Source: an optimization exercise on an open RTL-to-GDS flow (aim: small area). Production flows keep margins and buffers that such runs may drop. In this exercise RTL edits were held to simulation tests only and were not proved equivalent to the original. Some runs may be left out. An edit can pass the tests and still lose a function that they never use. The clock port is modelled as an ideal driver; clocking choices that lean on that would not hold on a real chip.

[design.v]
`timescale 1ns / 1ps
module fa (input wire a, input wire b, input wire c, output wire s, output wire co);
    assign s = a ^ b ^ c;
    assign co = (a & b) | (a & c) | (b & c);
endmodule
module ha (input wire a, input wire b, output wire s, output wire co);
    assign s = a ^ b;
    assign co = a & b;
endmodule
module mj (input wire a, input wire b, input wire c, output wire y);
    assign y = (a & b) | (a & c) | (b & c);
endmodule
`timescale 1ns / 1ps
`timescale 1ns / 1ps
`timescale 1ns / 1ps
`timescale 1ns / 1ps
module neural_pipeline_top (
    input wire clk,
    input wire rst,
    input wire signed [15:0] raw_in,
    output wire signed [15:0] vel_out
);
    genvar i;
    reg [15:0] x1, x2, y1, y2;
    wire f1;
    wire f2;
    wire f3;
    wire f4;
    wire f5;
    wire f6;
    wire f7;
    wire f8;
    wire f9;
    wire f10;
    wire f11;
    wire f12;
    wire f13;
    wire f14;
    wire f15;
    wire f16;
    wire f17;
    wire f18;
    wire f19;
    wire f20;
    wire f21;
    wire f22;
    wire f23;
    wire f24;
    wire f25;
    wire f26;
    wire f27;
    wire f28;
    wire f29;
    wire f30;
    wire f31;
    wire f32;
    wire f33;
    wire f34;
    wire f35;
    wire f36;
    wire f37;
    wire f38;
    wire f39;
    wire f40;
    wire f41;
    wire f42;
    wire f43;
    wire f44;
    wire f45;
    wire f46;
    wire f47;
    wire f48;
    wire f49;
    wire f50;
    wire f51;
    wire f52;
    wire f53;
    wire f54;
    wire f55;
    wire f56;
    wire f57;
    wire f58;
    wire f59;
    wire f60;
    wire f61;
    wire f62;
    wire f63;
    wire f64;
    wire f65;
    wire f66;
    wire f67;
    wire f68;
    wire f69;
    wire f70;
    wire f71;
    wire f72;
    wire f73;
    wire f74;
    wire f75;
    wire f76;
    wire f77;
    wire f78;
    wire f79;
    wire f80;
    wire f81;
    wire f82;
    wire f83;
    wire f84;
    wire f85;
    wire f86;
    wire f87;
    wire f88;
    wire f89;
    wire f90;
    wire f91;
    wire f92;
    wire f93;
    wire f94;
    wire f95;
    wire f96;
    wire f97;
    wire f98;
    wire f99;
    wire f100;
    wire f101;
    wire f102;
    wire f103;
    wire f104;
    wire f105;
    wire f106;
    wire f107;
    wire f108;
    wire f109;
    wire f110;
    wire f111;
    wire f112;
    wire f113;
    wire f114;
    wire f115;
    wire f116;
    wire f117;
    wire f118;
    wire f119;
    wire f120;
    wire f121;
    wire f122;
    wire f123;
    wire f124;
    wire f125;
    wire f126;
    wire f127;
    wire f128;
    wire f129;
    wire f130;
    wire f131;
    wire f132;
    wire f133;
    wire f134;
    wire f135;
    wire f136;
    wire f137;
    wire f138;
    wire f139;
    wire f140;
    wire f141;
    wire f142;
    wire f143;
    wire f144;
    wire f145;
    wire f146;
    wire f147;
    wire f148;
    wire f149;
    wire f150;
    wire f151;
    wire f152;
    wire f153;
    wire f154;
    wire f155;
    wire f156;
    wire f157;
    wire f158;
    wire f159;
    wire f160;
    wire f161;
    wire f162;
    wire f163;
    wire f164;
    wire f165;
    wire f166;
    wire f167;
    wire f168;
    wire f169;
    wire f170;
    wire f171;
    wire f172;
    wire f173;
    wire f174;
    wire f175;
    wire f176;
    wire f177;
    wire f178;
    wire f179;
    wire f180;
    wire f181;
    wire f182;
    wire f183;
    wire f184;
    wire f185;
    wire f186;
    wire f187;
    wire f188;
    wire f189;
    wire f190;
    wire f191;
    wire f192;
    wire f193;
    wire f194;
    wire f195;
    wire f196;
    wire f197;
    wire f198;
    wire f199;
    wire f200;
    wire f201;
    wire f202;
    wire f203;
    wire f204;
    wire f205;
    wire f206;
    wire f207;
    wire f208;
    wire f209;
    wire f210;
    wire f211;
    wire f212;
    wire f213;
    wire f214;
    wire f215;
    wire f216;
    wire f217;
    wire f218;
    wire f219;
    wire f220;
    wire f221;
    wire f222;
    wire f223;
    wire f224;
    wire f225;
    wire f226;
    wire f227;
    wire f228;
    wire f229;
    wire f230;
    wire f231;
    wire f232;
    wire f233;
    wire f234;
    wire f235;
    wire f236;
    wire f237;
    wire f238;
    wire f239;
    wire f240;
    wire f241;
    wire f242;
    wire f243;
    wire f244;
    wire f245;
    wire f246;
    wire f247;
    wire f248;
    wire f249;
    wire f250;
    wire f251;
    wire f252;
    wire f253;
    wire f254;
    wire f255;
    wire f256;
    wire f257;
    wire f258;
    wire f259;
    wire f260;
    wire f261;
    wire f262;
    wire f263;
    wire f264;
    wire f265;
    wire f266;
    wire f267;
    wire f268;
    wire f269;
    wire f270;
    wire f271;
    wire f272;
    wire f273;
    wire f274;
    wire f275;
    wire f276;
    wire f277;
    wire f278;
    wire f279;
    wire f280;
    wire f281;
    wire f282;
    wire f283;
    wire f284;
    wire f285;
    wire f286;
    wire f287;
    wire f288;
    wire f289;
    wire f290;
    wire f291;
    wire f292;
    wire f293;
    wire f294;
    wire f295;
    wire f296;
    wire f297;
    wire f298;
    wire f299;
    wire f300;
    wire f301;
    wire f302;
    wire f303;
    wire f304;
    wire f305;
    wire f306;
    wire f307;
    wire f308;
    wire f309;
    wire f310;
    wire f311;
    wire f312;
    wire f313;
    wire f314;
    wire f315;
    wire f316;
    wire f317;
    wire f318;
    wire f319;
    wire f320;
    wire f321;
    wire f322;
    wire f323;
    wire f324;
    wire f325;
    wire f326;
    wire f327;
    wire f328;
    wire f329;
    wire f330;
    wire f331;
    wire f332;
    wire f333;
    wire f334;
    wire f335;
    wire f336;
    wire f337;
    wire f338;
    wire f339;
    wire f340;
    wire f341;
    wire f342;
    wire f343;
    wire f344;
    wire f345;
    wire f346;
    wire f347;
    wire f348;
    wire f349;
    wire f350;
    wire f351;
    wire f352;
    wire f353;
    wire f354;
    wire f355;
    wire f356;
    wire f357;
    wire f358;
    wire f359;
    wire f360;
    wire f361;
    wire f362;
    wire f363;
    wire f364;
    wire f365;
    wire f366;
    wire f367;
    wire f368;
    wire f369;
    wire f370;
    wire f371;
    wire f372;
    wire f373;
    wire f374;
    wire f375;
    wire f376;
    wire f377;
    wire f378;
    wire f379;
    wire f380;
    wire f381;
    wire f382;
    wire f383;
    wire f384;
    wire f385;
    wire f386;
    wire f387;
    wire f388;
    wire f389;
    wire f390;
    wire f391;
    wire f392;
    wire f393;
    wire f394;
    wire f395;
    wire f396;
    wire f397;
    wire f398;
    wire f399;
    wire f400;
    wire f401;
    wire f402;
    wire f403;
    wire f404;
    wire f405;
    wire f406;
    wire f407;
    wire f408;
    wire f409;
    wire f410;
    wire f411;
    wire f412;
    wire f413;
    wire f414;
    wire f415;
    wire f416;
    wire f417;
    wire f418;
    wire f419;
    wire f420;
    wire f421;
    wire f422;
    wire f423;
    wire f424;
    wire f425;
    wire f426;
    wire f427;
    wire f428;
    wire f429;
    wire f430;
    wire f431;
    wire f432;
    wire f433;
    wire f434;
    wire f435;
    wire f436;
    wire f437;
    wire f438;
    wire f439;
    wire f103_n = ~f103;
    wire f111_n = ~f111;
    wire f113_n = ~f113;
    wire f114_n = ~f114;
    wire f128_n = ~f128;
    wire f133_n = ~f133;
    wire f137_n = ~f137;
    wire f143_n = ~f143;
    wire f151_n = ~f151;
    wire f158_n = ~f158;
    wire f164_n = ~f164;
    wire f187_n = ~f187;
    wire f19_n = ~f19;
    wire f195_n = ~f195;
    wire f20_n = ~f20;
    wire f215_n = ~f215;
    wire f225_n = ~f225;
    wire f235_n = ~f235;
    wire f245_n = ~f245;
    wire f257_n = ~f257;
    wire f263_n = ~f263;
    wire f271_n = ~f271;
    wire f285_n = ~f285;
    wire f299_n = ~f299;
    wire f304_n = ~f304;
    wire f313_n = ~f313;
    wire f319_n = ~f319;
    wire f327_n = ~f327;
    wire f33_n = ~f33;
    wire f333_n = ~f333;
    wire f341_n = ~f341;
    wire f342_n = ~f342;
    wire f347_n = ~f347;
    wire f35_n = ~f35;
    wire f359_n = ~f359;
    wire f369_n = ~f369;
    wire f379_n = ~f379;
    wire f380_n = ~f380;
    wire f385_n = ~f385;
    wire f393_n = ~f393;
    wire f396_n = ~f396;
    wire f401_n = ~f401;
    wire f407_n = ~f407;
    wire f410_n = ~f410;
    wire f43_n = ~f43;
    wire f44_n = ~f44;
    wire f57_n = ~f57;
    wire f59_n = ~f59;
    wire f67_n = ~f67;
    wire f68_n = ~f68;
    wire f7_n = ~f7;
    wire f81_n = ~f81;
    wire f83_n = ~f83;
    wire f9_n = ~f9;
    wire f91_n = ~f91;
    wire f92_n = ~f92;
    wire f95_n = ~f95;
    wire raw_in_15_n = ~raw_in[15];
    wire x1_0_n = ~x1[0];
    wire x1_12_n = ~x1[12];
    wire x1_13_n = ~x1[13];
    wire x1_3_n = ~x1[3];
    wire x1_6_n = ~x1[6];
    wire x1_9_n = ~x1[9];
    wire y1_15_n = ~y1[15];
    wire y2_0_n = ~y2[0];
    wire y2_12_n = ~y2[12];
    wire y2_13_n = ~y2[13];
    wire y2_15_n = ~y2[15];
    wire y2_3_n = ~y2[3];
    wire y2_6_n = ~y2[6];
    wire y2_9_n = ~y2[9];
    ha f1_ha (.a(x2[0]), .b(raw_in[0]), .s(f1), .co(f2));
    fa f3_fa (.a(x1_0_n), .b(x2[1]), .c(y1[0]), .s(f3), .co(f4));
    fa f5_fa (.a(f3), .b(raw_in[1]), .c(f2), .s(f5), .co(f6));
    ha f7_ha (.a(y2_0_n), .b(f5), .s(f7), .co(f8));
    fa f9_fa (.a(x2[2]), .b(y1[1]), .c(f4), .s(f9), .co(f10));
    fa f11_fa (.a(x1[1]), .b(y2[1]), .c(f9_n), .s(f11), .co(f12));
    fa f13_fa (.a(raw_in[2]), .b(f6), .c(f8), .s(f13), .co(f14));
    assign f15 = ~(~f11 ^ f13);
    assign f16 = ~f11 | f13;
    fa f17_fa (.a(x2[3]), .b(y1[2]), .c(f10), .s(f17), .co(f18));
    fa f19_fa (.a(x1[2]), .b(y2[2]), .c(f12), .s(f19), .co(f20));
    fa f21_fa (.a(f17), .b(f19_n), .c(raw_in[3]), .s(f21), .co(f22));
    fa f23_fa (.a(f21), .b(f14), .c(f16), .s(f23), .co(f24));
    fa f25_fa (.a(x1_3_n), .b(x2[4]), .c(y1[3]), .s(f25), .co(f26));
    fa f27_fa (.a(y2_3_n), .b(f25), .c(f18), .s(f27), .co(f28));
    fa f29_fa (.a(f27), .b(raw_in[4]), .c(f22), .s(f29), .co(f30));
    fa f31_fa (.a(f20_n), .b(f29), .c(f24), .s(f31), .co(f32));
    fa f33_fa (.a(x2[5]), .b(y1[4]), .c(f26), .s(f33), .co(f34));
    fa f35_fa (.a(x1[4]), .b(y2[4]), .c(f33_n), .s(f35), .co(f36));
    fa f37_fa (.a(f28), .b(raw_in[5]), .c(f30), .s(f37), .co(f38));
    fa f39_fa (.a(f35_n), .b(f37), .c(f32), .s(f39), .co(f40));
    fa f41_fa (.a(x2[6]), .b(y1[5]), .c(f34), .s(f41), .co(f42));
    fa f43_fa (.a(x1[5]), .b(y2[5]), .c(f36), .s(f43), .co(f44));
    fa f45_fa (.a(f41), .b(f43_n), .c(raw_in[6]), .s(f45), .co(f46));
    fa f47_fa (.a(f45), .b(f38), .c(f40), .s(f47), .co(f48));
    fa f49_fa (.a(x1_6_n), .b(x2[7]), .c(y1[6]), .s(f49), .co(f50));
    fa f51_fa (.a(y2_6_n), .b(f49), .c(f42), .s(f51), .co(f52));
    fa f53_fa (.a(f51), .b(raw_in[7]), .c(f46), .s(f53), .co(f54));
    fa f55_fa (.a(f44_n), .b(f53), .c(f48), .s(f55), .co(f56));
    fa f57_fa (.a(x2[8]), .b(y1[7]), .c(f50), .s(f57), .co(f58));
    fa f59_fa (.a(x1[7]), .b(y2[7]), .c(f57_n), .s(f59), .co(f60));
    fa f61_fa (.a(f52), .b(raw_in[8]), .c(f54), .s(f61), .co(f62));
    fa f63_fa (.a(f59_n), .b(f61), .c(f56), .s(f63), .co(f64));
    fa f65_fa (.a(x2[9]), .b(y1[8]), .c(f58), .s(f65), .co(f66));
    fa f67_fa (.a(x1[8]), .b(y2[8]), .c(f60), .s(f67), .co(f68));
    fa f69_fa (.a(f65), .b(f67_n), .c(raw_in[9]), .s(f69), .co(f70));
    fa f71_fa (.a(f69), .b(f62), .c(f64), .s(f71), .co(f72));
    fa f73_fa (.a(x1_9_n), .b(x2[10]), .c(y1[9]), .s(f73), .co(f74));
    fa f75_fa (.a(y2_9_n), .b(f73), .c(f66), .s(f75), .co(f76));
    fa f77_fa (.a(f75), .b(raw_in[10]), .c(f70), .s(f77), .co(f78));
    fa f79_fa (.a(f68_n), .b(f77), .c(f72), .s(f79), .co(f80));
    fa f81_fa (.a(x2[11]), .b(y1[10]), .c(f74), .s(f81), .co(f82));
    fa f83_fa (.a(x1[10]), .b(y2[10]), .c(f81_n), .s(f83), .co(f84));
    fa f85_fa (.a(f76), .b(raw_in[11]), .c(f78), .s(f85), .co(f86));
    fa f87_fa (.a(f83_n), .b(f85), .c(f80), .s(f87), .co(f88));
    fa f89_fa (.a(x2[12]), .b(y1[11]), .c(f82), .s(f89), .co(f90));
    fa f91_fa (.a(x1[11]), .b(y2[11]), .c(f84), .s(f91), .co(f92));
    fa f93_fa (.a(f89), .b(f91_n), .c(raw_in[12]), .s(f93), .co(f94));
    fa f95_fa (.a(f93), .b(f86), .c(f88), .s(f95), .co(f96));
    fa f97_fa (.a(x1_12_n), .b(x2[13]), .c(y1[12]), .s(f97), .co(f98));
    fa f99_fa (.a(y2_12_n), .b(f97), .c(f90), .s(f99), .co(f100));
    fa f101_fa (.a(f99), .b(raw_in[13]), .c(f94), .s(f101), .co(f102));
    fa f103_fa (.a(f92_n), .b(f101), .c(f96), .s(f103), .co(f104));
    fa f105_fa (.a(x2[14]), .b(y1[13]), .c(f98), .s(f105), .co(f106));
    fa f107_fa (.a(x1_13_n), .b(y2_13_n), .c(f105), .s(f107), .co(f108));
    fa f109_fa (.a(f100), .b(raw_in[14]), .c(f102), .s(f109), .co(f110));
    fa f111_fa (.a(f107), .b(f109), .c(f104), .s(f111), .co(f112));
    fa f113_fa (.a(x1[14]), .b(x2[15]), .c(y2[14]), .s(f113), .co(f114));
    fa f115_fa (.a(y1[14]), .b(f113_n), .c(f106), .s(f115), .co(f116));
    fa f117_fa (.a(f108), .b(f115), .c(raw_in_15_n), .s(f117), .co(f118));
    fa f119_fa (.a(f117), .b(f110), .c(f112), .s(f119), .co(f120));
    fa f121_fa (.a(x1[15]), .b(y1_15_n), .c(y2[15]), .s(f121), .co(f122));
    fa f123_fa (.a(f114_n), .b(f121), .c(f116), .s(f123), .co(f124));
    fa f125_fa (.a(f123), .b(f118), .c(f120), .s(f125), .co(f126));
    fa f127_fa (.a(f122), .b(f124), .c(f126), .s(f127), .co(f128));
    ha f129_ha (.a(y1[0]), .b(y2[0]), .s(f129), .co(f130));
    fa f131_fa (.a(y1[1]), .b(y2[1]), .c(f130), .s(f131), .co(f132));
    fa f133_fa (.a(y1[2]), .b(y2[2]), .c(f132), .s(f133), .co(f134));
    fa f135_fa (.a(y1[3]), .b(y2[3]), .c(f134), .s(f135), .co(f136));
    fa f137_fa (.a(y1[4]), .b(y2[4]), .c(f136), .s(f137), .co(f138));
    fa f139_fa (.a(y1[5]), .b(y2[5]), .c(f138), .s(f139), .co(f140));
    fa f141_fa (.a(y1[6]), .b(y2[6]), .c(f140), .s(f141), .co(f142));
    fa f143_fa (.a(y1[7]), .b(y2[7]), .c(f142), .s(f143), .co(f144));
    fa f145_fa (.a(y1[8]), .b(y2[8]), .c(f144), .s(f145), .co(f146));
    fa f147_fa (.a(y1[9]), .b(y2[9]), .c(f146), .s(f147), .co(f148));
    fa f149_fa (.a(y1[10]), .b(y2[10]), .c(f148), .s(f149), .co(f150));
    fa f151_fa (.a(y1[11]), .b(y2[11]), .c(f150), .s(f151), .co(f152));
    fa f153_fa (.a(y1[12]), .b(y2[12]), .c(f152), .s(f153), .co(f154));
    fa f155_fa (.a(y1[13]), .b(y2[13]), .c(f154), .s(f155), .co(f156));
    fa f157_fa (.a(y1[14]), .b(y2[14]), .c(f156), .s(f157), .co(f158));
    fa f159_fa (.a(y1[15]), .b(y2[15]), .c(f158_n), .s(f159), .co(f160));
    assign f161 = ~(f129 ^ ~f1);
    assign f162 = f129 | ~f1;
    mj f164_mj (.a(f131), .b(f162), .c(f7_n), .y(f164));
    fa f165_fa (.a(f129), .b(f133_n), .c(f1), .s(f165), .co(f166));
    mj f168_mj (.a(f165), .b(f164_n), .c(f15), .y(f168));
    fa f169_fa (.a(f131), .b(f166), .c(f7), .s(f169), .co(f170));
    fa f171_fa (.a(f169), .b(f168), .c(f23), .s(f171), .co(f172));
    assign f173 = ~(f135 ^ ~f171);
    assign f174 = f135 | ~f171;
    fa f175_fa (.a(f133), .b(f137_n), .c(f1), .s(f175), .co(f176));
    fa f177_fa (.a(f175), .b(f170), .c(f15), .s(f177), .co(f178));
    fa f179_fa (.a(f177), .b(f31), .c(f172), .s(f179), .co(f180));
    assign f181 = ~(f174 ^ ~f179);
    assign f182 = f174 | ~f179;
    fa f183_fa (.a(f135), .b(f176), .c(f7), .s(f183), .co(f184));
    fa f185_fa (.a(f183), .b(f178), .c(f23), .s(f185), .co(f186));
    fa f187_fa (.a(f185), .b(f39), .c(f180), .s(f187), .co(f188));
    mj f190_mj (.a(f139), .b(f182), .c(f187_n), .y(f190));
    fa f191_fa (.a(f137), .b(f184), .c(f15), .s(f191), .co(f192));
    fa f193_fa (.a(f191), .b(f31), .c(f186), .s(f193), .co(f194));
    fa f195_fa (.a(f193), .b(f47), .c(f188), .s(f195), .co(f196));
    mj f198_mj (.a(f141), .b(f190), .c(f195_n), .y(f198));
    fa f199_fa (.a(f139), .b(f143_n), .c(f1), .s(f199), .co(f200));
    fa f201_fa (.a(f199), .b(f192), .c(f23), .s(f201), .co(f202));
    fa f203_fa (.a(f201), .b(f39), .c(f194), .s(f203), .co(f204));
    fa f205_fa (.a(f203), .b(f55), .c(f196), .s(f205), .co(f206));
    assign f207 = ~(f198 ^ ~f205);
    assign f208 = f198 | ~f205;
    fa f209_fa (.a(f141), .b(f200), .c(f7), .s(f209), .co(f210));
    fa f211_fa (.a(f209), .b(f31), .c(f202), .s(f211), .co(f212));
    fa f213_fa (.a(f211), .b(f47), .c(f204), .s(f213), .co(f214));
    fa f215_fa (.a(f213), .b(f63), .c(f206), .s(f215), .co(f216));
    mj f218_mj (.a(f145), .b(f208), .c(f215_n), .y(f218));
    fa f219_fa (.a(f143), .b(f210), .c(f15), .s(f219), .co(f220));
    fa f221_fa (.a(f219), .b(f39), .c(f212), .s(f221), .co(f222));
    fa f223_fa (.a(f221), .b(f55), .c(f214), .s(f223), .co(f224));
    fa f225_fa (.a(f223), .b(f71), .c(f216), .s(f225), .co(f226));
    mj f228_mj (.a(f147), .b(f218), .c(f225_n), .y(f228));
    fa f229_fa (.a(f145), .b(f220), .c(f23), .s(f229), .co(f230));
    fa f231_fa (.a(f229), .b(f47), .c(f222), .s(f231), .co(f232));
    fa f233_fa (.a(f231), .b(f63), .c(f224), .s(f233), .co(f234));
    fa f235_fa (.a(f233), .b(f79), .c(f226), .s(f235), .co(f236));
    mj f238_mj (.a(f149), .b(f228), .c(f235_n), .y(f238));
    fa f239_fa (.a(f147), .b(f31), .c(f230), .s(f239), .co(f240));
    fa f241_fa (.a(f239), .b(f55), .c(f232), .s(f241), .co(f242));
    fa f243_fa (.a(f241), .b(f71), .c(f234), .s(f243), .co(f244));
    fa f245_fa (.a(f243), .b(f87), .c(f236), .s(f245), .co(f246));
    mj f248_mj (.a(f151), .b(f238), .c(f245_n), .y(f248));
    fa f249_fa (.a(y2[0]), .b(f153), .c(f1), .s(f249), .co(f250));
    fa f251_fa (.a(f149), .b(f39), .c(f240), .s(f251), .co(f252));
    fa f253_fa (.a(f251), .b(f63), .c(f242), .s(f253), .co(f254));
    fa f255_fa (.a(f253), .b(f79), .c(f244), .s(f255), .co(f256));
    fa f257_fa (.a(f255), .b(f95), .c(f246), .s(f257), .co(f258));
    fa f259_fa (.a(f249), .b(f248), .c(f257_n), .s(f259), .co(f260));
    fa f261_fa (.a(y2[1]), .b(f155), .c(f250), .s(f261), .co(f262));
    fa f263_fa (.a(f151_n), .b(f7), .c(f261), .s(f263), .co(f264));
    fa f265_fa (.a(f263_n), .b(f47), .c(f252), .s(f265), .co(f266));
    fa f267_fa (.a(f265), .b(f71), .c(f254), .s(f267), .co(f268));
    fa f269_fa (.a(f267), .b(f87), .c(f256), .s(f269), .co(f270));
    fa f271_fa (.a(f269), .b(f103), .c(f258), .s(f271), .co(f272));
    ha f273_ha (.a(f260), .b(f271_n), .s(f273), .co(f274));
    fa f275_fa (.a(y2[2]), .b(f157), .c(f262), .s(f275), .co(f276));
    fa f277_fa (.a(f264), .b(f275), .c(f15), .s(f277), .co(f278));
    fa f279_fa (.a(f153), .b(f55), .c(f266), .s(f279), .co(f280));
    fa f281_fa (.a(f279), .b(f79), .c(f268), .s(f281), .co(f282));
    fa f283_fa (.a(f281), .b(f95), .c(f270), .s(f283), .co(f284));
    fa f285_fa (.a(f283), .b(f111), .c(f272), .s(f285), .co(f286));
    fa f287_fa (.a(f277), .b(f274), .c(f285_n), .s(f287), .co(f288));
    fa f289_fa (.a(y2_3_n), .b(f155), .c(f159), .s(f289), .co(f290));
    fa f291_fa (.a(f276), .b(f278), .c(f23), .s(f291), .co(f292));
    fa f293_fa (.a(f289), .b(f63), .c(f280), .s(f293), .co(f294));
    fa f295_fa (.a(f293), .b(f87), .c(f282), .s(f295), .co(f296));
    fa f297_fa (.a(f295), .b(f103), .c(f284), .s(f297), .co(f298));
    fa f299_fa (.a(f297), .b(f119), .c(f286), .s(f299), .co(f300));
    fa f301_fa (.a(f291), .b(f288), .c(f299_n), .s(f301), .co(f302));
    fa f303_fa (.a(f157), .b(f160), .c(f290), .s(f303), .co(f304));
    fa f305_fa (.a(y2[4]), .b(f31), .c(f292), .s(f305), .co(f306));
    fa f307_fa (.a(f303), .b(f71), .c(f294), .s(f307), .co(f308));
    fa f309_fa (.a(f307), .b(f95), .c(f296), .s(f309), .co(f310));
    fa f311_fa (.a(f309), .b(f111), .c(f298), .s(f311), .co(f312));
    fa f313_fa (.a(f311), .b(f125), .c(f300), .s(f313), .co(f314));
    fa f315_fa (.a(f305), .b(f302), .c(f313_n), .s(f315), .co(f316));
    fa f317_fa (.a(y2[5]), .b(f159), .c(f304_n), .s(f317), .co(f318));
    fa f319_fa (.a(f317), .b(f39), .c(f306), .s(f319), .co(f320));
    fa f321_fa (.a(f319_n), .b(f79), .c(f308), .s(f321), .co(f322));
    fa f323_fa (.a(f321), .b(f103), .c(f310), .s(f323), .co(f324));
    fa f325_fa (.a(f323), .b(f119), .c(f312), .s(f325), .co(f326));
    fa f327_fa (.a(f325), .b(f127), .c(f314), .s(f327), .co(f328));
    fa f329_fa (.a(f316), .b(f327_n), .c(f315), .s(f329), .co(f330));
    fa f331_fa (.a(y2[6]), .b(f160), .c(f318), .s(f331), .co(f332));
    fa f333_fa (.a(f331), .b(f47), .c(f320), .s(f333), .co(f334));
    fa f335_fa (.a(f333_n), .b(f87), .c(f322), .s(f335), .co(f336));
    fa f337_fa (.a(f335), .b(f111), .c(f324), .s(f337), .co(f338));
    fa f339_fa (.a(f337), .b(f125), .c(f326), .s(f339), .co(f340));
    fa f341_fa (.a(f128), .b(f330), .c(f329), .s(f341), .co(f342));
    fa f343_fa (.a(f339), .b(f328), .c(f341_n), .s(f343), .co(f344));
    fa f345_fa (.a(y2[7]), .b(f332), .c(f55), .s(f345), .co(f346));
    fa f347_fa (.a(f334), .b(f345), .c(f95_n), .s(f347), .co(f348));
    fa f349_fa (.a(f336), .b(f119), .c(f338), .s(f349), .co(f350));
    fa f351_fa (.a(f349), .b(f128), .c(f127), .s(f351), .co(f352));
    fa f353_fa (.a(f347_n), .b(f340), .c(f351), .s(f353), .co(f354));
    fa f355_fa (.a(f353), .b(f342_n), .c(f344), .s(f355), .co(f356));
    fa f357_fa (.a(y2[8]), .b(f63), .c(f346), .s(f357), .co(f358));
    fa f359_fa (.a(f357), .b(f103_n), .c(f348), .s(f359), .co(f360));
    fa f361_fa (.a(f125), .b(f350), .c(f352), .s(f361), .co(f362));
    fa f363_fa (.a(f359_n), .b(f128_n), .c(f354), .s(f363), .co(f364));
    fa f365_fa (.a(f361), .b(f363), .c(f356), .s(f365), .co(f366));
    fa f367_fa (.a(y2[9]), .b(f71), .c(f358), .s(f367), .co(f368));
    fa f369_fa (.a(f367), .b(f111_n), .c(f360), .s(f369), .co(f370));
    fa f371_fa (.a(f128), .b(f127), .c(f362), .s(f371), .co(f372));
    fa f373_fa (.a(f369_n), .b(f364), .c(f371), .s(f373), .co(f374));
    fa f375_fa (.a(f373), .b(f366), .c(f365), .s(f375), .co(f376));
    fa f377_fa (.a(y2[10]), .b(f79), .c(f368), .s(f377), .co(f378));
    fa f379_fa (.a(f377), .b(f370), .c(f128), .s(f379), .co(f380));
    fa f381_fa (.a(f119), .b(f379_n), .c(f372), .s(f381), .co(f382));
    fa f383_fa (.a(f374), .b(f381), .c(f376), .s(f383), .co(f384));
    fa f385_fa (.a(y2[11]), .b(f87), .c(f378), .s(f385), .co(f386));
    fa f387_fa (.a(f385_n), .b(f125), .c(f128), .s(f387), .co(f388));
    fa f389_fa (.a(f380_n), .b(f387), .c(f382), .s(f389), .co(f390));
    fa f391_fa (.a(f389), .b(f384), .c(f383), .s(f391), .co(f392));
    fa f393_fa (.a(y2[12]), .b(f95), .c(f386), .s(f393), .co(f394));
    fa f395_fa (.a(f393_n), .b(f127), .c(f388), .s(f395), .co(f396));
    fa f397_fa (.a(f395), .b(f390), .c(f392), .s(f397), .co(f398));
    fa f399_fa (.a(y2[13]), .b(f103), .c(f394), .s(f399), .co(f400));
    fa f401_fa (.a(f399), .b(f128), .c(f396_n), .s(f401), .co(f402));
    fa f403_fa (.a(f401_n), .b(f398), .c(f397), .s(f403), .co(f404));
    fa f405_fa (.a(y2[14]), .b(f111), .c(f400), .s(f405), .co(f406));
    fa f407_fa (.a(f405), .b(f128_n), .c(f402), .s(f407), .co(f408));
    fa f409_fa (.a(f407_n), .b(f404), .c(f403), .s(f409), .co(f410));
    fa f411_fa (.a(y2_15_n), .b(f119), .c(f406), .s(f411), .co(f412));
    fa f413_fa (.a(f411), .b(f408), .c(f410_n), .s(f413), .co(f414));
    fa f415_fa (.a(f125), .b(f412), .c(f414), .s(f415), .co(f416));
    fa f417_fa (.a(f127), .b(f416), .c(f415), .s(f417), .co(f418));
    assign f419 = ~f128 ^ f418 ^ f417;
    assign f421 = f259;
    assign f422 = f273;
    assign f423 = f287;
    assign f424 = f301;
    assign f425 = ~f315;
    assign f426 = ~f329;
    assign f427 = ~f343;
    assign f428 = ~f355;
    assign f429 = f365;
    assign f430 = ~f375;
    assign f431 = f383;
    assign f432 = ~f391;
    assign f433 = f397;
    assign f434 = f403;
    assign f435 = ~f409;
    assign f436 = f413;
    assign f437 = ~f415;
    assign f438 = ~f417;
    assign f439 = ~f419;
    wire [30:12] ya;
    assign ya[12] = f421;
    assign ya[13] = f422;
    assign ya[14] = f423;
    assign ya[15] = f424;
    assign ya[16] = f425;
    assign ya[17] = f426;
    assign ya[18] = f427;
    assign ya[19] = f428;
    assign ya[20] = f429;
    assign ya[21] = f430;
    assign ya[22] = f431;
    assign ya[23] = f432;
    assign ya[24] = f433;
    assign ya[25] = f434;
    assign ya[26] = f435;
    assign ya[27] = f436;
    assign ya[28] = f437;
    assign ya[29] = f438;
    assign ya[30] = f439;
    wire ovf = (ya[30] != ya[27]) | (ya[29] != ya[27]) | (ya[28] != ya[27]);
    wire [15:0] y_comb = ovf ? {ya[30], {15{~ya[30]}}} : ya[27:12];
    always @(posedge clk) begin
        if (rst) begin
            x1 <= 0;
            x2 <= 0;
            y1 <= 0;
            y2 <= 0;
        end else begin
            x1 <= raw_in;
            x2 <= x1;
            y1 <= y_comb;
            y2 <= y1;
        end
    end
    reg [28:0] acc;
    wire [14:0] ax = y2[14:0] ^ {15{y2[15]}};
    wire cin = y2[15] & (|y2[14:0]);
    wire t1;
    wire t2;
    wire t3;
    wire t4;
    wire t5;
    wire t6;
    wire t7;
    wire t8;
    wire t9;
    wire t10;
    wire t11;
    wire t12;
    wire t13;
    wire t14;
    wire t15;
    wire t16;
    wire t17;
    wire t18;
    wire t19;
    wire t20;
    wire t21;
    wire t22;
    wire t23;
    wire t24;
    wire t25;
    wire t26;
    wire t27;
    wire t28;
    wire t29;
    wire t30;
    wire t31;
    wire t32;
    wire t33;
    wire t34;
    wire t35;
    wire t36;
    wire t37;
    wire t38;
    wire t39;
    wire t40;
    wire t41;
    wire t42;
    wire t43;
    wire t44;
    wire t45;
    wire t46;
    wire t47;
    wire t48;
    wire t49;
    wire t50;
    wire t51;
    wire t52;
    wire t53;
    wire t54;
    wire t55;
    wire t56;
    wire t57;
    wire t58;
    wire t59;
    wire t60;
    wire t61;
    wire t62;
    wire t63;
    wire t64;
    wire t65;
    wire t66;
    wire t67;
    wire t68;
    wire t69;
    wire t70;
    wire t71;
    wire t72;
    wire t73;
    wire t74;
    wire t75;
    wire t76;
    wire t77;
    wire t78;
    wire t79;
    wire t80;
    wire t81;
    wire t82;
    wire t83;
    wire t84;
    wire t85;
    wire t86;
    wire t87;
    wire t88;
    wire t89;
    wire t90;
    wire t91;
    wire t92;
    wire t93;
    wire t94;
    wire t95;
    wire t96;
    wire t97;
    wire t98;
    wire t99;
    wire t100;
    wire t101;
    wire t102;
    wire t103;
    wire t104;
    wire t105;
    wire t106;
    wire t107;
    wire t108;
    wire t109;
    wire t110;
    wire t111;
    wire t112;
    wire t113;
    wire t114;
    wire t115;
    wire t116;
    wire t117;
    wire t118;
    wire t119;
    wire t120;
    wire t121;
    wire t122;
    wire t123;
    wire t124;
    wire t125;
    wire t126;
    wire t127;
    wire t128;
    wire t129;
    wire t130;
    wire t131;
    wire t132;
    wire t133;
    wire t134;
    wire t135;
    wire t136;
    wire t137;
    wire t138;
    wire t139;
    wire t140;
    wire t141;
    wire t142;
    wire t143;
    wire t144;
    wire t145;
    wire t146;
    wire t147;
    wire t148;
    wire t149;
    wire t150;
    wire t151;
    wire t152;
    wire t153;
    wire t154;
    wire t155;
    wire t156;
    wire t157;
    wire t158;
    wire t159;
    wire t160;
    wire t161;
    wire t162;
    wire t163;
    wire t164;
    wire t165;
    wire t166;
    wire t167;
    wire t168;
    wire t169;
    wire t170;
    wire t171;
    wire t172;
    wire t173;
    wire t174;
    wire t175;
    wire t176;
    wire t177;
    wire t178;
    wire t179;
    wire t180;
    wire t181;
    wire t182;
    wire t183;
    wire t184;
    wire t185;
    wire t186;
    wire t187;
    wire t188;
    wire t189;
    wire t190;
    wire t191;
    wire t192;
    wire t193;
    wire t194;
    wire t195;
    wire t196;
    wire t197;
    wire t198;
    wire t199;
    wire t200;
    wire t201;
    wire t202;
    wire t203;
    wire t204;
    wire t205;
    wire t206;
    wire t207;
    wire t208;
    wire t209;
    wire t210;
    wire t211;
    wire t212;
    wire t213;
    wire t214;
    wire t215;
    wire t216;
    wire t217;
    wire t218;
    wire t219;
    wire t220;
    wire t221;
    wire t222;
    wire t223;
    wire t224;
    wire t225;
    wire t226;
    wire t227;
    wire t228;
    wire acc_15_n = ~acc[15];
    wire acc_16_n = ~acc[16];
    wire acc_17_n = ~acc[17];
    wire acc_18_n = ~acc[18];
    wire acc_19_n = ~acc[19];
    wire acc_20_n = ~acc[20];
    wire acc_21_n = ~acc[21];
    wire acc_22_n = ~acc[22];
    wire acc_23_n = ~acc[23];
    wire acc_24_n = ~acc[24];
    wire acc_25_n = ~acc[25];
    wire acc_26_n = ~acc[26];
    wire acc_27_n = ~acc[27];
    wire acc_28_n = ~acc[28];
    fa t1_fa (.a(acc[0]), .b(ax[0]), .c(cin), .s(t1), .co(t2));
    assign t3 = ~(~acc[14] ^ t1);
    assign t4 = ~acc[14] | t1;
    fa t5_fa (.a(acc[1]), .b(ax[1]), .c(t2), .s(t5), .co(t6));
    fa t7_fa (.a(acc_15_n), .b(t4), .c(t5), .s(t7), .co(t8));
    fa t9_fa (.a(acc[2]), .b(acc_16_n), .c(ax[2]), .s(t9), .co(t10));
    fa t11_fa (.a(t9), .b(t6), .c(t8), .s(t11), .co(t12));
    fa t13_fa (.a(acc[3]), .b(ax[3]), .c(t10), .s(t13), .co(t14));
    fa t15_fa (.a(acc_17_n), .b(t13), .c(t12), .s(t15), .co(t16));
    fa t17_fa (.a(acc[4]), .b(ax[4]), .c(t14), .s(t17), .co(t18));
    fa t19_fa (.a(acc_18_n), .b(t17), .c(t16), .s(t19), .co(t20));
    fa t21_fa (.a(acc[5]), .b(acc_19_n), .c(ax[5]), .s(t21), .co(t22));
    fa t23_fa (.a(t21), .b(t18), .c(t20), .s(t23), .co(t24));
    fa t25_fa (.a(acc[6]), .b(ax[6]), .c(t22), .s(t25), .co(t26));
    fa t27_fa (.a(acc_20_n), .b(t25), .c(t24), .s(t27), .co(t28));
    fa t29_fa (.a(acc[7]), .b(ax[7]), .c(t26), .s(t29), .co(t30));
    fa t31_fa (.a(acc_21_n), .b(t29), .c(t28), .s(t31), .co(t32));
    fa t33_fa (.a(acc[8]), .b(acc_22_n), .c(ax[8]), .s(t33), .co(t34));
    fa t35_fa (.a(t33), .b(t30), .c(t32), .s(t35), .co(t36));
    fa t37_fa (.a(acc[9]), .b(ax[9]), .c(t34), .s(t37), .co(t38));
    fa t39_fa (.a(acc_23_n), .b(t37), .c(t36), .s(t39), .co(t40));
    fa t41_fa (.a(acc[10]), .b(ax[10]), .c(t38), .s(t41), .co(t42));
    fa t43_fa (.a(acc_24_n), .b(t41), .c(t40), .s(t43), .co(t44));
    fa t45_fa (.a(acc[11]), .b(acc_25_n), .c(ax[11]), .s(t45), .co(t46));
    fa t47_fa (.a(t45), .b(t42), .c(t44), .s(t47), .co(t48));
    fa t49_fa (.a(acc[12]), .b(ax[12]), .c(t46), .s(t49), .co(t50));
    fa t51_fa (.a(acc_26_n), .b(t49), .c(t48), .s(t51), .co(t52));
    fa t53_fa (.a(acc[13]), .b(ax[13]), .c(t50), .s(t53), .co(t54));
    fa t55_fa (.a(acc_27_n), .b(t53), .c(t52), .s(t55), .co(t56));
    fa t57_fa (.a(acc[14]), .b(acc_28_n), .c(ax[14]), .s(t57), .co(t58));
    fa t59_fa (.a(t57), .b(t54), .c(t56), .s(t59), .co(t60));
    fa t61_fa (.a(acc[15]), .b(t58), .c(t60), .s(t61), .co(t62));
    fa t63_fa (.a(acc[16]), .b(t62), .c(t61), .s(t63), .co(t64));
    fa t65_fa (.a(acc[17]), .b(t64), .c(t63), .s(t65), .co(t66));
    fa t67_fa (.a(acc[18]), .b(t66), .c(t65), .s(t67), .co(t68));
    fa t69_fa (.a(acc[19]), .b(t68), .c(t67), .s(t69), .co(t70));
    fa t71_fa (.a(acc[20]), .b(t70), .c(t69), .s(t71), .co(t72));
    fa t73_fa (.a(acc[21]), .b(t72), .c(t71), .s(t73), .co(t74));
    fa t75_fa (.a(acc[22]), .b(t74), .c(t73), .s(t75), .co(t76));
    fa t77_fa (.a(acc[23]), .b(t76), .c(t75), .s(t77), .co(t78));
    fa t79_fa (.a(acc[24]), .b(t78), .c(t77), .s(t79), .co(t80));
    fa t81_fa (.a(acc[25]), .b(t80), .c(t79), .s(t81), .co(t82));
    fa t83_fa (.a(acc[26]), .b(t82), .c(t81), .s(t83), .co(t84));
    fa t85_fa (.a(acc[27]), .b(t84), .c(t83), .s(t85), .co(t86));
    assign t87 = acc[28] ^ t86 ^ t85;
    assign t89 = t3;
    assign t90 = t7;
    assign t91 = t11;
    assign t92 = t15;
    assign t93 = t19;
    assign t94 = t23;
    assign t95 = t27;
    assign t96 = t31;
    assign t97 = t35;
    assign t98 = t39;
    assign t99 = t43;
    assign t100 = t47;
    assign t101 = t51;
    assign t102 = t55;
    assign t103 = t59;
    assign t104 = ~t61;
    assign t105 = ~t63;
    assign t106 = ~t65;
    assign t107 = ~t67;
    assign t108 = ~t69;
    assign t109 = ~t71;
    assign t110 = ~t73;
    assign t111 = ~t75;
    assign t112 = ~t77;
    assign t113 = ~t79;
    assign t114 = ~t81;
    assign t115 = ~t83;
    assign t116 = ~t85;
    assign t117 = ~t87;
    ha t118_ha (.a(acc[16]), .b(acc[14]), .s(t118), .co(t119));
    fa t120_fa (.a(acc[17]), .b(acc[15]), .c(t119), .s(t120), .co(t121));
    fa t122_fa (.a(acc[18]), .b(acc[16]), .c(t121), .s(t122), .co(t123));
    fa t124_fa (.a(acc[19]), .b(acc[17]), .c(t123), .s(t124), .co(t125));
    fa t126_fa (.a(acc[20]), .b(acc[18]), .c(t125), .s(t126), .co(t127));
    fa t128_fa (.a(acc[21]), .b(acc[19]), .c(t127), .s(t128), .co(t129));
    fa t130_fa (.a(acc[22]), .b(acc[20]), .c(t129), .s(t130), .co(t131));
    fa t132_fa (.a(acc[23]), .b(acc[21]), .c(t131), .s(t132), .co(t133));
    fa t134_fa (.a(acc[24]), .b(acc[22]), .c(t133), .s(t134), .co(t135));
    fa t136_fa (.a(acc[25]), .b(acc[23]), .c(t135), .s(t136), .co(t137));
    fa t138_fa (.a(acc[26]), .b(acc[24]), .c(t137), .s(t138), .co(t139));
    fa t140_fa (.a(acc[27]), .b(acc[25]), .c(t139), .s(t140), .co(t141));
    fa t142_fa (.a(acc[28]), .b(acc[26]), .c(t141), .s(t142), .co(t143));
    ha t144_ha (.a(acc[27]), .b(t143), .s(t144), .co(t145));
    ha t146_ha (.a(acc[28]), .b(t145), .s(t146), .co(t147));
    ha t148_ha (.a(acc[14]), .b(t120), .s(t148), .co(t149));
    fa t150_fa (.a(acc[15]), .b(t149), .c(t122), .s(t150), .co(t151));
    fa t152_fa (.a(t118), .b(t124), .c(t151), .s(t152), .co(t153));
    fa t154_fa (.a(t120), .b(t126), .c(t153), .s(t154), .co(t155));
    fa t156_fa (.a(t122), .b(t128), .c(t155), .s(t156), .co(t157));
    fa t158_fa (.a(t124), .b(t130), .c(t157), .s(t158), .co(t159));
    fa t160_fa (.a(t126), .b(t132), .c(t159), .s(t160), .co(t161));
    fa t162_fa (.a(t128), .b(t134), .c(t161), .s(t162), .co(t163));
    fa t164_fa (.a(t130), .b(t136), .c(t163), .s(t164), .co(t165));
    fa t166_fa (.a(t132), .b(t138), .c(t165), .s(t166), .co(t167));
    fa t168_fa (.a(t134), .b(t140), .c(t167), .s(t168), .co(t169));
    fa t170_fa (.a(t136), .b(t142), .c(t169), .s(t170), .co(t171));
    fa t172_fa (.a(t138), .b(t144), .c(t171), .s(t172), .co(t173));
    fa t174_fa (.a(t140), .b(t146), .c(t173), .s(t174), .co(t175));
    fa t176_fa (.a(t142), .b(t147), .c(t175), .s(t176), .co(t177));
    assign t178 = t144 ^ t177;
    assign t180 = t148;
    assign t181 = t150;
    assign t182 = t152;
    assign t183 = t154;
    assign t184 = t156;
    assign t185 = t158;
    assign t186 = t160;
    assign t187 = t162;
    assign t188 = t164;
    assign t189 = t166;
    assign t190 = t168;
    assign t191 = t170;
    assign t192 = t172;
    assign t193 = t174;
    assign t194 = t176;
    assign t195 = t178;
    assign t197 = y1[0] & m[0];
    mj t199_mj (.a(y1[1]), .b(m[1]), .c(t197), .y(t199));
    mj t201_mj (.a(y1[2]), .b(m[2]), .c(t199), .y(t201));
    mj t203_mj (.a(y1[3]), .b(m[3]), .c(t201), .y(t203));
    mj t205_mj (.a(y1[4]), .b(m[4]), .c(t203), .y(t205));
    mj t207_mj (.a(y1[5]), .b(m[5]), .c(t205), .y(t207));
    mj t209_mj (.a(y1[6]), .b(m[6]), .c(t207), .y(t209));
    mj t211_mj (.a(y1[7]), .b(m[7]), .c(t209), .y(t211));
    mj t213_mj (.a(y1[8]), .b(m[8]), .c(t211), .y(t213));
    mj t215_mj (.a(y1[9]), .b(m[9]), .c(t213), .y(t215));
    mj t217_mj (.a(y1[10]), .b(m[10]), .c(t215), .y(t217));
    mj t219_mj (.a(y1[11]), .b(m[11]), .c(t217), .y(t219));
    mj t221_mj (.a(y1[12]), .b(m[12]), .c(t219), .y(t221));
    mj t223_mj (.a(y1[13]), .b(m[13]), .c(t221), .y(t223));
    mj t225_mj (.a(y1[14]), .b(m[14]), .c(t223), .y(t225));
    mj t227_mj (.a(y1[15]), .b(m[15]), .c(t225), .y(t227));
    assign t228 = t227;
    wire [28:0] acc_nx;
    assign acc_nx[0] = t89;
    assign acc_nx[1] = t90;
    assign acc_nx[2] = t91;
    assign acc_nx[3] = t92;
    assign acc_nx[4] = t93;
    assign acc_nx[5] = t94;
    assign acc_nx[6] = t95;
    assign acc_nx[7] = t96;
    assign acc_nx[8] = t97;
    assign acc_nx[9] = t98;
    assign acc_nx[10] = t99;
    assign acc_nx[11] = t100;
    assign acc_nx[12] = t101;
    assign acc_nx[13] = t102;
    assign acc_nx[14] = t103;
    assign acc_nx[15] = t104;
    assign acc_nx[16] = t105;
    assign acc_nx[17] = t106;
    assign acc_nx[18] = t107;
    assign acc_nx[19] = t108;
    assign acc_nx[20] = t109;
    assign acc_nx[21] = t110;
    assign acc_nx[22] = t111;
    assign acc_nx[23] = t112;
    assign acc_nx[24] = t113;
    assign acc_nx[25] = t114;
    assign acc_nx[26] = t115;
    assign acc_nx[27] = t116;
    assign acc_nx[28] = t117;
    wire [15:0] m;
    assign m[0] = t180;
    assign m[1] = t181;
    assign m[2] = t182;
    assign m[3] = t183;
    assign m[4] = t184;
    assign m[5] = t185;
    assign m[6] = t186;
    assign m[7] = t187;
    assign m[8] = t188;
    assign m[9] = t189;
    assign m[10] = t190;
    assign m[11] = t191;
    assign m[12] = t192;
    assign m[13] = t193;
    assign m[14] = t194;
    assign m[15] = t195;
    wire c16 = t228;
    always @(posedge clk) begin
        if (rst)
            acc <= 0;
        else
            acc <= acc_nx;
    end
    wire m1;
    wire m2;
    wire m3;
    wire m4;
    wire m5;
    wire m6;
    wire m7;
    wire m8;
    wire m9;
    wire m10;
    wire m11;
    wire m12;
    wire m13;
    wire m14;
    wire m15;
    wire m16;
    wire m17;
    wire m18;
    wire m19;
    wire m20;
    wire m21;
    wire m22;
    wire m23;
    wire m24;
    wire m25;
    wire m26;
    wire m27;
    wire m28;
    wire m29;
    wire m30;
    wire m31;
    wire m32;
    wire m33;
    assign m1 = y1[0];
    assign m2 = y1[1] | m1;
    assign m3 = y1[2] | m2;
    assign m4 = y1[3] | m3;
    assign m5 = y1[4] & m4;
    assign m6 = y1[5] | m5;
    assign m7 = y1[6] & m6;
    assign m8 = y1[7] & m7;
    assign m9 = y1[8] | m8;
    assign m10 = y1[9] & m9;
    assign m11 = y1[10] | m10;
    assign m12 = y1[11] & m11;
    assign m13 = y1[12] | m12;
    assign m14 = y1[13] | m13;
    assign m15 = y1[14] | m14;
    assign m16 = ~y1[15] | m15;
    assign m17 = S[0];
    assign m18 = S[1] | m17;
    assign m19 = S[2] | m18;
    assign m20 = S[3] | m19;
    assign m21 = S[4] | m20;
    assign m22 = S[5] | m21;
    assign m23 = S[6] | m22;
    assign m24 = S[7] | m23;
    assign m25 = S[8] | m24;
    assign m26 = S[9] | m25;
    assign m27 = S[10] | m26;
    assign m28 = S[11] | m27;
    assign m29 = S[12] & m28;
    assign m30 = S[13] | m29;
    assign m31 = S[14] & m30;
    assign m32 = S[15] | m31;
    assign m33 = S[16] | m32;
    wire above = m16;
    wire over = m33;
    wire mz = ~|m[14:0];
    wire below = m[15] ? (~mz & ~(y1[15] ^ c16)) : (y1[15] & ~c16);
    reg [4:0] timer;
    wire idle = (timer == 5'd0);
    wire spike = (timer == 5'd20);
    wire [5:0] tbw;                    
    assign tbw[0] = 1'b1;
    generate for (i = 0; i < 5; i = i + 1) begin : g_dec
        assign tbw[i+1] = tbw[i] & ~timer[i];
    end endgenerate
    always @(posedge clk) begin
        if (rst)
            timer <= 0;
        else if (!idle)
            timer <= timer ^ tbw[4:0];
        else if (below && above)
            timer <= 5'd20;
    end
    reg [10:0] u;
    wire [11:0] uc;
    assign uc[0] = 1'b1;
    generate for (i = 0; i < 11; i = i + 1) begin : g_inc
        assign uc[i+1] = uc[i] & u[i];
    end endgenerate
    wire u_last = (u == 11'd1499);
    wire u_zero = (u == 11'd0);         
    wire upd = (u == 11'd1);            
    reg [6:0] w;
    wire done = (w == 7'd22);
    wire [6:0] w_nx = {w[5:0], ~(w[6] ^ w[5])};
    always @(posedge clk) begin
        if (rst) begin
            u <= 11'd1;
            w <= 7'd0;
        end else begin
            u <= u_last ? 11'd0 : (u ^ uc[10:0]);
            if (u_zero && !done)
                w <= w_nx;
        end
    end
    wire sp = done & spike;
    wire pwin = (u[10:4] == 7'd0);                
    wire mult = pwin & (u[3] | u[2]);             
    wire kbit = ~u[1] | (u[3] & u[2]);            
    reg pending;
    wire add = ~pwin & ~u_last & (sp | pending);  
    always @(posedge clk) begin
        if (rst)
            pending <= 1'b0;
        else
            pending <= pwin & (pending | sp);
    end
    reg [16:0] S;
    reg [14:0] v;
    wire [16:0] bop = mult ? (kbit ? {2'b00, v} : 17'd0) : (add ? 17'd819 : 17'd0);
    wire s1;
    wire s2;
    wire s3;
    wire s4;
    wire s5;
    wire s6;
    wire s7;
    wire s8;
    wire s9;
    wire s10;
    wire s11;
    wire s12;
    wire s13;
    wire s14;
    wire s15;
    wire s16;
    wire s17;
    wire s18;
    wire s19;
    wire s20;
    wire s21;
    wire s22;
    wire s23;
    wire s24;
    wire s25;
    wire s26;
    wire s27;
    wire s28;
    wire s29;
    wire s30;
    wire s31;
    wire s32;
    wire s33;
    wire s34;
    wire s35;
    wire s36;
    wire s37;
    wire s38;
    wire s39;
    wire s40;
    wire s41;
    wire s42;
    wire s43;
    wire s44;
    wire s45;
    wire s46;
    wire s47;
    wire s48;
    wire s49;
    wire s50;
    wire s51;
    ha s1_ha (.a(S[0]), .b(bop[0]), .s(s1), .co(s2));
    fa s3_fa (.a(S[1]), .b(bop[1]), .c(s2), .s(s3), .co(s4));
    fa s5_fa (.a(S[2]), .b(bop[2]), .c(s4), .s(s5), .co(s6));
    fa s7_fa (.a(S[3]), .b(bop[3]), .c(s6), .s(s7), .co(s8));
    fa s9_fa (.a(S[4]), .b(bop[4]), .c(s8), .s(s9), .co(s10));
    fa s11_fa (.a(S[5]), .b(bop[5]), .c(s10), .s(s11), .co(s12));
    fa s13_fa (.a(S[6]), .b(bop[6]), .c(s12), .s(s13), .co(s14));
    fa s15_fa (.a(S[7]), .b(bop[7]), .c(s14), .s(s15), .co(s16));
    fa s17_fa (.a(S[8]), .b(bop[8]), .c(s16), .s(s17), .co(s18));
    fa s19_fa (.a(S[9]), .b(bop[9]), .c(s18), .s(s19), .co(s20));
    fa s21_fa (.a(S[10]), .b(bop[10]), .c(s20), .s(s21), .co(s22));
    fa s23_fa (.a(S[11]), .b(bop[11]), .c(s22), .s(s23), .co(s24));
    fa s25_fa (.a(S[12]), .b(bop[12]), .c(s24), .s(s25), .co(s26));
    fa s27_fa (.a(S[13]), .b(bop[13]), .c(s26), .s(s27), .co(s28));
    fa s29_fa (.a(S[14]), .b(bop[14]), .c(s28), .s(s29), .co(s30));
    fa s31_fa (.a(S[15]), .b(bop[15]), .c(s30), .s(s31), .co(s32));
    assign s33 = S[16] ^ bop[16] ^ s32;
    assign s35 = s1;
    assign s36 = s3;
    assign s37 = s5;
    assign s38 = s7;
    assign s39 = s9;
    assign s40 = s11;
    assign s41 = s13;
    assign s42 = s15;
    assign s43 = s17;
    assign s44 = s19;
    assign s45 = s21;
    assign s46 = s23;
    assign s47 = s25;
    assign s48 = s27;
    assign s49 = s29;
    assign s50 = s31;
    assign s51 = s33;
    wire [16:0] ssum;
    assign ssum[0] = s35;
    assign ssum[1] = s36;
    assign ssum[2] = s37;
    assign ssum[3] = s38;
    assign ssum[4] = s39;
    assign ssum[5] = s40;
    assign ssum[6] = s41;
    assign ssum[7] = s42;
    assign ssum[8] = s43;
    assign ssum[9] = s44;
    assign ssum[10] = s45;
    assign ssum[11] = s46;
    assign ssum[12] = s47;
    assign ssum[13] = s48;
    assign ssum[14] = s49;
    assign ssum[15] = s50;
    assign ssum[16] = s51;
    always @(posedge clk) begin
        if (rst || upd)
            S <= 0;
        else if (mult)
            S <= {1'b0, ssum[16:1]};
        else
            S <= ssum;
        if (rst)
            v <= 0;
        else if (upd)
            v <= over ? 15'd20480 : S[14:0];
    end
    assign vel_out = {1'b0, v};
endmodule
[flow/run.sh]
#!/bin/bash
# Standard ORFS layout (standard.sh, standard synthesis included) with
# two changes: port buffers use the smallest buffer cell, and clock tree
# synthesis uses clkbuf_8 without dummy loads.
set -euo pipefail
export BUFFER_PORTS_ARGS="-buffer_cell sky130_fd_sc_hd__buf_1"
export CTS_ARGS="-sink_clustering_enable -repair_clock_nets -dont_use_dummy_load -buf_list sky130_fd_sc_hd__clkbuf_8"
bash standard.sh > standard.log 2>&1
[standard.sh]
#!/bin/bash
# synth_recipe.tcl (not shown) runs the flow's synth.tcl, then flattens the netlist and writes it again
# the make line also repeats each setting of config.mk as NAME=value (left out here)
make -C /OpenROAD-flow-scripts/flow DESIGN_CONFIG=/design/flow/config.mk WORK_HOME=/design/flow/orfs CLKGATE_MAP_FILE= SYNTH_SCRIPT=/design/flow/synth_recipe.tcl "${@:-finish}"
[config.mk]
export PLATFORM = sky130hd
export DESIGN_NAME = neural_pipeline_top
export DESIGN_NICKNAME = neural_pipeline_top
export VERILOG_FILES = /design/flow/design.v
export SDC_FILE = /design/flow/constraint.sdc
export NUM_CORES = 4
export LEC_CHECK = 0
export CAP_MARGIN = 20
export CORE_MARGIN = 2
export CORE_UTILIZATION = 70
export PLACE_DENSITY = 0.8
export SLEW_MARGIN = 20
export SYNTH_HIERARCHICAL = 1
[constraint.sdc]
create_clock -name core_clock -period 25.0 [get_ports {clk}]
set_input_delay 5.0000 -clock core_clock [delete_from_list [all_inputs] [get_ports {clk}]]
set_output_delay 5.0000 -clock core_clock [all_outputs]
set_load 0.01 [all_outputs]
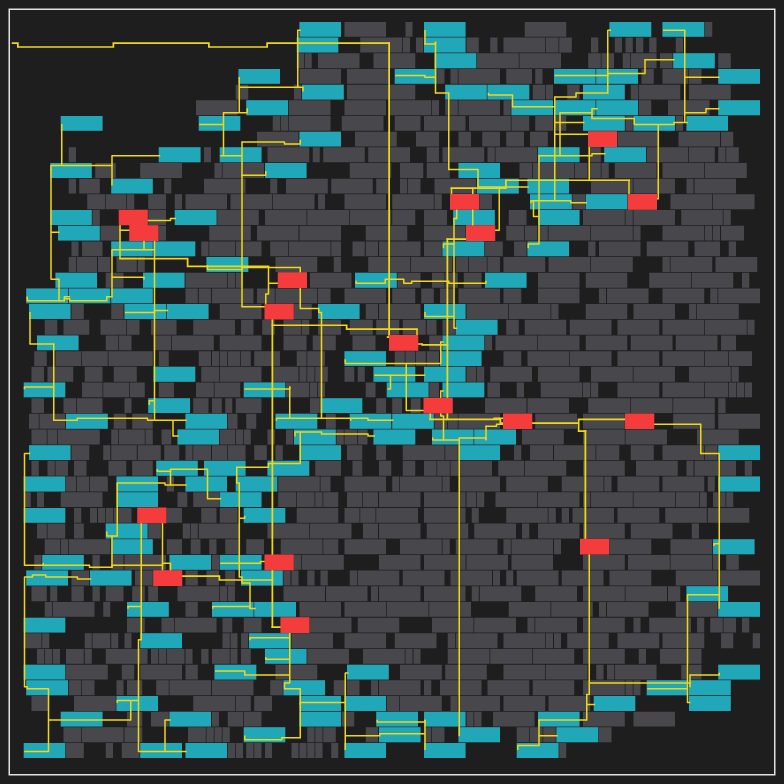
Figure 1: run 1, clock network drawn from the DEF.
[red] cells driving clock nets | count: 17
[cyan] flip-flops | count: 149
[yellow] clock wires | length: 1880 µm
flops lie: widely spread

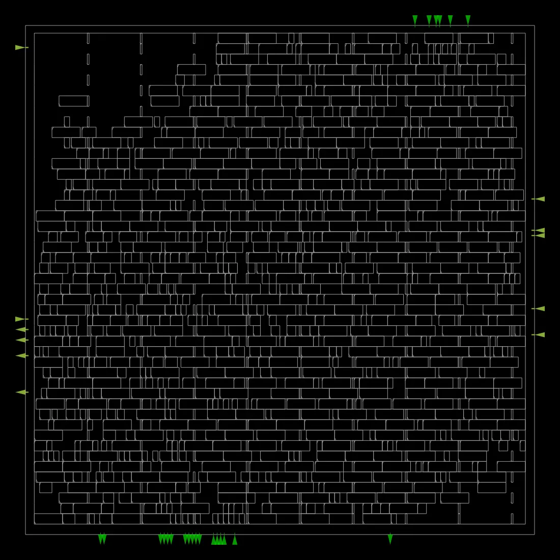
Figure 2: run 1, cell outlines without signal wires.
share of the final layout cell area in sequential cells: 0.247
non-filler cells in the finished layout: 1159

==> results.py, run 1 <==
metrics = {
    "clocking": {
        "post_cts_resize_count": 0,
        "clock_latency_ps": 460,
        "post_cts_repair_setup_buffers": 0,
        "clock_tree.htree_level_count": 4,
    },
    "run_status": {
        "status": "finished clean",
    },
    "worst_setup_path": {
        "worst-endpoint-arrival_ps": 21300,
        "slowest_stage_cell_on_the_critical_path": "sky130_fd_sc_hd__fa_1",
        "regToRegStartpoint": "y1[0]",
        "critical_path_depth_in_cells": 46,
        "worst_path_most_repeated_cell": "sky130_fd_sc_hd__fa_1",
    },
    "hold_path": {
        "timing.hold.worst_endpoint": "v[14]",
    },
    "finish": {
        "inverters_excl_clock": 100,
        "largest_registers": "acc (29), S (17)",
        "layout.area.seq_mm2": 0.00298,
        "drive_above_1_share": 0.0777,
        "largest_register_ff_count": 29,
        "area_dominant_class": "multi-input combinational cells",
        "n_clock_buffer": 17,
        "final_std_cell_area_no_fill_mm2": 0.0121,
    },
    "logic_synthesis": {
        "yosysSeqAreaShare": 0.258,
        "total_standard_cell_area_after_synthesis_mm2": 0.0116,
        "synth.largest_area_cell": "sky130_fd_sc_hd__fa_1",
    },
    "sta": {
        "relSlewSlack": 0.420,
        "final_min_period_over_clock_period": 0.841,
    },
    "floorplan": {
        "dieArea_mm2": 0.0176,
        "num_rows": 47,
    },
}
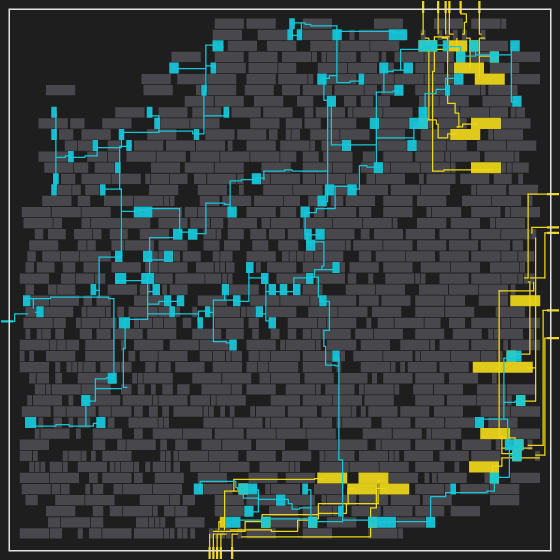
Figure 3: run 1, nets reached from selected ports.
[cyan] rst | direction: input | edge: left | end cells: 118 | wire: 1080 µm
[yellow] raw_in | direction: input | edge: 6 top, 5 right, 5 bottom | end cells: 31 | wire: 673 µm

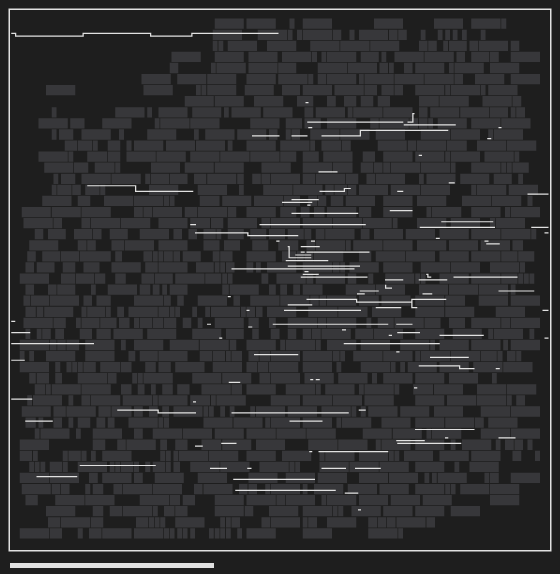
Figure 4: run 1, metal 3.
The bar under the picture is 50 µm long.
main direction: horizontal
wire length on this layer: 917 µm
nets with wire on the layer: 66

Figure 5. The metal 1 layer (run 1).
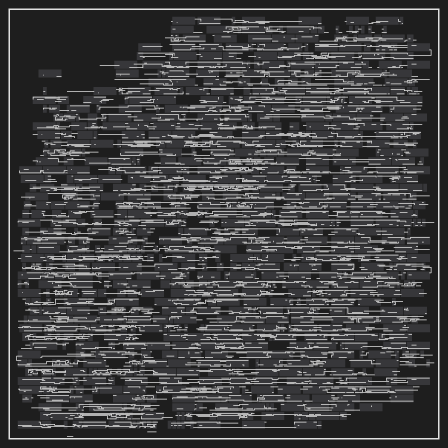

## Run 2: what changed since run 1
==> run.sh (new file) <==
#!/bin/bash
# synth_recipe.tcl (not shown) runs the flow's synth.tcl, then flattens the netlist and writes it again
# the make line also repeats each setting of config.mk as NAME=value (left out here)
make -C /OpenROAD-flow-scripts/flow DESIGN_CONFIG=/design/flow/config.mk WORK_HOME=/design/flow/orfs CLKGATE_MAP_FILE= SYNTH_SCRIPT=/design/flow/synth_recipe.tcl finish
--- a/config.mk
+++ b/config.mk
@@ -7,7 +7,7 @@
 export LEC_CHECK = 0
 export CAP_MARGIN = 20
 export CORE_MARGIN = 2
-export CORE_UTILIZATION = 70
-export PLACE_DENSITY = 0.8
+export CORE_UTILIZATION = 40
+export CTS_BUF_LIST = sky130_fd_sc_hd__clkbuf_8
 export SLEW_MARGIN = 20
 export SYNTH_HIERARCHICAL = 1
removed: flow/run.sh
removed: standard.sh
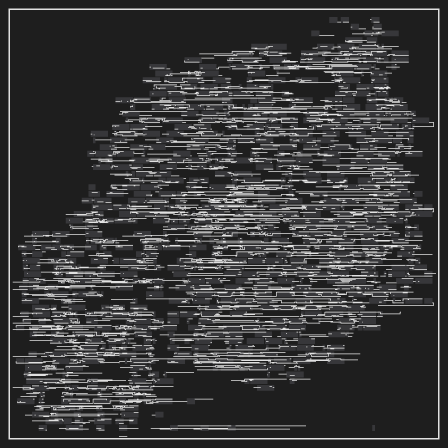
Figure 6: run 2, the metal 1 layer.
nets with wire on the layer: 1187
wire length on this layer: 10800 µm
longest straight run: 46.0 µm

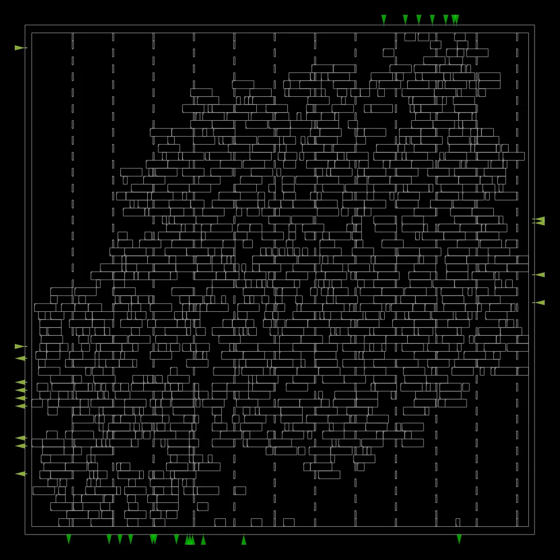
Figure 7: run 2, cell outlines without signal wires.
row cnt: 62
number of well taps: 384

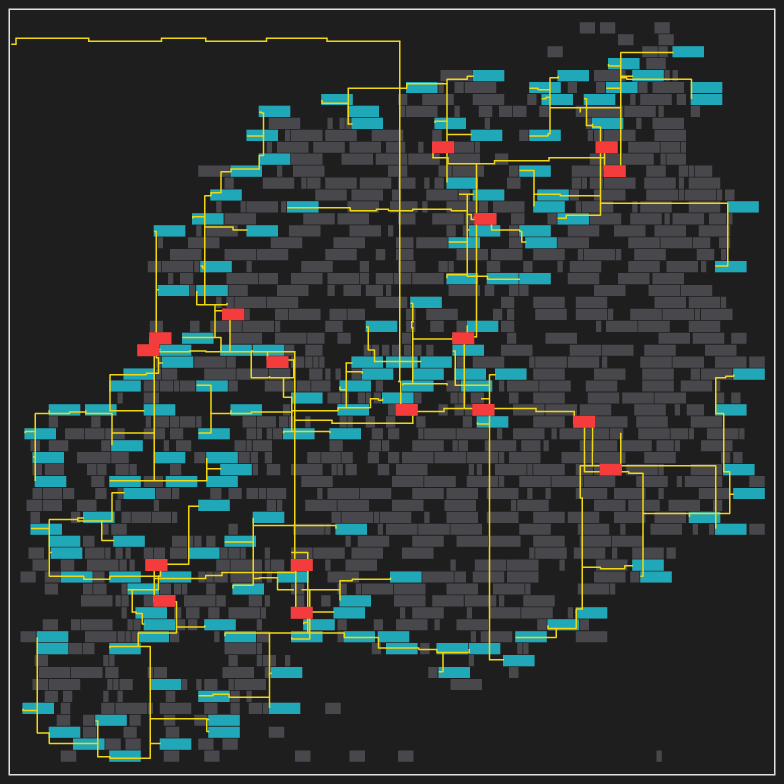
Figure 8: run 2, clock network drawn from the DEF.
[cyan] flip-flops | count: 149
[red] cells driving clock nets | count: 17
[yellow] clock wires | length: 2250 µm
routed clock nets: 18

==> results.py, run 2 <==
metrics = {
    "run_status": {
        "status": "finished clean",
    },
    "worst_setup_path": {
        "regToRegStartpoint": "y1[0]",
        "worst_path_most_repeated_cell": "sky130_fd_sc_hd__fa_1",
        "critical_path_depth_in_cells": 45,
        "rr_endpoint": "y1[7]",
        "worst-endpoint-arrival_ps": 21560,
        "slowest_stage_cell_on_the_critical_path": "sky130_fd_sc_hd__fa_1",
    },
    "finish": {
        "stdcell_count": 1338,
        "largest_register_ff_count": 29,
        "drive_above_1_share": 0.0901,
        "layout.area.seq_mm2": 0.00298,
        "nonClockBufferCount": 36,
        "final_std_cell_area_no_fill_mm2": 0.0126,
        "n_clock_buffer": 20,
        "layout.cells.most_common": "sky130_fd_sc_hd__fa_1",
        "largest_registers": "acc (29), S (17)",
        "area_dominant_class": "multi-input combinational cells",
        "seq-cell-share": 0.236,
        "inverters_excl_clock": 100,
        "seq_cell_count": 149,
    },
    "logic_synthesis": {
        "yosysSeqAreaShare": 0.258,
        "synth.ff_latch_count": 149,
        "synth.largest_area_cell": "sky130_fd_sc_hd__fa_1",
        "total_standard_cell_area_after_synthesis_mm2": 0.0116,
        "synth.distinct_cells": 57,
        "synth-async-reset-ratio": 0,
    },
    "sta": {
        "final_min_period_over_clock_period": 0.850,
        "setup_total_negative_slack_ps": 0,
        "relSlewSlack": 0.293,
        "final.min_clock_period_ps": 21260,
        "maxClockFrequency_mhz": 47.0,
    },
    "placed_design": {
        "postPlaceCellArea_mm2": 0.0122,
    },
    "drt": {
        "drc": 0,
        "m1WireLength_mm": 10.8,
        "topRoutingLayerUsed": "met4",
        "routed-wl-met2_mm": 11.7,
    },
    "global_route": {
        "gr-usage-met2": 0.285,
        "grt.busiest_layer": "met2",
        "grt_use_total": 0.174,
    },
    "floorplan": {
        "die_y_um": 174,
        "io-pin-count": 34,
        "dieArea_mm2": 0.0303,
        "placeableCoreArea_mm2": 0.0286,
    },
    "clocking": {
        "clock_tree.htree_level_count": 4,
        "post_cts_repair_setup_buffers": 0,
        "clock_latency_ps": 460,
        "post_cts_resize_count": 0,
    },
    "hold_path": {
        "timing.hold.worst_endpoint": "x2[12]",
    },
}
Figure 9. Nets reached from selected ports (run 2).
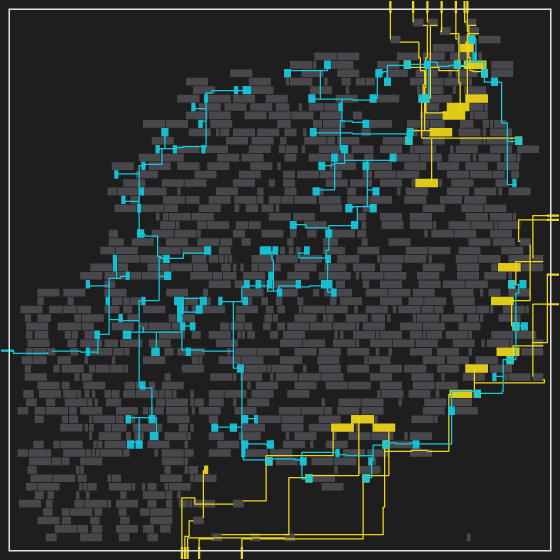

## Run 3: what changed since run 2
==> flow/run.sh (new file) <==
#!/bin/bash
# The standard layout (standard.sh, with the standard synthesis unchanged)
# plus three changes:
#  1. after the standard synthesis, the combinational logic other than the
#     adder, majority and tie cells is re-mapped by ABC with an area script
#     (flow/reabc.abc); flip-flops and their names are left as they are;
#  2. port buffers use the smallest buffer cell (buf_1);
#  3. clock tree synthesis uses clkbuf_8 and no dummy loads.
# Each tool's output goes to a log file of its own in this folder.
set -euo pipefail
export BUFFER_PORTS_ARGS="-buffer_cell sky130_fd_sc_hd__buf_1"
export CTS_ARGS="-sink_clustering_enable -repair_clock_nets -dont_use_dummy_load -buf_list sky130_fd_sc_hd__clkbuf_8"

R=orfs/results/${FLOW_PLATFORM}/neural_pipeline_top/base
LIB=${FLOW_HOME}/platforms/${FLOW_PLATFORM}/lib/sky130_fd_sc_hd__tt_025C_1v80.lib
YOSYS=${FLOW_HOME}/../tools/install/yosys/bin/yosys
[ -x "$YOSYS" ] || YOSYS=yosys

bash standard.sh synth > standard_synth.log 2>&1
cp $R/1_2_yosys.v 1_2_yosys_standard.v

DU=""
for c in probe_p_8 probec_p_8 lpflow_bleeder_1 lpflow_clkbufkapwr_1 lpflow_clkbufkapwr_16 \
  lpflow_clkbufkapwr_2 lpflow_clkbufkapwr_4 lpflow_clkbufkapwr_8 lpflow_clkinvkapwr_1 \
  lpflow_clkinvkapwr_16 lpflow_clkinvkapwr_2 lpflow_clkinvkapwr_4 lpflow_clkinvkapwr_8 \
  lpflow_decapkapwr_12 lpflow_decapkapwr_3 lpflow_decapkapwr_4 lpflow_decapkapwr_6 \
  lpflow_decapkapwr_8 lpflow_inputiso0n_1 lpflow_inputiso0p_1 lpflow_inputiso1n_1 \
  lpflow_inputiso1p_1 lpflow_inputisolatch_1 lpflow_isobufsrc_1 lpflow_isobufsrc_16 \
  lpflow_isobufsrc_2 lpflow_isobufsrc_4 lpflow_isobufsrc_8 lpflow_isobufsrckapwr_16 \
  lpflow_lsbuf_lh_hl_isowell_tap_1 lpflow_lsbuf_lh_hl_isowell_tap_2 \
  lpflow_lsbuf_lh_hl_isowell_tap_4 lpflow_lsbuf_lh_isowell_4 lpflow_lsbuf_lh_isowell_tap_1 \
  lpflow_lsbuf_lh_isowell_tap_2 lpflow_lsbuf_lh_isowell_tap_4; do
  DU="$DU -dont_use sky130_fd_sc_hd__$c"
done

cat > reabc.ys <<EOT
read_liberty -ignore_miss_func $LIB
setattr -mod -set keep_hierarchy 1 sky130_fd_sc_hd__fa_1 sky130_fd_sc_hd__ha_1 sky130_fd_sc_hd__maj3_1 sky130_fd_sc_hd__maj3_2 sky130_fd_sc_hd__maj3_4 sky130_fd_sc_hd__conb_1 sky130_fd_sc_hd__dfxtp_1
read_verilog 1_2_yosys_standard.v
hierarchy -top ${FLOW_TOP}
flatten
opt -purge
abc -liberty $LIB $DU -script flow/reabc.abc
opt_clean -purge
chtype -set sky130_fd_sc_hd__maj3_1 t:sky130_fd_sc_hd__maj3_2
splitnets
opt_clean -purge
tee -o reabc_stat.txt stat -liberty $LIB
select ${FLOW_TOP}
write_verilog -noattr -nohex -nodec -selected $R/1_2_yosys.v
EOT
$YOSYS -s reabc.ys > reabc.log 2>&1

bash standard.sh > standard.log 2>&1
==> flow/reabc.abc (new file) <==
strash
dch -f
amap
strash
dch -f
amap
topo
==> standard.sh (new file) <==
#!/bin/bash
# synth_recipe.tcl (not shown) runs the flow's synth.tcl, then flattens the netlist and writes it again
# the make line also repeats each setting of config.mk as NAME=value (left out here)
make -C /OpenROAD-flow-scripts/flow DESIGN_CONFIG=/design/flow/config.mk WORK_HOME=/design/flow/orfs CLKGATE_MAP_FILE= SYNTH_SCRIPT=/design/flow/synth_recipe.tcl "${@:-finish}"
--- a/config.mk
+++ b/config.mk
@@ -7,7 +7,7 @@
 export LEC_CHECK = 0
 export CAP_MARGIN = 20
 export CORE_MARGIN = 2
-export CORE_UTILIZATION = 40
-export CTS_BUF_LIST = sky130_fd_sc_hd__clkbuf_8
+export CORE_UTILIZATION = 70
+export PLACE_DENSITY = 0.8
 export SLEW_MARGIN = 20
 export SYNTH_HIERARCHICAL = 1
removed: run.sh
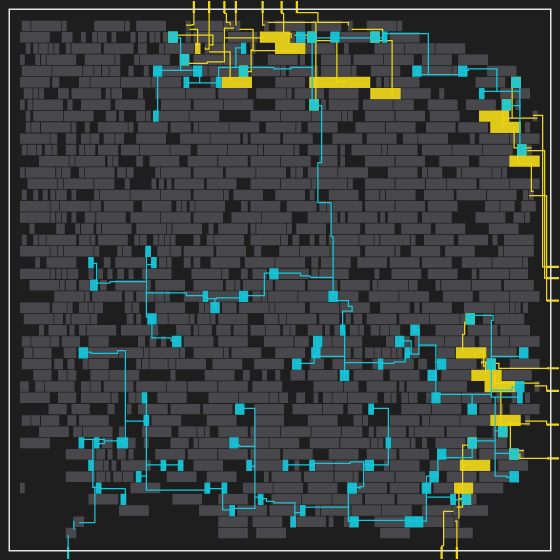
Figure 10: run 3, nets reached from selected ports.
[yellow] raw_in | direction: input | edge: 7 top, 7 right, 2 bottom | end cells: 31 | wire: 524 µm
[cyan] rst | direction: input | edge: bottom | end cells: 89 | wire: 902 µm

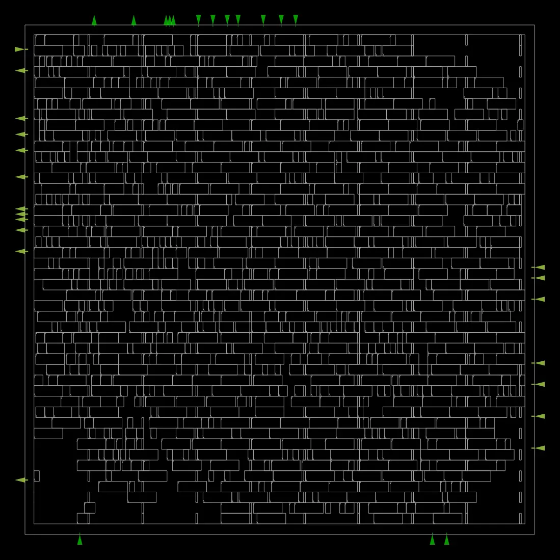
Figure 11: run 3, cell outlines without signal wires.
number of well taps: 216
final cell utilization of the core: 0.753
count of flip-flops and latches: 149
share of the final layout cell area in sequential cells: 0.252

==> results.py, run 3 <==
metrics = {
    "run_status": {
        "status": "finished clean",
    },
    "clocking": {
        "clock_tree.htree_level_count": 4,
        "clock_latency_ps": 460,
        "cts_sinks": 149,
        "cts_tree": "built",
        "post_cts_repair_setup_buffers": 0,
        "post_cts_resize_count": 0,
    },
    "placed_design": {
        "postPlaceCellArea_mm2": 0.0116,
    },
    "floorplan": {
        "placeableCoreArea_mm2": 0.0157,
        "io-pin-count": 34,
        "dieArea_mm2": 0.0170,
        "die_y_um": 130,
        "num_rows": 46,
    },
    "sta": {
        "final_min_period_over_clock_period": 0.829,
        "relSlewSlack": 0.306,
        "final.min_clock_period_ps": 20720,
        "setup_total_negative_slack_ps": 0,
        "maxClockFrequency_mhz": 48.3,
        "final_hold_viol_count": 0,
    },
    "finish": {
        "clock_tree_area_fraction": 0.0198,
        "drive_above_1_share": 0.0217,
        "stdcell_count": 1183,
        "inverters_excl_clock": 150,
        "nonClockBufferCount": 35,
        "layout.cells.most_common": "sky130_fd_sc_hd__fa_1",
        "largest_register_ff_count": 29,
        "largest_registers": "acc (29), S (17)",
        "area_dominant_class": "multi-input combinational cells",
        "layout.area.seq_mm2": 0.00298,
        "final_std_cell_area_no_fill_mm2": 0.0118,
        "n_clock_buffer": 17,
    },
    "worst_setup_path": {
        "worst_path_most_repeated_cell": "sky130_fd_sc_hd__fa_1",
        "critical_path_depth_in_cells": 46,
        "worst-endpoint-arrival_ps": 21060,
        "rr_endpoint": "y1[4]",
        "cp-start-kind": "input port",
        "slowest_stage_cell_on_the_critical_path": "sky130_fd_sc_hd__fa_1",
        "regToRegStartpoint": "y1[0]",
        "timing.setup.critical_path_class": "in2reg",
    },
    "logic_synthesis": {
        "total_standard_cell_area_after_synthesis_mm2": 0.0112,
    },
    "global_route": {
        "gr-usage-met2": 0.514,
        "grt.busiest_layer": "met2",
        "grt_pass1_vias": 7508,
        "grt_max_degree": 90,
        "grt_use_total": 0.299,
    },
    "drt": {
        "num_vias": 6723,
        "m1WireLength_mm": 8.42,
        "topRoutingLayerUsed": "met4",
        "drt.antenna.violating_nets": 0,
        "routed-wl-met2_mm": 11.6,
        "drt-pass1-iter-count": 8,
        "drc": 0,
    },
    "hold_path": {
        "timing.hold.worst_endpoint": "x2[9]",
    },
}
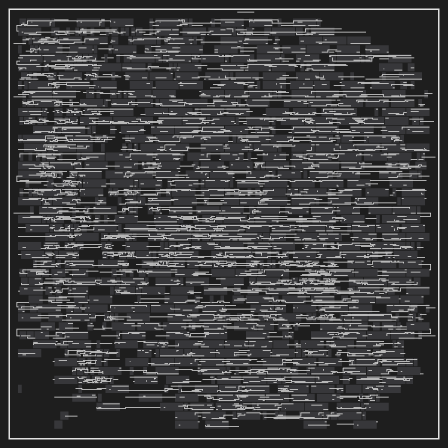
Figure 12: run 3, the metal 1 layer.
longest straight run: 30.8 µm
nets with wire on the layer: 1188
wire length on this layer: 8420 µm
share of all routed wire: 38%
main direction: horizontal

Figure 13. Metal 3 (run 3).
The bar under the picture is 50 µm long.
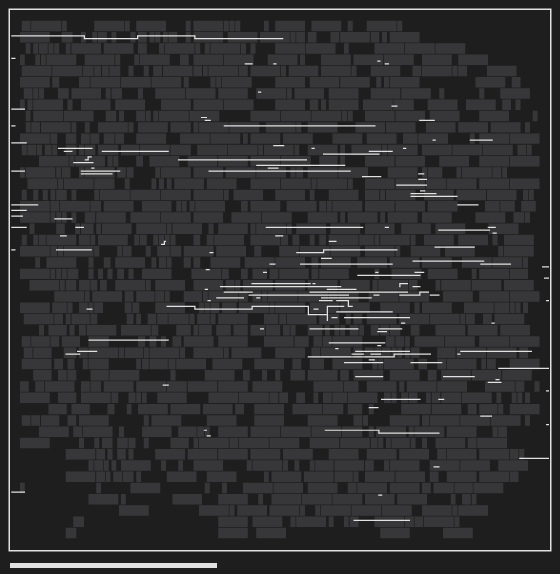

## Run 4: what changed since run 3
--- a/design.v
+++ b/design.v
@@ -1271,7 +1271,6 @@
     wire m30;
     wire m31;
     wire m32;
-    wire m33;
     assign m1 = y1[0];
     assign m2 = y1[1] | m1;
     assign m3 = y1[2] | m2;
@@ -1304,9 +1303,8 @@
     assign m30 = S[13] | m29;
     assign m31 = S[14] & m30;
     assign m32 = S[15] | m31;
-    assign m33 = S[16] | m32;
     wire above = m16;
-    wire over = m33;
+    wire over = m32;
     wire mz = ~|m[14:0];
     wire below = m[15] ? (~mz & ~(y1[15] ^ c16)) : (y1[15] & ~c16);
     reg [4:0] timer;
@@ -1352,16 +1350,16 @@
     wire mult = pwin & (u[3] | u[2]);             
     wire kbit = ~u[1] | (u[3] & u[2]);            
     reg pending;
-    wire add = ~pwin & ~u_last & (sp | pending);  
+    reg [15:0] S;
+    reg [14:0] v;
+    wire add = ~pwin & ~u_last & ~S[15] & (sp | pending);
     always @(posedge clk) begin
         if (rst)
             pending <= 1'b0;
         else
             pending <= pwin & (pending | sp);
     end
-    reg [16:0] S;
-    reg [14:0] v;
-    wire [16:0] bop = mult ? (kbit ? {2'b00, v} : 17'd0) : (add ? 17'd819 : 17'd0);
+    wire [15:0] bop = mult ? (kbit ? {1'b0, v} : 16'd0) : (add ? 16'd819 : 16'd0);
     wire s1;
     wire s2;
     wire s3;
@@ -1410,9 +1408,6 @@
     wire s46;
     wire s47;
     wire s48;
-    wire s49;
-    wire s50;
-    wire s51;
     ha s1_ha (.a(S[0]), .b(bop[0]), .s(s1), .co(s2));
     fa s3_fa (.a(S[1]), .b(bop[1]), .c(s2), .s(s3), .co(s4));
     fa s5_fa (.a(S[2]), .b(bop[2]), .c(s4), .s(s5), .co(s6));
@@ -1428,48 +1423,45 @@
     fa s25_fa (.a(S[12]), .b(bop[12]), .c(s24), .s(s25), .co(s26));
     fa s27_fa (.a(S[13]), .b(bop[13]), .c(s26), .s(s27), .co(s28));
     fa s29_fa (.a(S[14]), .b(bop[14]), .c(s28), .s(s29), .co(s30));
-    fa s31_fa (.a(S[15]), .b(bop[15]), .c(s30), .s(s31), .co(s32));
-    assign s33 = S[16] ^ bop[16] ^ s32;
-    assign s35 = s1;
-    assign s36 = s3;
-    assign s37 = s5;
-    assign s38 = s7;
-    assign s39 = s9;
-    assign s40 = s11;
-    assign s41 = s13;
-    assign s42 = s15;
-    assign s43 = s17;
-    assign s44 = s19;
-    assign s45 = s21;
-    assign s46 = s23;
-    assign s47 = s25;
-    assign s48 = s27;
-    assign s49 = s29;
-    assign s50 = s31;
-    assign s51 = s33;
-    wire [16:0] ssum;
-    assign ssum[0] = s35;
-    assign ssum[1] = s36;
-    assign ssum[2] = s37;
-    assign ssum[3] = s38;
-    assign ssum[4] = s39;
-    assign ssum[5] = s40;
-    assign ssum[6] = s41;
-    assign ssum[7] = s42;
-    assign ssum[8] = s43;
-    assign ssum[9] = s44;
-    assign ssum[10] = s45;
-    assign ssum[11] = s46;
-    assign ssum[12] = s47;
-    assign ssum[13] = s48;
-    assign ssum[14] = s49;
-    assign ssum[15] = s50;
-    assign ssum[16] = s51;
+    assign s31 = S[15] ^ bop[15] ^ s30;
+    assign s33 = s1;
+    assign s34 = s3;
+    assign s35 = s5;
+    assign s36 = s7;
+    assign s37 = s9;
+    assign s38 = s11;
+    assign s39 = s13;
+    assign s40 = s15;
+    assign s41 = s17;
+    assign s42 = s19;
+    assign s43 = s21;
+    assign s44 = s23;
+    assign s45 = s25;
+    assign s46 = s27;
+    assign s47 = s29;
+    assign s48 = s31;
+    wire [15:0] ssum;
+    assign ssum[0] = s33;
+    assign ssum[1] = s34;
+    assign ssum[2] = s35;
+    assign ssum[3] = s36;
+    assign ssum[4] = s37;
+    assign ssum[5] = s38;
+    assign ssum[6] = s39;
+    assign ssum[7] = s40;
+    assign ssum[8] = s41;
+    assign ssum[9] = s42;
+    assign ssum[10] = s43;
+    assign ssum[11] = s44;
+    assign ssum[12] = s45;
+    assign ssum[13] = s46;
+    assign ssum[14] = s47;
+    assign ssum[15] = s48;
     always @(posedge clk) begin
         if (rst || upd)
             S <= 0;
         else if (mult)
-            S <= {1'b0, ssum[16:1]};
+            S <= {1'b0, ssum[15:1]};
         else
             S <= ssum;
         if (rst)
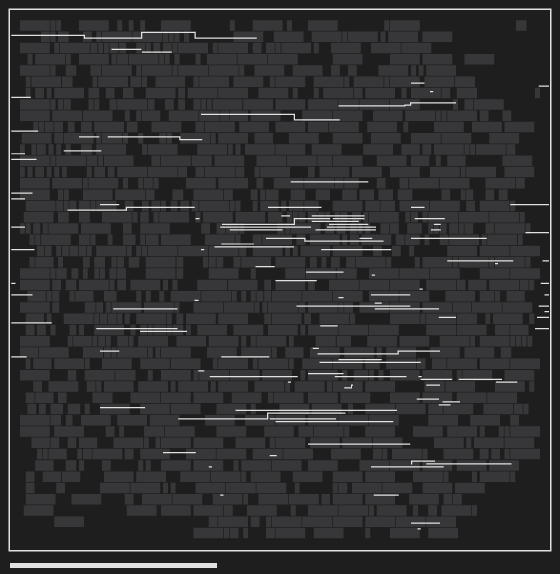
Figure 14: run 4, metal 3.
The bar under the picture is 50 µm long.
share of all routed wire: 4.9%
wire length on this layer: 1100 µm

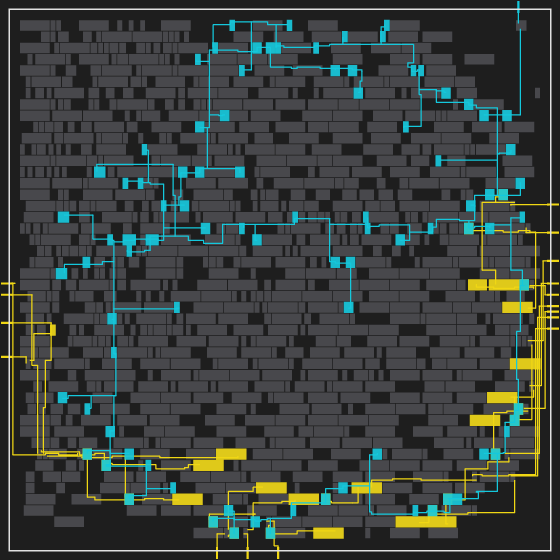
Figure 15: run 4, nets reached from selected ports.
[cyan] rst | direction: input | edge: top | end cells: 91 | wire: 957 µm
[yellow] raw_in | direction: input | edge: 9 right, 4 left, 3 bottom | end cells: 31 | wire: 890 µm

==> results.py, run 4 <==
metrics = {
    "run_status": {
        "status": "finished clean",
    },
    "clocking": {
        "clock_latency_ps": 470,
        "cts_sinks": 148,
        "cts_tree": "built",
        "clock_tree.htree_level_count": 4,
        "post_cts_resize_count": 0,
        "post_cts_repair_setup_buffers": 0,
    },
    "global_route": {
        "grt.busiest_layer": "met2",
        "antenna_found_initial": 0,
        "gr-usage-met2": 0.540,
        "grt_pass1_vias": 7405,
        "grt_use_total": 0.307,
    },
    "worst_setup_path": {
        "worst-endpoint-arrival_ps": 21020,
        "worst_path_most_repeated_cell": "sky130_fd_sc_hd__fa_1",
        "slowest_stage_cell_on_the_critical_path": "sky130_fd_sc_hd__fa_1",
        "rr_endpoint": "y1[13]",
        "cp-start-kind": "input port",
        "timing.setup.critical_path_class": "in2reg",
    },
    "drt": {
        "drc": 0,
        "routed-wl-met2_mm": 12.0,
        "drt.antenna.violating_nets": 0,
        "topRoutingLayerUsed": "met4",
        "drt-pass1-iter-count": 5,
        "num_vias": 6657,
        "m1WireLength_mm": 8.58,
    },
    "floorplan": {
        "placeableCoreArea_mm2": 0.0157,
        "io-pin-count": 34,
        "nWellTaps": 216,
        "dieArea_mm2": 0.0170,
        "die_y_um": 130,
    },
    "finish": {
        "drive_above_1_share": 0.0217,
        "layout.cells.most_common": "sky130_fd_sc_hd__fa_1",
        "nonClockBufferCount": 35,
        "stdcell_count": 1182,
        "fin_util": 0.751,
        "clock_tree_area_fraction": 0.0198,
        "final_std_cell_area_no_fill_mm2": 0.0118,
        "seq-cell-share": 0.251,
        "layout.area.seq_mm2": 0.00296,
        "area_dominant_class": "multi-input combinational cells",
        "seq_cell_count": 148,
    },
    "sta": {
        "setup_total_negative_slack_ps": 0,
        "final_hold_viol_count": 0,
        "final_min_period_over_clock_period": 0.827,
        "maxClockFrequency_mhz": 48.4,
        "relSlewSlack": 0.337,
        "drv_slew": 0,
    },
    "logic_synthesis": {
        "syn_area_per_cell_um2": 12.2,
    },
    "placed_design": {
        "postPlaceCellArea_mm2": 0.0116,
    },
    "hold_path": {
        "timing.hold.worst_endpoint": "x2[12]",
    },
}
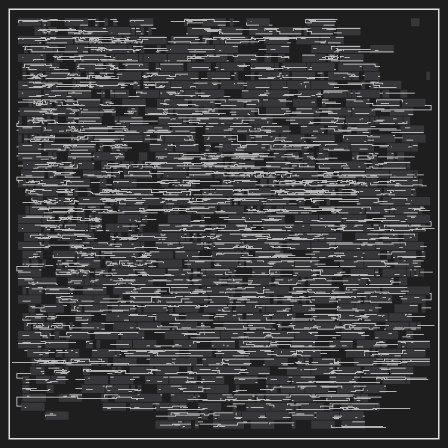
Figure 16: run 4, the metal 1 layer.
longest straight run: 48.8 µm
main direction: horizontal
wire length on this layer: 8580 µm
nets with wire on the layer: 1180
share of all routed wire: 38%

Figure 17. Clock network drawn from the DEF (run 4).
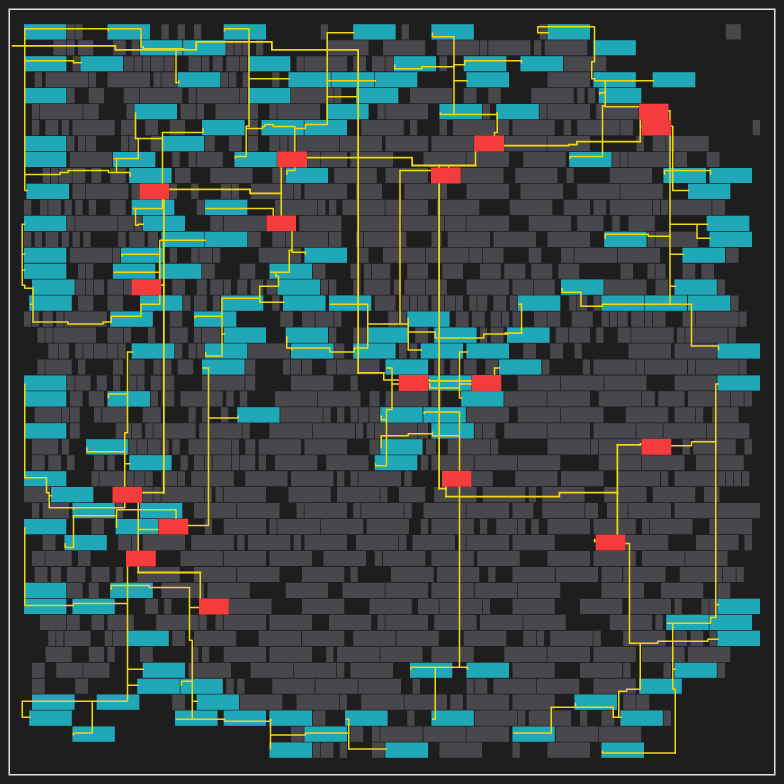

## Run 5: what changed since run 4
--- a/design.v
+++ b/design.v
@@ -455,16 +455,13 @@
     wire f431;
     wire f432;
     wire f433;
-    wire f434;
-    wire f435;
-    wire f436;
-    wire f437;
-    wire f438;
-    wire f439;
     wire f103_n = ~f103;
     wire f111_n = ~f111;
     wire f113_n = ~f113;
     wire f114_n = ~f114;
+    wire f119_n = ~f119;
+    wire f125_n = ~f125;
+    wire f127_n = ~f127;
     wire f128_n = ~f128;
     wire f133_n = ~f133;
     wire f137_n = ~f137;
@@ -492,19 +489,16 @@
     wire f33_n = ~f33;
     wire f333_n = ~f333;
     wire f341_n = ~f341;
-    wire f342_n = ~f342;
-    wire f347_n = ~f347;
     wire f35_n = ~f35;
+    wire f353_n = ~f353;
+    wire f354_n = ~f354;
     wire f359_n = ~f359;
     wire f369_n = ~f369;
-    wire f379_n = ~f379;
-    wire f380_n = ~f380;
+    wire f377_n = ~f377;
     wire f385_n = ~f385;
-    wire f393_n = ~f393;
-    wire f396_n = ~f396;
-    wire f401_n = ~f401;
-    wire f407_n = ~f407;
-    wire f410_n = ~f410;
+    wire f391_n = ~f391;
+    wire f397_n = ~f397;
+    wire f400_n = ~f400;
     wire f43_n = ~f43;
     wire f44_n = ~f44;
     wire f57_n = ~f57;
@@ -708,85 +702,82 @@
     fa f335_fa (.a(f333_n), .b(f87), .c(f322), .s(f335), .co(f336));
     fa f337_fa (.a(f335), .b(f111), .c(f324), .s(f337), .co(f338));
     fa f339_fa (.a(f337), .b(f125), .c(f326), .s(f339), .co(f340));
-    fa f341_fa (.a(f128), .b(f330), .c(f329), .s(f341), .co(f342));
-    fa f343_fa (.a(f339), .b(f328), .c(f341_n), .s(f343), .co(f344));
+    fa f341_fa (.a(f128), .b(f339), .c(f328), .s(f341), .co(f342));
+    fa f343_fa (.a(f341_n), .b(f330), .c(f329), .s(f343), .co(f344));
     fa f345_fa (.a(y2[7]), .b(f332), .c(f55), .s(f345), .co(f346));
     fa f347_fa (.a(f334), .b(f345), .c(f95_n), .s(f347), .co(f348));
     fa f349_fa (.a(f336), .b(f119), .c(f338), .s(f349), .co(f350));
-    fa f351_fa (.a(f349), .b(f128), .c(f127), .s(f351), .co(f352));
-    fa f353_fa (.a(f347_n), .b(f340), .c(f351), .s(f353), .co(f354));
-    fa f355_fa (.a(f353), .b(f342_n), .c(f344), .s(f355), .co(f356));
+    fa f351_fa (.a(f349), .b(f127), .c(f340), .s(f351), .co(f352));
+    fa f353_fa (.a(f347), .b(f344), .c(f343), .s(f353), .co(f354));
+    fa f355_fa (.a(f351), .b(f342), .c(f353_n), .s(f355), .co(f356));
     fa f357_fa (.a(y2[8]), .b(f63), .c(f346), .s(f357), .co(f358));
     fa f359_fa (.a(f357), .b(f103_n), .c(f348), .s(f359), .co(f360));
-    fa f361_fa (.a(f125), .b(f350), .c(f352), .s(f361), .co(f362));
-    fa f363_fa (.a(f359_n), .b(f128_n), .c(f354), .s(f363), .co(f364));
-    fa f365_fa (.a(f361), .b(f363), .c(f356), .s(f365), .co(f366));
+    fa f361_fa (.a(f125), .b(f350), .c(f128), .s(f361), .co(f362));
+    fa f363_fa (.a(f359_n), .b(f352), .c(f361), .s(f363), .co(f364));
+    fa f365_fa (.a(f363), .b(f354_n), .c(f356), .s(f365), .co(f366));
     fa f367_fa (.a(y2[9]), .b(f71), .c(f358), .s(f367), .co(f368));
     fa f369_fa (.a(f367), .b(f111_n), .c(f360), .s(f369), .co(f370));
-    fa f371_fa (.a(f128), .b(f127), .c(f362), .s(f371), .co(f372));
-    fa f373_fa (.a(f369_n), .b(f364), .c(f371), .s(f373), .co(f374));
-    fa f375_fa (.a(f373), .b(f366), .c(f365), .s(f375), .co(f376));
-    fa f377_fa (.a(y2[10]), .b(f79), .c(f368), .s(f377), .co(f378));
-    fa f379_fa (.a(f377), .b(f370), .c(f128), .s(f379), .co(f380));
-    fa f381_fa (.a(f119), .b(f379_n), .c(f372), .s(f381), .co(f382));
-    fa f383_fa (.a(f374), .b(f381), .c(f376), .s(f383), .co(f384));
-    fa f385_fa (.a(y2[11]), .b(f87), .c(f378), .s(f385), .co(f386));
-    fa f387_fa (.a(f385_n), .b(f125), .c(f128), .s(f387), .co(f388));
-    fa f389_fa (.a(f380_n), .b(f387), .c(f382), .s(f389), .co(f390));
-    fa f391_fa (.a(f389), .b(f384), .c(f383), .s(f391), .co(f392));
-    fa f393_fa (.a(y2[12]), .b(f95), .c(f386), .s(f393), .co(f394));
-    fa f395_fa (.a(f393_n), .b(f127), .c(f388), .s(f395), .co(f396));
-    fa f397_fa (.a(f395), .b(f390), .c(f392), .s(f397), .co(f398));
-    fa f399_fa (.a(y2[13]), .b(f103), .c(f394), .s(f399), .co(f400));
-    fa f401_fa (.a(f399), .b(f128), .c(f396_n), .s(f401), .co(f402));
-    fa f403_fa (.a(f401_n), .b(f398), .c(f397), .s(f403), .co(f404));
-    fa f405_fa (.a(y2[14]), .b(f111), .c(f400), .s(f405), .co(f406));
-    fa f407_fa (.a(f405), .b(f128_n), .c(f402), .s(f407), .co(f408));
-    fa f409_fa (.a(f407_n), .b(f404), .c(f403), .s(f409), .co(f410));
-    fa f411_fa (.a(y2_15_n), .b(f119), .c(f406), .s(f411), .co(f412));
-    fa f413_fa (.a(f411), .b(f408), .c(f410_n), .s(f413), .co(f414));
-    fa f415_fa (.a(f125), .b(f412), .c(f414), .s(f415), .co(f416));
-    fa f417_fa (.a(f127), .b(f416), .c(f415), .s(f417), .co(f418));
-    assign f419 = ~f128 ^ f418 ^ f417;
-    assign f421 = f259;
-    assign f422 = f273;
-    assign f423 = f287;
-    assign f424 = f301;
-    assign f425 = ~f315;
-    assign f426 = ~f329;
-    assign f427 = ~f343;
-    assign f428 = ~f355;
-    assign f429 = f365;
-    assign f430 = ~f375;
-    assign f431 = f383;
-    assign f432 = ~f391;
-    assign f433 = f397;
-    assign f434 = f403;
-    assign f435 = ~f409;
-    assign f436 = f413;
-    assign f437 = ~f415;
-    assign f438 = ~f417;
-    assign f439 = ~f419;
+    fa f371_fa (.a(f127), .b(f362), .c(f364), .s(f371), .co(f372));
+    fa f373_fa (.a(f369_n), .b(f371), .c(f366), .s(f373), .co(f374));
+    fa f375_fa (.a(y2[10]), .b(f79), .c(f368), .s(f375), .co(f376));
+    fa f377_fa (.a(f375), .b(f119_n), .c(f370), .s(f377), .co(f378));
+    fa f379_fa (.a(f377_n), .b(f128), .c(f372), .s(f379), .co(f380));
+    fa f381_fa (.a(f379), .b(f374), .c(f373), .s(f381), .co(f382));
+    fa f383_fa (.a(y2[11]), .b(f87), .c(f376), .s(f383), .co(f384));
+    fa f385_fa (.a(f383), .b(f125_n), .c(f378), .s(f385), .co(f386));
+    fa f387_fa (.a(f385_n), .b(f380), .c(f382), .s(f387), .co(f388));
+    fa f389_fa (.a(y2[12]), .b(f95), .c(f384), .s(f389), .co(f390));
+    fa f391_fa (.a(f389), .b(f127_n), .c(f386), .s(f391), .co(f392));
+    fa f393_fa (.a(f391_n), .b(f388), .c(f387), .s(f393), .co(f394));
+    fa f395_fa (.a(y2[13]), .b(f103), .c(f390), .s(f395), .co(f396));
+    fa f397_fa (.a(f395), .b(f128_n), .c(f392), .s(f397), .co(f398));
+    fa f399_fa (.a(f397_n), .b(f394), .c(f393), .s(f399), .co(f400));
+    fa f401_fa (.a(y2[14]), .b(f111), .c(f396), .s(f401), .co(f402));
+    fa f403_fa (.a(f401), .b(f398), .c(f400_n), .s(f403), .co(f404));
+    fa f405_fa (.a(y2_15_n), .b(f119), .c(f402), .s(f405), .co(f406));
+    fa f407_fa (.a(f405), .b(f404), .c(f403), .s(f407), .co(f408));
+    fa f409_fa (.a(f125), .b(f406), .c(f408), .s(f409), .co(f410));
+    fa f411_fa (.a(f127), .b(f410), .c(f409), .s(f411), .co(f412));
+    assign f413 = f128 ^ f412 ^ f411;
+    assign f415 = f259;
+    assign f416 = f273;
+    assign f417 = f287;
+    assign f418 = f301;
+    assign f419 = ~f315;
+    assign f420 = ~f329;
+    assign f421 = ~f343;
+    assign f422 = ~f355;
+    assign f423 = ~f365;
+    assign f424 = f373;
+    assign f425 = ~f381;
+    assign f426 = f387;
+    assign f427 = f393;
+    assign f428 = ~f399;
+    assign f429 = ~f403;
+    assign f430 = f407;
+    assign f431 = ~f409;
+    assign f432 = ~f411;
+    assign f433 = f413;
     wire [30:12] ya;
-    assign ya[12] = f421;
-    assign ya[13] = f422;
-    assign ya[14] = f423;
-    assign ya[15] = f424;
-    assign ya[16] = f425;
-    assign ya[17] = f426;
-    assign ya[18] = f427;
-    assign ya[19] = f428;
-    assign ya[20] = f429;
-    assign ya[21] = f430;
-    assign ya[22] = f431;
-    assign ya[23] = f432;
-    assign ya[24] = f433;
-    assign ya[25] = f434;
-    assign ya[26] = f435;
-    assign ya[27] = f436;
-    assign ya[28] = f437;
-    assign ya[29] = f438;
-    assign ya[30] = f439;
+    assign ya[12] = f415;
+    assign ya[13] = f416;
+    assign ya[14] = f417;
+    assign ya[15] = f418;
+    assign ya[16] = f419;
+    assign ya[17] = f420;
+    assign ya[18] = f421;
+    assign ya[19] = f422;
+    assign ya[20] = f423;
+    assign ya[21] = f424;
+    assign ya[22] = f425;
+    assign ya[23] = f426;
+    assign ya[24] = f427;
+    assign ya[25] = f428;
+    assign ya[26] = f429;
+    assign ya[27] = f430;
+    assign ya[28] = f431;
+    assign ya[29] = f432;
+    assign ya[30] = f433;
     wire ovf = (ya[30] != ya[27]) | (ya[29] != ya[27]) | (ya[28] != ya[27]);
     wire [15:0] y_comb = ovf ? {ya[30], {15{~ya[30]}}} : ya[27:12];
     always @(posedge clk) begin
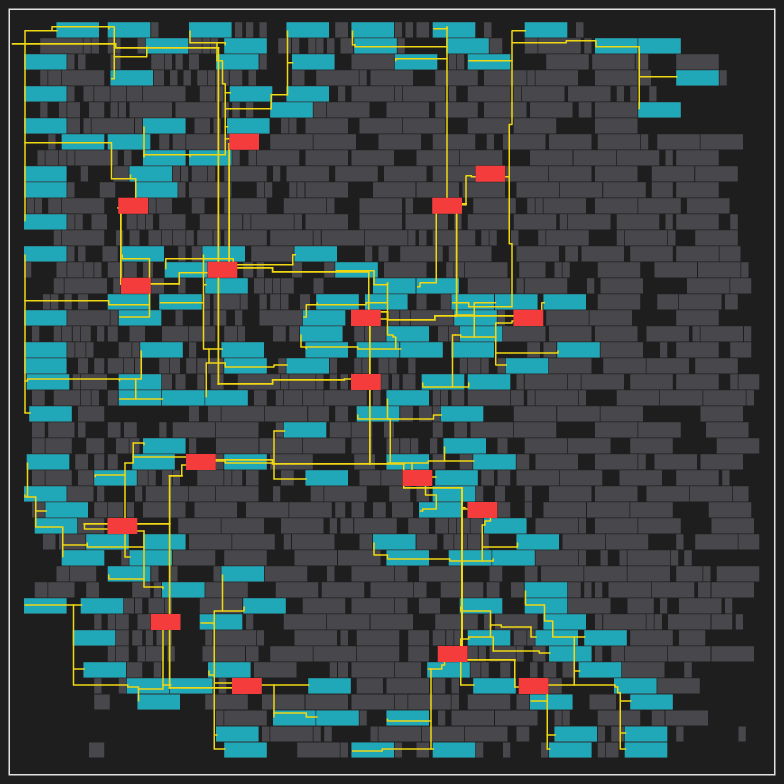
Figure 18: run 5, clock network drawn from the DEF.
[yellow] clock wires | length: 1680 µm
[red] cells driving clock nets | count: 17
[cyan] flip-flops | count: 148
flops lie: widely spread
routed clock nets: 18

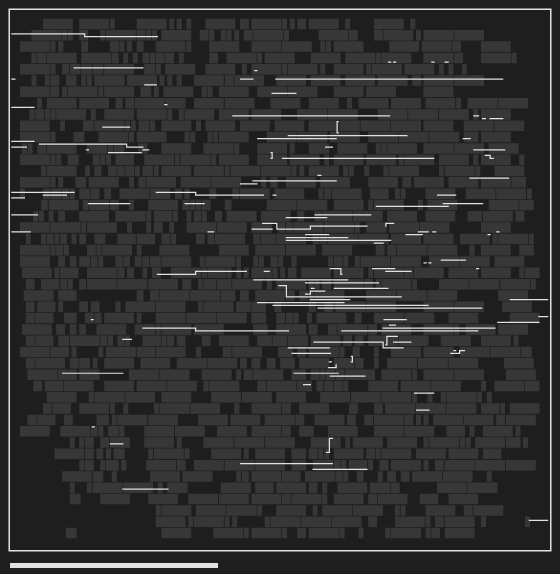
Figure 19: run 5, metal 3.
The bar under the picture is 50 µm long.
wire length on this layer: 1100 µm
longest straight run: 54.5 µm
main direction: horizontal
share of all routed wire: 4.9%

==> results.py, run 5 <==
metrics = {
    "run_status": {
        "status": "finished clean",
    },
    "global_route": {
        "antenna_found_initial": 0,
        "grt_use_total": 0.300,
        "grt.busiest_layer": "met2",
        "gr-usage-met2": 0.512,
    },
    "clocking": {
        "post_cts_resize_count": 0,
        "cts_tree": "built",
        "clock_latency_ps": 460,
        "cts_sinks": 148,
        "post_cts_repair_setup_buffers": 0,
    },
    "logic_synthesis": {
        "syn_area_per_cell_um2": 12.2,
    },
    "finish": {
        "seq-cell-share": 0.253,
        "layout.area.seq_mm2": 0.00296,
        "stdcell_count": 1179,
        "layout.cells.most_common": "sky130_fd_sc_hd__fa_1",
        "area_dominant_class": "multi-input combinational cells",
        "clock_tree_area_fraction": 0.0199,
        "fin_util": 0.749,
    },
    "floorplan": {
        "placeableCoreArea_mm2": 0.0157,
        "nWellTaps": 216,
        "io-pin-count": 34,
        "dieArea_mm2": 0.0169,
        "die_y_um": 130,
    },
    "sta": {
        "final_hold_viol_count": 0,
        "maxClockFrequency_mhz": 47.3,
        "final_min_period_over_clock_period": 0.846,
        "setup_total_negative_slack_ps": 0,
        "relSlewSlack": 0.292,
        "drv_slew": 0,
    },
    "drt": {
        "drc": 0,
        "routed-wl-met2_mm": 11.5,
        "m1WireLength_mm": 8.86,
        "drt-pass1-iter-count": 5,
        "num_vias": 6641,
        "topRoutingLayerUsed": "met4",
    },
    "worst_setup_path": {
        "timing.setup.critical_path_class": "in2reg",
        "slowest_stage_cell_on_the_critical_path": "sky130_fd_sc_hd__fa_1",
        "worst_path_most_repeated_cell": "sky130_fd_sc_hd__fa_1",
        "worst-endpoint-arrival_ps": 21510,
        "cp-start-kind": "input port",
    },
    "placed_design": {
        "postPlaceCellArea_mm2": 0.0115,
        "placement.setup.worst_slack_ps": 3430,
    },
    "hold_path": {
        "timing.hold.worst_endpoint": "x2[9]",
    },
}
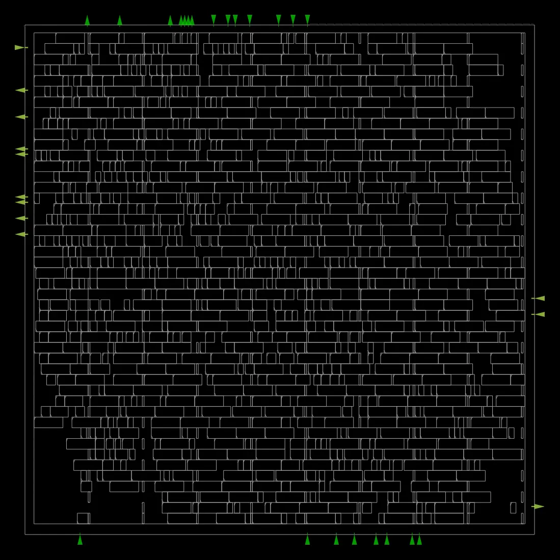
Figure 20: run 5, cell outlines without signal wires.
number of fill cells: 1063
count of flip-flops and latches: 148

Figure 21. The metal 1 layer (run 5).
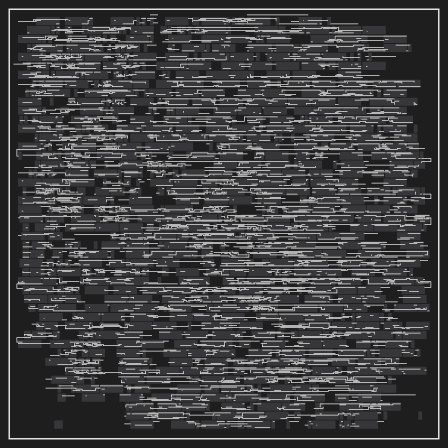

## Run 6: what changed since run 5
--- a/flow/run.sh
+++ b/flow/run.sh
@@ -5,7 +5,9 @@
 #     adder, majority and tie cells is re-mapped by ABC with an area script
 #     (flow/reabc.abc); flip-flops and their names are left as they are;
 #  2. port buffers use the smallest buffer cell (buf_1);
-#  3. clock tree synthesis uses clkbuf_8 and no dummy loads.
+#  3. clock tree synthesis uses clkbuf_8 and no dummy loads; afterwards
+#     clock buffers are downsized to clkbuf_4 where the clock-pin slew
+#     allows it (flow/cts_trim.tcl).
 # Each tool's output goes to a log file of its own in this folder.
 set -euo pipefail
 export BUFFER_PORTS_ARGS="-buffer_cell sky130_fd_sc_hd__buf_1"
@@ -51,4 +53,10 @@
 EOT
 $YOSYS -s reabc.ys > reabc.log 2>&1
 
+bash standard.sh cts > standard_to_cts.log 2>&1
+OPENROAD=${FLOW_HOME}/../tools/install/OpenROAD/bin/openroad
+[ -x "$OPENROAD" ] || OPENROAD=openroad
+export R LIB
+$OPENROAD -no_init -exit flow/cts_trim.tcl > cts_trim.log 2>&1
+
 bash standard.sh > standard.log 2>&1
==> flow/cts_trim.tcl (new file) <==
read_liberty $::env(LIB)
read_db $::env(R)/4_cts.odb
read_sdc $::env(R)/4_cts.sdc
source $::env(FLOW_HOME)/platforms/$::env(FLOW_PLATFORM)/setRC.tcl
set_propagated_clock [all_clocks]
estimate_parasitics -placement
proc maxslew {} {
  set ms 0
  foreach p [get_pins -of_objects [get_cells -filter "ref_name =~ *df*"] -filter "name == CLK"] {
    set s [get_property $p slew_max]
    if {$s > $ms} { set ms $s }
  }
  return $ms
}
puts "max clock-pin slew before: [maxslew]"
set small [[ord::get_db] findMaster sky130_fd_sc_hd__clkbuf_4]
foreach inst [[ord::get_db_block] getInsts] {
  set m [$inst getMaster]
  if {[$m getName] != "sky130_fd_sc_hd__clkbuf_8"} continue
  $inst swapMaster $small
  estimate_parasitics -placement
  set s [maxslew]
  if {$s > 0.110} {
    $inst swapMaster $m
    estimate_parasitics -placement
    puts "kept [$inst getName] ($s)"
  } else {
    puts "downsized [$inst getName] ($s)"
  }
}
puts "max clock-pin slew after: [maxslew]"
write_db $::env(R)/4_cts.odb
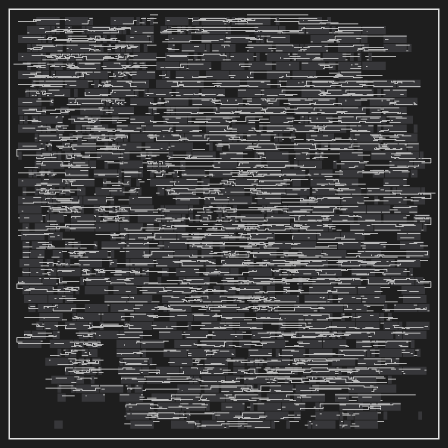
Figure 22: run 6, the metal 1 layer.
longest straight run: 37.3 µm
main direction: horizontal
share of all routed wire: 40%
nets with wire on the layer: 1192

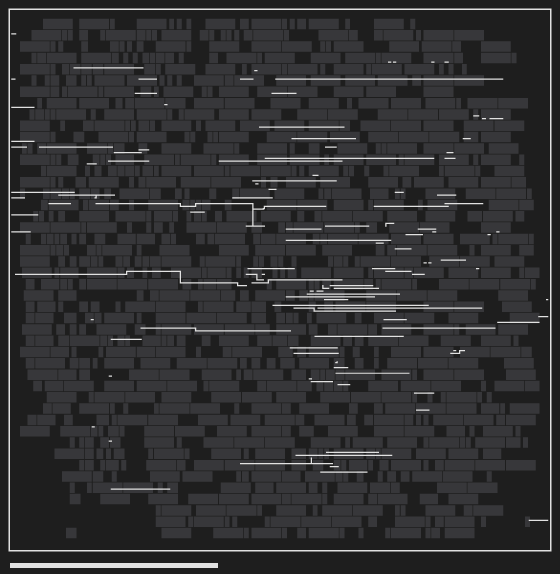
Figure 23: run 6, metal 3.
The bar under the picture is 50 µm long.
main direction: horizontal
share of all routed wire: 4.8%

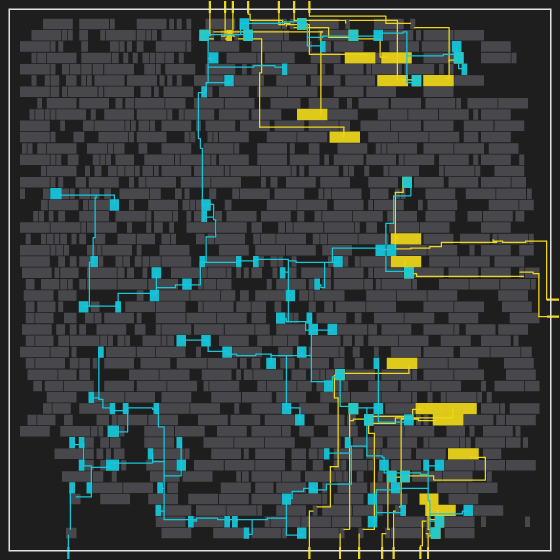
Figure 24: run 6, nets reached from selected ports.
[yellow] raw_in | direction: input | edge: 7 bottom, 7 top, 2 right | end cells: 31 | wire: 710 µm
[cyan] rst | direction: input | edge: bottom | end cells: 92 | wire: 847 µm

==> results.py, run 6 <==
metrics = {
    "clocking": {
        "cts_sinks": 148,
        "cts_tree": "built",
        "clock_latency_ps": 570,
        "post_cts_repair_setup_buffers": 0,
        "post_cts_resize_count": 0,
    },
    "floorplan": {
        "dieArea_mm2": 0.0169,
        "placeableCoreArea_mm2": 0.0157,
        "die_y_um": 130,
        "io-pin-count": 34,
        "nWellTaps": 216,
    },
    "worst_setup_path": {
        "timing.setup.critical_path_class": "in2reg",
        "worst_path_most_repeated_cell": "sky130_fd_sc_hd__fa_1",
        "cp-start-kind": "input port",
        "timing.critical_path.to_type": "flip-flop",
        "worst-endpoint-arrival_ps": 21550,
        "slowest_stage_cell_on_the_critical_path": "sky130_fd_sc_hd__fa_1",
    },
    "global_route": {
        "grt_use_total": 0.300,
        "grt.busiest_layer": "met2",
        "gr-usage-met2": 0.512,
        "antenna_found_initial": 1,
    },
    "drt": {
        "topRoutingLayerUsed": "met4",
        "drt-pass1-iter-count": 5,
        "routed-wl-met2_mm": 11.4,
        "drc": 0,
        "num_vias": 6646,
    },
    "finish": {
        "area_dominant_class": "multi-input combinational cells",
        "layout.cells.most_common": "sky130_fd_sc_hd__fa_1",
        "fin_util": 0.744,
        "stdcell_count": 1180,
        "seq_cell_count": 148,
        "fillCellCount": 1077,
        "clock_tree_area_fraction": 0.0131,
        "layout.area.seq_mm2": 0.00296,
    },
    "sta": {
        "final_hold_viol_count": 0,
        "setup_total_negative_slack_ps": 0,
        "relSlewSlack": 0.288,
        "maxClockFrequency_mhz": 47.5,
    },
    "hold_path": {
        "timing.hold.worst_endpoint": "x2[6]",
        "launch_instance_of_the_worst_min_delay_path": "x1[6]",
    },
    "placed_design": {
        "placement.setup.worst_slack_ps": 3430,
        "postPlaceCellArea_mm2": 0.0115,
    },
    "logic_synthesis": {
        "syn_area_per_cell_um2": 12.2,
    },
    "run_status": {
        "status": "finished clean",
    },
}
Figure 25. Cell outlines without signal wires (run 6).
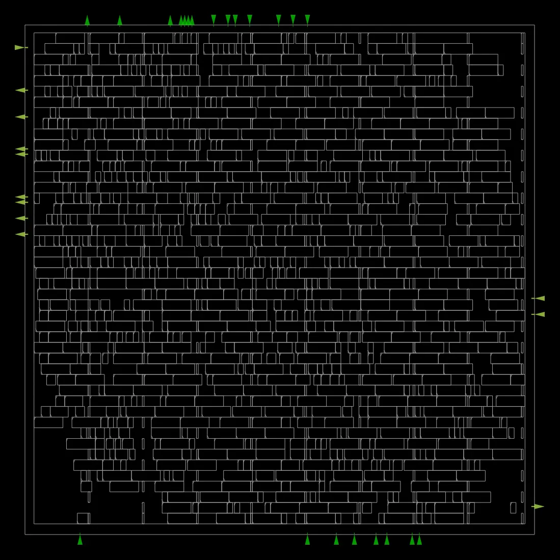

## Run 7: what changed since run 6
==> flow/reabc.abc (replaced) <==
strash
&get -n
&deepsyn -T 30
&put
dch -f
amap
strash
dch -f
amap
topo
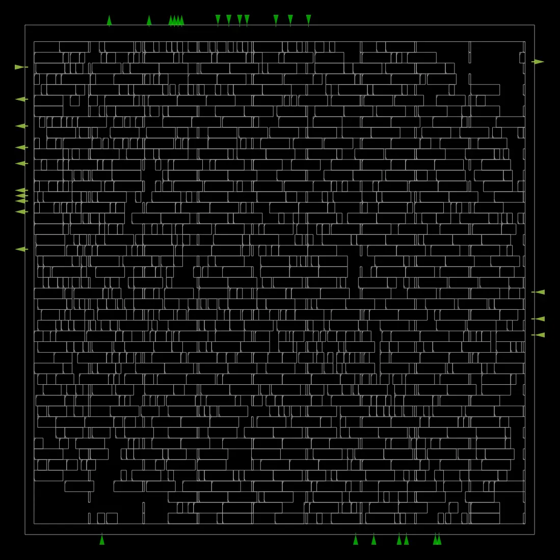
Figure 26: run 7, cell outlines without signal wires.
non-filler cells in the finished layout: 1163
final cell utilization of the core: 0.758
number of well taps: 211
share of the final layout cell area in sequential cells: 0.256
row cnt: 45

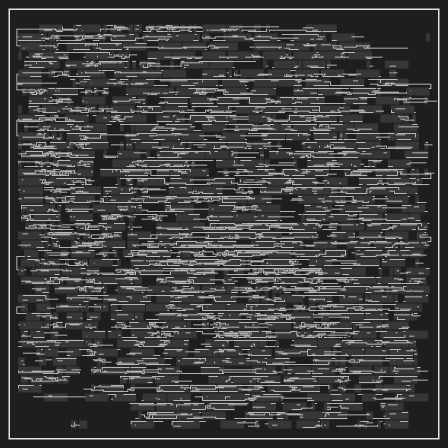
Figure 27: run 7, the metal 1 layer.
share of all routed wire: 39%
main direction: horizontal
wire length on this layer: 8450 µm

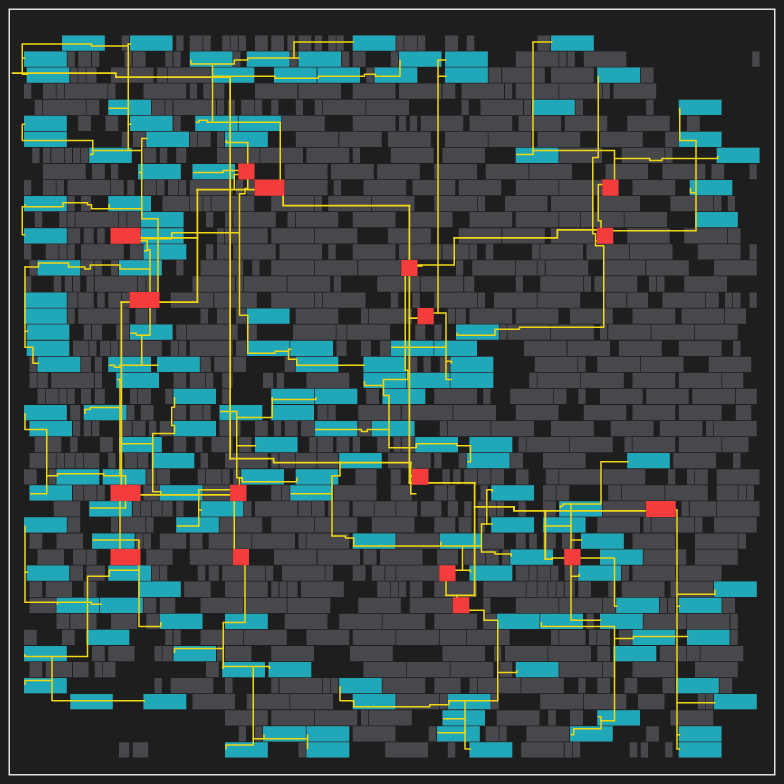
Figure 28: run 7, clock network drawn from the DEF.
[yellow] clock wires | length: 1900 µm
[red] cells driving clock nets | count: 17
[cyan] flip-flops | count: 148
routed clock nets: 18

==> results.py, run 7 <==
metrics = {
    "clocking": {
        "post_cts_repair_setup_buffers": 0,
        "clkSlewWorstSetupHoldPaths_ps": 100,
        "clock_latency_ps": 580,
        "cts_tree": "built",
        "post_cts_resize_count": 0,
    },
    "global_route": {
        "antenna_found_initial": 1,
        "grt_max_degree": 86,
        "grt_use_total": 0.298,
        "gr-usage-met2": 0.520,
    },
    "placed_design": {
        "postPlaceCellArea_mm2": 0.0114,
        "placement.setup.worst_slack_ps": 3460,
        "dp_cells": 1144,
    },
    "finish": {
        "layout.area.seq_mm2": 0.00296,
        "area_dominant_class": "multi-input combinational cells",
        "final_std_cell_area_no_fill_mm2": 0.0116,
        "clock_tree_area_fraction": 0.0143,
        "layout.cells.most_common": "sky130_fd_sc_hd__fa_1",
        "seq_cell_count": 148,
        "inverters_excl_clock": 163,
        "fillCellCount": 1009,
    },
    "sta": {
        "setup_total_negative_slack_ps": 0,
        "final_hold_viol_count": 0,
        "holdWs_ps": 446,
        "relSlewSlack": 0.379,
        "maxClockFrequency_mhz": 47.9,
    },
    "drt": {
        "drt-pass1-iter-count": 5,
        "routed-wl-met2_mm": 11.4,
        "drc": 0,
        "num_vias": 6383,
        "topRoutingLayerUsed": "met4",
    },
    "worst_setup_path": {
        "timing.setup.critical_path_class": "in2reg",
        "worst-endpoint-arrival_ps": 21330,
        "required_ps": 25430,
        "cp-start-kind": "input port",
        "timing.critical_path.to_type": "flip-flop",
        "slowest_stage_cell_on_the_critical_path": "sky130_fd_sc_hd__fa_1",
        "worst_path_most_repeated_cell": "sky130_fd_sc_hd__fa_1",
        "regToRegStartpoint": "y1[0]",
    },
    "hold_path": {
        "launch_instance_of_the_worst_min_delay_path": "x1[6]",
        "timing.hold.worst_endpoint": "x2[6]",
    },
    "logic_synthesis": {
        "syn_area_per_cell_um2": 12.2,
    },
    "run_status": {
        "status": "finished clean",
    },
    "floorplan": {
        "dieArea_mm2": 0.0167,
        "io-pin-count": 34,
        "placeableCoreArea_mm2": 0.0153,
        "die_y_um": 129,
    },
}
Figure 29. Nets reached from selected ports (run 7).
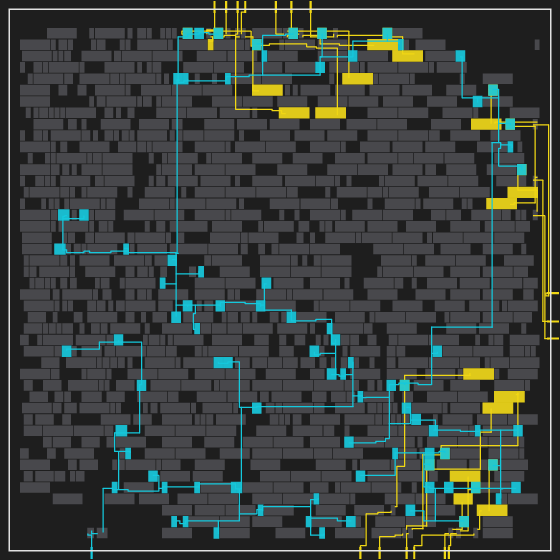

## Run 8: what changed since run 7
--- a/flow/run.sh
+++ b/flow/run.sh
@@ -2,7 +2,7 @@
 # The standard layout (standard.sh, with the standard synthesis unchanged)
 # plus three changes:
 #  1. after the standard synthesis, the combinational logic other than the
-#     adder, majority and tie cells is re-mapped by ABC with an area script
+#     full-adder and tie cells is re-mapped by ABC with an area script
 #     (flow/reabc.abc); flip-flops and their names are left as they are;
 #  2. port buffers use the smallest buffer cell (buf_1);
 #  3. clock tree synthesis uses clkbuf_8 and no dummy loads; afterwards
@@ -37,14 +37,14 @@
 
 cat > reabc.ys <<EOT
 read_liberty -ignore_miss_func $LIB
-setattr -mod -set keep_hierarchy 1 sky130_fd_sc_hd__fa_1 sky130_fd_sc_hd__ha_1 sky130_fd_sc_hd__maj3_1 sky130_fd_sc_hd__maj3_2 sky130_fd_sc_hd__maj3_4 sky130_fd_sc_hd__conb_1 sky130_fd_sc_hd__dfxtp_1
+setattr -mod -set keep_hierarchy 1 sky130_fd_sc_hd__fa_1 sky130_fd_sc_hd__conb_1 sky130_fd_sc_hd__dfxtp_1
 read_verilog 1_2_yosys_standard.v
 hierarchy -top ${FLOW_TOP}
 flatten
 opt -purge
 abc -liberty $LIB $DU -script flow/reabc.abc
 opt_clean -purge
-chtype -set sky130_fd_sc_hd__maj3_1 t:sky130_fd_sc_hd__maj3_2
+
 splitnets
 opt_clean -purge
 tee -o reabc_stat.txt stat -liberty $LIB
==> flow/reabc.abc (replaced) <==
strash
dch -f
amap
strash
dch -f
amap
topo
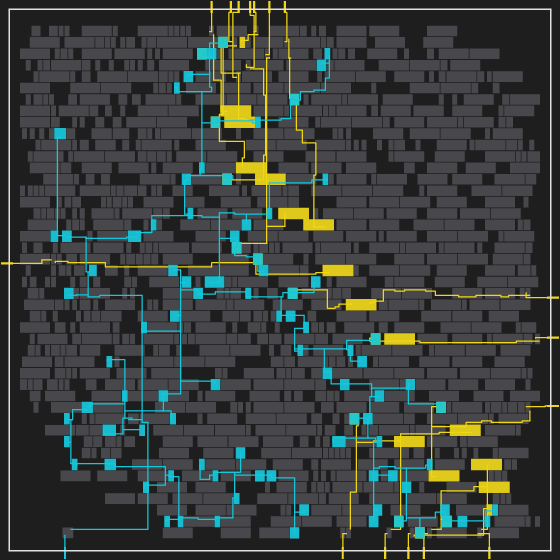
Figure 30: run 8, nets reached from selected ports.
[cyan] rst | direction: input | edge: bottom | end cells: 93 | wire: 902 µm
[yellow] raw_in | direction: input | edge: 7 top, 5 bottom, 3 right, 1 left | end cells: 30 | wire: 753 µm

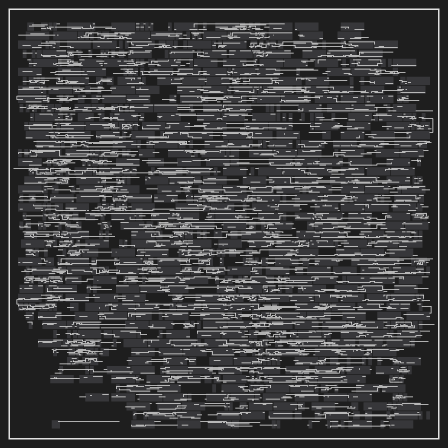
Figure 31: run 8, the metal 1 layer.
longest straight run: 37.3 µm
main direction: horizontal
nets with wire on the layer: 1176
wire length on this layer: 8600 µm

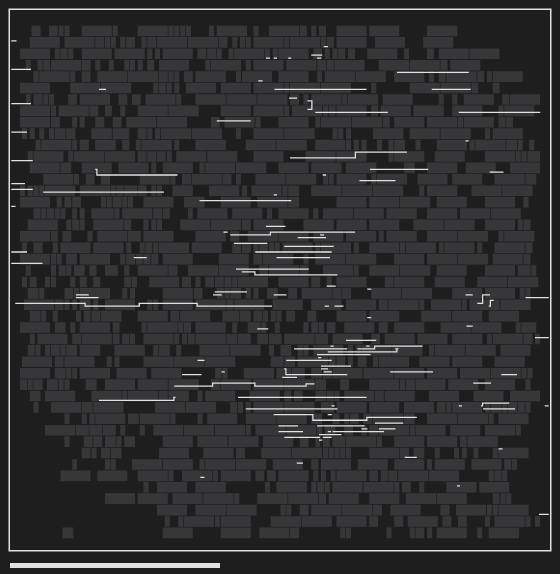
Figure 32: run 8, metal 3.
The bar under the picture is 50 µm long.
wire length on this layer: 863 µm
share of all routed wire: 3.9%
nets with wire on the layer: 69

==> results.py, run 8 <==
metrics = {
    "worst_setup_path": {
        "regToRegStartpoint": "y1[0]",
        "slowest_stage_cell_on_the_critical_path": "sky130_fd_sc_hd__o21ai_0",
        "cp-start-kind": "input port",
        "worst_path_most_repeated_cell": "sky130_fd_sc_hd__fa_1",
        "timing.critical_path.to_type": "flip-flop",
        "timing.setup.critical_path_class": "in2reg",
    },
    "drt": {
        "drc": 0,
        "drt-pass1-iter-count": 5,
        "num_vias": 6850,
        "topRoutingLayerUsed": "met4",
    },
    "finish": {
        "seq-cell-share": 0.259,
        "fin_util": 0.754,
        "layout.area.seq_mm2": 0.00296,
        "clock_tree_area_fraction": 0.0150,
        "area_dominant_class": "multi-input combinational cells",
        "inverters_excl_clock": 166,
    },
    "global_route": {
        "antenna_found_initial": 1,
        "grt_max_degree": 64,
    },
    "clocking": {
        "post_cts_resize_count": 0,
        "cts_tree": "built",
    },
    "floorplan": {
        "io-pin-count": 34,
        "nWellTaps": 188,
        "die_y_um": 129,
    },
    "hold_path": {
        "timing.hold.worst_endpoint": "u[0]",
    },
    "placed_design": {
        "postPlaceCellArea_mm2": 0.0113,
        "placement.setup.worst_slack_ps": 3420,
    },
    "sta": {
        "holdWs_ps": 427,
        "maxClockFrequency_mhz": 47.5,
    },
    "run_status": {
        "status": "finished clean",
    },
    "logic_synthesis": {
        "syn_area_per_cell_um2": 11.7,
    },
}
Figure 33. Clock network drawn from the DEF (run 8).
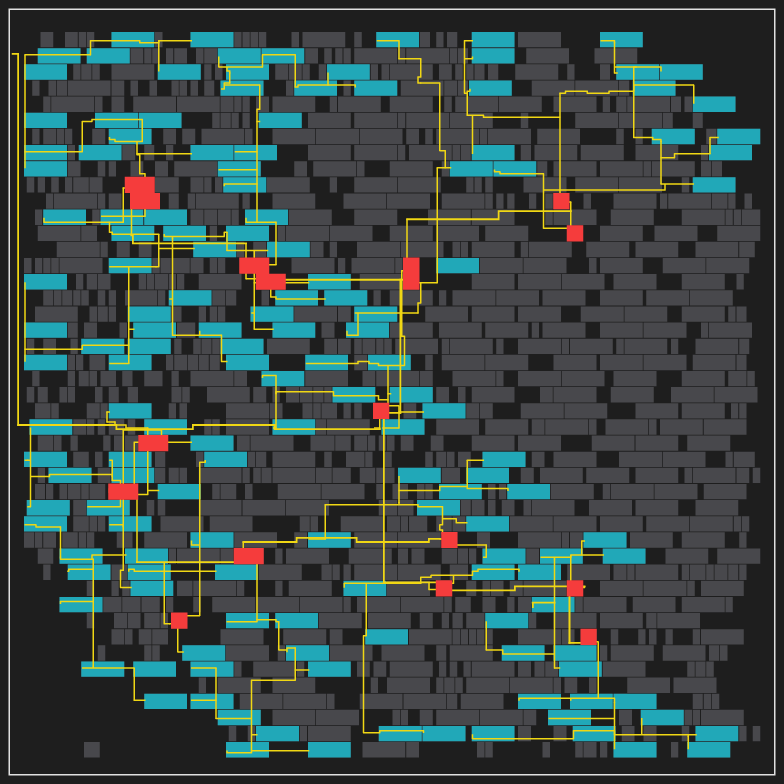

## Run 9: what changed since run 8
--- a/design.v
+++ b/design.v
@@ -21,6 +21,8 @@
     output wire signed [15:0] vel_out
 );
     genvar i;
+    reg [14:0] S;       
+    reg [14:0] v;       
     reg [15:0] x1, x2, y1, y2;
     wire f1;
     wire f2;
@@ -1261,7 +1263,6 @@
     wire m29;
     wire m30;
     wire m31;
-    wire m32;
     assign m1 = y1[0];
     assign m2 = y1[1] | m1;
     assign m3 = y1[2] | m2;
@@ -1293,9 +1294,8 @@
     assign m29 = S[12] & m28;
     assign m30 = S[13] | m29;
     assign m31 = S[14] & m30;
-    assign m32 = S[15] | m31;
     wire above = m16;
-    wire over = m32;
+    wire over = m31;
     wire mz = ~|m[14:0];
     wire below = m[15] ? (~mz & ~(y1[15] ^ c16)) : (y1[15] & ~c16);
     reg [4:0] timer;
@@ -1341,16 +1341,14 @@
     wire mult = pwin & (u[3] | u[2]);             
     wire kbit = ~u[1] | (u[3] & u[2]);            
     reg pending;
-    reg [15:0] S;
-    reg [14:0] v;
-    wire add = ~pwin & ~u_last & ~S[15] & (sp | pending);
+    wire add = ~pwin & ~u_last & ~over & (sp | pending);
     always @(posedge clk) begin
         if (rst)
             pending <= 1'b0;
         else
             pending <= pwin & (pending | sp);
     end
-    wire [15:0] bop = mult ? (kbit ? {1'b0, v} : 16'd0) : (add ? 16'd819 : 16'd0);
+    wire [14:0] bop = mult ? (kbit ? v : 15'd0) : (add ? 15'd819 : 15'd0);
     wire s1;
     wire s2;
     wire s3;
@@ -1397,8 +1395,6 @@
     wire s44;
     wire s45;
     wire s46;
-    wire s47;
-    wire s48;
     ha s1_ha (.a(S[0]), .b(bop[0]), .s(s1), .co(s2));
     fa s3_fa (.a(S[1]), .b(bop[1]), .c(s2), .s(s3), .co(s4));
     fa s5_fa (.a(S[2]), .b(bop[2]), .c(s4), .s(s5), .co(s6));
@@ -1414,47 +1410,46 @@
     fa s25_fa (.a(S[12]), .b(bop[12]), .c(s24), .s(s25), .co(s26));
     fa s27_fa (.a(S[13]), .b(bop[13]), .c(s26), .s(s27), .co(s28));
     fa s29_fa (.a(S[14]), .b(bop[14]), .c(s28), .s(s29), .co(s30));
-    assign s31 = S[15] ^ bop[15] ^ s30;
-    assign s33 = s1;
-    assign s34 = s3;
-    assign s35 = s5;
-    assign s36 = s7;
-    assign s37 = s9;
-    assign s38 = s11;
-    assign s39 = s13;
-    assign s40 = s15;
-    assign s41 = s17;
-    assign s42 = s19;
-    assign s43 = s21;
-    assign s44 = s23;
-    assign s45 = s25;
-    assign s46 = s27;
-    assign s47 = s29;
-    assign s48 = s31;
+    assign s31 = s1;
+    assign s32 = s3;
+    assign s33 = s5;
+    assign s34 = s7;
+    assign s35 = s9;
+    assign s36 = s11;
+    assign s37 = s13;
+    assign s38 = s15;
+    assign s39 = s17;
+    assign s40 = s19;
+    assign s41 = s21;
+    assign s42 = s23;
+    assign s43 = s25;
+    assign s44 = s27;
+    assign s45 = s29;
+    assign s46 = s30;
     wire [15:0] ssum;
-    assign ssum[0] = s33;
-    assign ssum[1] = s34;
-    assign ssum[2] = s35;
-    assign ssum[3] = s36;
-    assign ssum[4] = s37;
-    assign ssum[5] = s38;
-    assign ssum[6] = s39;
-    assign ssum[7] = s40;
-    assign ssum[8] = s41;
-    assign ssum[9] = s42;
-    assign ssum[10] = s43;
-    assign ssum[11] = s44;
-    assign ssum[12] = s45;
-    assign ssum[13] = s46;
-    assign ssum[14] = s47;
-    assign ssum[15] = s48;
+    assign ssum[0] = s31;
+    assign ssum[1] = s32;
+    assign ssum[2] = s33;
+    assign ssum[3] = s34;
+    assign ssum[4] = s35;
+    assign ssum[5] = s36;
+    assign ssum[6] = s37;
+    assign ssum[7] = s38;
+    assign ssum[8] = s39;
+    assign ssum[9] = s40;
+    assign ssum[10] = s41;
+    assign ssum[11] = s42;
+    assign ssum[12] = s43;
+    assign ssum[13] = s44;
+    assign ssum[14] = s45;
+    assign ssum[15] = s46;
     always @(posedge clk) begin
         if (rst || upd)
             S <= 0;
         else if (mult)
-            S <= {1'b0, ssum[15:1]};
+            S <= ssum[15:1];
         else
-            S <= ssum;
+            S <= ssum[14:0];
         if (rst)
             v <= 0;
         else if (upd)
==> flow/reabc.abc (replaced) <==
strash
dch -f
amap
strash
dch -f
amap
strash
dch -f
amap
topo
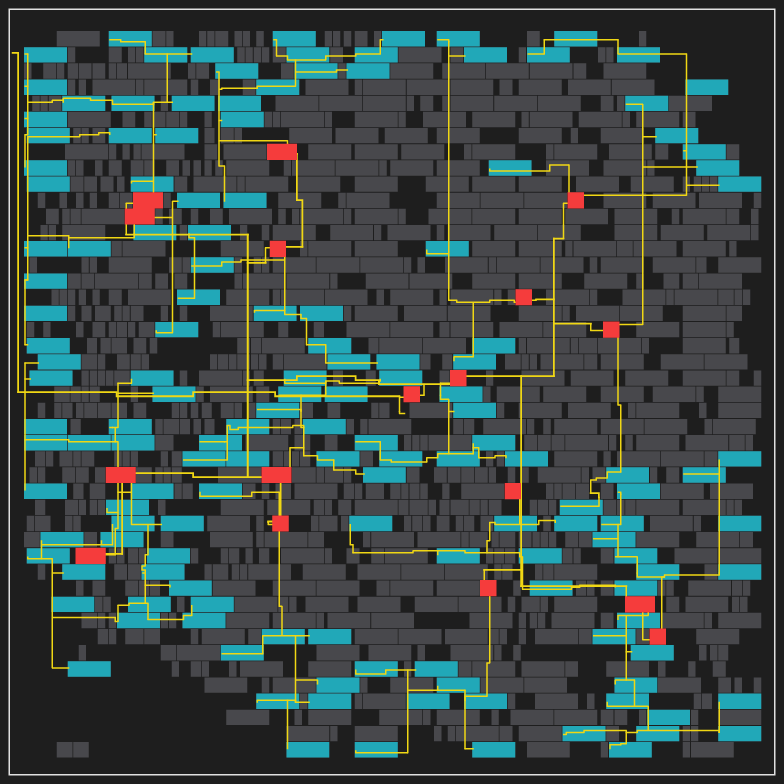
Figure 34: run 9, clock network drawn from the DEF.
[red] cells driving clock nets | count: 17
[cyan] flip-flops | count: 147
[yellow] clock wires | length: 1880 µm
routed clock nets: 18
flops lie: widely spread

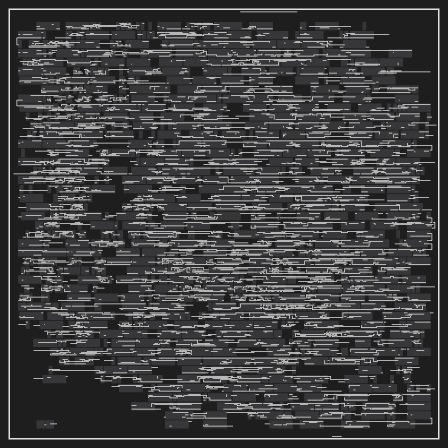
Figure 35: run 9, the metal 1 layer.
nets with wire on the layer: 1198
main direction: horizontal

==> results.py, run 9 <==
metrics = {
    "finish": {
        "multi_input_combinational_cell_count": 642,
        "clock_tree_area_fraction": 0.0150,
        "layout.area.seq_mm2": 0.00294,
        "area_dominant_class": "multi-input combinational cells",
        "seq-cell-share": 0.257,
    },
    "worst_setup_path": {
        "regToRegStartpoint": "y2[0]",
        "worst_path_most_repeated_cell": "sky130_fd_sc_hd__fa_1",
        "cp-start-kind": "input port",
        "timing.setup.critical_path_class": "in2reg",
        "setup.worst_path.start": "raw_in[0]",
        "critical_path_peak_fanout": 15,
        "timing.critical_path.to_type": "flip-flop",
    },
    "sta": {
        "holdWs_ps": 424,
        "maxClockFrequency_mhz": 47.4,
    },
    "run_status": {
        "status": "finished clean",
    },
    "global_route": {
        "antenna_found_initial": 1,
        "grt_max_degree": 91,
    },
    "placed_design": {
        "postPlaceCellArea_mm2": 0.0113,
        "placement.setup.worst_slack_ps": 3350,
    },
    "logic_synthesis": {
        "syn_area_per_cell_um2": 11.5,
    },
    "drt": {
        "topRoutingLayerUsed": "met4",
        "drc": 0,
        "drt-pass1-iter-count": 8,
        "num_vias": 6887,
    },
    "floorplan": {
        "io-pin-count": 34,
    },
    "hold_path": {
        "timing.hold.worst_endpoint": "u[0]",
    },
    "clocking": {
        "post_cts_resize_count": 0,
    },
}
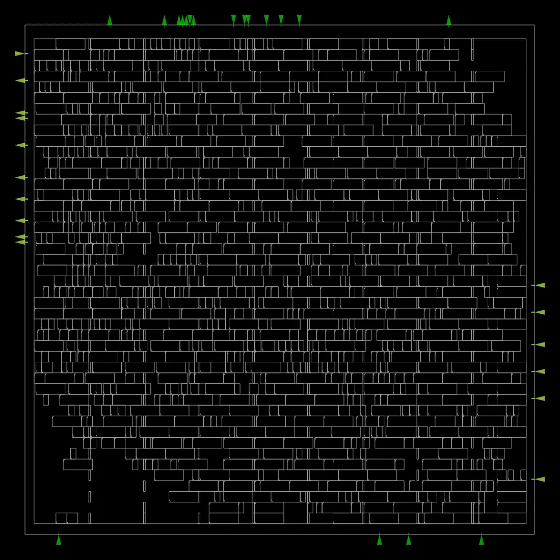
Figure 36: run 9, cell outlines without signal wires.
final cell utilization of the core: 0.753
non-filler cells in the finished layout: 1187
number of fill cells: 970
number of well taps: 188

Figure 37. Nets reached from selected ports (run 9).
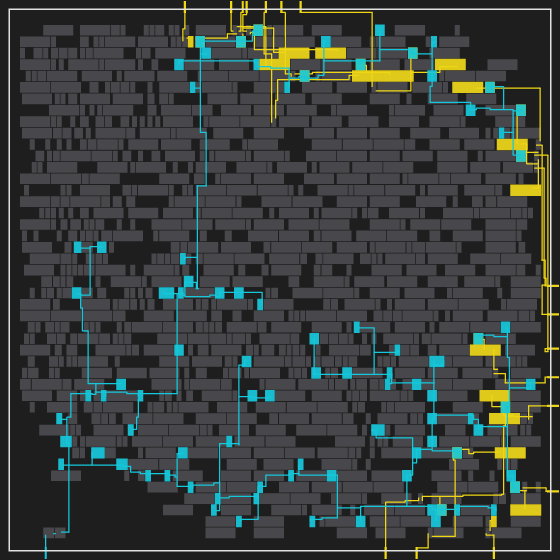

## Run 10: what changed since run 9
--- a/design.v
+++ b/design.v
@@ -1323,22 +1323,21 @@
     wire u_last = (u == 11'd1499);
     wire u_zero = (u == 11'd0);         
     wire upd = (u == 11'd1);            
-    reg [6:0] w;
-    wire done = (w == 7'd22);
-    wire [6:0] w_nx = {w[5:0], ~(w[6] ^ w[5])};
+    reg done;
+    wire wend = S[6] & S[5] & S[1] & S[0];         
     always @(posedge clk) begin
         if (rst) begin
             u <= 11'd1;
-            w <= 7'd0;
+            done <= 1'b0;
         end else begin
             u <= u_last ? 11'd0 : (u ^ uc[10:0]);
-            if (u_zero && !done)
-                w <= w_nx;
+            if (u_zero && wend)
+                done <= 1'b1;
         end
     end
     wire sp = done & spike;
     wire pwin = (u[10:4] == 7'd0);                
-    wire mult = pwin & (u[3] | u[2]);             
+    wire mult = done & pwin & (u[3] | u[2]);      
     wire kbit = ~u[1] | (u[3] & u[2]);            
     reg pending;
     wire add = ~pwin & ~u_last & ~over & (sp | pending);
@@ -1348,7 +1347,9 @@
         else
             pending <= pwin & (pending | sp);
     end
-    wire [14:0] bop = mult ? (kbit ? v : 15'd0) : (add ? 15'd819 : 15'd0);
+    wire inc = ~done & u_zero;                    
+    wire [14:0] bop = mult ? (kbit ? v : 15'd0) : ((add ? 15'd819 : 15'd0) | {14'd0, inc});
+    wire clear = done ? upd : (u_zero & wend);
     wire s1;
     wire s2;
     wire s3;
@@ -1444,7 +1445,7 @@
     assign ssum[14] = s45;
     assign ssum[15] = s46;
     always @(posedge clk) begin
-        if (rst || upd)
+        if (rst || clear)
             S <= 0;
         else if (mult)
             S <= ssum[15:1];
@@ -1452,7 +1453,7 @@
             S <= ssum[14:0];
         if (rst)
             v <= 0;
-        else if (upd)
+        else if (upd && done)
             v <= over ? 15'd20480 : S[14:0];
     end
     assign vel_out = {1'b0, v};
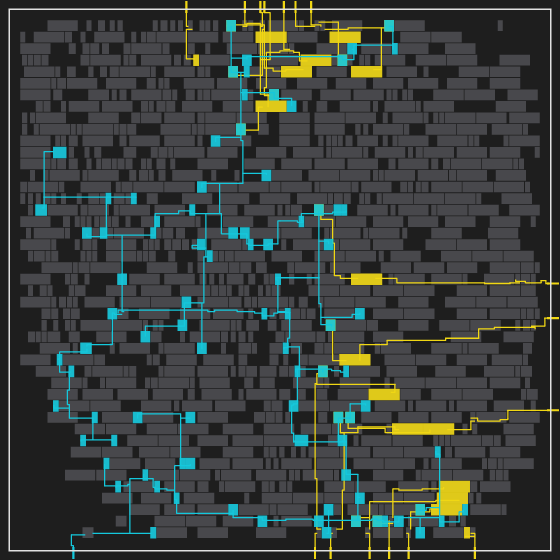
Figure 38: run 10, nets reached from selected ports.
[cyan] rst | direction: input | edge: bottom | end cells: 89 | wire: 834 µm
[yellow] raw_in | direction: input | edge: 7 top, 6 bottom, 3 right | end cells: 30 | wire: 610 µm

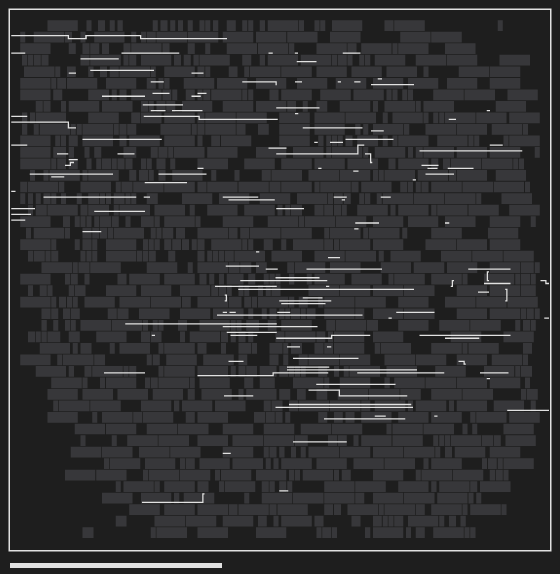
Figure 39: run 10, metal 3.
The bar under the picture is 50 µm long.
share of all routed wire: 5.1%
nets with wire on the layer: 94

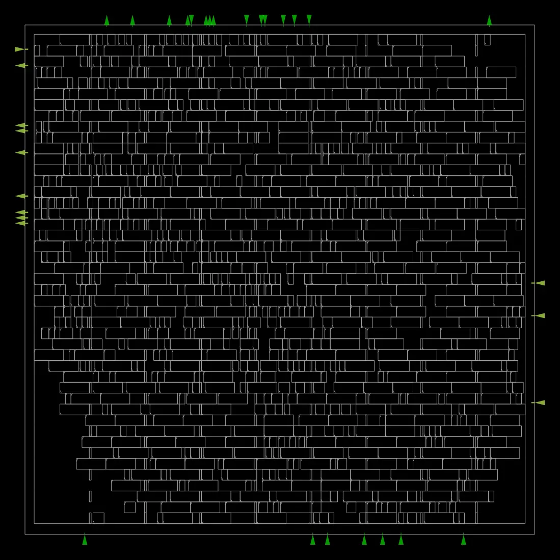
Figure 40: run 10, cell outlines without signal wires.
final cell utilization of the core: 0.746
number of fill cells: 1034
Core Box Area: 0.0150 mm²

==> results.py, run 10 <==
metrics = {
    "run_status": {
        "status": "finished clean",
    },
    "worst_setup_path": {
        "required_ps": 25480,
        "critical_path.max_stage_delay_ps": 710,
        "timing.setup.critical_path_class": "in2reg",
        "regToRegStartpoint": "y2[0]",
        "timing.critical_path.to_type": "flip-flop",
        "cp-start-kind": "input port",
        "critical_path_peak_fanout": 8,
        "setup.worst_path.start": "raw_in[0]",
        "rr_endpoint": "y1[10]",
        "worst_path_most_repeated_cell": "sky130_fd_sc_hd__fa_1",
    },
    "clocking": {
        "clock_tree.htree_level_count": 4,
        "cts_tree": "built",
        "post_cts_resize_count": 0,
        "cts_buffers": 17,
    },
    "sta": {
        "final_min_period_over_clock_period": 0.864,
        "final_hold_viol_count": 0,
        "maxClockFrequency_mhz": 46.3,
    },
    "placed_design": {
        "postPlaceCellArea_mm2": 0.0111,
        "globalplace.congestion": 0.903,
        "placement.setup.worst_slack_ps": 2910,
    },
    "drt": {
        "drc": 0,
        "wl_per_cell_um": 19.3,
        "drt-pass1-iter-count": 5,
        "topRoutingLayerUsed": "met4",
        "num_vias": 6821,
    },
    "global_route": {
        "antenna_found_initial": 1,
        "grt_max_degree": 47,
        "grt_use_total": 0.315,
        "grt_first_pass_wirelength_mm": 38.5,
    },
    "hold_path": {
        "timing.hold.worst_endpoint": "u[0]",
    },
    "finish": {
        "seq-cell-share": 0.252,
        "stdcell_count": 1166,
        "final_std_cell_area_no_fill_mm2": 0.0112,
        "layout.cells.most_common_list": "sky130_fd_sc_hd__fa_1 (271), sky130_fd_sc_hd__dfxtp_1 (141), sky130_fd_sc_hd__clkinv_1 (137), sky130_fd_sc_hd__nor2_1 (114), sky130_fd_sc_hd__nor2b_1 (50)",
        "area_dominant_class": "multi-input combinational cells",
        "clock_tree_area_fraction": 0.0142,
        "multi_input_combinational_cell_count": 646,
        "layout.area.seq_mm2": 0.00282,
    },
    "floorplan": {
        "io-pin-count": 34,
        "die_width_um": 127,
        "nWellTaps": 188,
        "initial_utilization": 0.710,
    },
    "logic_synthesis": {
        "ys.warnings.count": 7,
        "syn_area_per_cell_um2": 11.5,
    },
}
Figure 41. Clock network drawn from the DEF (run 10).
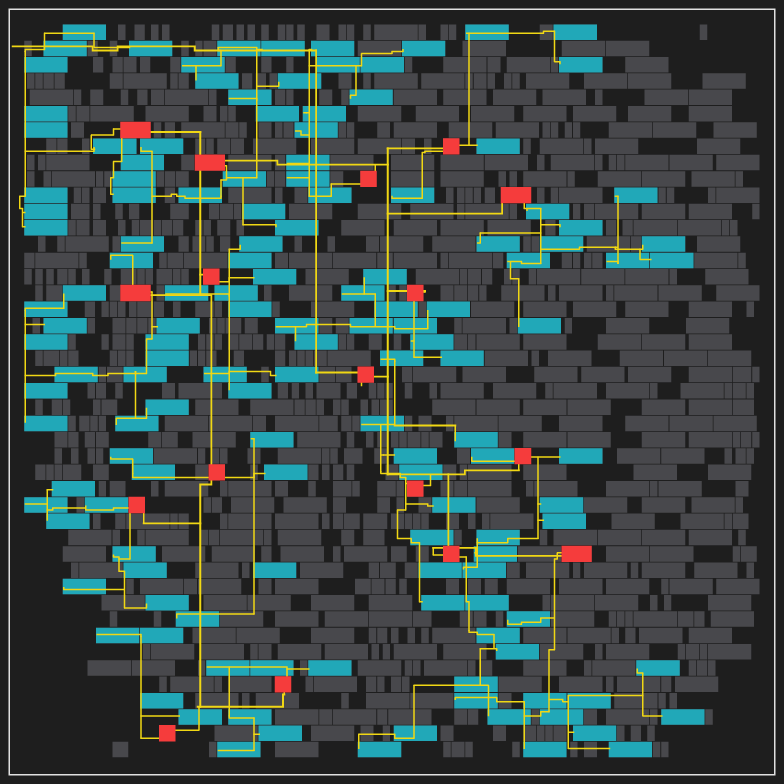

--- run 11 (changed files replaced; the others as in run 10) ---
==> design.v <==
`timescale 1ns / 1ps
module fa (input wire a, input wire b, input wire c, output wire s, output wire co);
    assign s = a ^ b ^ c;
    assign co = (a & b) | (a & c) | (b & c);
endmodule
module ha (input wire a, input wire b, output wire s, output wire co);
    assign s = a ^ b;
    assign co = a & b;
endmodule
module mj (input wire a, input wire b, input wire c, output wire y);
    assign y = (a & b) | (a & c) | (b & c);
endmodule
`timescale 1ns / 1ps
`timescale 1ns / 1ps
`timescale 1ns / 1ps
`timescale 1ns / 1ps
module neural_pipeline_top (
    input wire clk,
    input wire rst,
    input wire signed [15:0] raw_in,
    output wire signed [15:0] vel_out
);
    genvar i;
    reg [14:0] S;       
    reg [14:0] v;       
    reg [15:0] x1n, x2, y1, y2n;
    wire [15:0] y2 = ~y2n;
    wire f1;
    wire f2;
    wire f3;
    wire f4;
    wire f5;
    wire f6;
    wire f7;
    wire f8;
    wire f9;
    wire f10;
    wire f11;
    wire f12;
    wire f13;
    wire f14;
    wire f15;
    wire f16;
    wire f17;
    wire f18;
    wire f19;
    wire f20;
    wire f21;
    wire f22;
    wire f23;
    wire f24;
    wire f25;
    wire f26;
    wire f27;
    wire f28;
    wire f29;
    wire f30;
    wire f31;
    wire f32;
    wire f33;
    wire f34;
    wire f35;
    wire f36;
    wire f37;
    wire f38;
    wire f39;
    wire f40;
    wire f41;
    wire f42;
    wire f43;
    wire f44;
    wire f45;
    wire f46;
    wire f47;
    wire f48;
    wire f49;
    wire f50;
    wire f51;
    wire f52;
    wire f53;
    wire f54;
    wire f55;
    wire f56;
    wire f57;
    wire f58;
    wire f59;
    wire f60;
    wire f61;
    wire f62;
    wire f63;
    wire f64;
    wire f65;
    wire f66;
    wire f67;
    wire f68;
    wire f69;
    wire f70;
    wire f71;
    wire f72;
    wire f73;
    wire f74;
    wire f75;
    wire f76;
    wire f77;
    wire f78;
    wire f79;
    wire f80;
    wire f81;
    wire f82;
    wire f83;
    wire f84;
    wire f85;
    wire f86;
    wire f87;
    wire f88;
    wire f89;
    wire f90;
    wire f91;
    wire f92;
    wire f93;
    wire f94;
    wire f95;
    wire f96;
    wire f97;
    wire f98;
    wire f99;
    wire f100;
    wire f101;
    wire f102;
    wire f103;
    wire f104;
    wire f105;
    wire f106;
    wire f107;
    wire f108;
    wire f109;
    wire f110;
    wire f111;
    wire f112;
    wire f113;
    wire f114;
    wire f115;
    wire f116;
    wire f117;
    wire f118;
    wire f119;
    wire f120;
    wire f121;
    wire f122;
    wire f123;
    wire f124;
    wire f125;
    wire f126;
    wire f127;
    wire f128;
    wire f129;
    wire f130;
    wire f131;
    wire f132;
    wire f133;
    wire f134;
    wire f135;
    wire f136;
    wire f137;
    wire f138;
    wire f139;
    wire f140;
    wire f141;
    wire f142;
    wire f143;
    wire f144;
    wire f145;
    wire f146;
    wire f147;
    wire f148;
    wire f149;
    wire f150;
    wire f151;
    wire f152;
    wire f153;
    wire f154;
    wire f155;
    wire f156;
    wire f157;
    wire f158;
    wire f159;
    wire f160;
    wire f161;
    wire f162;
    wire f163;
    wire f164;
    wire f165;
    wire f166;
    wire f167;
    wire f168;
    wire f169;
    wire f170;
    wire f171;
    wire f172;
    wire f173;
    wire f174;
    wire f175;
    wire f176;
    wire f177;
    wire f178;
    wire f179;
    wire f180;
    wire f181;
    wire f182;
    wire f183;
    wire f184;
    wire f185;
    wire f186;
    wire f187;
    wire f188;
    wire f189;
    wire f190;
    wire f191;
    wire f192;
    wire f193;
    wire f194;
    wire f195;
    wire f196;
    wire f197;
    wire f198;
    wire f199;
    wire f200;
    wire f201;
    wire f202;
    wire f203;
    wire f204;
    wire f205;
    wire f206;
    wire f207;
    wire f208;
    wire f209;
    wire f210;
    wire f211;
    wire f212;
    wire f213;
    wire f214;
    wire f215;
    wire f216;
    wire f217;
    wire f218;
    wire f219;
    wire f220;
    wire f221;
    wire f222;
    wire f223;
    wire f224;
    wire f225;
    wire f226;
    wire f227;
    wire f228;
    wire f229;
    wire f230;
    wire f231;
    wire f232;
    wire f233;
    wire f234;
    wire f235;
    wire f236;
    wire f237;
    wire f238;
    wire f239;
    wire f240;
    wire f241;
    wire f242;
    wire f243;
    wire f244;
    wire f245;
    wire f246;
    wire f247;
    wire f248;
    wire f249;
    wire f250;
    wire f251;
    wire f252;
    wire f253;
    wire f254;
    wire f255;
    wire f256;
    wire f257;
    wire f258;
    wire f259;
    wire f260;
    wire f261;
    wire f262;
    wire f263;
    wire f264;
    wire f265;
    wire f266;
    wire f267;
    wire f268;
    wire f269;
    wire f270;
    wire f271;
    wire f272;
    wire f273;
    wire f274;
    wire f275;
    wire f276;
    wire f277;
    wire f278;
    wire f279;
    wire f280;
    wire f281;
    wire f282;
    wire f283;
    wire f284;
    wire f285;
    wire f286;
    wire f287;
    wire f288;
    wire f289;
    wire f290;
    wire f291;
    wire f292;
    wire f293;
    wire f294;
    wire f295;
    wire f296;
    wire f297;
    wire f298;
    wire f299;
    wire f300;
    wire f301;
    wire f302;
    wire f303;
    wire f304;
    wire f305;
    wire f306;
    wire f307;
    wire f308;
    wire f309;
    wire f310;
    wire f311;
    wire f312;
    wire f313;
    wire f314;
    wire f315;
    wire f316;
    wire f317;
    wire f318;
    wire f319;
    wire f320;
    wire f321;
    wire f322;
    wire f323;
    wire f324;
    wire f325;
    wire f326;
    wire f327;
    wire f328;
    wire f329;
    wire f330;
    wire f331;
    wire f332;
    wire f333;
    wire f334;
    wire f335;
    wire f336;
    wire f337;
    wire f338;
    wire f339;
    wire f340;
    wire f341;
    wire f342;
    wire f343;
    wire f344;
    wire f345;
    wire f346;
    wire f347;
    wire f348;
    wire f349;
    wire f350;
    wire f351;
    wire f352;
    wire f353;
    wire f354;
    wire f355;
    wire f356;
    wire f357;
    wire f358;
    wire f359;
    wire f360;
    wire f361;
    wire f362;
    wire f363;
    wire f364;
    wire f365;
    wire f366;
    wire f367;
    wire f368;
    wire f369;
    wire f370;
    wire f371;
    wire f372;
    wire f373;
    wire f374;
    wire f375;
    wire f376;
    wire f377;
    wire f378;
    wire f379;
    wire f380;
    wire f381;
    wire f382;
    wire f383;
    wire f384;
    wire f385;
    wire f386;
    wire f387;
    wire f388;
    wire f389;
    wire f390;
    wire f391;
    wire f392;
    wire f393;
    wire f394;
    wire f395;
    wire f396;
    wire f397;
    wire f398;
    wire f399;
    wire f400;
    wire f401;
    wire f402;
    wire f403;
    wire f404;
    wire f405;
    wire f406;
    wire f407;
    wire f408;
    wire f409;
    wire f410;
    wire f411;
    wire f412;
    wire f413;
    wire f414;
    wire f415;
    wire f416;
    wire f417;
    wire f418;
    wire f419;
    wire f420;
    wire f421;
    wire f422;
    wire f423;
    wire f424;
    wire f425;
    wire f426;
    wire f427;
    wire f428;
    wire f429;
    wire f430;
    wire f431;
    wire f432;
    wire f433;
    wire f103_n = ~f103;
    wire f111_n = ~f111;
    wire f121_n = ~f121;
    wire f122_n = ~f122;
    wire f141_n = ~f141;
    wire f143_n = ~f143;
    wire f153_n = ~f153;
    wire f165_n = ~f165;
    wire f187_n = ~f187;
    wire f188_n = ~f188;
    wire f215_n = ~f215;
    wire f225_n = ~f225;
    wire f23_n = ~f23;
    wire f235_n = ~f235;
    wire f245_n = ~f245;
    wire f257_n = ~f257;
    wire f261_n = ~f261;
    wire f263_n = ~f263;
    wire f271_n = ~f271;
    wire f285_n = ~f285;
    wire f299_n = ~f299;
    wire f306_n = ~f306;
    wire f313_n = ~f313;
    wire f327_n = ~f327;
    wire f341_n = ~f341;
    wire f353_n = ~f353;
    wire f356_n = ~f356;
    wire f39_n = ~f39;
    wire f402_n = ~f402;
    wire f405_n = ~f405;
    wire f408_n = ~f408;
    wire f47_n = ~f47;
    wire f55_n = ~f55;
    wire f63_n = ~f63;
    wire f7_n = ~f7;
    wire f71_n = ~f71;
    wire f79_n = ~f79;
    wire f87_n = ~f87;
    wire f95_n = ~f95;
    wire raw_in_15_n = ~raw_in[15];
    wire x2_15_n = ~x2[15];
    wire y1_15_n = ~y1[15];
    wire y2n_0_n = ~y2n[0];
    wire y2n_10_n = ~y2n[10];
    wire y2n_11_n = ~y2n[11];
    wire y2n_12_n = ~y2n[12];
    wire y2n_13_n = ~y2n[13];
    wire y2n_14_n = ~y2n[14];
    wire y2n_1_n = ~y2n[1];
    wire y2n_2_n = ~y2n[2];
    wire y2n_3_n = ~y2n[3];
    wire y2n_4_n = ~y2n[4];
    wire y2n_5_n = ~y2n[5];
    wire y2n_6_n = ~y2n[6];
    wire y2n_7_n = ~y2n[7];
    wire y2n_8_n = ~y2n[8];
    wire y2n_9_n = ~y2n[9];
    ha f1_ha (.a(x2[0]), .b(raw_in[0]), .s(f1), .co(f2));
    fa f3_fa (.a(x1n[0]), .b(x2[1]), .c(y1[0]), .s(f3), .co(f4));
    fa f5_fa (.a(y2n[0]), .b(f3), .c(raw_in[1]), .s(f5), .co(f6));
    ha f7_ha (.a(f2), .b(f5), .s(f7), .co(f8));
    fa f9_fa (.a(x1n[1]), .b(x2[2]), .c(y1[1]), .s(f9), .co(f10));
    fa f11_fa (.a(y2n[1]), .b(f4), .c(f9), .s(f11), .co(f12));
    fa f13_fa (.a(f11), .b(raw_in[2]), .c(f6), .s(f13), .co(f14));
    assign f15 = ~(f8 ^ f13);
    assign f16 = f8 | f13;
    fa f17_fa (.a(x1n[2]), .b(x2[3]), .c(y1[2]), .s(f17), .co(f18));
    fa f19_fa (.a(y2n[2]), .b(f10), .c(f17), .s(f19), .co(f20));
    fa f21_fa (.a(f12), .b(f19), .c(raw_in[3]), .s(f21), .co(f22));
    fa f23_fa (.a(f21), .b(f14), .c(f16), .s(f23), .co(f24));
    fa f25_fa (.a(x1n[3]), .b(x2[4]), .c(y1[3]), .s(f25), .co(f26));
    fa f27_fa (.a(y2n[3]), .b(f18), .c(f25), .s(f27), .co(f28));
    fa f29_fa (.a(f20), .b(f27), .c(raw_in[4]), .s(f29), .co(f30));
    fa f31_fa (.a(f22), .b(f29), .c(f24), .s(f31), .co(f32));
    fa f33_fa (.a(x1n[4]), .b(x2[5]), .c(y1[4]), .s(f33), .co(f34));
    fa f35_fa (.a(y2n[4]), .b(f26), .c(f33), .s(f35), .co(f36));
    fa f37_fa (.a(f28), .b(f35), .c(raw_in[5]), .s(f37), .co(f38));
    fa f39_fa (.a(f30), .b(f37), .c(f32), .s(f39), .co(f40));
    fa f41_fa (.a(x1n[5]), .b(x2[6]), .c(y1[5]), .s(f41), .co(f42));
    fa f43_fa (.a(y2n[5]), .b(f34), .c(f41), .s(f43), .co(f44));
    fa f45_fa (.a(f36), .b(f43), .c(raw_in[6]), .s(f45), .co(f46));
    fa f47_fa (.a(f38), .b(f45), .c(f40), .s(f47), .co(f48));
    fa f49_fa (.a(x1n[6]), .b(x2[7]), .c(y1[6]), .s(f49), .co(f50));
    fa f51_fa (.a(y2n[6]), .b(f42), .c(f49), .s(f51), .co(f52));
    fa f53_fa (.a(f44), .b(f51), .c(raw_in[7]), .s(f53), .co(f54));
    fa f55_fa (.a(f46), .b(f53), .c(f48), .s(f55), .co(f56));
    fa f57_fa (.a(x1n[7]), .b(x2[8]), .c(y1[7]), .s(f57), .co(f58));
    fa f59_fa (.a(y2n[7]), .b(f50), .c(f57), .s(f59), .co(f60));
    fa f61_fa (.a(f52), .b(f59), .c(raw_in[8]), .s(f61), .co(f62));
    fa f63_fa (.a(f54), .b(f61), .c(f56), .s(f63), .co(f64));
    fa f65_fa (.a(x1n[8]), .b(x2[9]), .c(y1[8]), .s(f65), .co(f66));
    fa f67_fa (.a(y2n[8]), .b(f58), .c(f65), .s(f67), .co(f68));
    fa f69_fa (.a(f60), .b(f67), .c(raw_in[9]), .s(f69), .co(f70));
    fa f71_fa (.a(f62), .b(f69), .c(f64), .s(f71), .co(f72));
    fa f73_fa (.a(x1n[9]), .b(x2[10]), .c(y1[9]), .s(f73), .co(f74));
    fa f75_fa (.a(y2n[9]), .b(f66), .c(f73), .s(f75), .co(f76));
    fa f77_fa (.a(f68), .b(f75), .c(raw_in[10]), .s(f77), .co(f78));
    fa f79_fa (.a(f70), .b(f77), .c(f72), .s(f79), .co(f80));
    fa f81_fa (.a(x1n[10]), .b(x2[11]), .c(y1[10]), .s(f81), .co(f82));
    fa f83_fa (.a(y2n[10]), .b(f74), .c(f81), .s(f83), .co(f84));
    fa f85_fa (.a(f76), .b(f83), .c(raw_in[11]), .s(f85), .co(f86));
    fa f87_fa (.a(f78), .b(f85), .c(f80), .s(f87), .co(f88));
    fa f89_fa (.a(x1n[11]), .b(x2[12]), .c(y1[11]), .s(f89), .co(f90));
    fa f91_fa (.a(y2n[11]), .b(f82), .c(f89), .s(f91), .co(f92));
    fa f93_fa (.a(f84), .b(f91), .c(raw_in[12]), .s(f93), .co(f94));
    fa f95_fa (.a(f86), .b(f93), .c(f88), .s(f95), .co(f96));
    fa f97_fa (.a(x1n[12]), .b(x2[13]), .c(y1[12]), .s(f97), .co(f98));
    fa f99_fa (.a(y2n[12]), .b(f90), .c(f97), .s(f99), .co(f100));
    fa f101_fa (.a(f92), .b(f99), .c(raw_in[13]), .s(f101), .co(f102));
    fa f103_fa (.a(f94), .b(f101), .c(f96), .s(f103), .co(f104));
    fa f105_fa (.a(x1n[13]), .b(x2[14]), .c(y1[13]), .s(f105), .co(f106));
    fa f107_fa (.a(y2n[13]), .b(f98), .c(f105), .s(f107), .co(f108));
    fa f109_fa (.a(f100), .b(f107), .c(raw_in[14]), .s(f109), .co(f110));
    fa f111_fa (.a(f102), .b(f109), .c(f104), .s(f111), .co(f112));
    fa f113_fa (.a(x1n[14]), .b(y1[14]), .c(y2n[14]), .s(f113), .co(f114));
    fa f115_fa (.a(f106), .b(f113), .c(f108), .s(f115), .co(f116));
    fa f117_fa (.a(x2_15_n), .b(f115), .c(raw_in_15_n), .s(f117), .co(f118));
    fa f119_fa (.a(f110), .b(f117), .c(f112), .s(f119), .co(f120));
    fa f121_fa (.a(x1n[15]), .b(y1[15]), .c(y2n[15]), .s(f121), .co(f122));
    fa f123_fa (.a(f114), .b(f121_n), .c(f116), .s(f123), .co(f124));
    fa f125_fa (.a(f123), .b(f118), .c(f120), .s(f125), .co(f126));
    fa f127_fa (.a(f122_n), .b(f124), .c(f126), .s(f127), .co(f128));
    ha f129_ha (.a(y1[0]), .b(y2n_0_n), .s(f129), .co(f130));
    fa f131_fa (.a(y1[1]), .b(y2n_1_n), .c(f130), .s(f131), .co(f132));
    fa f133_fa (.a(y1[2]), .b(y2n_2_n), .c(f132), .s(f133), .co(f134));
    fa f135_fa (.a(y1[3]), .b(y2n_3_n), .c(f134), .s(f135), .co(f136));
    fa f137_fa (.a(y1[4]), .b(y2n_4_n), .c(f136), .s(f137), .co(f138));
    fa f139_fa (.a(y1[5]), .b(y2n_5_n), .c(f138), .s(f139), .co(f140));
    fa f141_fa (.a(y1[6]), .b(y2n_6_n), .c(f140), .s(f141), .co(f142));
    fa f143_fa (.a(y1[7]), .b(y2n_7_n), .c(f142), .s(f143), .co(f144));
    fa f145_fa (.a(y1[8]), .b(y2n_8_n), .c(f144), .s(f145), .co(f146));
    fa f147_fa (.a(y1[9]), .b(y2n_9_n), .c(f146), .s(f147), .co(f148));
    fa f149_fa (.a(y1[10]), .b(y2n_10_n), .c(f148), .s(f149), .co(f150));
    fa f151_fa (.a(y1[11]), .b(y2n_11_n), .c(f150), .s(f151), .co(f152));
    fa f153_fa (.a(y1[12]), .b(y2n_12_n), .c(f152), .s(f153), .co(f154));
    fa f155_fa (.a(y1[13]), .b(y2n_13_n), .c(f154), .s(f155), .co(f156));
    fa f157_fa (.a(y1[14]), .b(y2n_14_n), .c(f156), .s(f157), .co(f158));
    fa f159_fa (.a(y1_15_n), .b(y2n[15]), .c(f158), .s(f159), .co(f160));
    assign f161 = ~(f129 ^ ~f1);
    assign f162 = f129 | ~f1;
    mj f164_mj (.a(f131), .b(f162), .c(f7_n), .y(f164));
    fa f165_fa (.a(f129), .b(f1), .c(f15), .s(f165), .co(f166));
    mj f168_mj (.a(f133), .b(f164), .c(f165_n), .y(f168));
    fa f169_fa (.a(f131), .b(f7), .c(f166), .s(f169), .co(f170));
    fa f171_fa (.a(f135), .b(f23_n), .c(f168), .s(f171), .co(f172));
    assign f173 = ~(~f169 ^ f171);
    assign f174 = ~f169 | f171;
    fa f175_fa (.a(f133), .b(f1), .c(f15), .s(f175), .co(f176));
    fa f177_fa (.a(f175), .b(f170), .c(f31), .s(f177), .co(f178));
    fa f179_fa (.a(f137), .b(f172), .c(f174), .s(f179), .co(f180));
    assign f181 = ~(~f177 ^ f179);
    assign f182 = ~f177 | f179;
    fa f183_fa (.a(f135), .b(f7), .c(f176), .s(f183), .co(f184));
    fa f185_fa (.a(f23), .b(f183), .c(f39), .s(f185), .co(f186));
    fa f187_fa (.a(f139), .b(f180), .c(f182), .s(f187), .co(f188));
    mj f190_mj (.a(f178), .b(f185), .c(f187_n), .y(f190));
    fa f191_fa (.a(f137), .b(f15), .c(f184), .s(f191), .co(f192));
    fa f193_fa (.a(f31), .b(f191), .c(f47), .s(f193), .co(f194));
    fa f195_fa (.a(f141_n), .b(f186), .c(f193), .s(f195), .co(f196));
    mj f198_mj (.a(f195), .b(f188_n), .c(f190), .y(f198));
    fa f199_fa (.a(f139), .b(f143_n), .c(f1), .s(f199), .co(f200));
    fa f201_fa (.a(f199), .b(f23), .c(f192), .s(f201), .co(f202));
    fa f203_fa (.a(f39), .b(f201), .c(f55), .s(f203), .co(f204));
    fa f205_fa (.a(f194), .b(f196), .c(f203), .s(f205), .co(f206));
    assign f207 = ~(~f205 ^ ~f198);
    assign f208 = ~f205 | ~f198;
    fa f209_fa (.a(f141), .b(f200), .c(f7), .s(f209), .co(f210));
    fa f211_fa (.a(f209), .b(f31), .c(f202), .s(f211), .co(f212));
    fa f213_fa (.a(f47), .b(f211), .c(f63), .s(f213), .co(f214));
    fa f215_fa (.a(f204), .b(f206), .c(f213), .s(f215), .co(f216));
    mj f218_mj (.a(f145), .b(f215_n), .c(f208), .y(f218));
    fa f219_fa (.a(f143), .b(f15), .c(f210), .s(f219), .co(f220));
    fa f221_fa (.a(f219), .b(f39), .c(f212), .s(f221), .co(f222));
    fa f223_fa (.a(f55), .b(f221), .c(f71), .s(f223), .co(f224));
    fa f225_fa (.a(f214), .b(f216), .c(f223), .s(f225), .co(f226));
    mj f228_mj (.a(f147), .b(f225_n), .c(f218), .y(f228));
    fa f229_fa (.a(f145), .b(f220), .c(f23), .s(f229), .co(f230));
    fa f231_fa (.a(f229), .b(f47), .c(f222), .s(f231), .co(f232));
    fa f233_fa (.a(f63), .b(f231), .c(f79), .s(f233), .co(f234));
    fa f235_fa (.a(f224), .b(f226), .c(f233), .s(f235), .co(f236));
    mj f238_mj (.a(f149), .b(f235_n), .c(f228), .y(f238));
    fa f239_fa (.a(f147), .b(f31), .c(f230), .s(f239), .co(f240));
    fa f241_fa (.a(f239), .b(f55), .c(f232), .s(f241), .co(f242));
    fa f243_fa (.a(f71), .b(f241), .c(f87), .s(f243), .co(f244));
    fa f245_fa (.a(f234), .b(f236), .c(f243), .s(f245), .co(f246));
    mj f248_mj (.a(f151), .b(f245_n), .c(f238), .y(f248));
    fa f249_fa (.a(y2n[0]), .b(f149), .c(f153_n), .s(f249), .co(f250));
    fa f251_fa (.a(f249), .b(f39), .c(f240), .s(f251), .co(f252));
    fa f253_fa (.a(f251), .b(f63), .c(f242), .s(f253), .co(f254));
    fa f255_fa (.a(f79), .b(f253), .c(f95), .s(f255), .co(f256));
    fa f257_fa (.a(f244), .b(f246), .c(f255), .s(f257), .co(f258));
    fa f259_fa (.a(f1), .b(f257_n), .c(f248), .s(f259), .co(f260));
    fa f261_fa (.a(y2n[1]), .b(f151), .c(f250), .s(f261), .co(f262));
    fa f263_fa (.a(f155), .b(f261_n), .c(f7), .s(f263), .co(f264));
    fa f265_fa (.a(f263_n), .b(f47), .c(f252), .s(f265), .co(f266));
    fa f267_fa (.a(f265), .b(f71), .c(f254), .s(f267), .co(f268));
    fa f269_fa (.a(f87), .b(f267), .c(f103), .s(f269), .co(f270));
    fa f271_fa (.a(f256), .b(f258), .c(f269), .s(f271), .co(f272));
    ha f273_ha (.a(f271_n), .b(f260), .s(f273), .co(f274));
    fa f275_fa (.a(y2n[2]), .b(f153), .c(f262), .s(f275), .co(f276));
    fa f277_fa (.a(f157), .b(f15), .c(f264), .s(f277), .co(f278));
    fa f279_fa (.a(f275), .b(f55), .c(f266), .s(f279), .co(f280));
    fa f281_fa (.a(f279), .b(f79), .c(f268), .s(f281), .co(f282));
    fa f283_fa (.a(f95), .b(f281), .c(f111), .s(f283), .co(f284));
    fa f285_fa (.a(f270), .b(f272), .c(f283), .s(f285), .co(f286));
    fa f287_fa (.a(f277), .b(f285_n), .c(f274), .s(f287), .co(f288));
    fa f289_fa (.a(y2n[3]), .b(f155), .c(f276), .s(f289), .co(f290));
    fa f291_fa (.a(f159), .b(f278), .c(f23), .s(f291), .co(f292));
    fa f293_fa (.a(f289), .b(f63), .c(f280), .s(f293), .co(f294));
    fa f295_fa (.a(f293), .b(f87), .c(f282), .s(f295), .co(f296));
    fa f297_fa (.a(f103), .b(f295), .c(f119), .s(f297), .co(f298));
    fa f299_fa (.a(f284), .b(f286), .c(f297), .s(f299), .co(f300));
    fa f301_fa (.a(f291), .b(f299_n), .c(f288), .s(f301), .co(f302));
    fa f303_fa (.a(y2n[4]), .b(f157), .c(f290), .s(f303), .co(f304));
    fa f305_fa (.a(f160), .b(f31), .c(f292), .s(f305), .co(f306));
    fa f307_fa (.a(f303), .b(f71), .c(f294), .s(f307), .co(f308));
    fa f309_fa (.a(f307), .b(f95), .c(f296), .s(f309), .co(f310));
    fa f311_fa (.a(f111), .b(f309), .c(f125), .s(f311), .co(f312));
    fa f313_fa (.a(f298), .b(f300), .c(f311), .s(f313), .co(f314));
    fa f315_fa (.a(f305), .b(f313_n), .c(f302), .s(f315), .co(f316));
    fa f317_fa (.a(y2n[5]), .b(f159), .c(f304), .s(f317), .co(f318));
    fa f319_fa (.a(f317), .b(f39_n), .c(f306_n), .s(f319), .co(f320));
    fa f321_fa (.a(f319), .b(f79), .c(f308), .s(f321), .co(f322));
    fa f323_fa (.a(f321), .b(f103), .c(f310), .s(f323), .co(f324));
    fa f325_fa (.a(f119), .b(f323), .c(f127), .s(f325), .co(f326));
    fa f327_fa (.a(f312), .b(f314), .c(f325), .s(f327), .co(f328));
    fa f329_fa (.a(f327_n), .b(f316), .c(f315), .s(f329), .co(f330));
    fa f331_fa (.a(y2n[6]), .b(f160), .c(f318), .s(f331), .co(f332));
    fa f333_fa (.a(f331), .b(f47_n), .c(f320), .s(f333), .co(f334));
    fa f335_fa (.a(f333), .b(f87), .c(f322), .s(f335), .co(f336));
    fa f337_fa (.a(f335), .b(f111), .c(f324), .s(f337), .co(f338));
    fa f339_fa (.a(f125), .b(f128), .c(f337), .s(f339), .co(f340));
    fa f341_fa (.a(f326), .b(f339), .c(f328), .s(f341), .co(f342));
    fa f343_fa (.a(f341_n), .b(f330), .c(f329), .s(f343), .co(f344));
    fa f345_fa (.a(y2n[7]), .b(f332), .c(f55_n), .s(f345), .co(f346));
    fa f347_fa (.a(f345), .b(f95), .c(f336), .s(f347), .co(f348));
    fa f349_fa (.a(f347), .b(f119), .c(f338), .s(f349), .co(f350));
    fa f351_fa (.a(f127), .b(f340), .c(f349), .s(f351), .co(f352));
    fa f353_fa (.a(f334), .b(f351), .c(f342), .s(f353), .co(f354));
    fa f355_fa (.a(f353_n), .b(f344), .c(f343), .s(f355), .co(f356));
    fa f357_fa (.a(y2n[8]), .b(f63_n), .c(f346), .s(f357), .co(f358));
    fa f359_fa (.a(f357), .b(f103), .c(f348), .s(f359), .co(f360));
    fa f361_fa (.a(f359), .b(f125), .c(f128), .s(f361), .co(f362));
    fa f363_fa (.a(f350), .b(f361), .c(f352), .s(f363), .co(f364));
    fa f365_fa (.a(f363), .b(f354), .c(f356_n), .s(f365), .co(f366));
    fa f367_fa (.a(y2n[9]), .b(f71_n), .c(f358), .s(f367), .co(f368));
    fa f369_fa (.a(f367), .b(f111), .c(f360), .s(f369), .co(f370));
    fa f371_fa (.a(f369), .b(f127), .c(f362), .s(f371), .co(f372));
    fa f373_fa (.a(f371), .b(f364), .c(f366), .s(f373), .co(f374));
    fa f375_fa (.a(y2n[10]), .b(f79_n), .c(f368), .s(f375), .co(f376));
    fa f377_fa (.a(f375), .b(f119), .c(f370), .s(f377), .co(f378));
    fa f379_fa (.a(f377), .b(f128), .c(f372), .s(f379), .co(f380));
    fa f381_fa (.a(f379), .b(f374), .c(f373), .s(f381), .co(f382));
    fa f383_fa (.a(y2n[11]), .b(f87_n), .c(f376), .s(f383), .co(f384));
    fa f385_fa (.a(f383), .b(f125), .c(f378), .s(f385), .co(f386));
    fa f387_fa (.a(f385), .b(f380), .c(f382), .s(f387), .co(f388));
    fa f389_fa (.a(y2n[12]), .b(f95_n), .c(f384), .s(f389), .co(f390));
    fa f391_fa (.a(f389), .b(f127), .c(f386), .s(f391), .co(f392));
    fa f393_fa (.a(f391), .b(f388), .c(f387), .s(f393), .co(f394));
    fa f395_fa (.a(y2n[13]), .b(f103_n), .c(f390), .s(f395), .co(f396));
    fa f397_fa (.a(f395), .b(f128), .c(f392), .s(f397), .co(f398));
    fa f399_fa (.a(f397), .b(f394), .c(f393), .s(f399), .co(f400));
    fa f401_fa (.a(y2n[14]), .b(f111_n), .c(f396), .s(f401), .co(f402));
    fa f403_fa (.a(f401), .b(f398), .c(f400), .s(f403), .co(f404));
    fa f405_fa (.a(y2n[15]), .b(f119), .c(f402_n), .s(f405), .co(f406));
    fa f407_fa (.a(f405_n), .b(f404), .c(f403), .s(f407), .co(f408));
    fa f409_fa (.a(f125), .b(f406), .c(f408_n), .s(f409), .co(f410));
    fa f411_fa (.a(f127), .b(f410), .c(f409), .s(f411), .co(f412));
    assign f413 = f128 ^ f412 ^ f411;
    assign f415 = f259;
    assign f416 = f273;
    assign f417 = f287;
    assign f418 = f301;
    assign f419 = ~f315;
    assign f420 = ~f329;
    assign f421 = ~f343;
    assign f422 = f355;
    assign f423 = ~f365;
    assign f424 = f373;
    assign f425 = ~f381;
    assign f426 = f387;
    assign f427 = f393;
    assign f428 = ~f399;
    assign f429 = f403;
    assign f430 = ~f407;
    assign f431 = ~f409;
    assign f432 = ~f411;
    assign f433 = f413;
    wire [30:12] ya;
    assign ya[12] = f415;
    assign ya[13] = f416;
    assign ya[14] = f417;
    assign ya[15] = f418;
    assign ya[16] = f419;
    assign ya[17] = f420;
    assign ya[18] = f421;
    assign ya[19] = f422;
    assign ya[20] = f423;
    assign ya[21] = f424;
    assign ya[22] = f425;
    assign ya[23] = f426;
    assign ya[24] = f427;
    assign ya[25] = f428;
    assign ya[26] = f429;
    assign ya[27] = f430;
    assign ya[28] = f431;
    assign ya[29] = f432;
    assign ya[30] = f433;
    wire ovf = (ya[30] != ya[27]) | (ya[29] != ya[27]) | (ya[28] != ya[27]);
    wire [15:0] y_comb = ovf ? {ya[30], {15{~ya[30]}}} : ya[27:12];
    always @(posedge clk) begin
        if (rst) begin
            x1n <= 16'hffff;
            x2 <= 0;
            y1 <= 0;
            y2n <= 16'hffff;
        end else begin
            x1n <= ~raw_in;
            x2 <= ~x1n;
            y1 <= y_comb;
            y2n <= ~y1;
        end
    end
    reg [28:0] acc;
    wire [14:0] ax = y2[14:0] ^ {15{y2[15]}};
    wire cin = y2[15] & (|y2[14:0]);
    wire t1;
    wire t2;
    wire t3;
    wire t4;
    wire t5;
    wire t6;
    wire t7;
    wire t8;
    wire t9;
    wire t10;
    wire t11;
    wire t12;
    wire t13;
    wire t14;
    wire t15;
    wire t16;
    wire t17;
    wire t18;
    wire t19;
    wire t20;
    wire t21;
    wire t22;
    wire t23;
    wire t24;
    wire t25;
    wire t26;
    wire t27;
    wire t28;
    wire t29;
    wire t30;
    wire t31;
    wire t32;
    wire t33;
    wire t34;
    wire t35;
    wire t36;
    wire t37;
    wire t38;
    wire t39;
    wire t40;
    wire t41;
    wire t42;
    wire t43;
    wire t44;
    wire t45;
    wire t46;
    wire t47;
    wire t48;
    wire t49;
    wire t50;
    wire t51;
    wire t52;
    wire t53;
    wire t54;
    wire t55;
    wire t56;
    wire t57;
    wire t58;
    wire t59;
    wire t60;
    wire t61;
    wire t62;
    wire t63;
    wire t64;
    wire t65;
    wire t66;
    wire t67;
    wire t68;
    wire t69;
    wire t70;
    wire t71;
    wire t72;
    wire t73;
    wire t74;
    wire t75;
    wire t76;
    wire t77;
    wire t78;
    wire t79;
    wire t80;
    wire t81;
    wire t82;
    wire t83;
    wire t84;
    wire t85;
    wire t86;
    wire t87;
    wire t88;
    wire t89;
    wire t90;
    wire t91;
    wire t92;
    wire t93;
    wire t94;
    wire t95;
    wire t96;
    wire t97;
    wire t98;
    wire t99;
    wire t100;
    wire t101;
    wire t102;
    wire t103;
    wire t104;
    wire t105;
    wire t106;
    wire t107;
    wire t108;
    wire t109;
    wire t110;
    wire t111;
    wire t112;
    wire t113;
    wire t114;
    wire t115;
    wire t116;
    wire t117;
    wire t118;
    wire t119;
    wire t120;
    wire t121;
    wire t122;
    wire t123;
    wire t124;
    wire t125;
    wire t126;
    wire t127;
    wire t128;
    wire t129;
    wire t130;
    wire t131;
    wire t132;
    wire t133;
    wire t134;
    wire t135;
    wire t136;
    wire t137;
    wire t138;
    wire t139;
    wire t140;
    wire t141;
    wire t142;
    wire t143;
    wire t144;
    wire t145;
    wire t146;
    wire t147;
    wire t148;
    wire t149;
    wire t150;
    wire t151;
    wire t152;
    wire t153;
    wire t154;
    wire t155;
    wire t156;
    wire t157;
    wire t158;
    wire t159;
    wire t160;
    wire t161;
    wire t162;
    wire t163;
    wire t164;
    wire t165;
    wire t166;
    wire t167;
    wire t168;
    wire t169;
    wire t170;
    wire t171;
    wire t172;
    wire t173;
    wire t174;
    wire t175;
    wire t176;
    wire t177;
    wire t178;
    wire t179;
    wire t180;
    wire t181;
    wire t182;
    wire t183;
    wire t184;
    wire t185;
    wire t186;
    wire t187;
    wire t188;
    wire t189;
    wire t190;
    wire t191;
    wire t192;
    wire t193;
    wire t194;
    wire t195;
    wire t196;
    wire t197;
    wire t198;
    wire t199;
    wire t200;
    wire t201;
    wire t202;
    wire t203;
    wire t204;
    wire t205;
    wire t206;
    wire t207;
    wire t208;
    wire t209;
    wire t210;
    wire t211;
    wire t212;
    wire t213;
    wire t214;
    wire t215;
    wire t216;
    wire t217;
    wire t218;
    wire t219;
    wire t220;
    wire t221;
    wire t222;
    wire t223;
    wire t224;
    wire t225;
    wire t226;
    wire t227;
    wire t228;
    wire acc_15_n = ~acc[15];
    wire acc_16_n = ~acc[16];
    wire acc_17_n = ~acc[17];
    wire acc_18_n = ~acc[18];
    wire acc_19_n = ~acc[19];
    wire acc_20_n = ~acc[20];
    wire acc_21_n = ~acc[21];
    wire acc_22_n = ~acc[22];
    wire acc_23_n = ~acc[23];
    wire acc_24_n = ~acc[24];
    wire acc_25_n = ~acc[25];
    wire acc_26_n = ~acc[26];
    wire acc_27_n = ~acc[27];
    wire acc_28_n = ~acc[28];
    fa t1_fa (.a(acc[0]), .b(ax[0]), .c(cin), .s(t1), .co(t2));
    assign t3 = ~(~acc[14] ^ t1);
    assign t4 = ~acc[14] | t1;
    fa t5_fa (.a(acc[1]), .b(ax[1]), .c(t2), .s(t5), .co(t6));
    fa t7_fa (.a(acc_15_n), .b(t4), .c(t5), .s(t7), .co(t8));
    fa t9_fa (.a(acc[2]), .b(acc_16_n), .c(ax[2]), .s(t9), .co(t10));
    fa t11_fa (.a(t9), .b(t6), .c(t8), .s(t11), .co(t12));
    fa t13_fa (.a(acc[3]), .b(ax[3]), .c(t10), .s(t13), .co(t14));
    fa t15_fa (.a(acc_17_n), .b(t13), .c(t12), .s(t15), .co(t16));
    fa t17_fa (.a(acc[4]), .b(ax[4]), .c(t14), .s(t17), .co(t18));
    fa t19_fa (.a(acc_18_n), .b(t17), .c(t16), .s(t19), .co(t20));
    fa t21_fa (.a(acc[5]), .b(acc_19_n), .c(ax[5]), .s(t21), .co(t22));
    fa t23_fa (.a(t21), .b(t18), .c(t20), .s(t23), .co(t24));
    fa t25_fa (.a(acc[6]), .b(ax[6]), .c(t22), .s(t25), .co(t26));
    fa t27_fa (.a(acc_20_n), .b(t25), .c(t24), .s(t27), .co(t28));
    fa t29_fa (.a(acc[7]), .b(ax[7]), .c(t26), .s(t29), .co(t30));
    fa t31_fa (.a(acc_21_n), .b(t29), .c(t28), .s(t31), .co(t32));
    fa t33_fa (.a(acc[8]), .b(acc_22_n), .c(ax[8]), .s(t33), .co(t34));
    fa t35_fa (.a(t33), .b(t30), .c(t32), .s(t35), .co(t36));
    fa t37_fa (.a(acc[9]), .b(ax[9]), .c(t34), .s(t37), .co(t38));
    fa t39_fa (.a(acc_23_n), .b(t37), .c(t36), .s(t39), .co(t40));
    fa t41_fa (.a(acc[10]), .b(ax[10]), .c(t38), .s(t41), .co(t42));
    fa t43_fa (.a(acc_24_n), .b(t41), .c(t40), .s(t43), .co(t44));
    fa t45_fa (.a(acc[11]), .b(acc_25_n), .c(ax[11]), .s(t45), .co(t46));
    fa t47_fa (.a(t45), .b(t42), .c(t44), .s(t47), .co(t48));
    fa t49_fa (.a(acc[12]), .b(ax[12]), .c(t46), .s(t49), .co(t50));
    fa t51_fa (.a(acc_26_n), .b(t49), .c(t48), .s(t51), .co(t52));
    fa t53_fa (.a(acc[13]), .b(ax[13]), .c(t50), .s(t53), .co(t54));
    fa t55_fa (.a(acc_27_n), .b(t53), .c(t52), .s(t55), .co(t56));
    fa t57_fa (.a(acc[14]), .b(acc_28_n), .c(ax[14]), .s(t57), .co(t58));
    fa t59_fa (.a(t57), .b(t54), .c(t56), .s(t59), .co(t60));
    fa t61_fa (.a(acc[15]), .b(t58), .c(t60), .s(t61), .co(t62));
    fa t63_fa (.a(acc[16]), .b(t62), .c(t61), .s(t63), .co(t64));
    fa t65_fa (.a(acc[17]), .b(t64), .c(t63), .s(t65), .co(t66));
    fa t67_fa (.a(acc[18]), .b(t66), .c(t65), .s(t67), .co(t68));
    fa t69_fa (.a(acc[19]), .b(t68), .c(t67), .s(t69), .co(t70));
    fa t71_fa (.a(acc[20]), .b(t70), .c(t69), .s(t71), .co(t72));
    fa t73_fa (.a(acc[21]), .b(t72), .c(t71), .s(t73), .co(t74));
    fa t75_fa (.a(acc[22]), .b(t74), .c(t73), .s(t75), .co(t76));
    fa t77_fa (.a(acc[23]), .b(t76), .c(t75), .s(t77), .co(t78));
    fa t79_fa (.a(acc[24]), .b(t78), .c(t77), .s(t79), .co(t80));
    fa t81_fa (.a(acc[25]), .b(t80), .c(t79), .s(t81), .co(t82));
    fa t83_fa (.a(acc[26]), .b(t82), .c(t81), .s(t83), .co(t84));
    fa t85_fa (.a(acc[27]), .b(t84), .c(t83), .s(t85), .co(t86));
    assign t87 = acc[28] ^ t86 ^ t85;
    assign t89 = t3;
    assign t90 = t7;
    assign t91 = t11;
    assign t92 = t15;
    assign t93 = t19;
    assign t94 = t23;
    assign t95 = t27;
    assign t96 = t31;
    assign t97 = t35;
    assign t98 = t39;
    assign t99 = t43;
    assign t100 = t47;
    assign t101 = t51;
    assign t102 = t55;
    assign t103 = t59;
    assign t104 = ~t61;
    assign t105 = ~t63;
    assign t106 = ~t65;
    assign t107 = ~t67;
    assign t108 = ~t69;
    assign t109 = ~t71;
    assign t110 = ~t73;
    assign t111 = ~t75;
    assign t112 = ~t77;
    assign t113 = ~t79;
    assign t114 = ~t81;
    assign t115 = ~t83;
    assign t116 = ~t85;
    assign t117 = ~t87;
    ha t118_ha (.a(acc[16]), .b(acc[14]), .s(t118), .co(t119));
    fa t120_fa (.a(acc[17]), .b(acc[15]), .c(t119), .s(t120), .co(t121));
    fa t122_fa (.a(acc[18]), .b(acc[16]), .c(t121), .s(t122), .co(t123));
    fa t124_fa (.a(acc[19]), .b(acc[17]), .c(t123), .s(t124), .co(t125));
    fa t126_fa (.a(acc[20]), .b(acc[18]), .c(t125), .s(t126), .co(t127));
    fa t128_fa (.a(acc[21]), .b(acc[19]), .c(t127), .s(t128), .co(t129));
    fa t130_fa (.a(acc[22]), .b(acc[20]), .c(t129), .s(t130), .co(t131));
    fa t132_fa (.a(acc[23]), .b(acc[21]), .c(t131), .s(t132), .co(t133));
    fa t134_fa (.a(acc[24]), .b(acc[22]), .c(t133), .s(t134), .co(t135));
    fa t136_fa (.a(acc[25]), .b(acc[23]), .c(t135), .s(t136), .co(t137));
    fa t138_fa (.a(acc[26]), .b(acc[24]), .c(t137), .s(t138), .co(t139));
    fa t140_fa (.a(acc[27]), .b(acc[25]), .c(t139), .s(t140), .co(t141));
    fa t142_fa (.a(acc[28]), .b(acc[26]), .c(t141), .s(t142), .co(t143));
    ha t144_ha (.a(acc[27]), .b(t143), .s(t144), .co(t145));
    ha t146_ha (.a(acc[28]), .b(t145), .s(t146), .co(t147));
    ha t148_ha (.a(acc[14]), .b(t120), .s(t148), .co(t149));
    fa t150_fa (.a(acc[15]), .b(t149), .c(t122), .s(t150), .co(t151));
    fa t152_fa (.a(t118), .b(t124), .c(t151), .s(t152), .co(t153));
    fa t154_fa (.a(t120), .b(t126), .c(t153), .s(t154), .co(t155));
    fa t156_fa (.a(t122), .b(t128), .c(t155), .s(t156), .co(t157));
    fa t158_fa (.a(t124), .b(t130), .c(t157), .s(t158), .co(t159));
    fa t160_fa (.a(t126), .b(t132), .c(t159), .s(t160), .co(t161));
    fa t162_fa (.a(t128), .b(t134), .c(t161), .s(t162), .co(t163));
    fa t164_fa (.a(t130), .b(t136), .c(t163), .s(t164), .co(t165));
    fa t166_fa (.a(t132), .b(t138), .c(t165), .s(t166), .co(t167));
    fa t168_fa (.a(t134), .b(t140), .c(t167), .s(t168), .co(t169));
    fa t170_fa (.a(t136), .b(t142), .c(t169), .s(t170), .co(t171));
    fa t172_fa (.a(t138), .b(t144), .c(t171), .s(t172), .co(t173));
    fa t174_fa (.a(t140), .b(t146), .c(t173), .s(t174), .co(t175));
    fa t176_fa (.a(t142), .b(t147), .c(t175), .s(t176), .co(t177));
    assign t178 = t144 ^ t177;
    assign t180 = t148;
    assign t181 = t150;
    assign t182 = t152;
    assign t183 = t154;
    assign t184 = t156;
    assign t185 = t158;
    assign t186 = t160;
    assign t187 = t162;
    assign t188 = t164;
    assign t189 = t166;
    assign t190 = t168;
    assign t191 = t170;
    assign t192 = t172;
    assign t193 = t174;
    assign t194 = t176;
    assign t195 = t178;
    assign t197 = y1[0] & m[0];
    mj t199_mj (.a(y1[1]), .b(m[1]), .c(t197), .y(t199));
    mj t201_mj (.a(y1[2]), .b(m[2]), .c(t199), .y(t201));
    mj t203_mj (.a(y1[3]), .b(m[3]), .c(t201), .y(t203));
    mj t205_mj (.a(y1[4]), .b(m[4]), .c(t203), .y(t205));
    mj t207_mj (.a(y1[5]), .b(m[5]), .c(t205), .y(t207));
    mj t209_mj (.a(y1[6]), .b(m[6]), .c(t207), .y(t209));
    mj t211_mj (.a(y1[7]), .b(m[7]), .c(t209), .y(t211));
    mj t213_mj (.a(y1[8]), .b(m[8]), .c(t211), .y(t213));
    mj t215_mj (.a(y1[9]), .b(m[9]), .c(t213), .y(t215));
    mj t217_mj (.a(y1[10]), .b(m[10]), .c(t215), .y(t217));
    mj t219_mj (.a(y1[11]), .b(m[11]), .c(t217), .y(t219));
    mj t221_mj (.a(y1[12]), .b(m[12]), .c(t219), .y(t221));
    mj t223_mj (.a(y1[13]), .b(m[13]), .c(t221), .y(t223));
    mj t225_mj (.a(y1[14]), .b(m[14]), .c(t223), .y(t225));
    mj t227_mj (.a(y1[15]), .b(m[15]), .c(t225), .y(t227));
    assign t228 = t227;
    wire [28:0] acc_nx;
    assign acc_nx[0] = t89;
    assign acc_nx[1] = t90;
    assign acc_nx[2] = t91;
    assign acc_nx[3] = t92;
    assign acc_nx[4] = t93;
    assign acc_nx[5] = t94;
    assign acc_nx[6] = t95;
    assign acc_nx[7] = t96;
    assign acc_nx[8] = t97;
    assign acc_nx[9] = t98;
    assign acc_nx[10] = t99;
    assign acc_nx[11] = t100;
    assign acc_nx[12] = t101;
    assign acc_nx[13] = t102;
    assign acc_nx[14] = t103;
    assign acc_nx[15] = t104;
    assign acc_nx[16] = t105;
    assign acc_nx[17] = t106;
    assign acc_nx[18] = t107;
    assign acc_nx[19] = t108;
    assign acc_nx[20] = t109;
    assign acc_nx[21] = t110;
    assign acc_nx[22] = t111;
    assign acc_nx[23] = t112;
    assign acc_nx[24] = t113;
    assign acc_nx[25] = t114;
    assign acc_nx[26] = t115;
    assign acc_nx[27] = t116;
    assign acc_nx[28] = t117;
    wire [15:0] m;
    assign m[0] = t180;
    assign m[1] = t181;
    assign m[2] = t182;
    assign m[3] = t183;
    assign m[4] = t184;
    assign m[5] = t185;
    assign m[6] = t186;
    assign m[7] = t187;
    assign m[8] = t188;
    assign m[9] = t189;
    assign m[10] = t190;
    assign m[11] = t191;
    assign m[12] = t192;
    assign m[13] = t193;
    assign m[14] = t194;
    assign m[15] = t195;
    wire c16 = t228;
    always @(posedge clk) begin
        if (rst)
            acc <= 0;
        else
            acc <= acc_nx;
    end
    wire m1;
    wire m2;
    wire m3;
    wire m4;
    wire m5;
    wire m6;
    wire m7;
    wire m8;
    wire m9;
    wire m10;
    wire m11;
    wire m12;
    wire m13;
    wire m14;
    wire m15;
    wire m16;
    wire m17;
    wire m18;
    wire m19;
    wire m20;
    wire m21;
    wire m22;
    wire m23;
    wire m24;
    wire m25;
    wire m26;
    wire m27;
    wire m28;
    wire m29;
    wire m30;
    wire m31;
    assign m1 = y1[0];
    assign m2 = y1[1] | m1;
    assign m3 = y1[2] | m2;
    assign m4 = y1[3] | m3;
    assign m5 = y1[4] & m4;
    assign m6 = y1[5] | m5;
    assign m7 = y1[6] & m6;
    assign m8 = y1[7] & m7;
    assign m9 = y1[8] | m8;
    assign m10 = y1[9] & m9;
    assign m11 = y1[10] | m10;
    assign m12 = y1[11] & m11;
    assign m13 = y1[12] | m12;
    assign m14 = y1[13] | m13;
    assign m15 = y1[14] | m14;
    assign m16 = ~y1[15] | m15;
    assign m17 = S[0];
    assign m18 = S[1] | m17;
    assign m19 = S[2] | m18;
    assign m20 = S[3] | m19;
    assign m21 = S[4] | m20;
    assign m22 = S[5] | m21;
    assign m23 = S[6] | m22;
    assign m24 = S[7] | m23;
    assign m25 = S[8] | m24;
    assign m26 = S[9] | m25;
    assign m27 = S[10] | m26;
    assign m28 = S[11] | m27;
    assign m29 = S[12] & m28;
    assign m30 = S[13] | m29;
    assign m31 = S[14] & m30;
    wire above = m16;
    wire over = m31;
    wire mz = ~|m[14:0];
    wire below = m[15] ? (~mz & ~(y1[15] ^ c16)) : (y1[15] & ~c16);
    reg [4:0] timer;
    wire idle = (timer == 5'd0);
    wire spike = (timer == 5'd20);
    wire [5:0] tbw;                    
    assign tbw[0] = 1'b1;
    generate for (i = 0; i < 5; i = i + 1) begin : g_dec
        assign tbw[i+1] = tbw[i] & ~timer[i];
    end endgenerate
    always @(posedge clk) begin
        if (rst)
            timer <= 0;
        else if (!idle)
            timer <= timer ^ tbw[4:0];
        else if (below && above)
            timer <= 5'd20;
    end
    reg [10:0] u;
    wire [11:0] uc;
    assign uc[0] = 1'b1;
    generate for (i = 0; i < 11; i = i + 1) begin : g_inc
        assign uc[i+1] = uc[i] & u[i];
    end endgenerate
    wire u_last = (u == 11'd1499);
    wire u_zero = (u == 11'd0);         
    wire upd = (u == 11'd1);            
    reg done;
    wire wend = S[6] & S[5] & S[1] & S[0];         
    always @(posedge clk) begin
        if (rst) begin
            u <= 11'd1;
            done <= 1'b0;
        end else begin
            u <= u_last ? 11'd0 : (u ^ uc[10:0]);
            if (u_zero && wend)
                done <= 1'b1;
        end
    end
    wire sp = done & spike;
    wire pwin = (u[10:4] == 7'd0);                
    wire mult = done & pwin & (u[3] | u[2]);      
    wire kbit = ~u[1] | (u[3] & u[2]);            
    reg pending;
    wire add = ~pwin & ~u_last & ~over & (sp | pending);
    always @(posedge clk) begin
        if (rst)
            pending <= 1'b0;
        else
            pending <= pwin & (pending | sp);
    end
    wire inc = ~done & u_zero;                    
    wire [14:0] bop = mult ? (kbit ? v : 15'd0) : ((add ? 15'd819 : 15'd0) | {14'd0, inc});
    wire clear = done ? upd : (u_zero & wend);
    wire s1;
    wire s2;
    wire s3;
    wire s4;
    wire s5;
    wire s6;
    wire s7;
    wire s8;
    wire s9;
    wire s10;
    wire s11;
    wire s12;
    wire s13;
    wire s14;
    wire s15;
    wire s16;
    wire s17;
    wire s18;
    wire s19;
    wire s20;
    wire s21;
    wire s22;
    wire s23;
    wire s24;
    wire s25;
    wire s26;
    wire s27;
    wire s28;
    wire s29;
    wire s30;
    wire s31;
    wire s32;
    wire s33;
    wire s34;
    wire s35;
    wire s36;
    wire s37;
    wire s38;
    wire s39;
    wire s40;
    wire s41;
    wire s42;
    wire s43;
    wire s44;
    wire s45;
    wire s46;
    ha s1_ha (.a(S[0]), .b(bop[0]), .s(s1), .co(s2));
    fa s3_fa (.a(S[1]), .b(bop[1]), .c(s2), .s(s3), .co(s4));
    fa s5_fa (.a(S[2]), .b(bop[2]), .c(s4), .s(s5), .co(s6));
    fa s7_fa (.a(S[3]), .b(bop[3]), .c(s6), .s(s7), .co(s8));
    fa s9_fa (.a(S[4]), .b(bop[4]), .c(s8), .s(s9), .co(s10));
    fa s11_fa (.a(S[5]), .b(bop[5]), .c(s10), .s(s11), .co(s12));
    fa s13_fa (.a(S[6]), .b(bop[6]), .c(s12), .s(s13), .co(s14));
    fa s15_fa (.a(S[7]), .b(bop[7]), .c(s14), .s(s15), .co(s16));
    fa s17_fa (.a(S[8]), .b(bop[8]), .c(s16), .s(s17), .co(s18));
    fa s19_fa (.a(S[9]), .b(bop[9]), .c(s18), .s(s19), .co(s20));
    fa s21_fa (.a(S[10]), .b(bop[10]), .c(s20), .s(s21), .co(s22));
    fa s23_fa (.a(S[11]), .b(bop[11]), .c(s22), .s(s23), .co(s24));
    fa s25_fa (.a(S[12]), .b(bop[12]), .c(s24), .s(s25), .co(s26));
    fa s27_fa (.a(S[13]), .b(bop[13]), .c(s26), .s(s27), .co(s28));
    fa s29_fa (.a(S[14]), .b(bop[14]), .c(s28), .s(s29), .co(s30));
    assign s31 = s1;
    assign s32 = s3;
    assign s33 = s5;
    assign s34 = s7;
    assign s35 = s9;
    assign s36 = s11;
    assign s37 = s13;
    assign s38 = s15;
    assign s39 = s17;
    assign s40 = s19;
    assign s41 = s21;
    assign s42 = s23;
    assign s43 = s25;
    assign s44 = s27;
    assign s45 = s29;
    assign s46 = s30;
    wire [15:0] ssum;
    assign ssum[0] = s31;
    assign ssum[1] = s32;
    assign ssum[2] = s33;
    assign ssum[3] = s34;
    assign ssum[4] = s35;
    assign ssum[5] = s36;
    assign ssum[6] = s37;
    assign ssum[7] = s38;
    assign ssum[8] = s39;
    assign ssum[9] = s40;
    assign ssum[10] = s41;
    assign ssum[11] = s42;
    assign ssum[12] = s43;
    assign ssum[13] = s44;
    assign ssum[14] = s45;
    assign ssum[15] = s46;
    always @(posedge clk) begin
        if (rst || clear)
            S <= 0;
        else if (mult)
            S <= ssum[15:1];
        else
            S <= ssum[14:0];
        if (rst)
            v <= 0;
        else if (upd && done)
            v <= over ? 15'd20480 : S[14:0];
    end
    assign vel_out = {1'b0, v};
endmodule
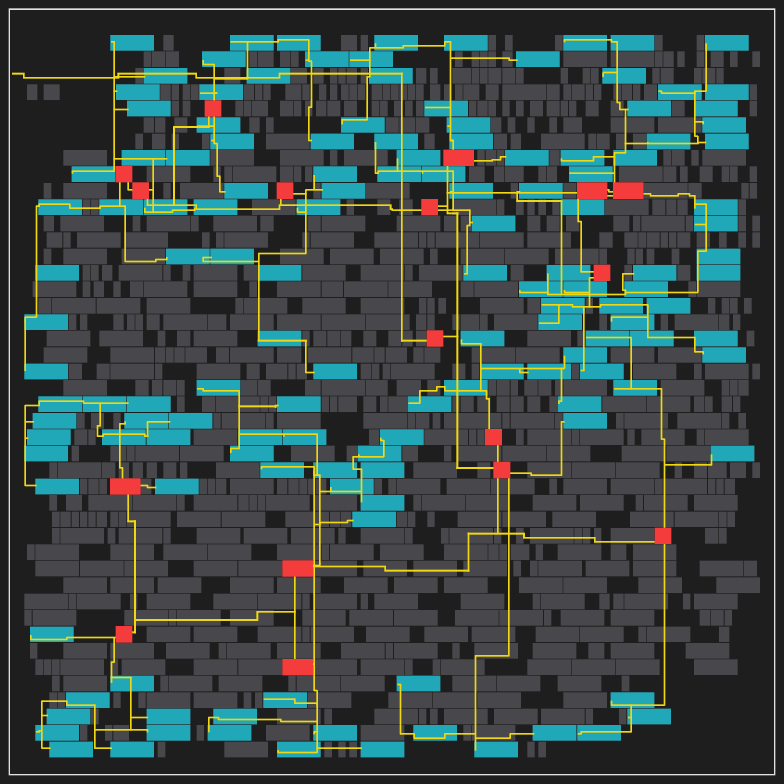
Figure 42: run 11, clock network drawn from the DEF.
[red] cells driving clock nets | count: 17
[cyan] flip-flops | count: 141
[yellow] clock wires | length: 1780 µm
flops lie: widely spread

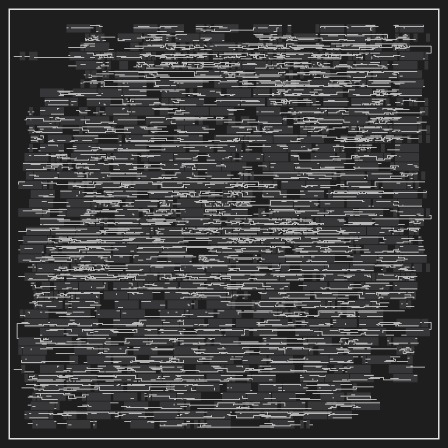
Figure 43: run 11, the metal 1 layer.
longest straight run: 45.1 µm
share of all routed wire: 40%
main direction: horizontal
nets with wire on the layer: 1152
wire length on this layer: 9090 µm

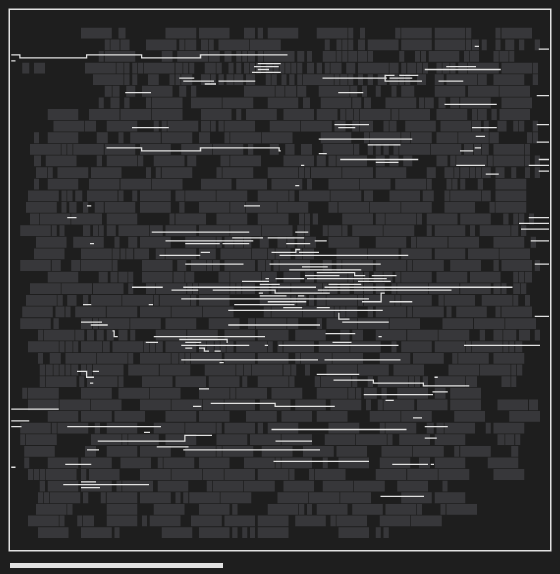
Figure 44: run 11, metal 3.
The bar under the picture is 50 µm long.
share of all routed wire: 6.6%
main direction: horizontal
nets with wire on the layer: 118
wire length on this layer: 1490 µm

==> results.py, run 11 <==
metrics = {
    "clocking": {
        "post_cts_resize_count": 0,
        "clock_tree.htree_level_count": 4,
    },
    "worst_setup_path": {
        "required_ps": 25460,
        "cp-start-kind": "input port",
        "critical_path_peak_fanout": 15,
        "regToRegStartpoint": "y2n[1]",
    },
    "logic_synthesis": {
        "ys.warnings.count": 7,
        "syn_area_per_cell_um2": 11.8,
    },
    "placed_design": {
        "placement.setup.worst_slack_ps": 4080,
    },
    "finish": {
        "seq-cell-share": 0.255,
        "layout.area.seq_mm2": 0.00282,
        "fin_util": 0.758,
        "multi_input_combinational_cell_count": 617,
        "final_std_cell_area_no_fill_mm2": 0.0111,
    },
    "floorplan": {
        "initial_utilization": 0.720,
        "placeableCoreArea_mm2": 0.0146,
        "die_width_um": 126,
        "io-pin-count": 34,
    },
    "drt": {
        "drt-pass1-iter-count": 6,
        "topRoutingLayerUsed": "met4",
        "drc": 0,
        "wl_per_cell_um": 20.1,
    },
    "hold_path": {
        "timing.hold.worst_endpoint": "x2[0]",
    },
    "global_route": {
        "grt_first_pass_wirelength_mm": 38.7,
        "grt_use_total": 0.321,
    },
    "run_status": {
        "status": "finished clean",
    },
}
Figure 45. Cell outlines without signal wires (run 11).
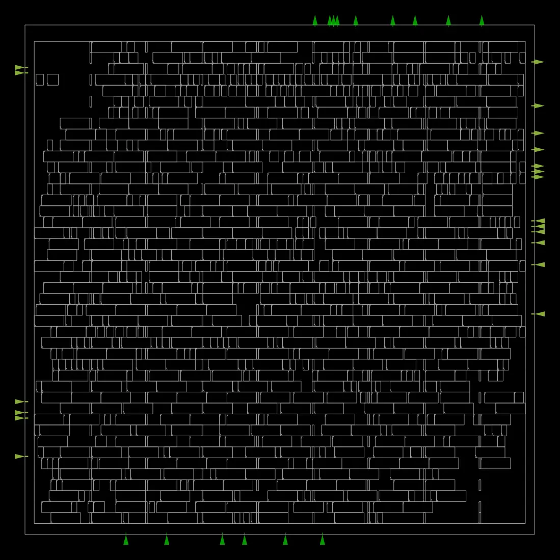

## Run 12: what changed since run 11
--- a/design.v
+++ b/design.v
@@ -1300,31 +1300,34 @@
         else if (below && above)
             timer <= 5'd20;
     end
-    reg [10:0] u;
-    wire [11:0] uc;
-    assign uc[0] = 1'b1;
-    generate for (i = 0; i < 11; i = i + 1) begin : g_inc
-        assign uc[i+1] = uc[i] & u[i];
-    end endgenerate
-    wire u_last = (u == 11'd1499);
-    wire u_zero = (u == 11'd0);         
-    wire upd = (u == 11'd1);            
+    reg [3:0] lo;
+    reg [6:0] b;
+    wire b0 = (b == 7'd0);
+    wire b93 = (b == 7'd39);
+    wire lo15 = &lo;
+    wire upd = b93 & lo15;                        
+    wire u_zero = b93 & (lo == 4'd14);            
+    wire u_last = b93 & (lo == 4'd13);            
+    wire [3:0] lo_inc = lo + 4'd1;
     reg done;
     wire wend = S[6] & S[5] & S[1] & S[0];         
     always @(posedge clk) begin
         if (rst) begin
-            u <= 11'd1;
+            lo <= 4'd15;
+            b <= 7'd39;
             done <= 1'b0;
         end else begin
-            u <= u_last ? 11'd0 : (u ^ uc[10:0]);
+            lo <= (lo15 & b93) ? 4'd4 : lo_inc;
+            if (lo15)
+                b <= b93 ? 7'd0 : {b[5:0], ~(b[6] ^ b[5])};
             if (u_zero && wend)
                 done <= 1'b1;
         end
     end
     wire sp = done & spike;
-    wire pwin = (u[10:4] == 7'd0);                
-    wire mult = done & pwin & (u[3] | u[2]);      
-    wire kbit = ~u[1] | (u[3] & u[2]);            
+    wire pwin = b0 | (b93 & (lo[3:1] == 3'b111));  
+    wire mult = done & b0;                        
+    wire kbit = ~lo[1] | (lo[3] & lo[2]);         
     reg pending;
     wire add = ~pwin & ~u_last & ~over & (sp | pending);
     always @(posedge clk) begin
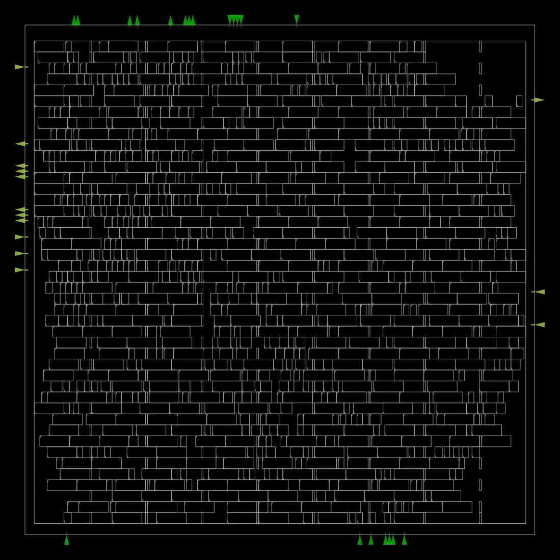
Figure 46: run 12, cell outlines without signal wires.
share of the final layout cell area in sequential cells: 0.256
final cell utilization of the core: 0.756

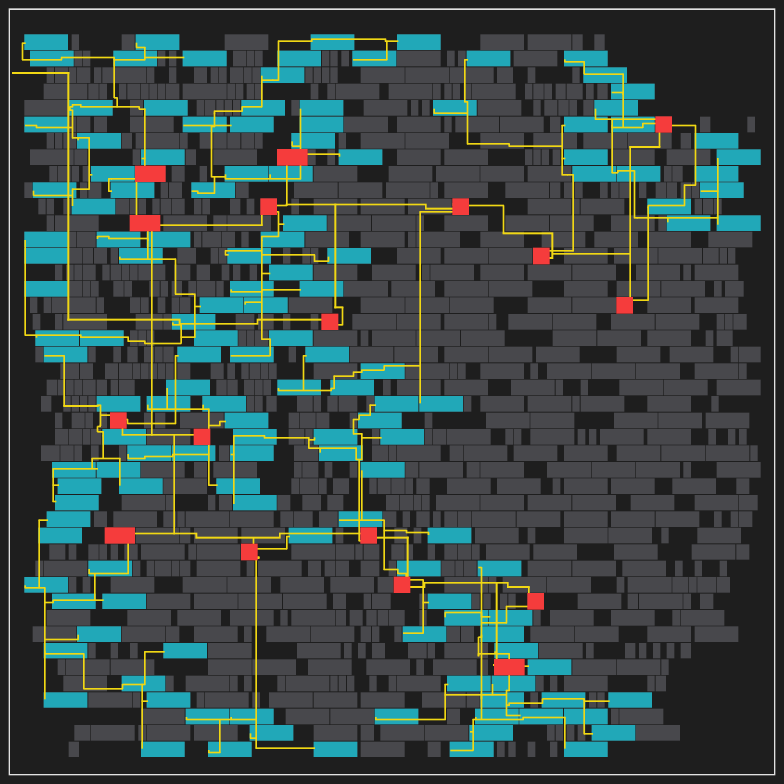
Figure 47: run 12, clock network drawn from the DEF.
[yellow] clock wires | length: 1710 µm
[red] cells driving clock nets | count: 17
[cyan] flip-flops | count: 141
flops lie: widely spread

==> results.py, run 12 <==
metrics = {
    "hold_path": {
        "timing.hold.worst_endpoint": "x2[2]",
    },
    "worst_setup_path": {
        "critical_path_peak_fanout": 15,
        "required_ps": 25470,
        "slowest_stage_cell_on_the_critical_path": "sky130_fd_sc_hd__fa_1",
        "regToRegStartpoint": "y2n[1]",
        "cp-start-kind": "input port",
        "setup.worst_path.start": "raw_in[1]",
        "worstRegToRegCells": 48,
    },
    "finish": {
        "final_std_cell_area_no_fill_mm2": 0.0110,
        "layout.area.seq_mm2": 0.00282,
        "largest_register_ff_count": 29,
        "drive_above_1_share": 0.0246,
        "max_flop_register": "acc",
        "multi_input_combinational_cell_count": 595,
    },
    "clocking": {
        "post_cts_resize_count": 0,
        "clock_tree.htree_level_count": 4,
        "cts_buffers": 17,
        "cts_tree": "built",
    },
    "sta": {
        "drv_slew": 0,
        "timing.final.ws_setup_ps": 4740,
        "setup_total_negative_slack_ps": 0,
    },
    "floorplan": {
        "die_y_um": 126,
        "placeableCoreArea_mm2": 0.0146,
        "io-pin-count": 34,
        "die_width_um": 126,
        "initial_utilization": 0.718,
    },
    "drt": {
        "drc": 0,
        "topRoutingLayerUsed": "met4",
        "routed_via_density": 5.94,
        "drt-pass1-iter-count": 5,
        "wl_per_cell_um": 19.9,
    },
    "logic_synthesis": {
        "syn_area_per_cell_um2": 11.9,
        "ys.warnings.count": 7,
    },
    "global_route": {
        "antenna_found_initial": 0,
        "gr-usage-met2": 0.537,
        "grt_use_total": 0.314,
        "grt_first_pass_wirelength_mm": 37.8,
    },
    "placed_design": {
        "postPlaceCellArea_mm2": 0.0109,
        "placement.setup.worst_slack_ps": 4120,
        "globalplace.congestion": 0.887,
    },
    "run_status": {
        "status": "finished clean",
    },
}
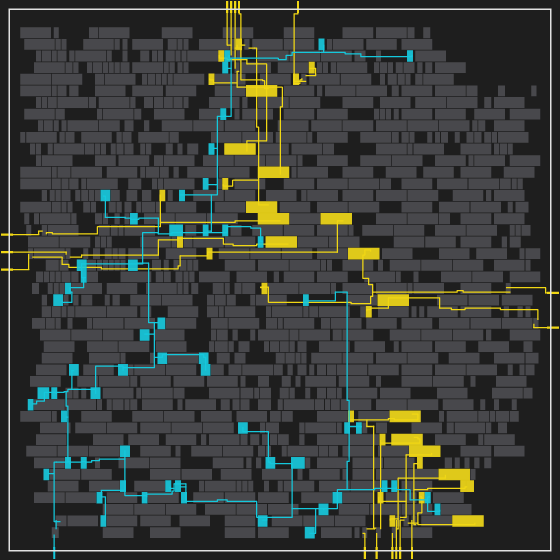
Figure 48: run 12, nets reached from selected ports.
[cyan] rst | direction: input | edge: bottom | end cells: 56 | wire: 579 µm
[yellow] raw_in | direction: input | edge: 6 bottom, 5 top, 3 left, 2 right | end cells: 33 | wire: 827 µm


==> gallery <==
Metal 3.
The bar under the picture is 50 µm long.
picture 1
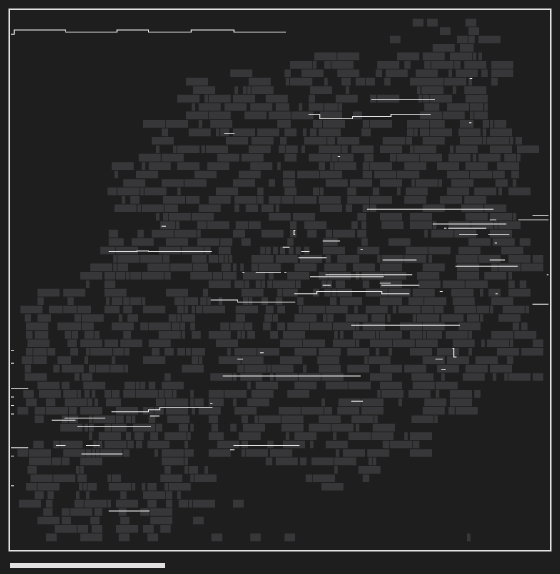
picture 2
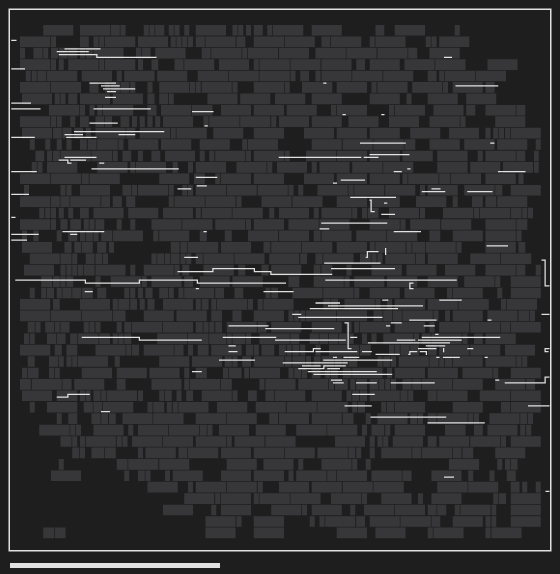
picture 3
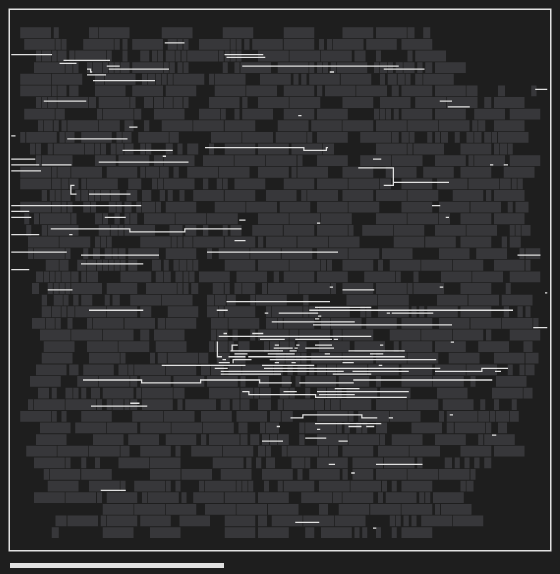
picture 4
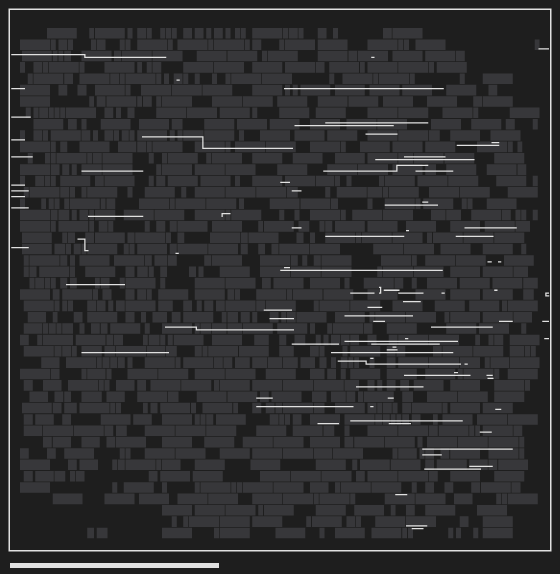
run 2 -> picture 1
run 12 -> picture 3
run 9 -> picture 2
run 7 -> picture 4
Of these, largest die: picture 1

port drivers added, routing unchanged:
How much do the figures lean on ideal ports? The routed layouts below were timed once more, with nothing changed but the port constraints. Step 1 sets driving cells, clkbuf_16 on the clock port and buf_2 on the other inputs (assumed; they add their load-dependent delay and slew). Step 2 moves the port delays by t, midway between the first and last clock arrival at a register: inputs arrive t later, outputs are due t later. That takes back most of the time a late clock gives input paths. Slacks: ideal / step 1 / step 2; pairs: ideal / step 1.
run | shift t [ns] | setup slack, ns | worst data-port slew with drivers (ns) | cell pins on the clock port's net
run 1 | 0.477 | 3.977 / 3.993 / 3.516 | 0.05 | 1
run 2 | 0.499 | 3.738 / 3.762 / 3.263 | 0.04 | 1
run 3 | 0.482 | 4.277 / 4.295 / 3.814 | 0.05 | 1
run 4 | 0.489 | 4.319 / 4.338 / 3.849 | 0.06 | 1
run 5 | 0.487 | 3.858 / 3.878 / 3.391 | 0.04 | 1
run 6 | 0.590 | 3.938 / 3.955 / 3.365 | 0.04 | 1
run 7 | 0.608 | 4.102 / 4.128 / 3.520 | 0.05 | 1
run 8 | 0.585 | 3.946 / 3.960 / 3.375 | 0.03 | 1
run 9 | 0.605 | 3.893 / 3.908 / 3.302 | 0.05 | 1
run 10 | 0.609 | 3.410 / 3.426 / 2.816 | 0.04 | 1
run 11 | 0.591 | 4.642 / 4.657 / 4.066 | 0.05 | 1
run 12 | 0.585 | 4.744 / 4.756 / 4.171 | 0.04 | 1
After both steps every run listed still meets setup and hold. The setup slack of run 10, which loses most, moves by +0.016 ns with the drivers and by -0.594 ns with both steps.
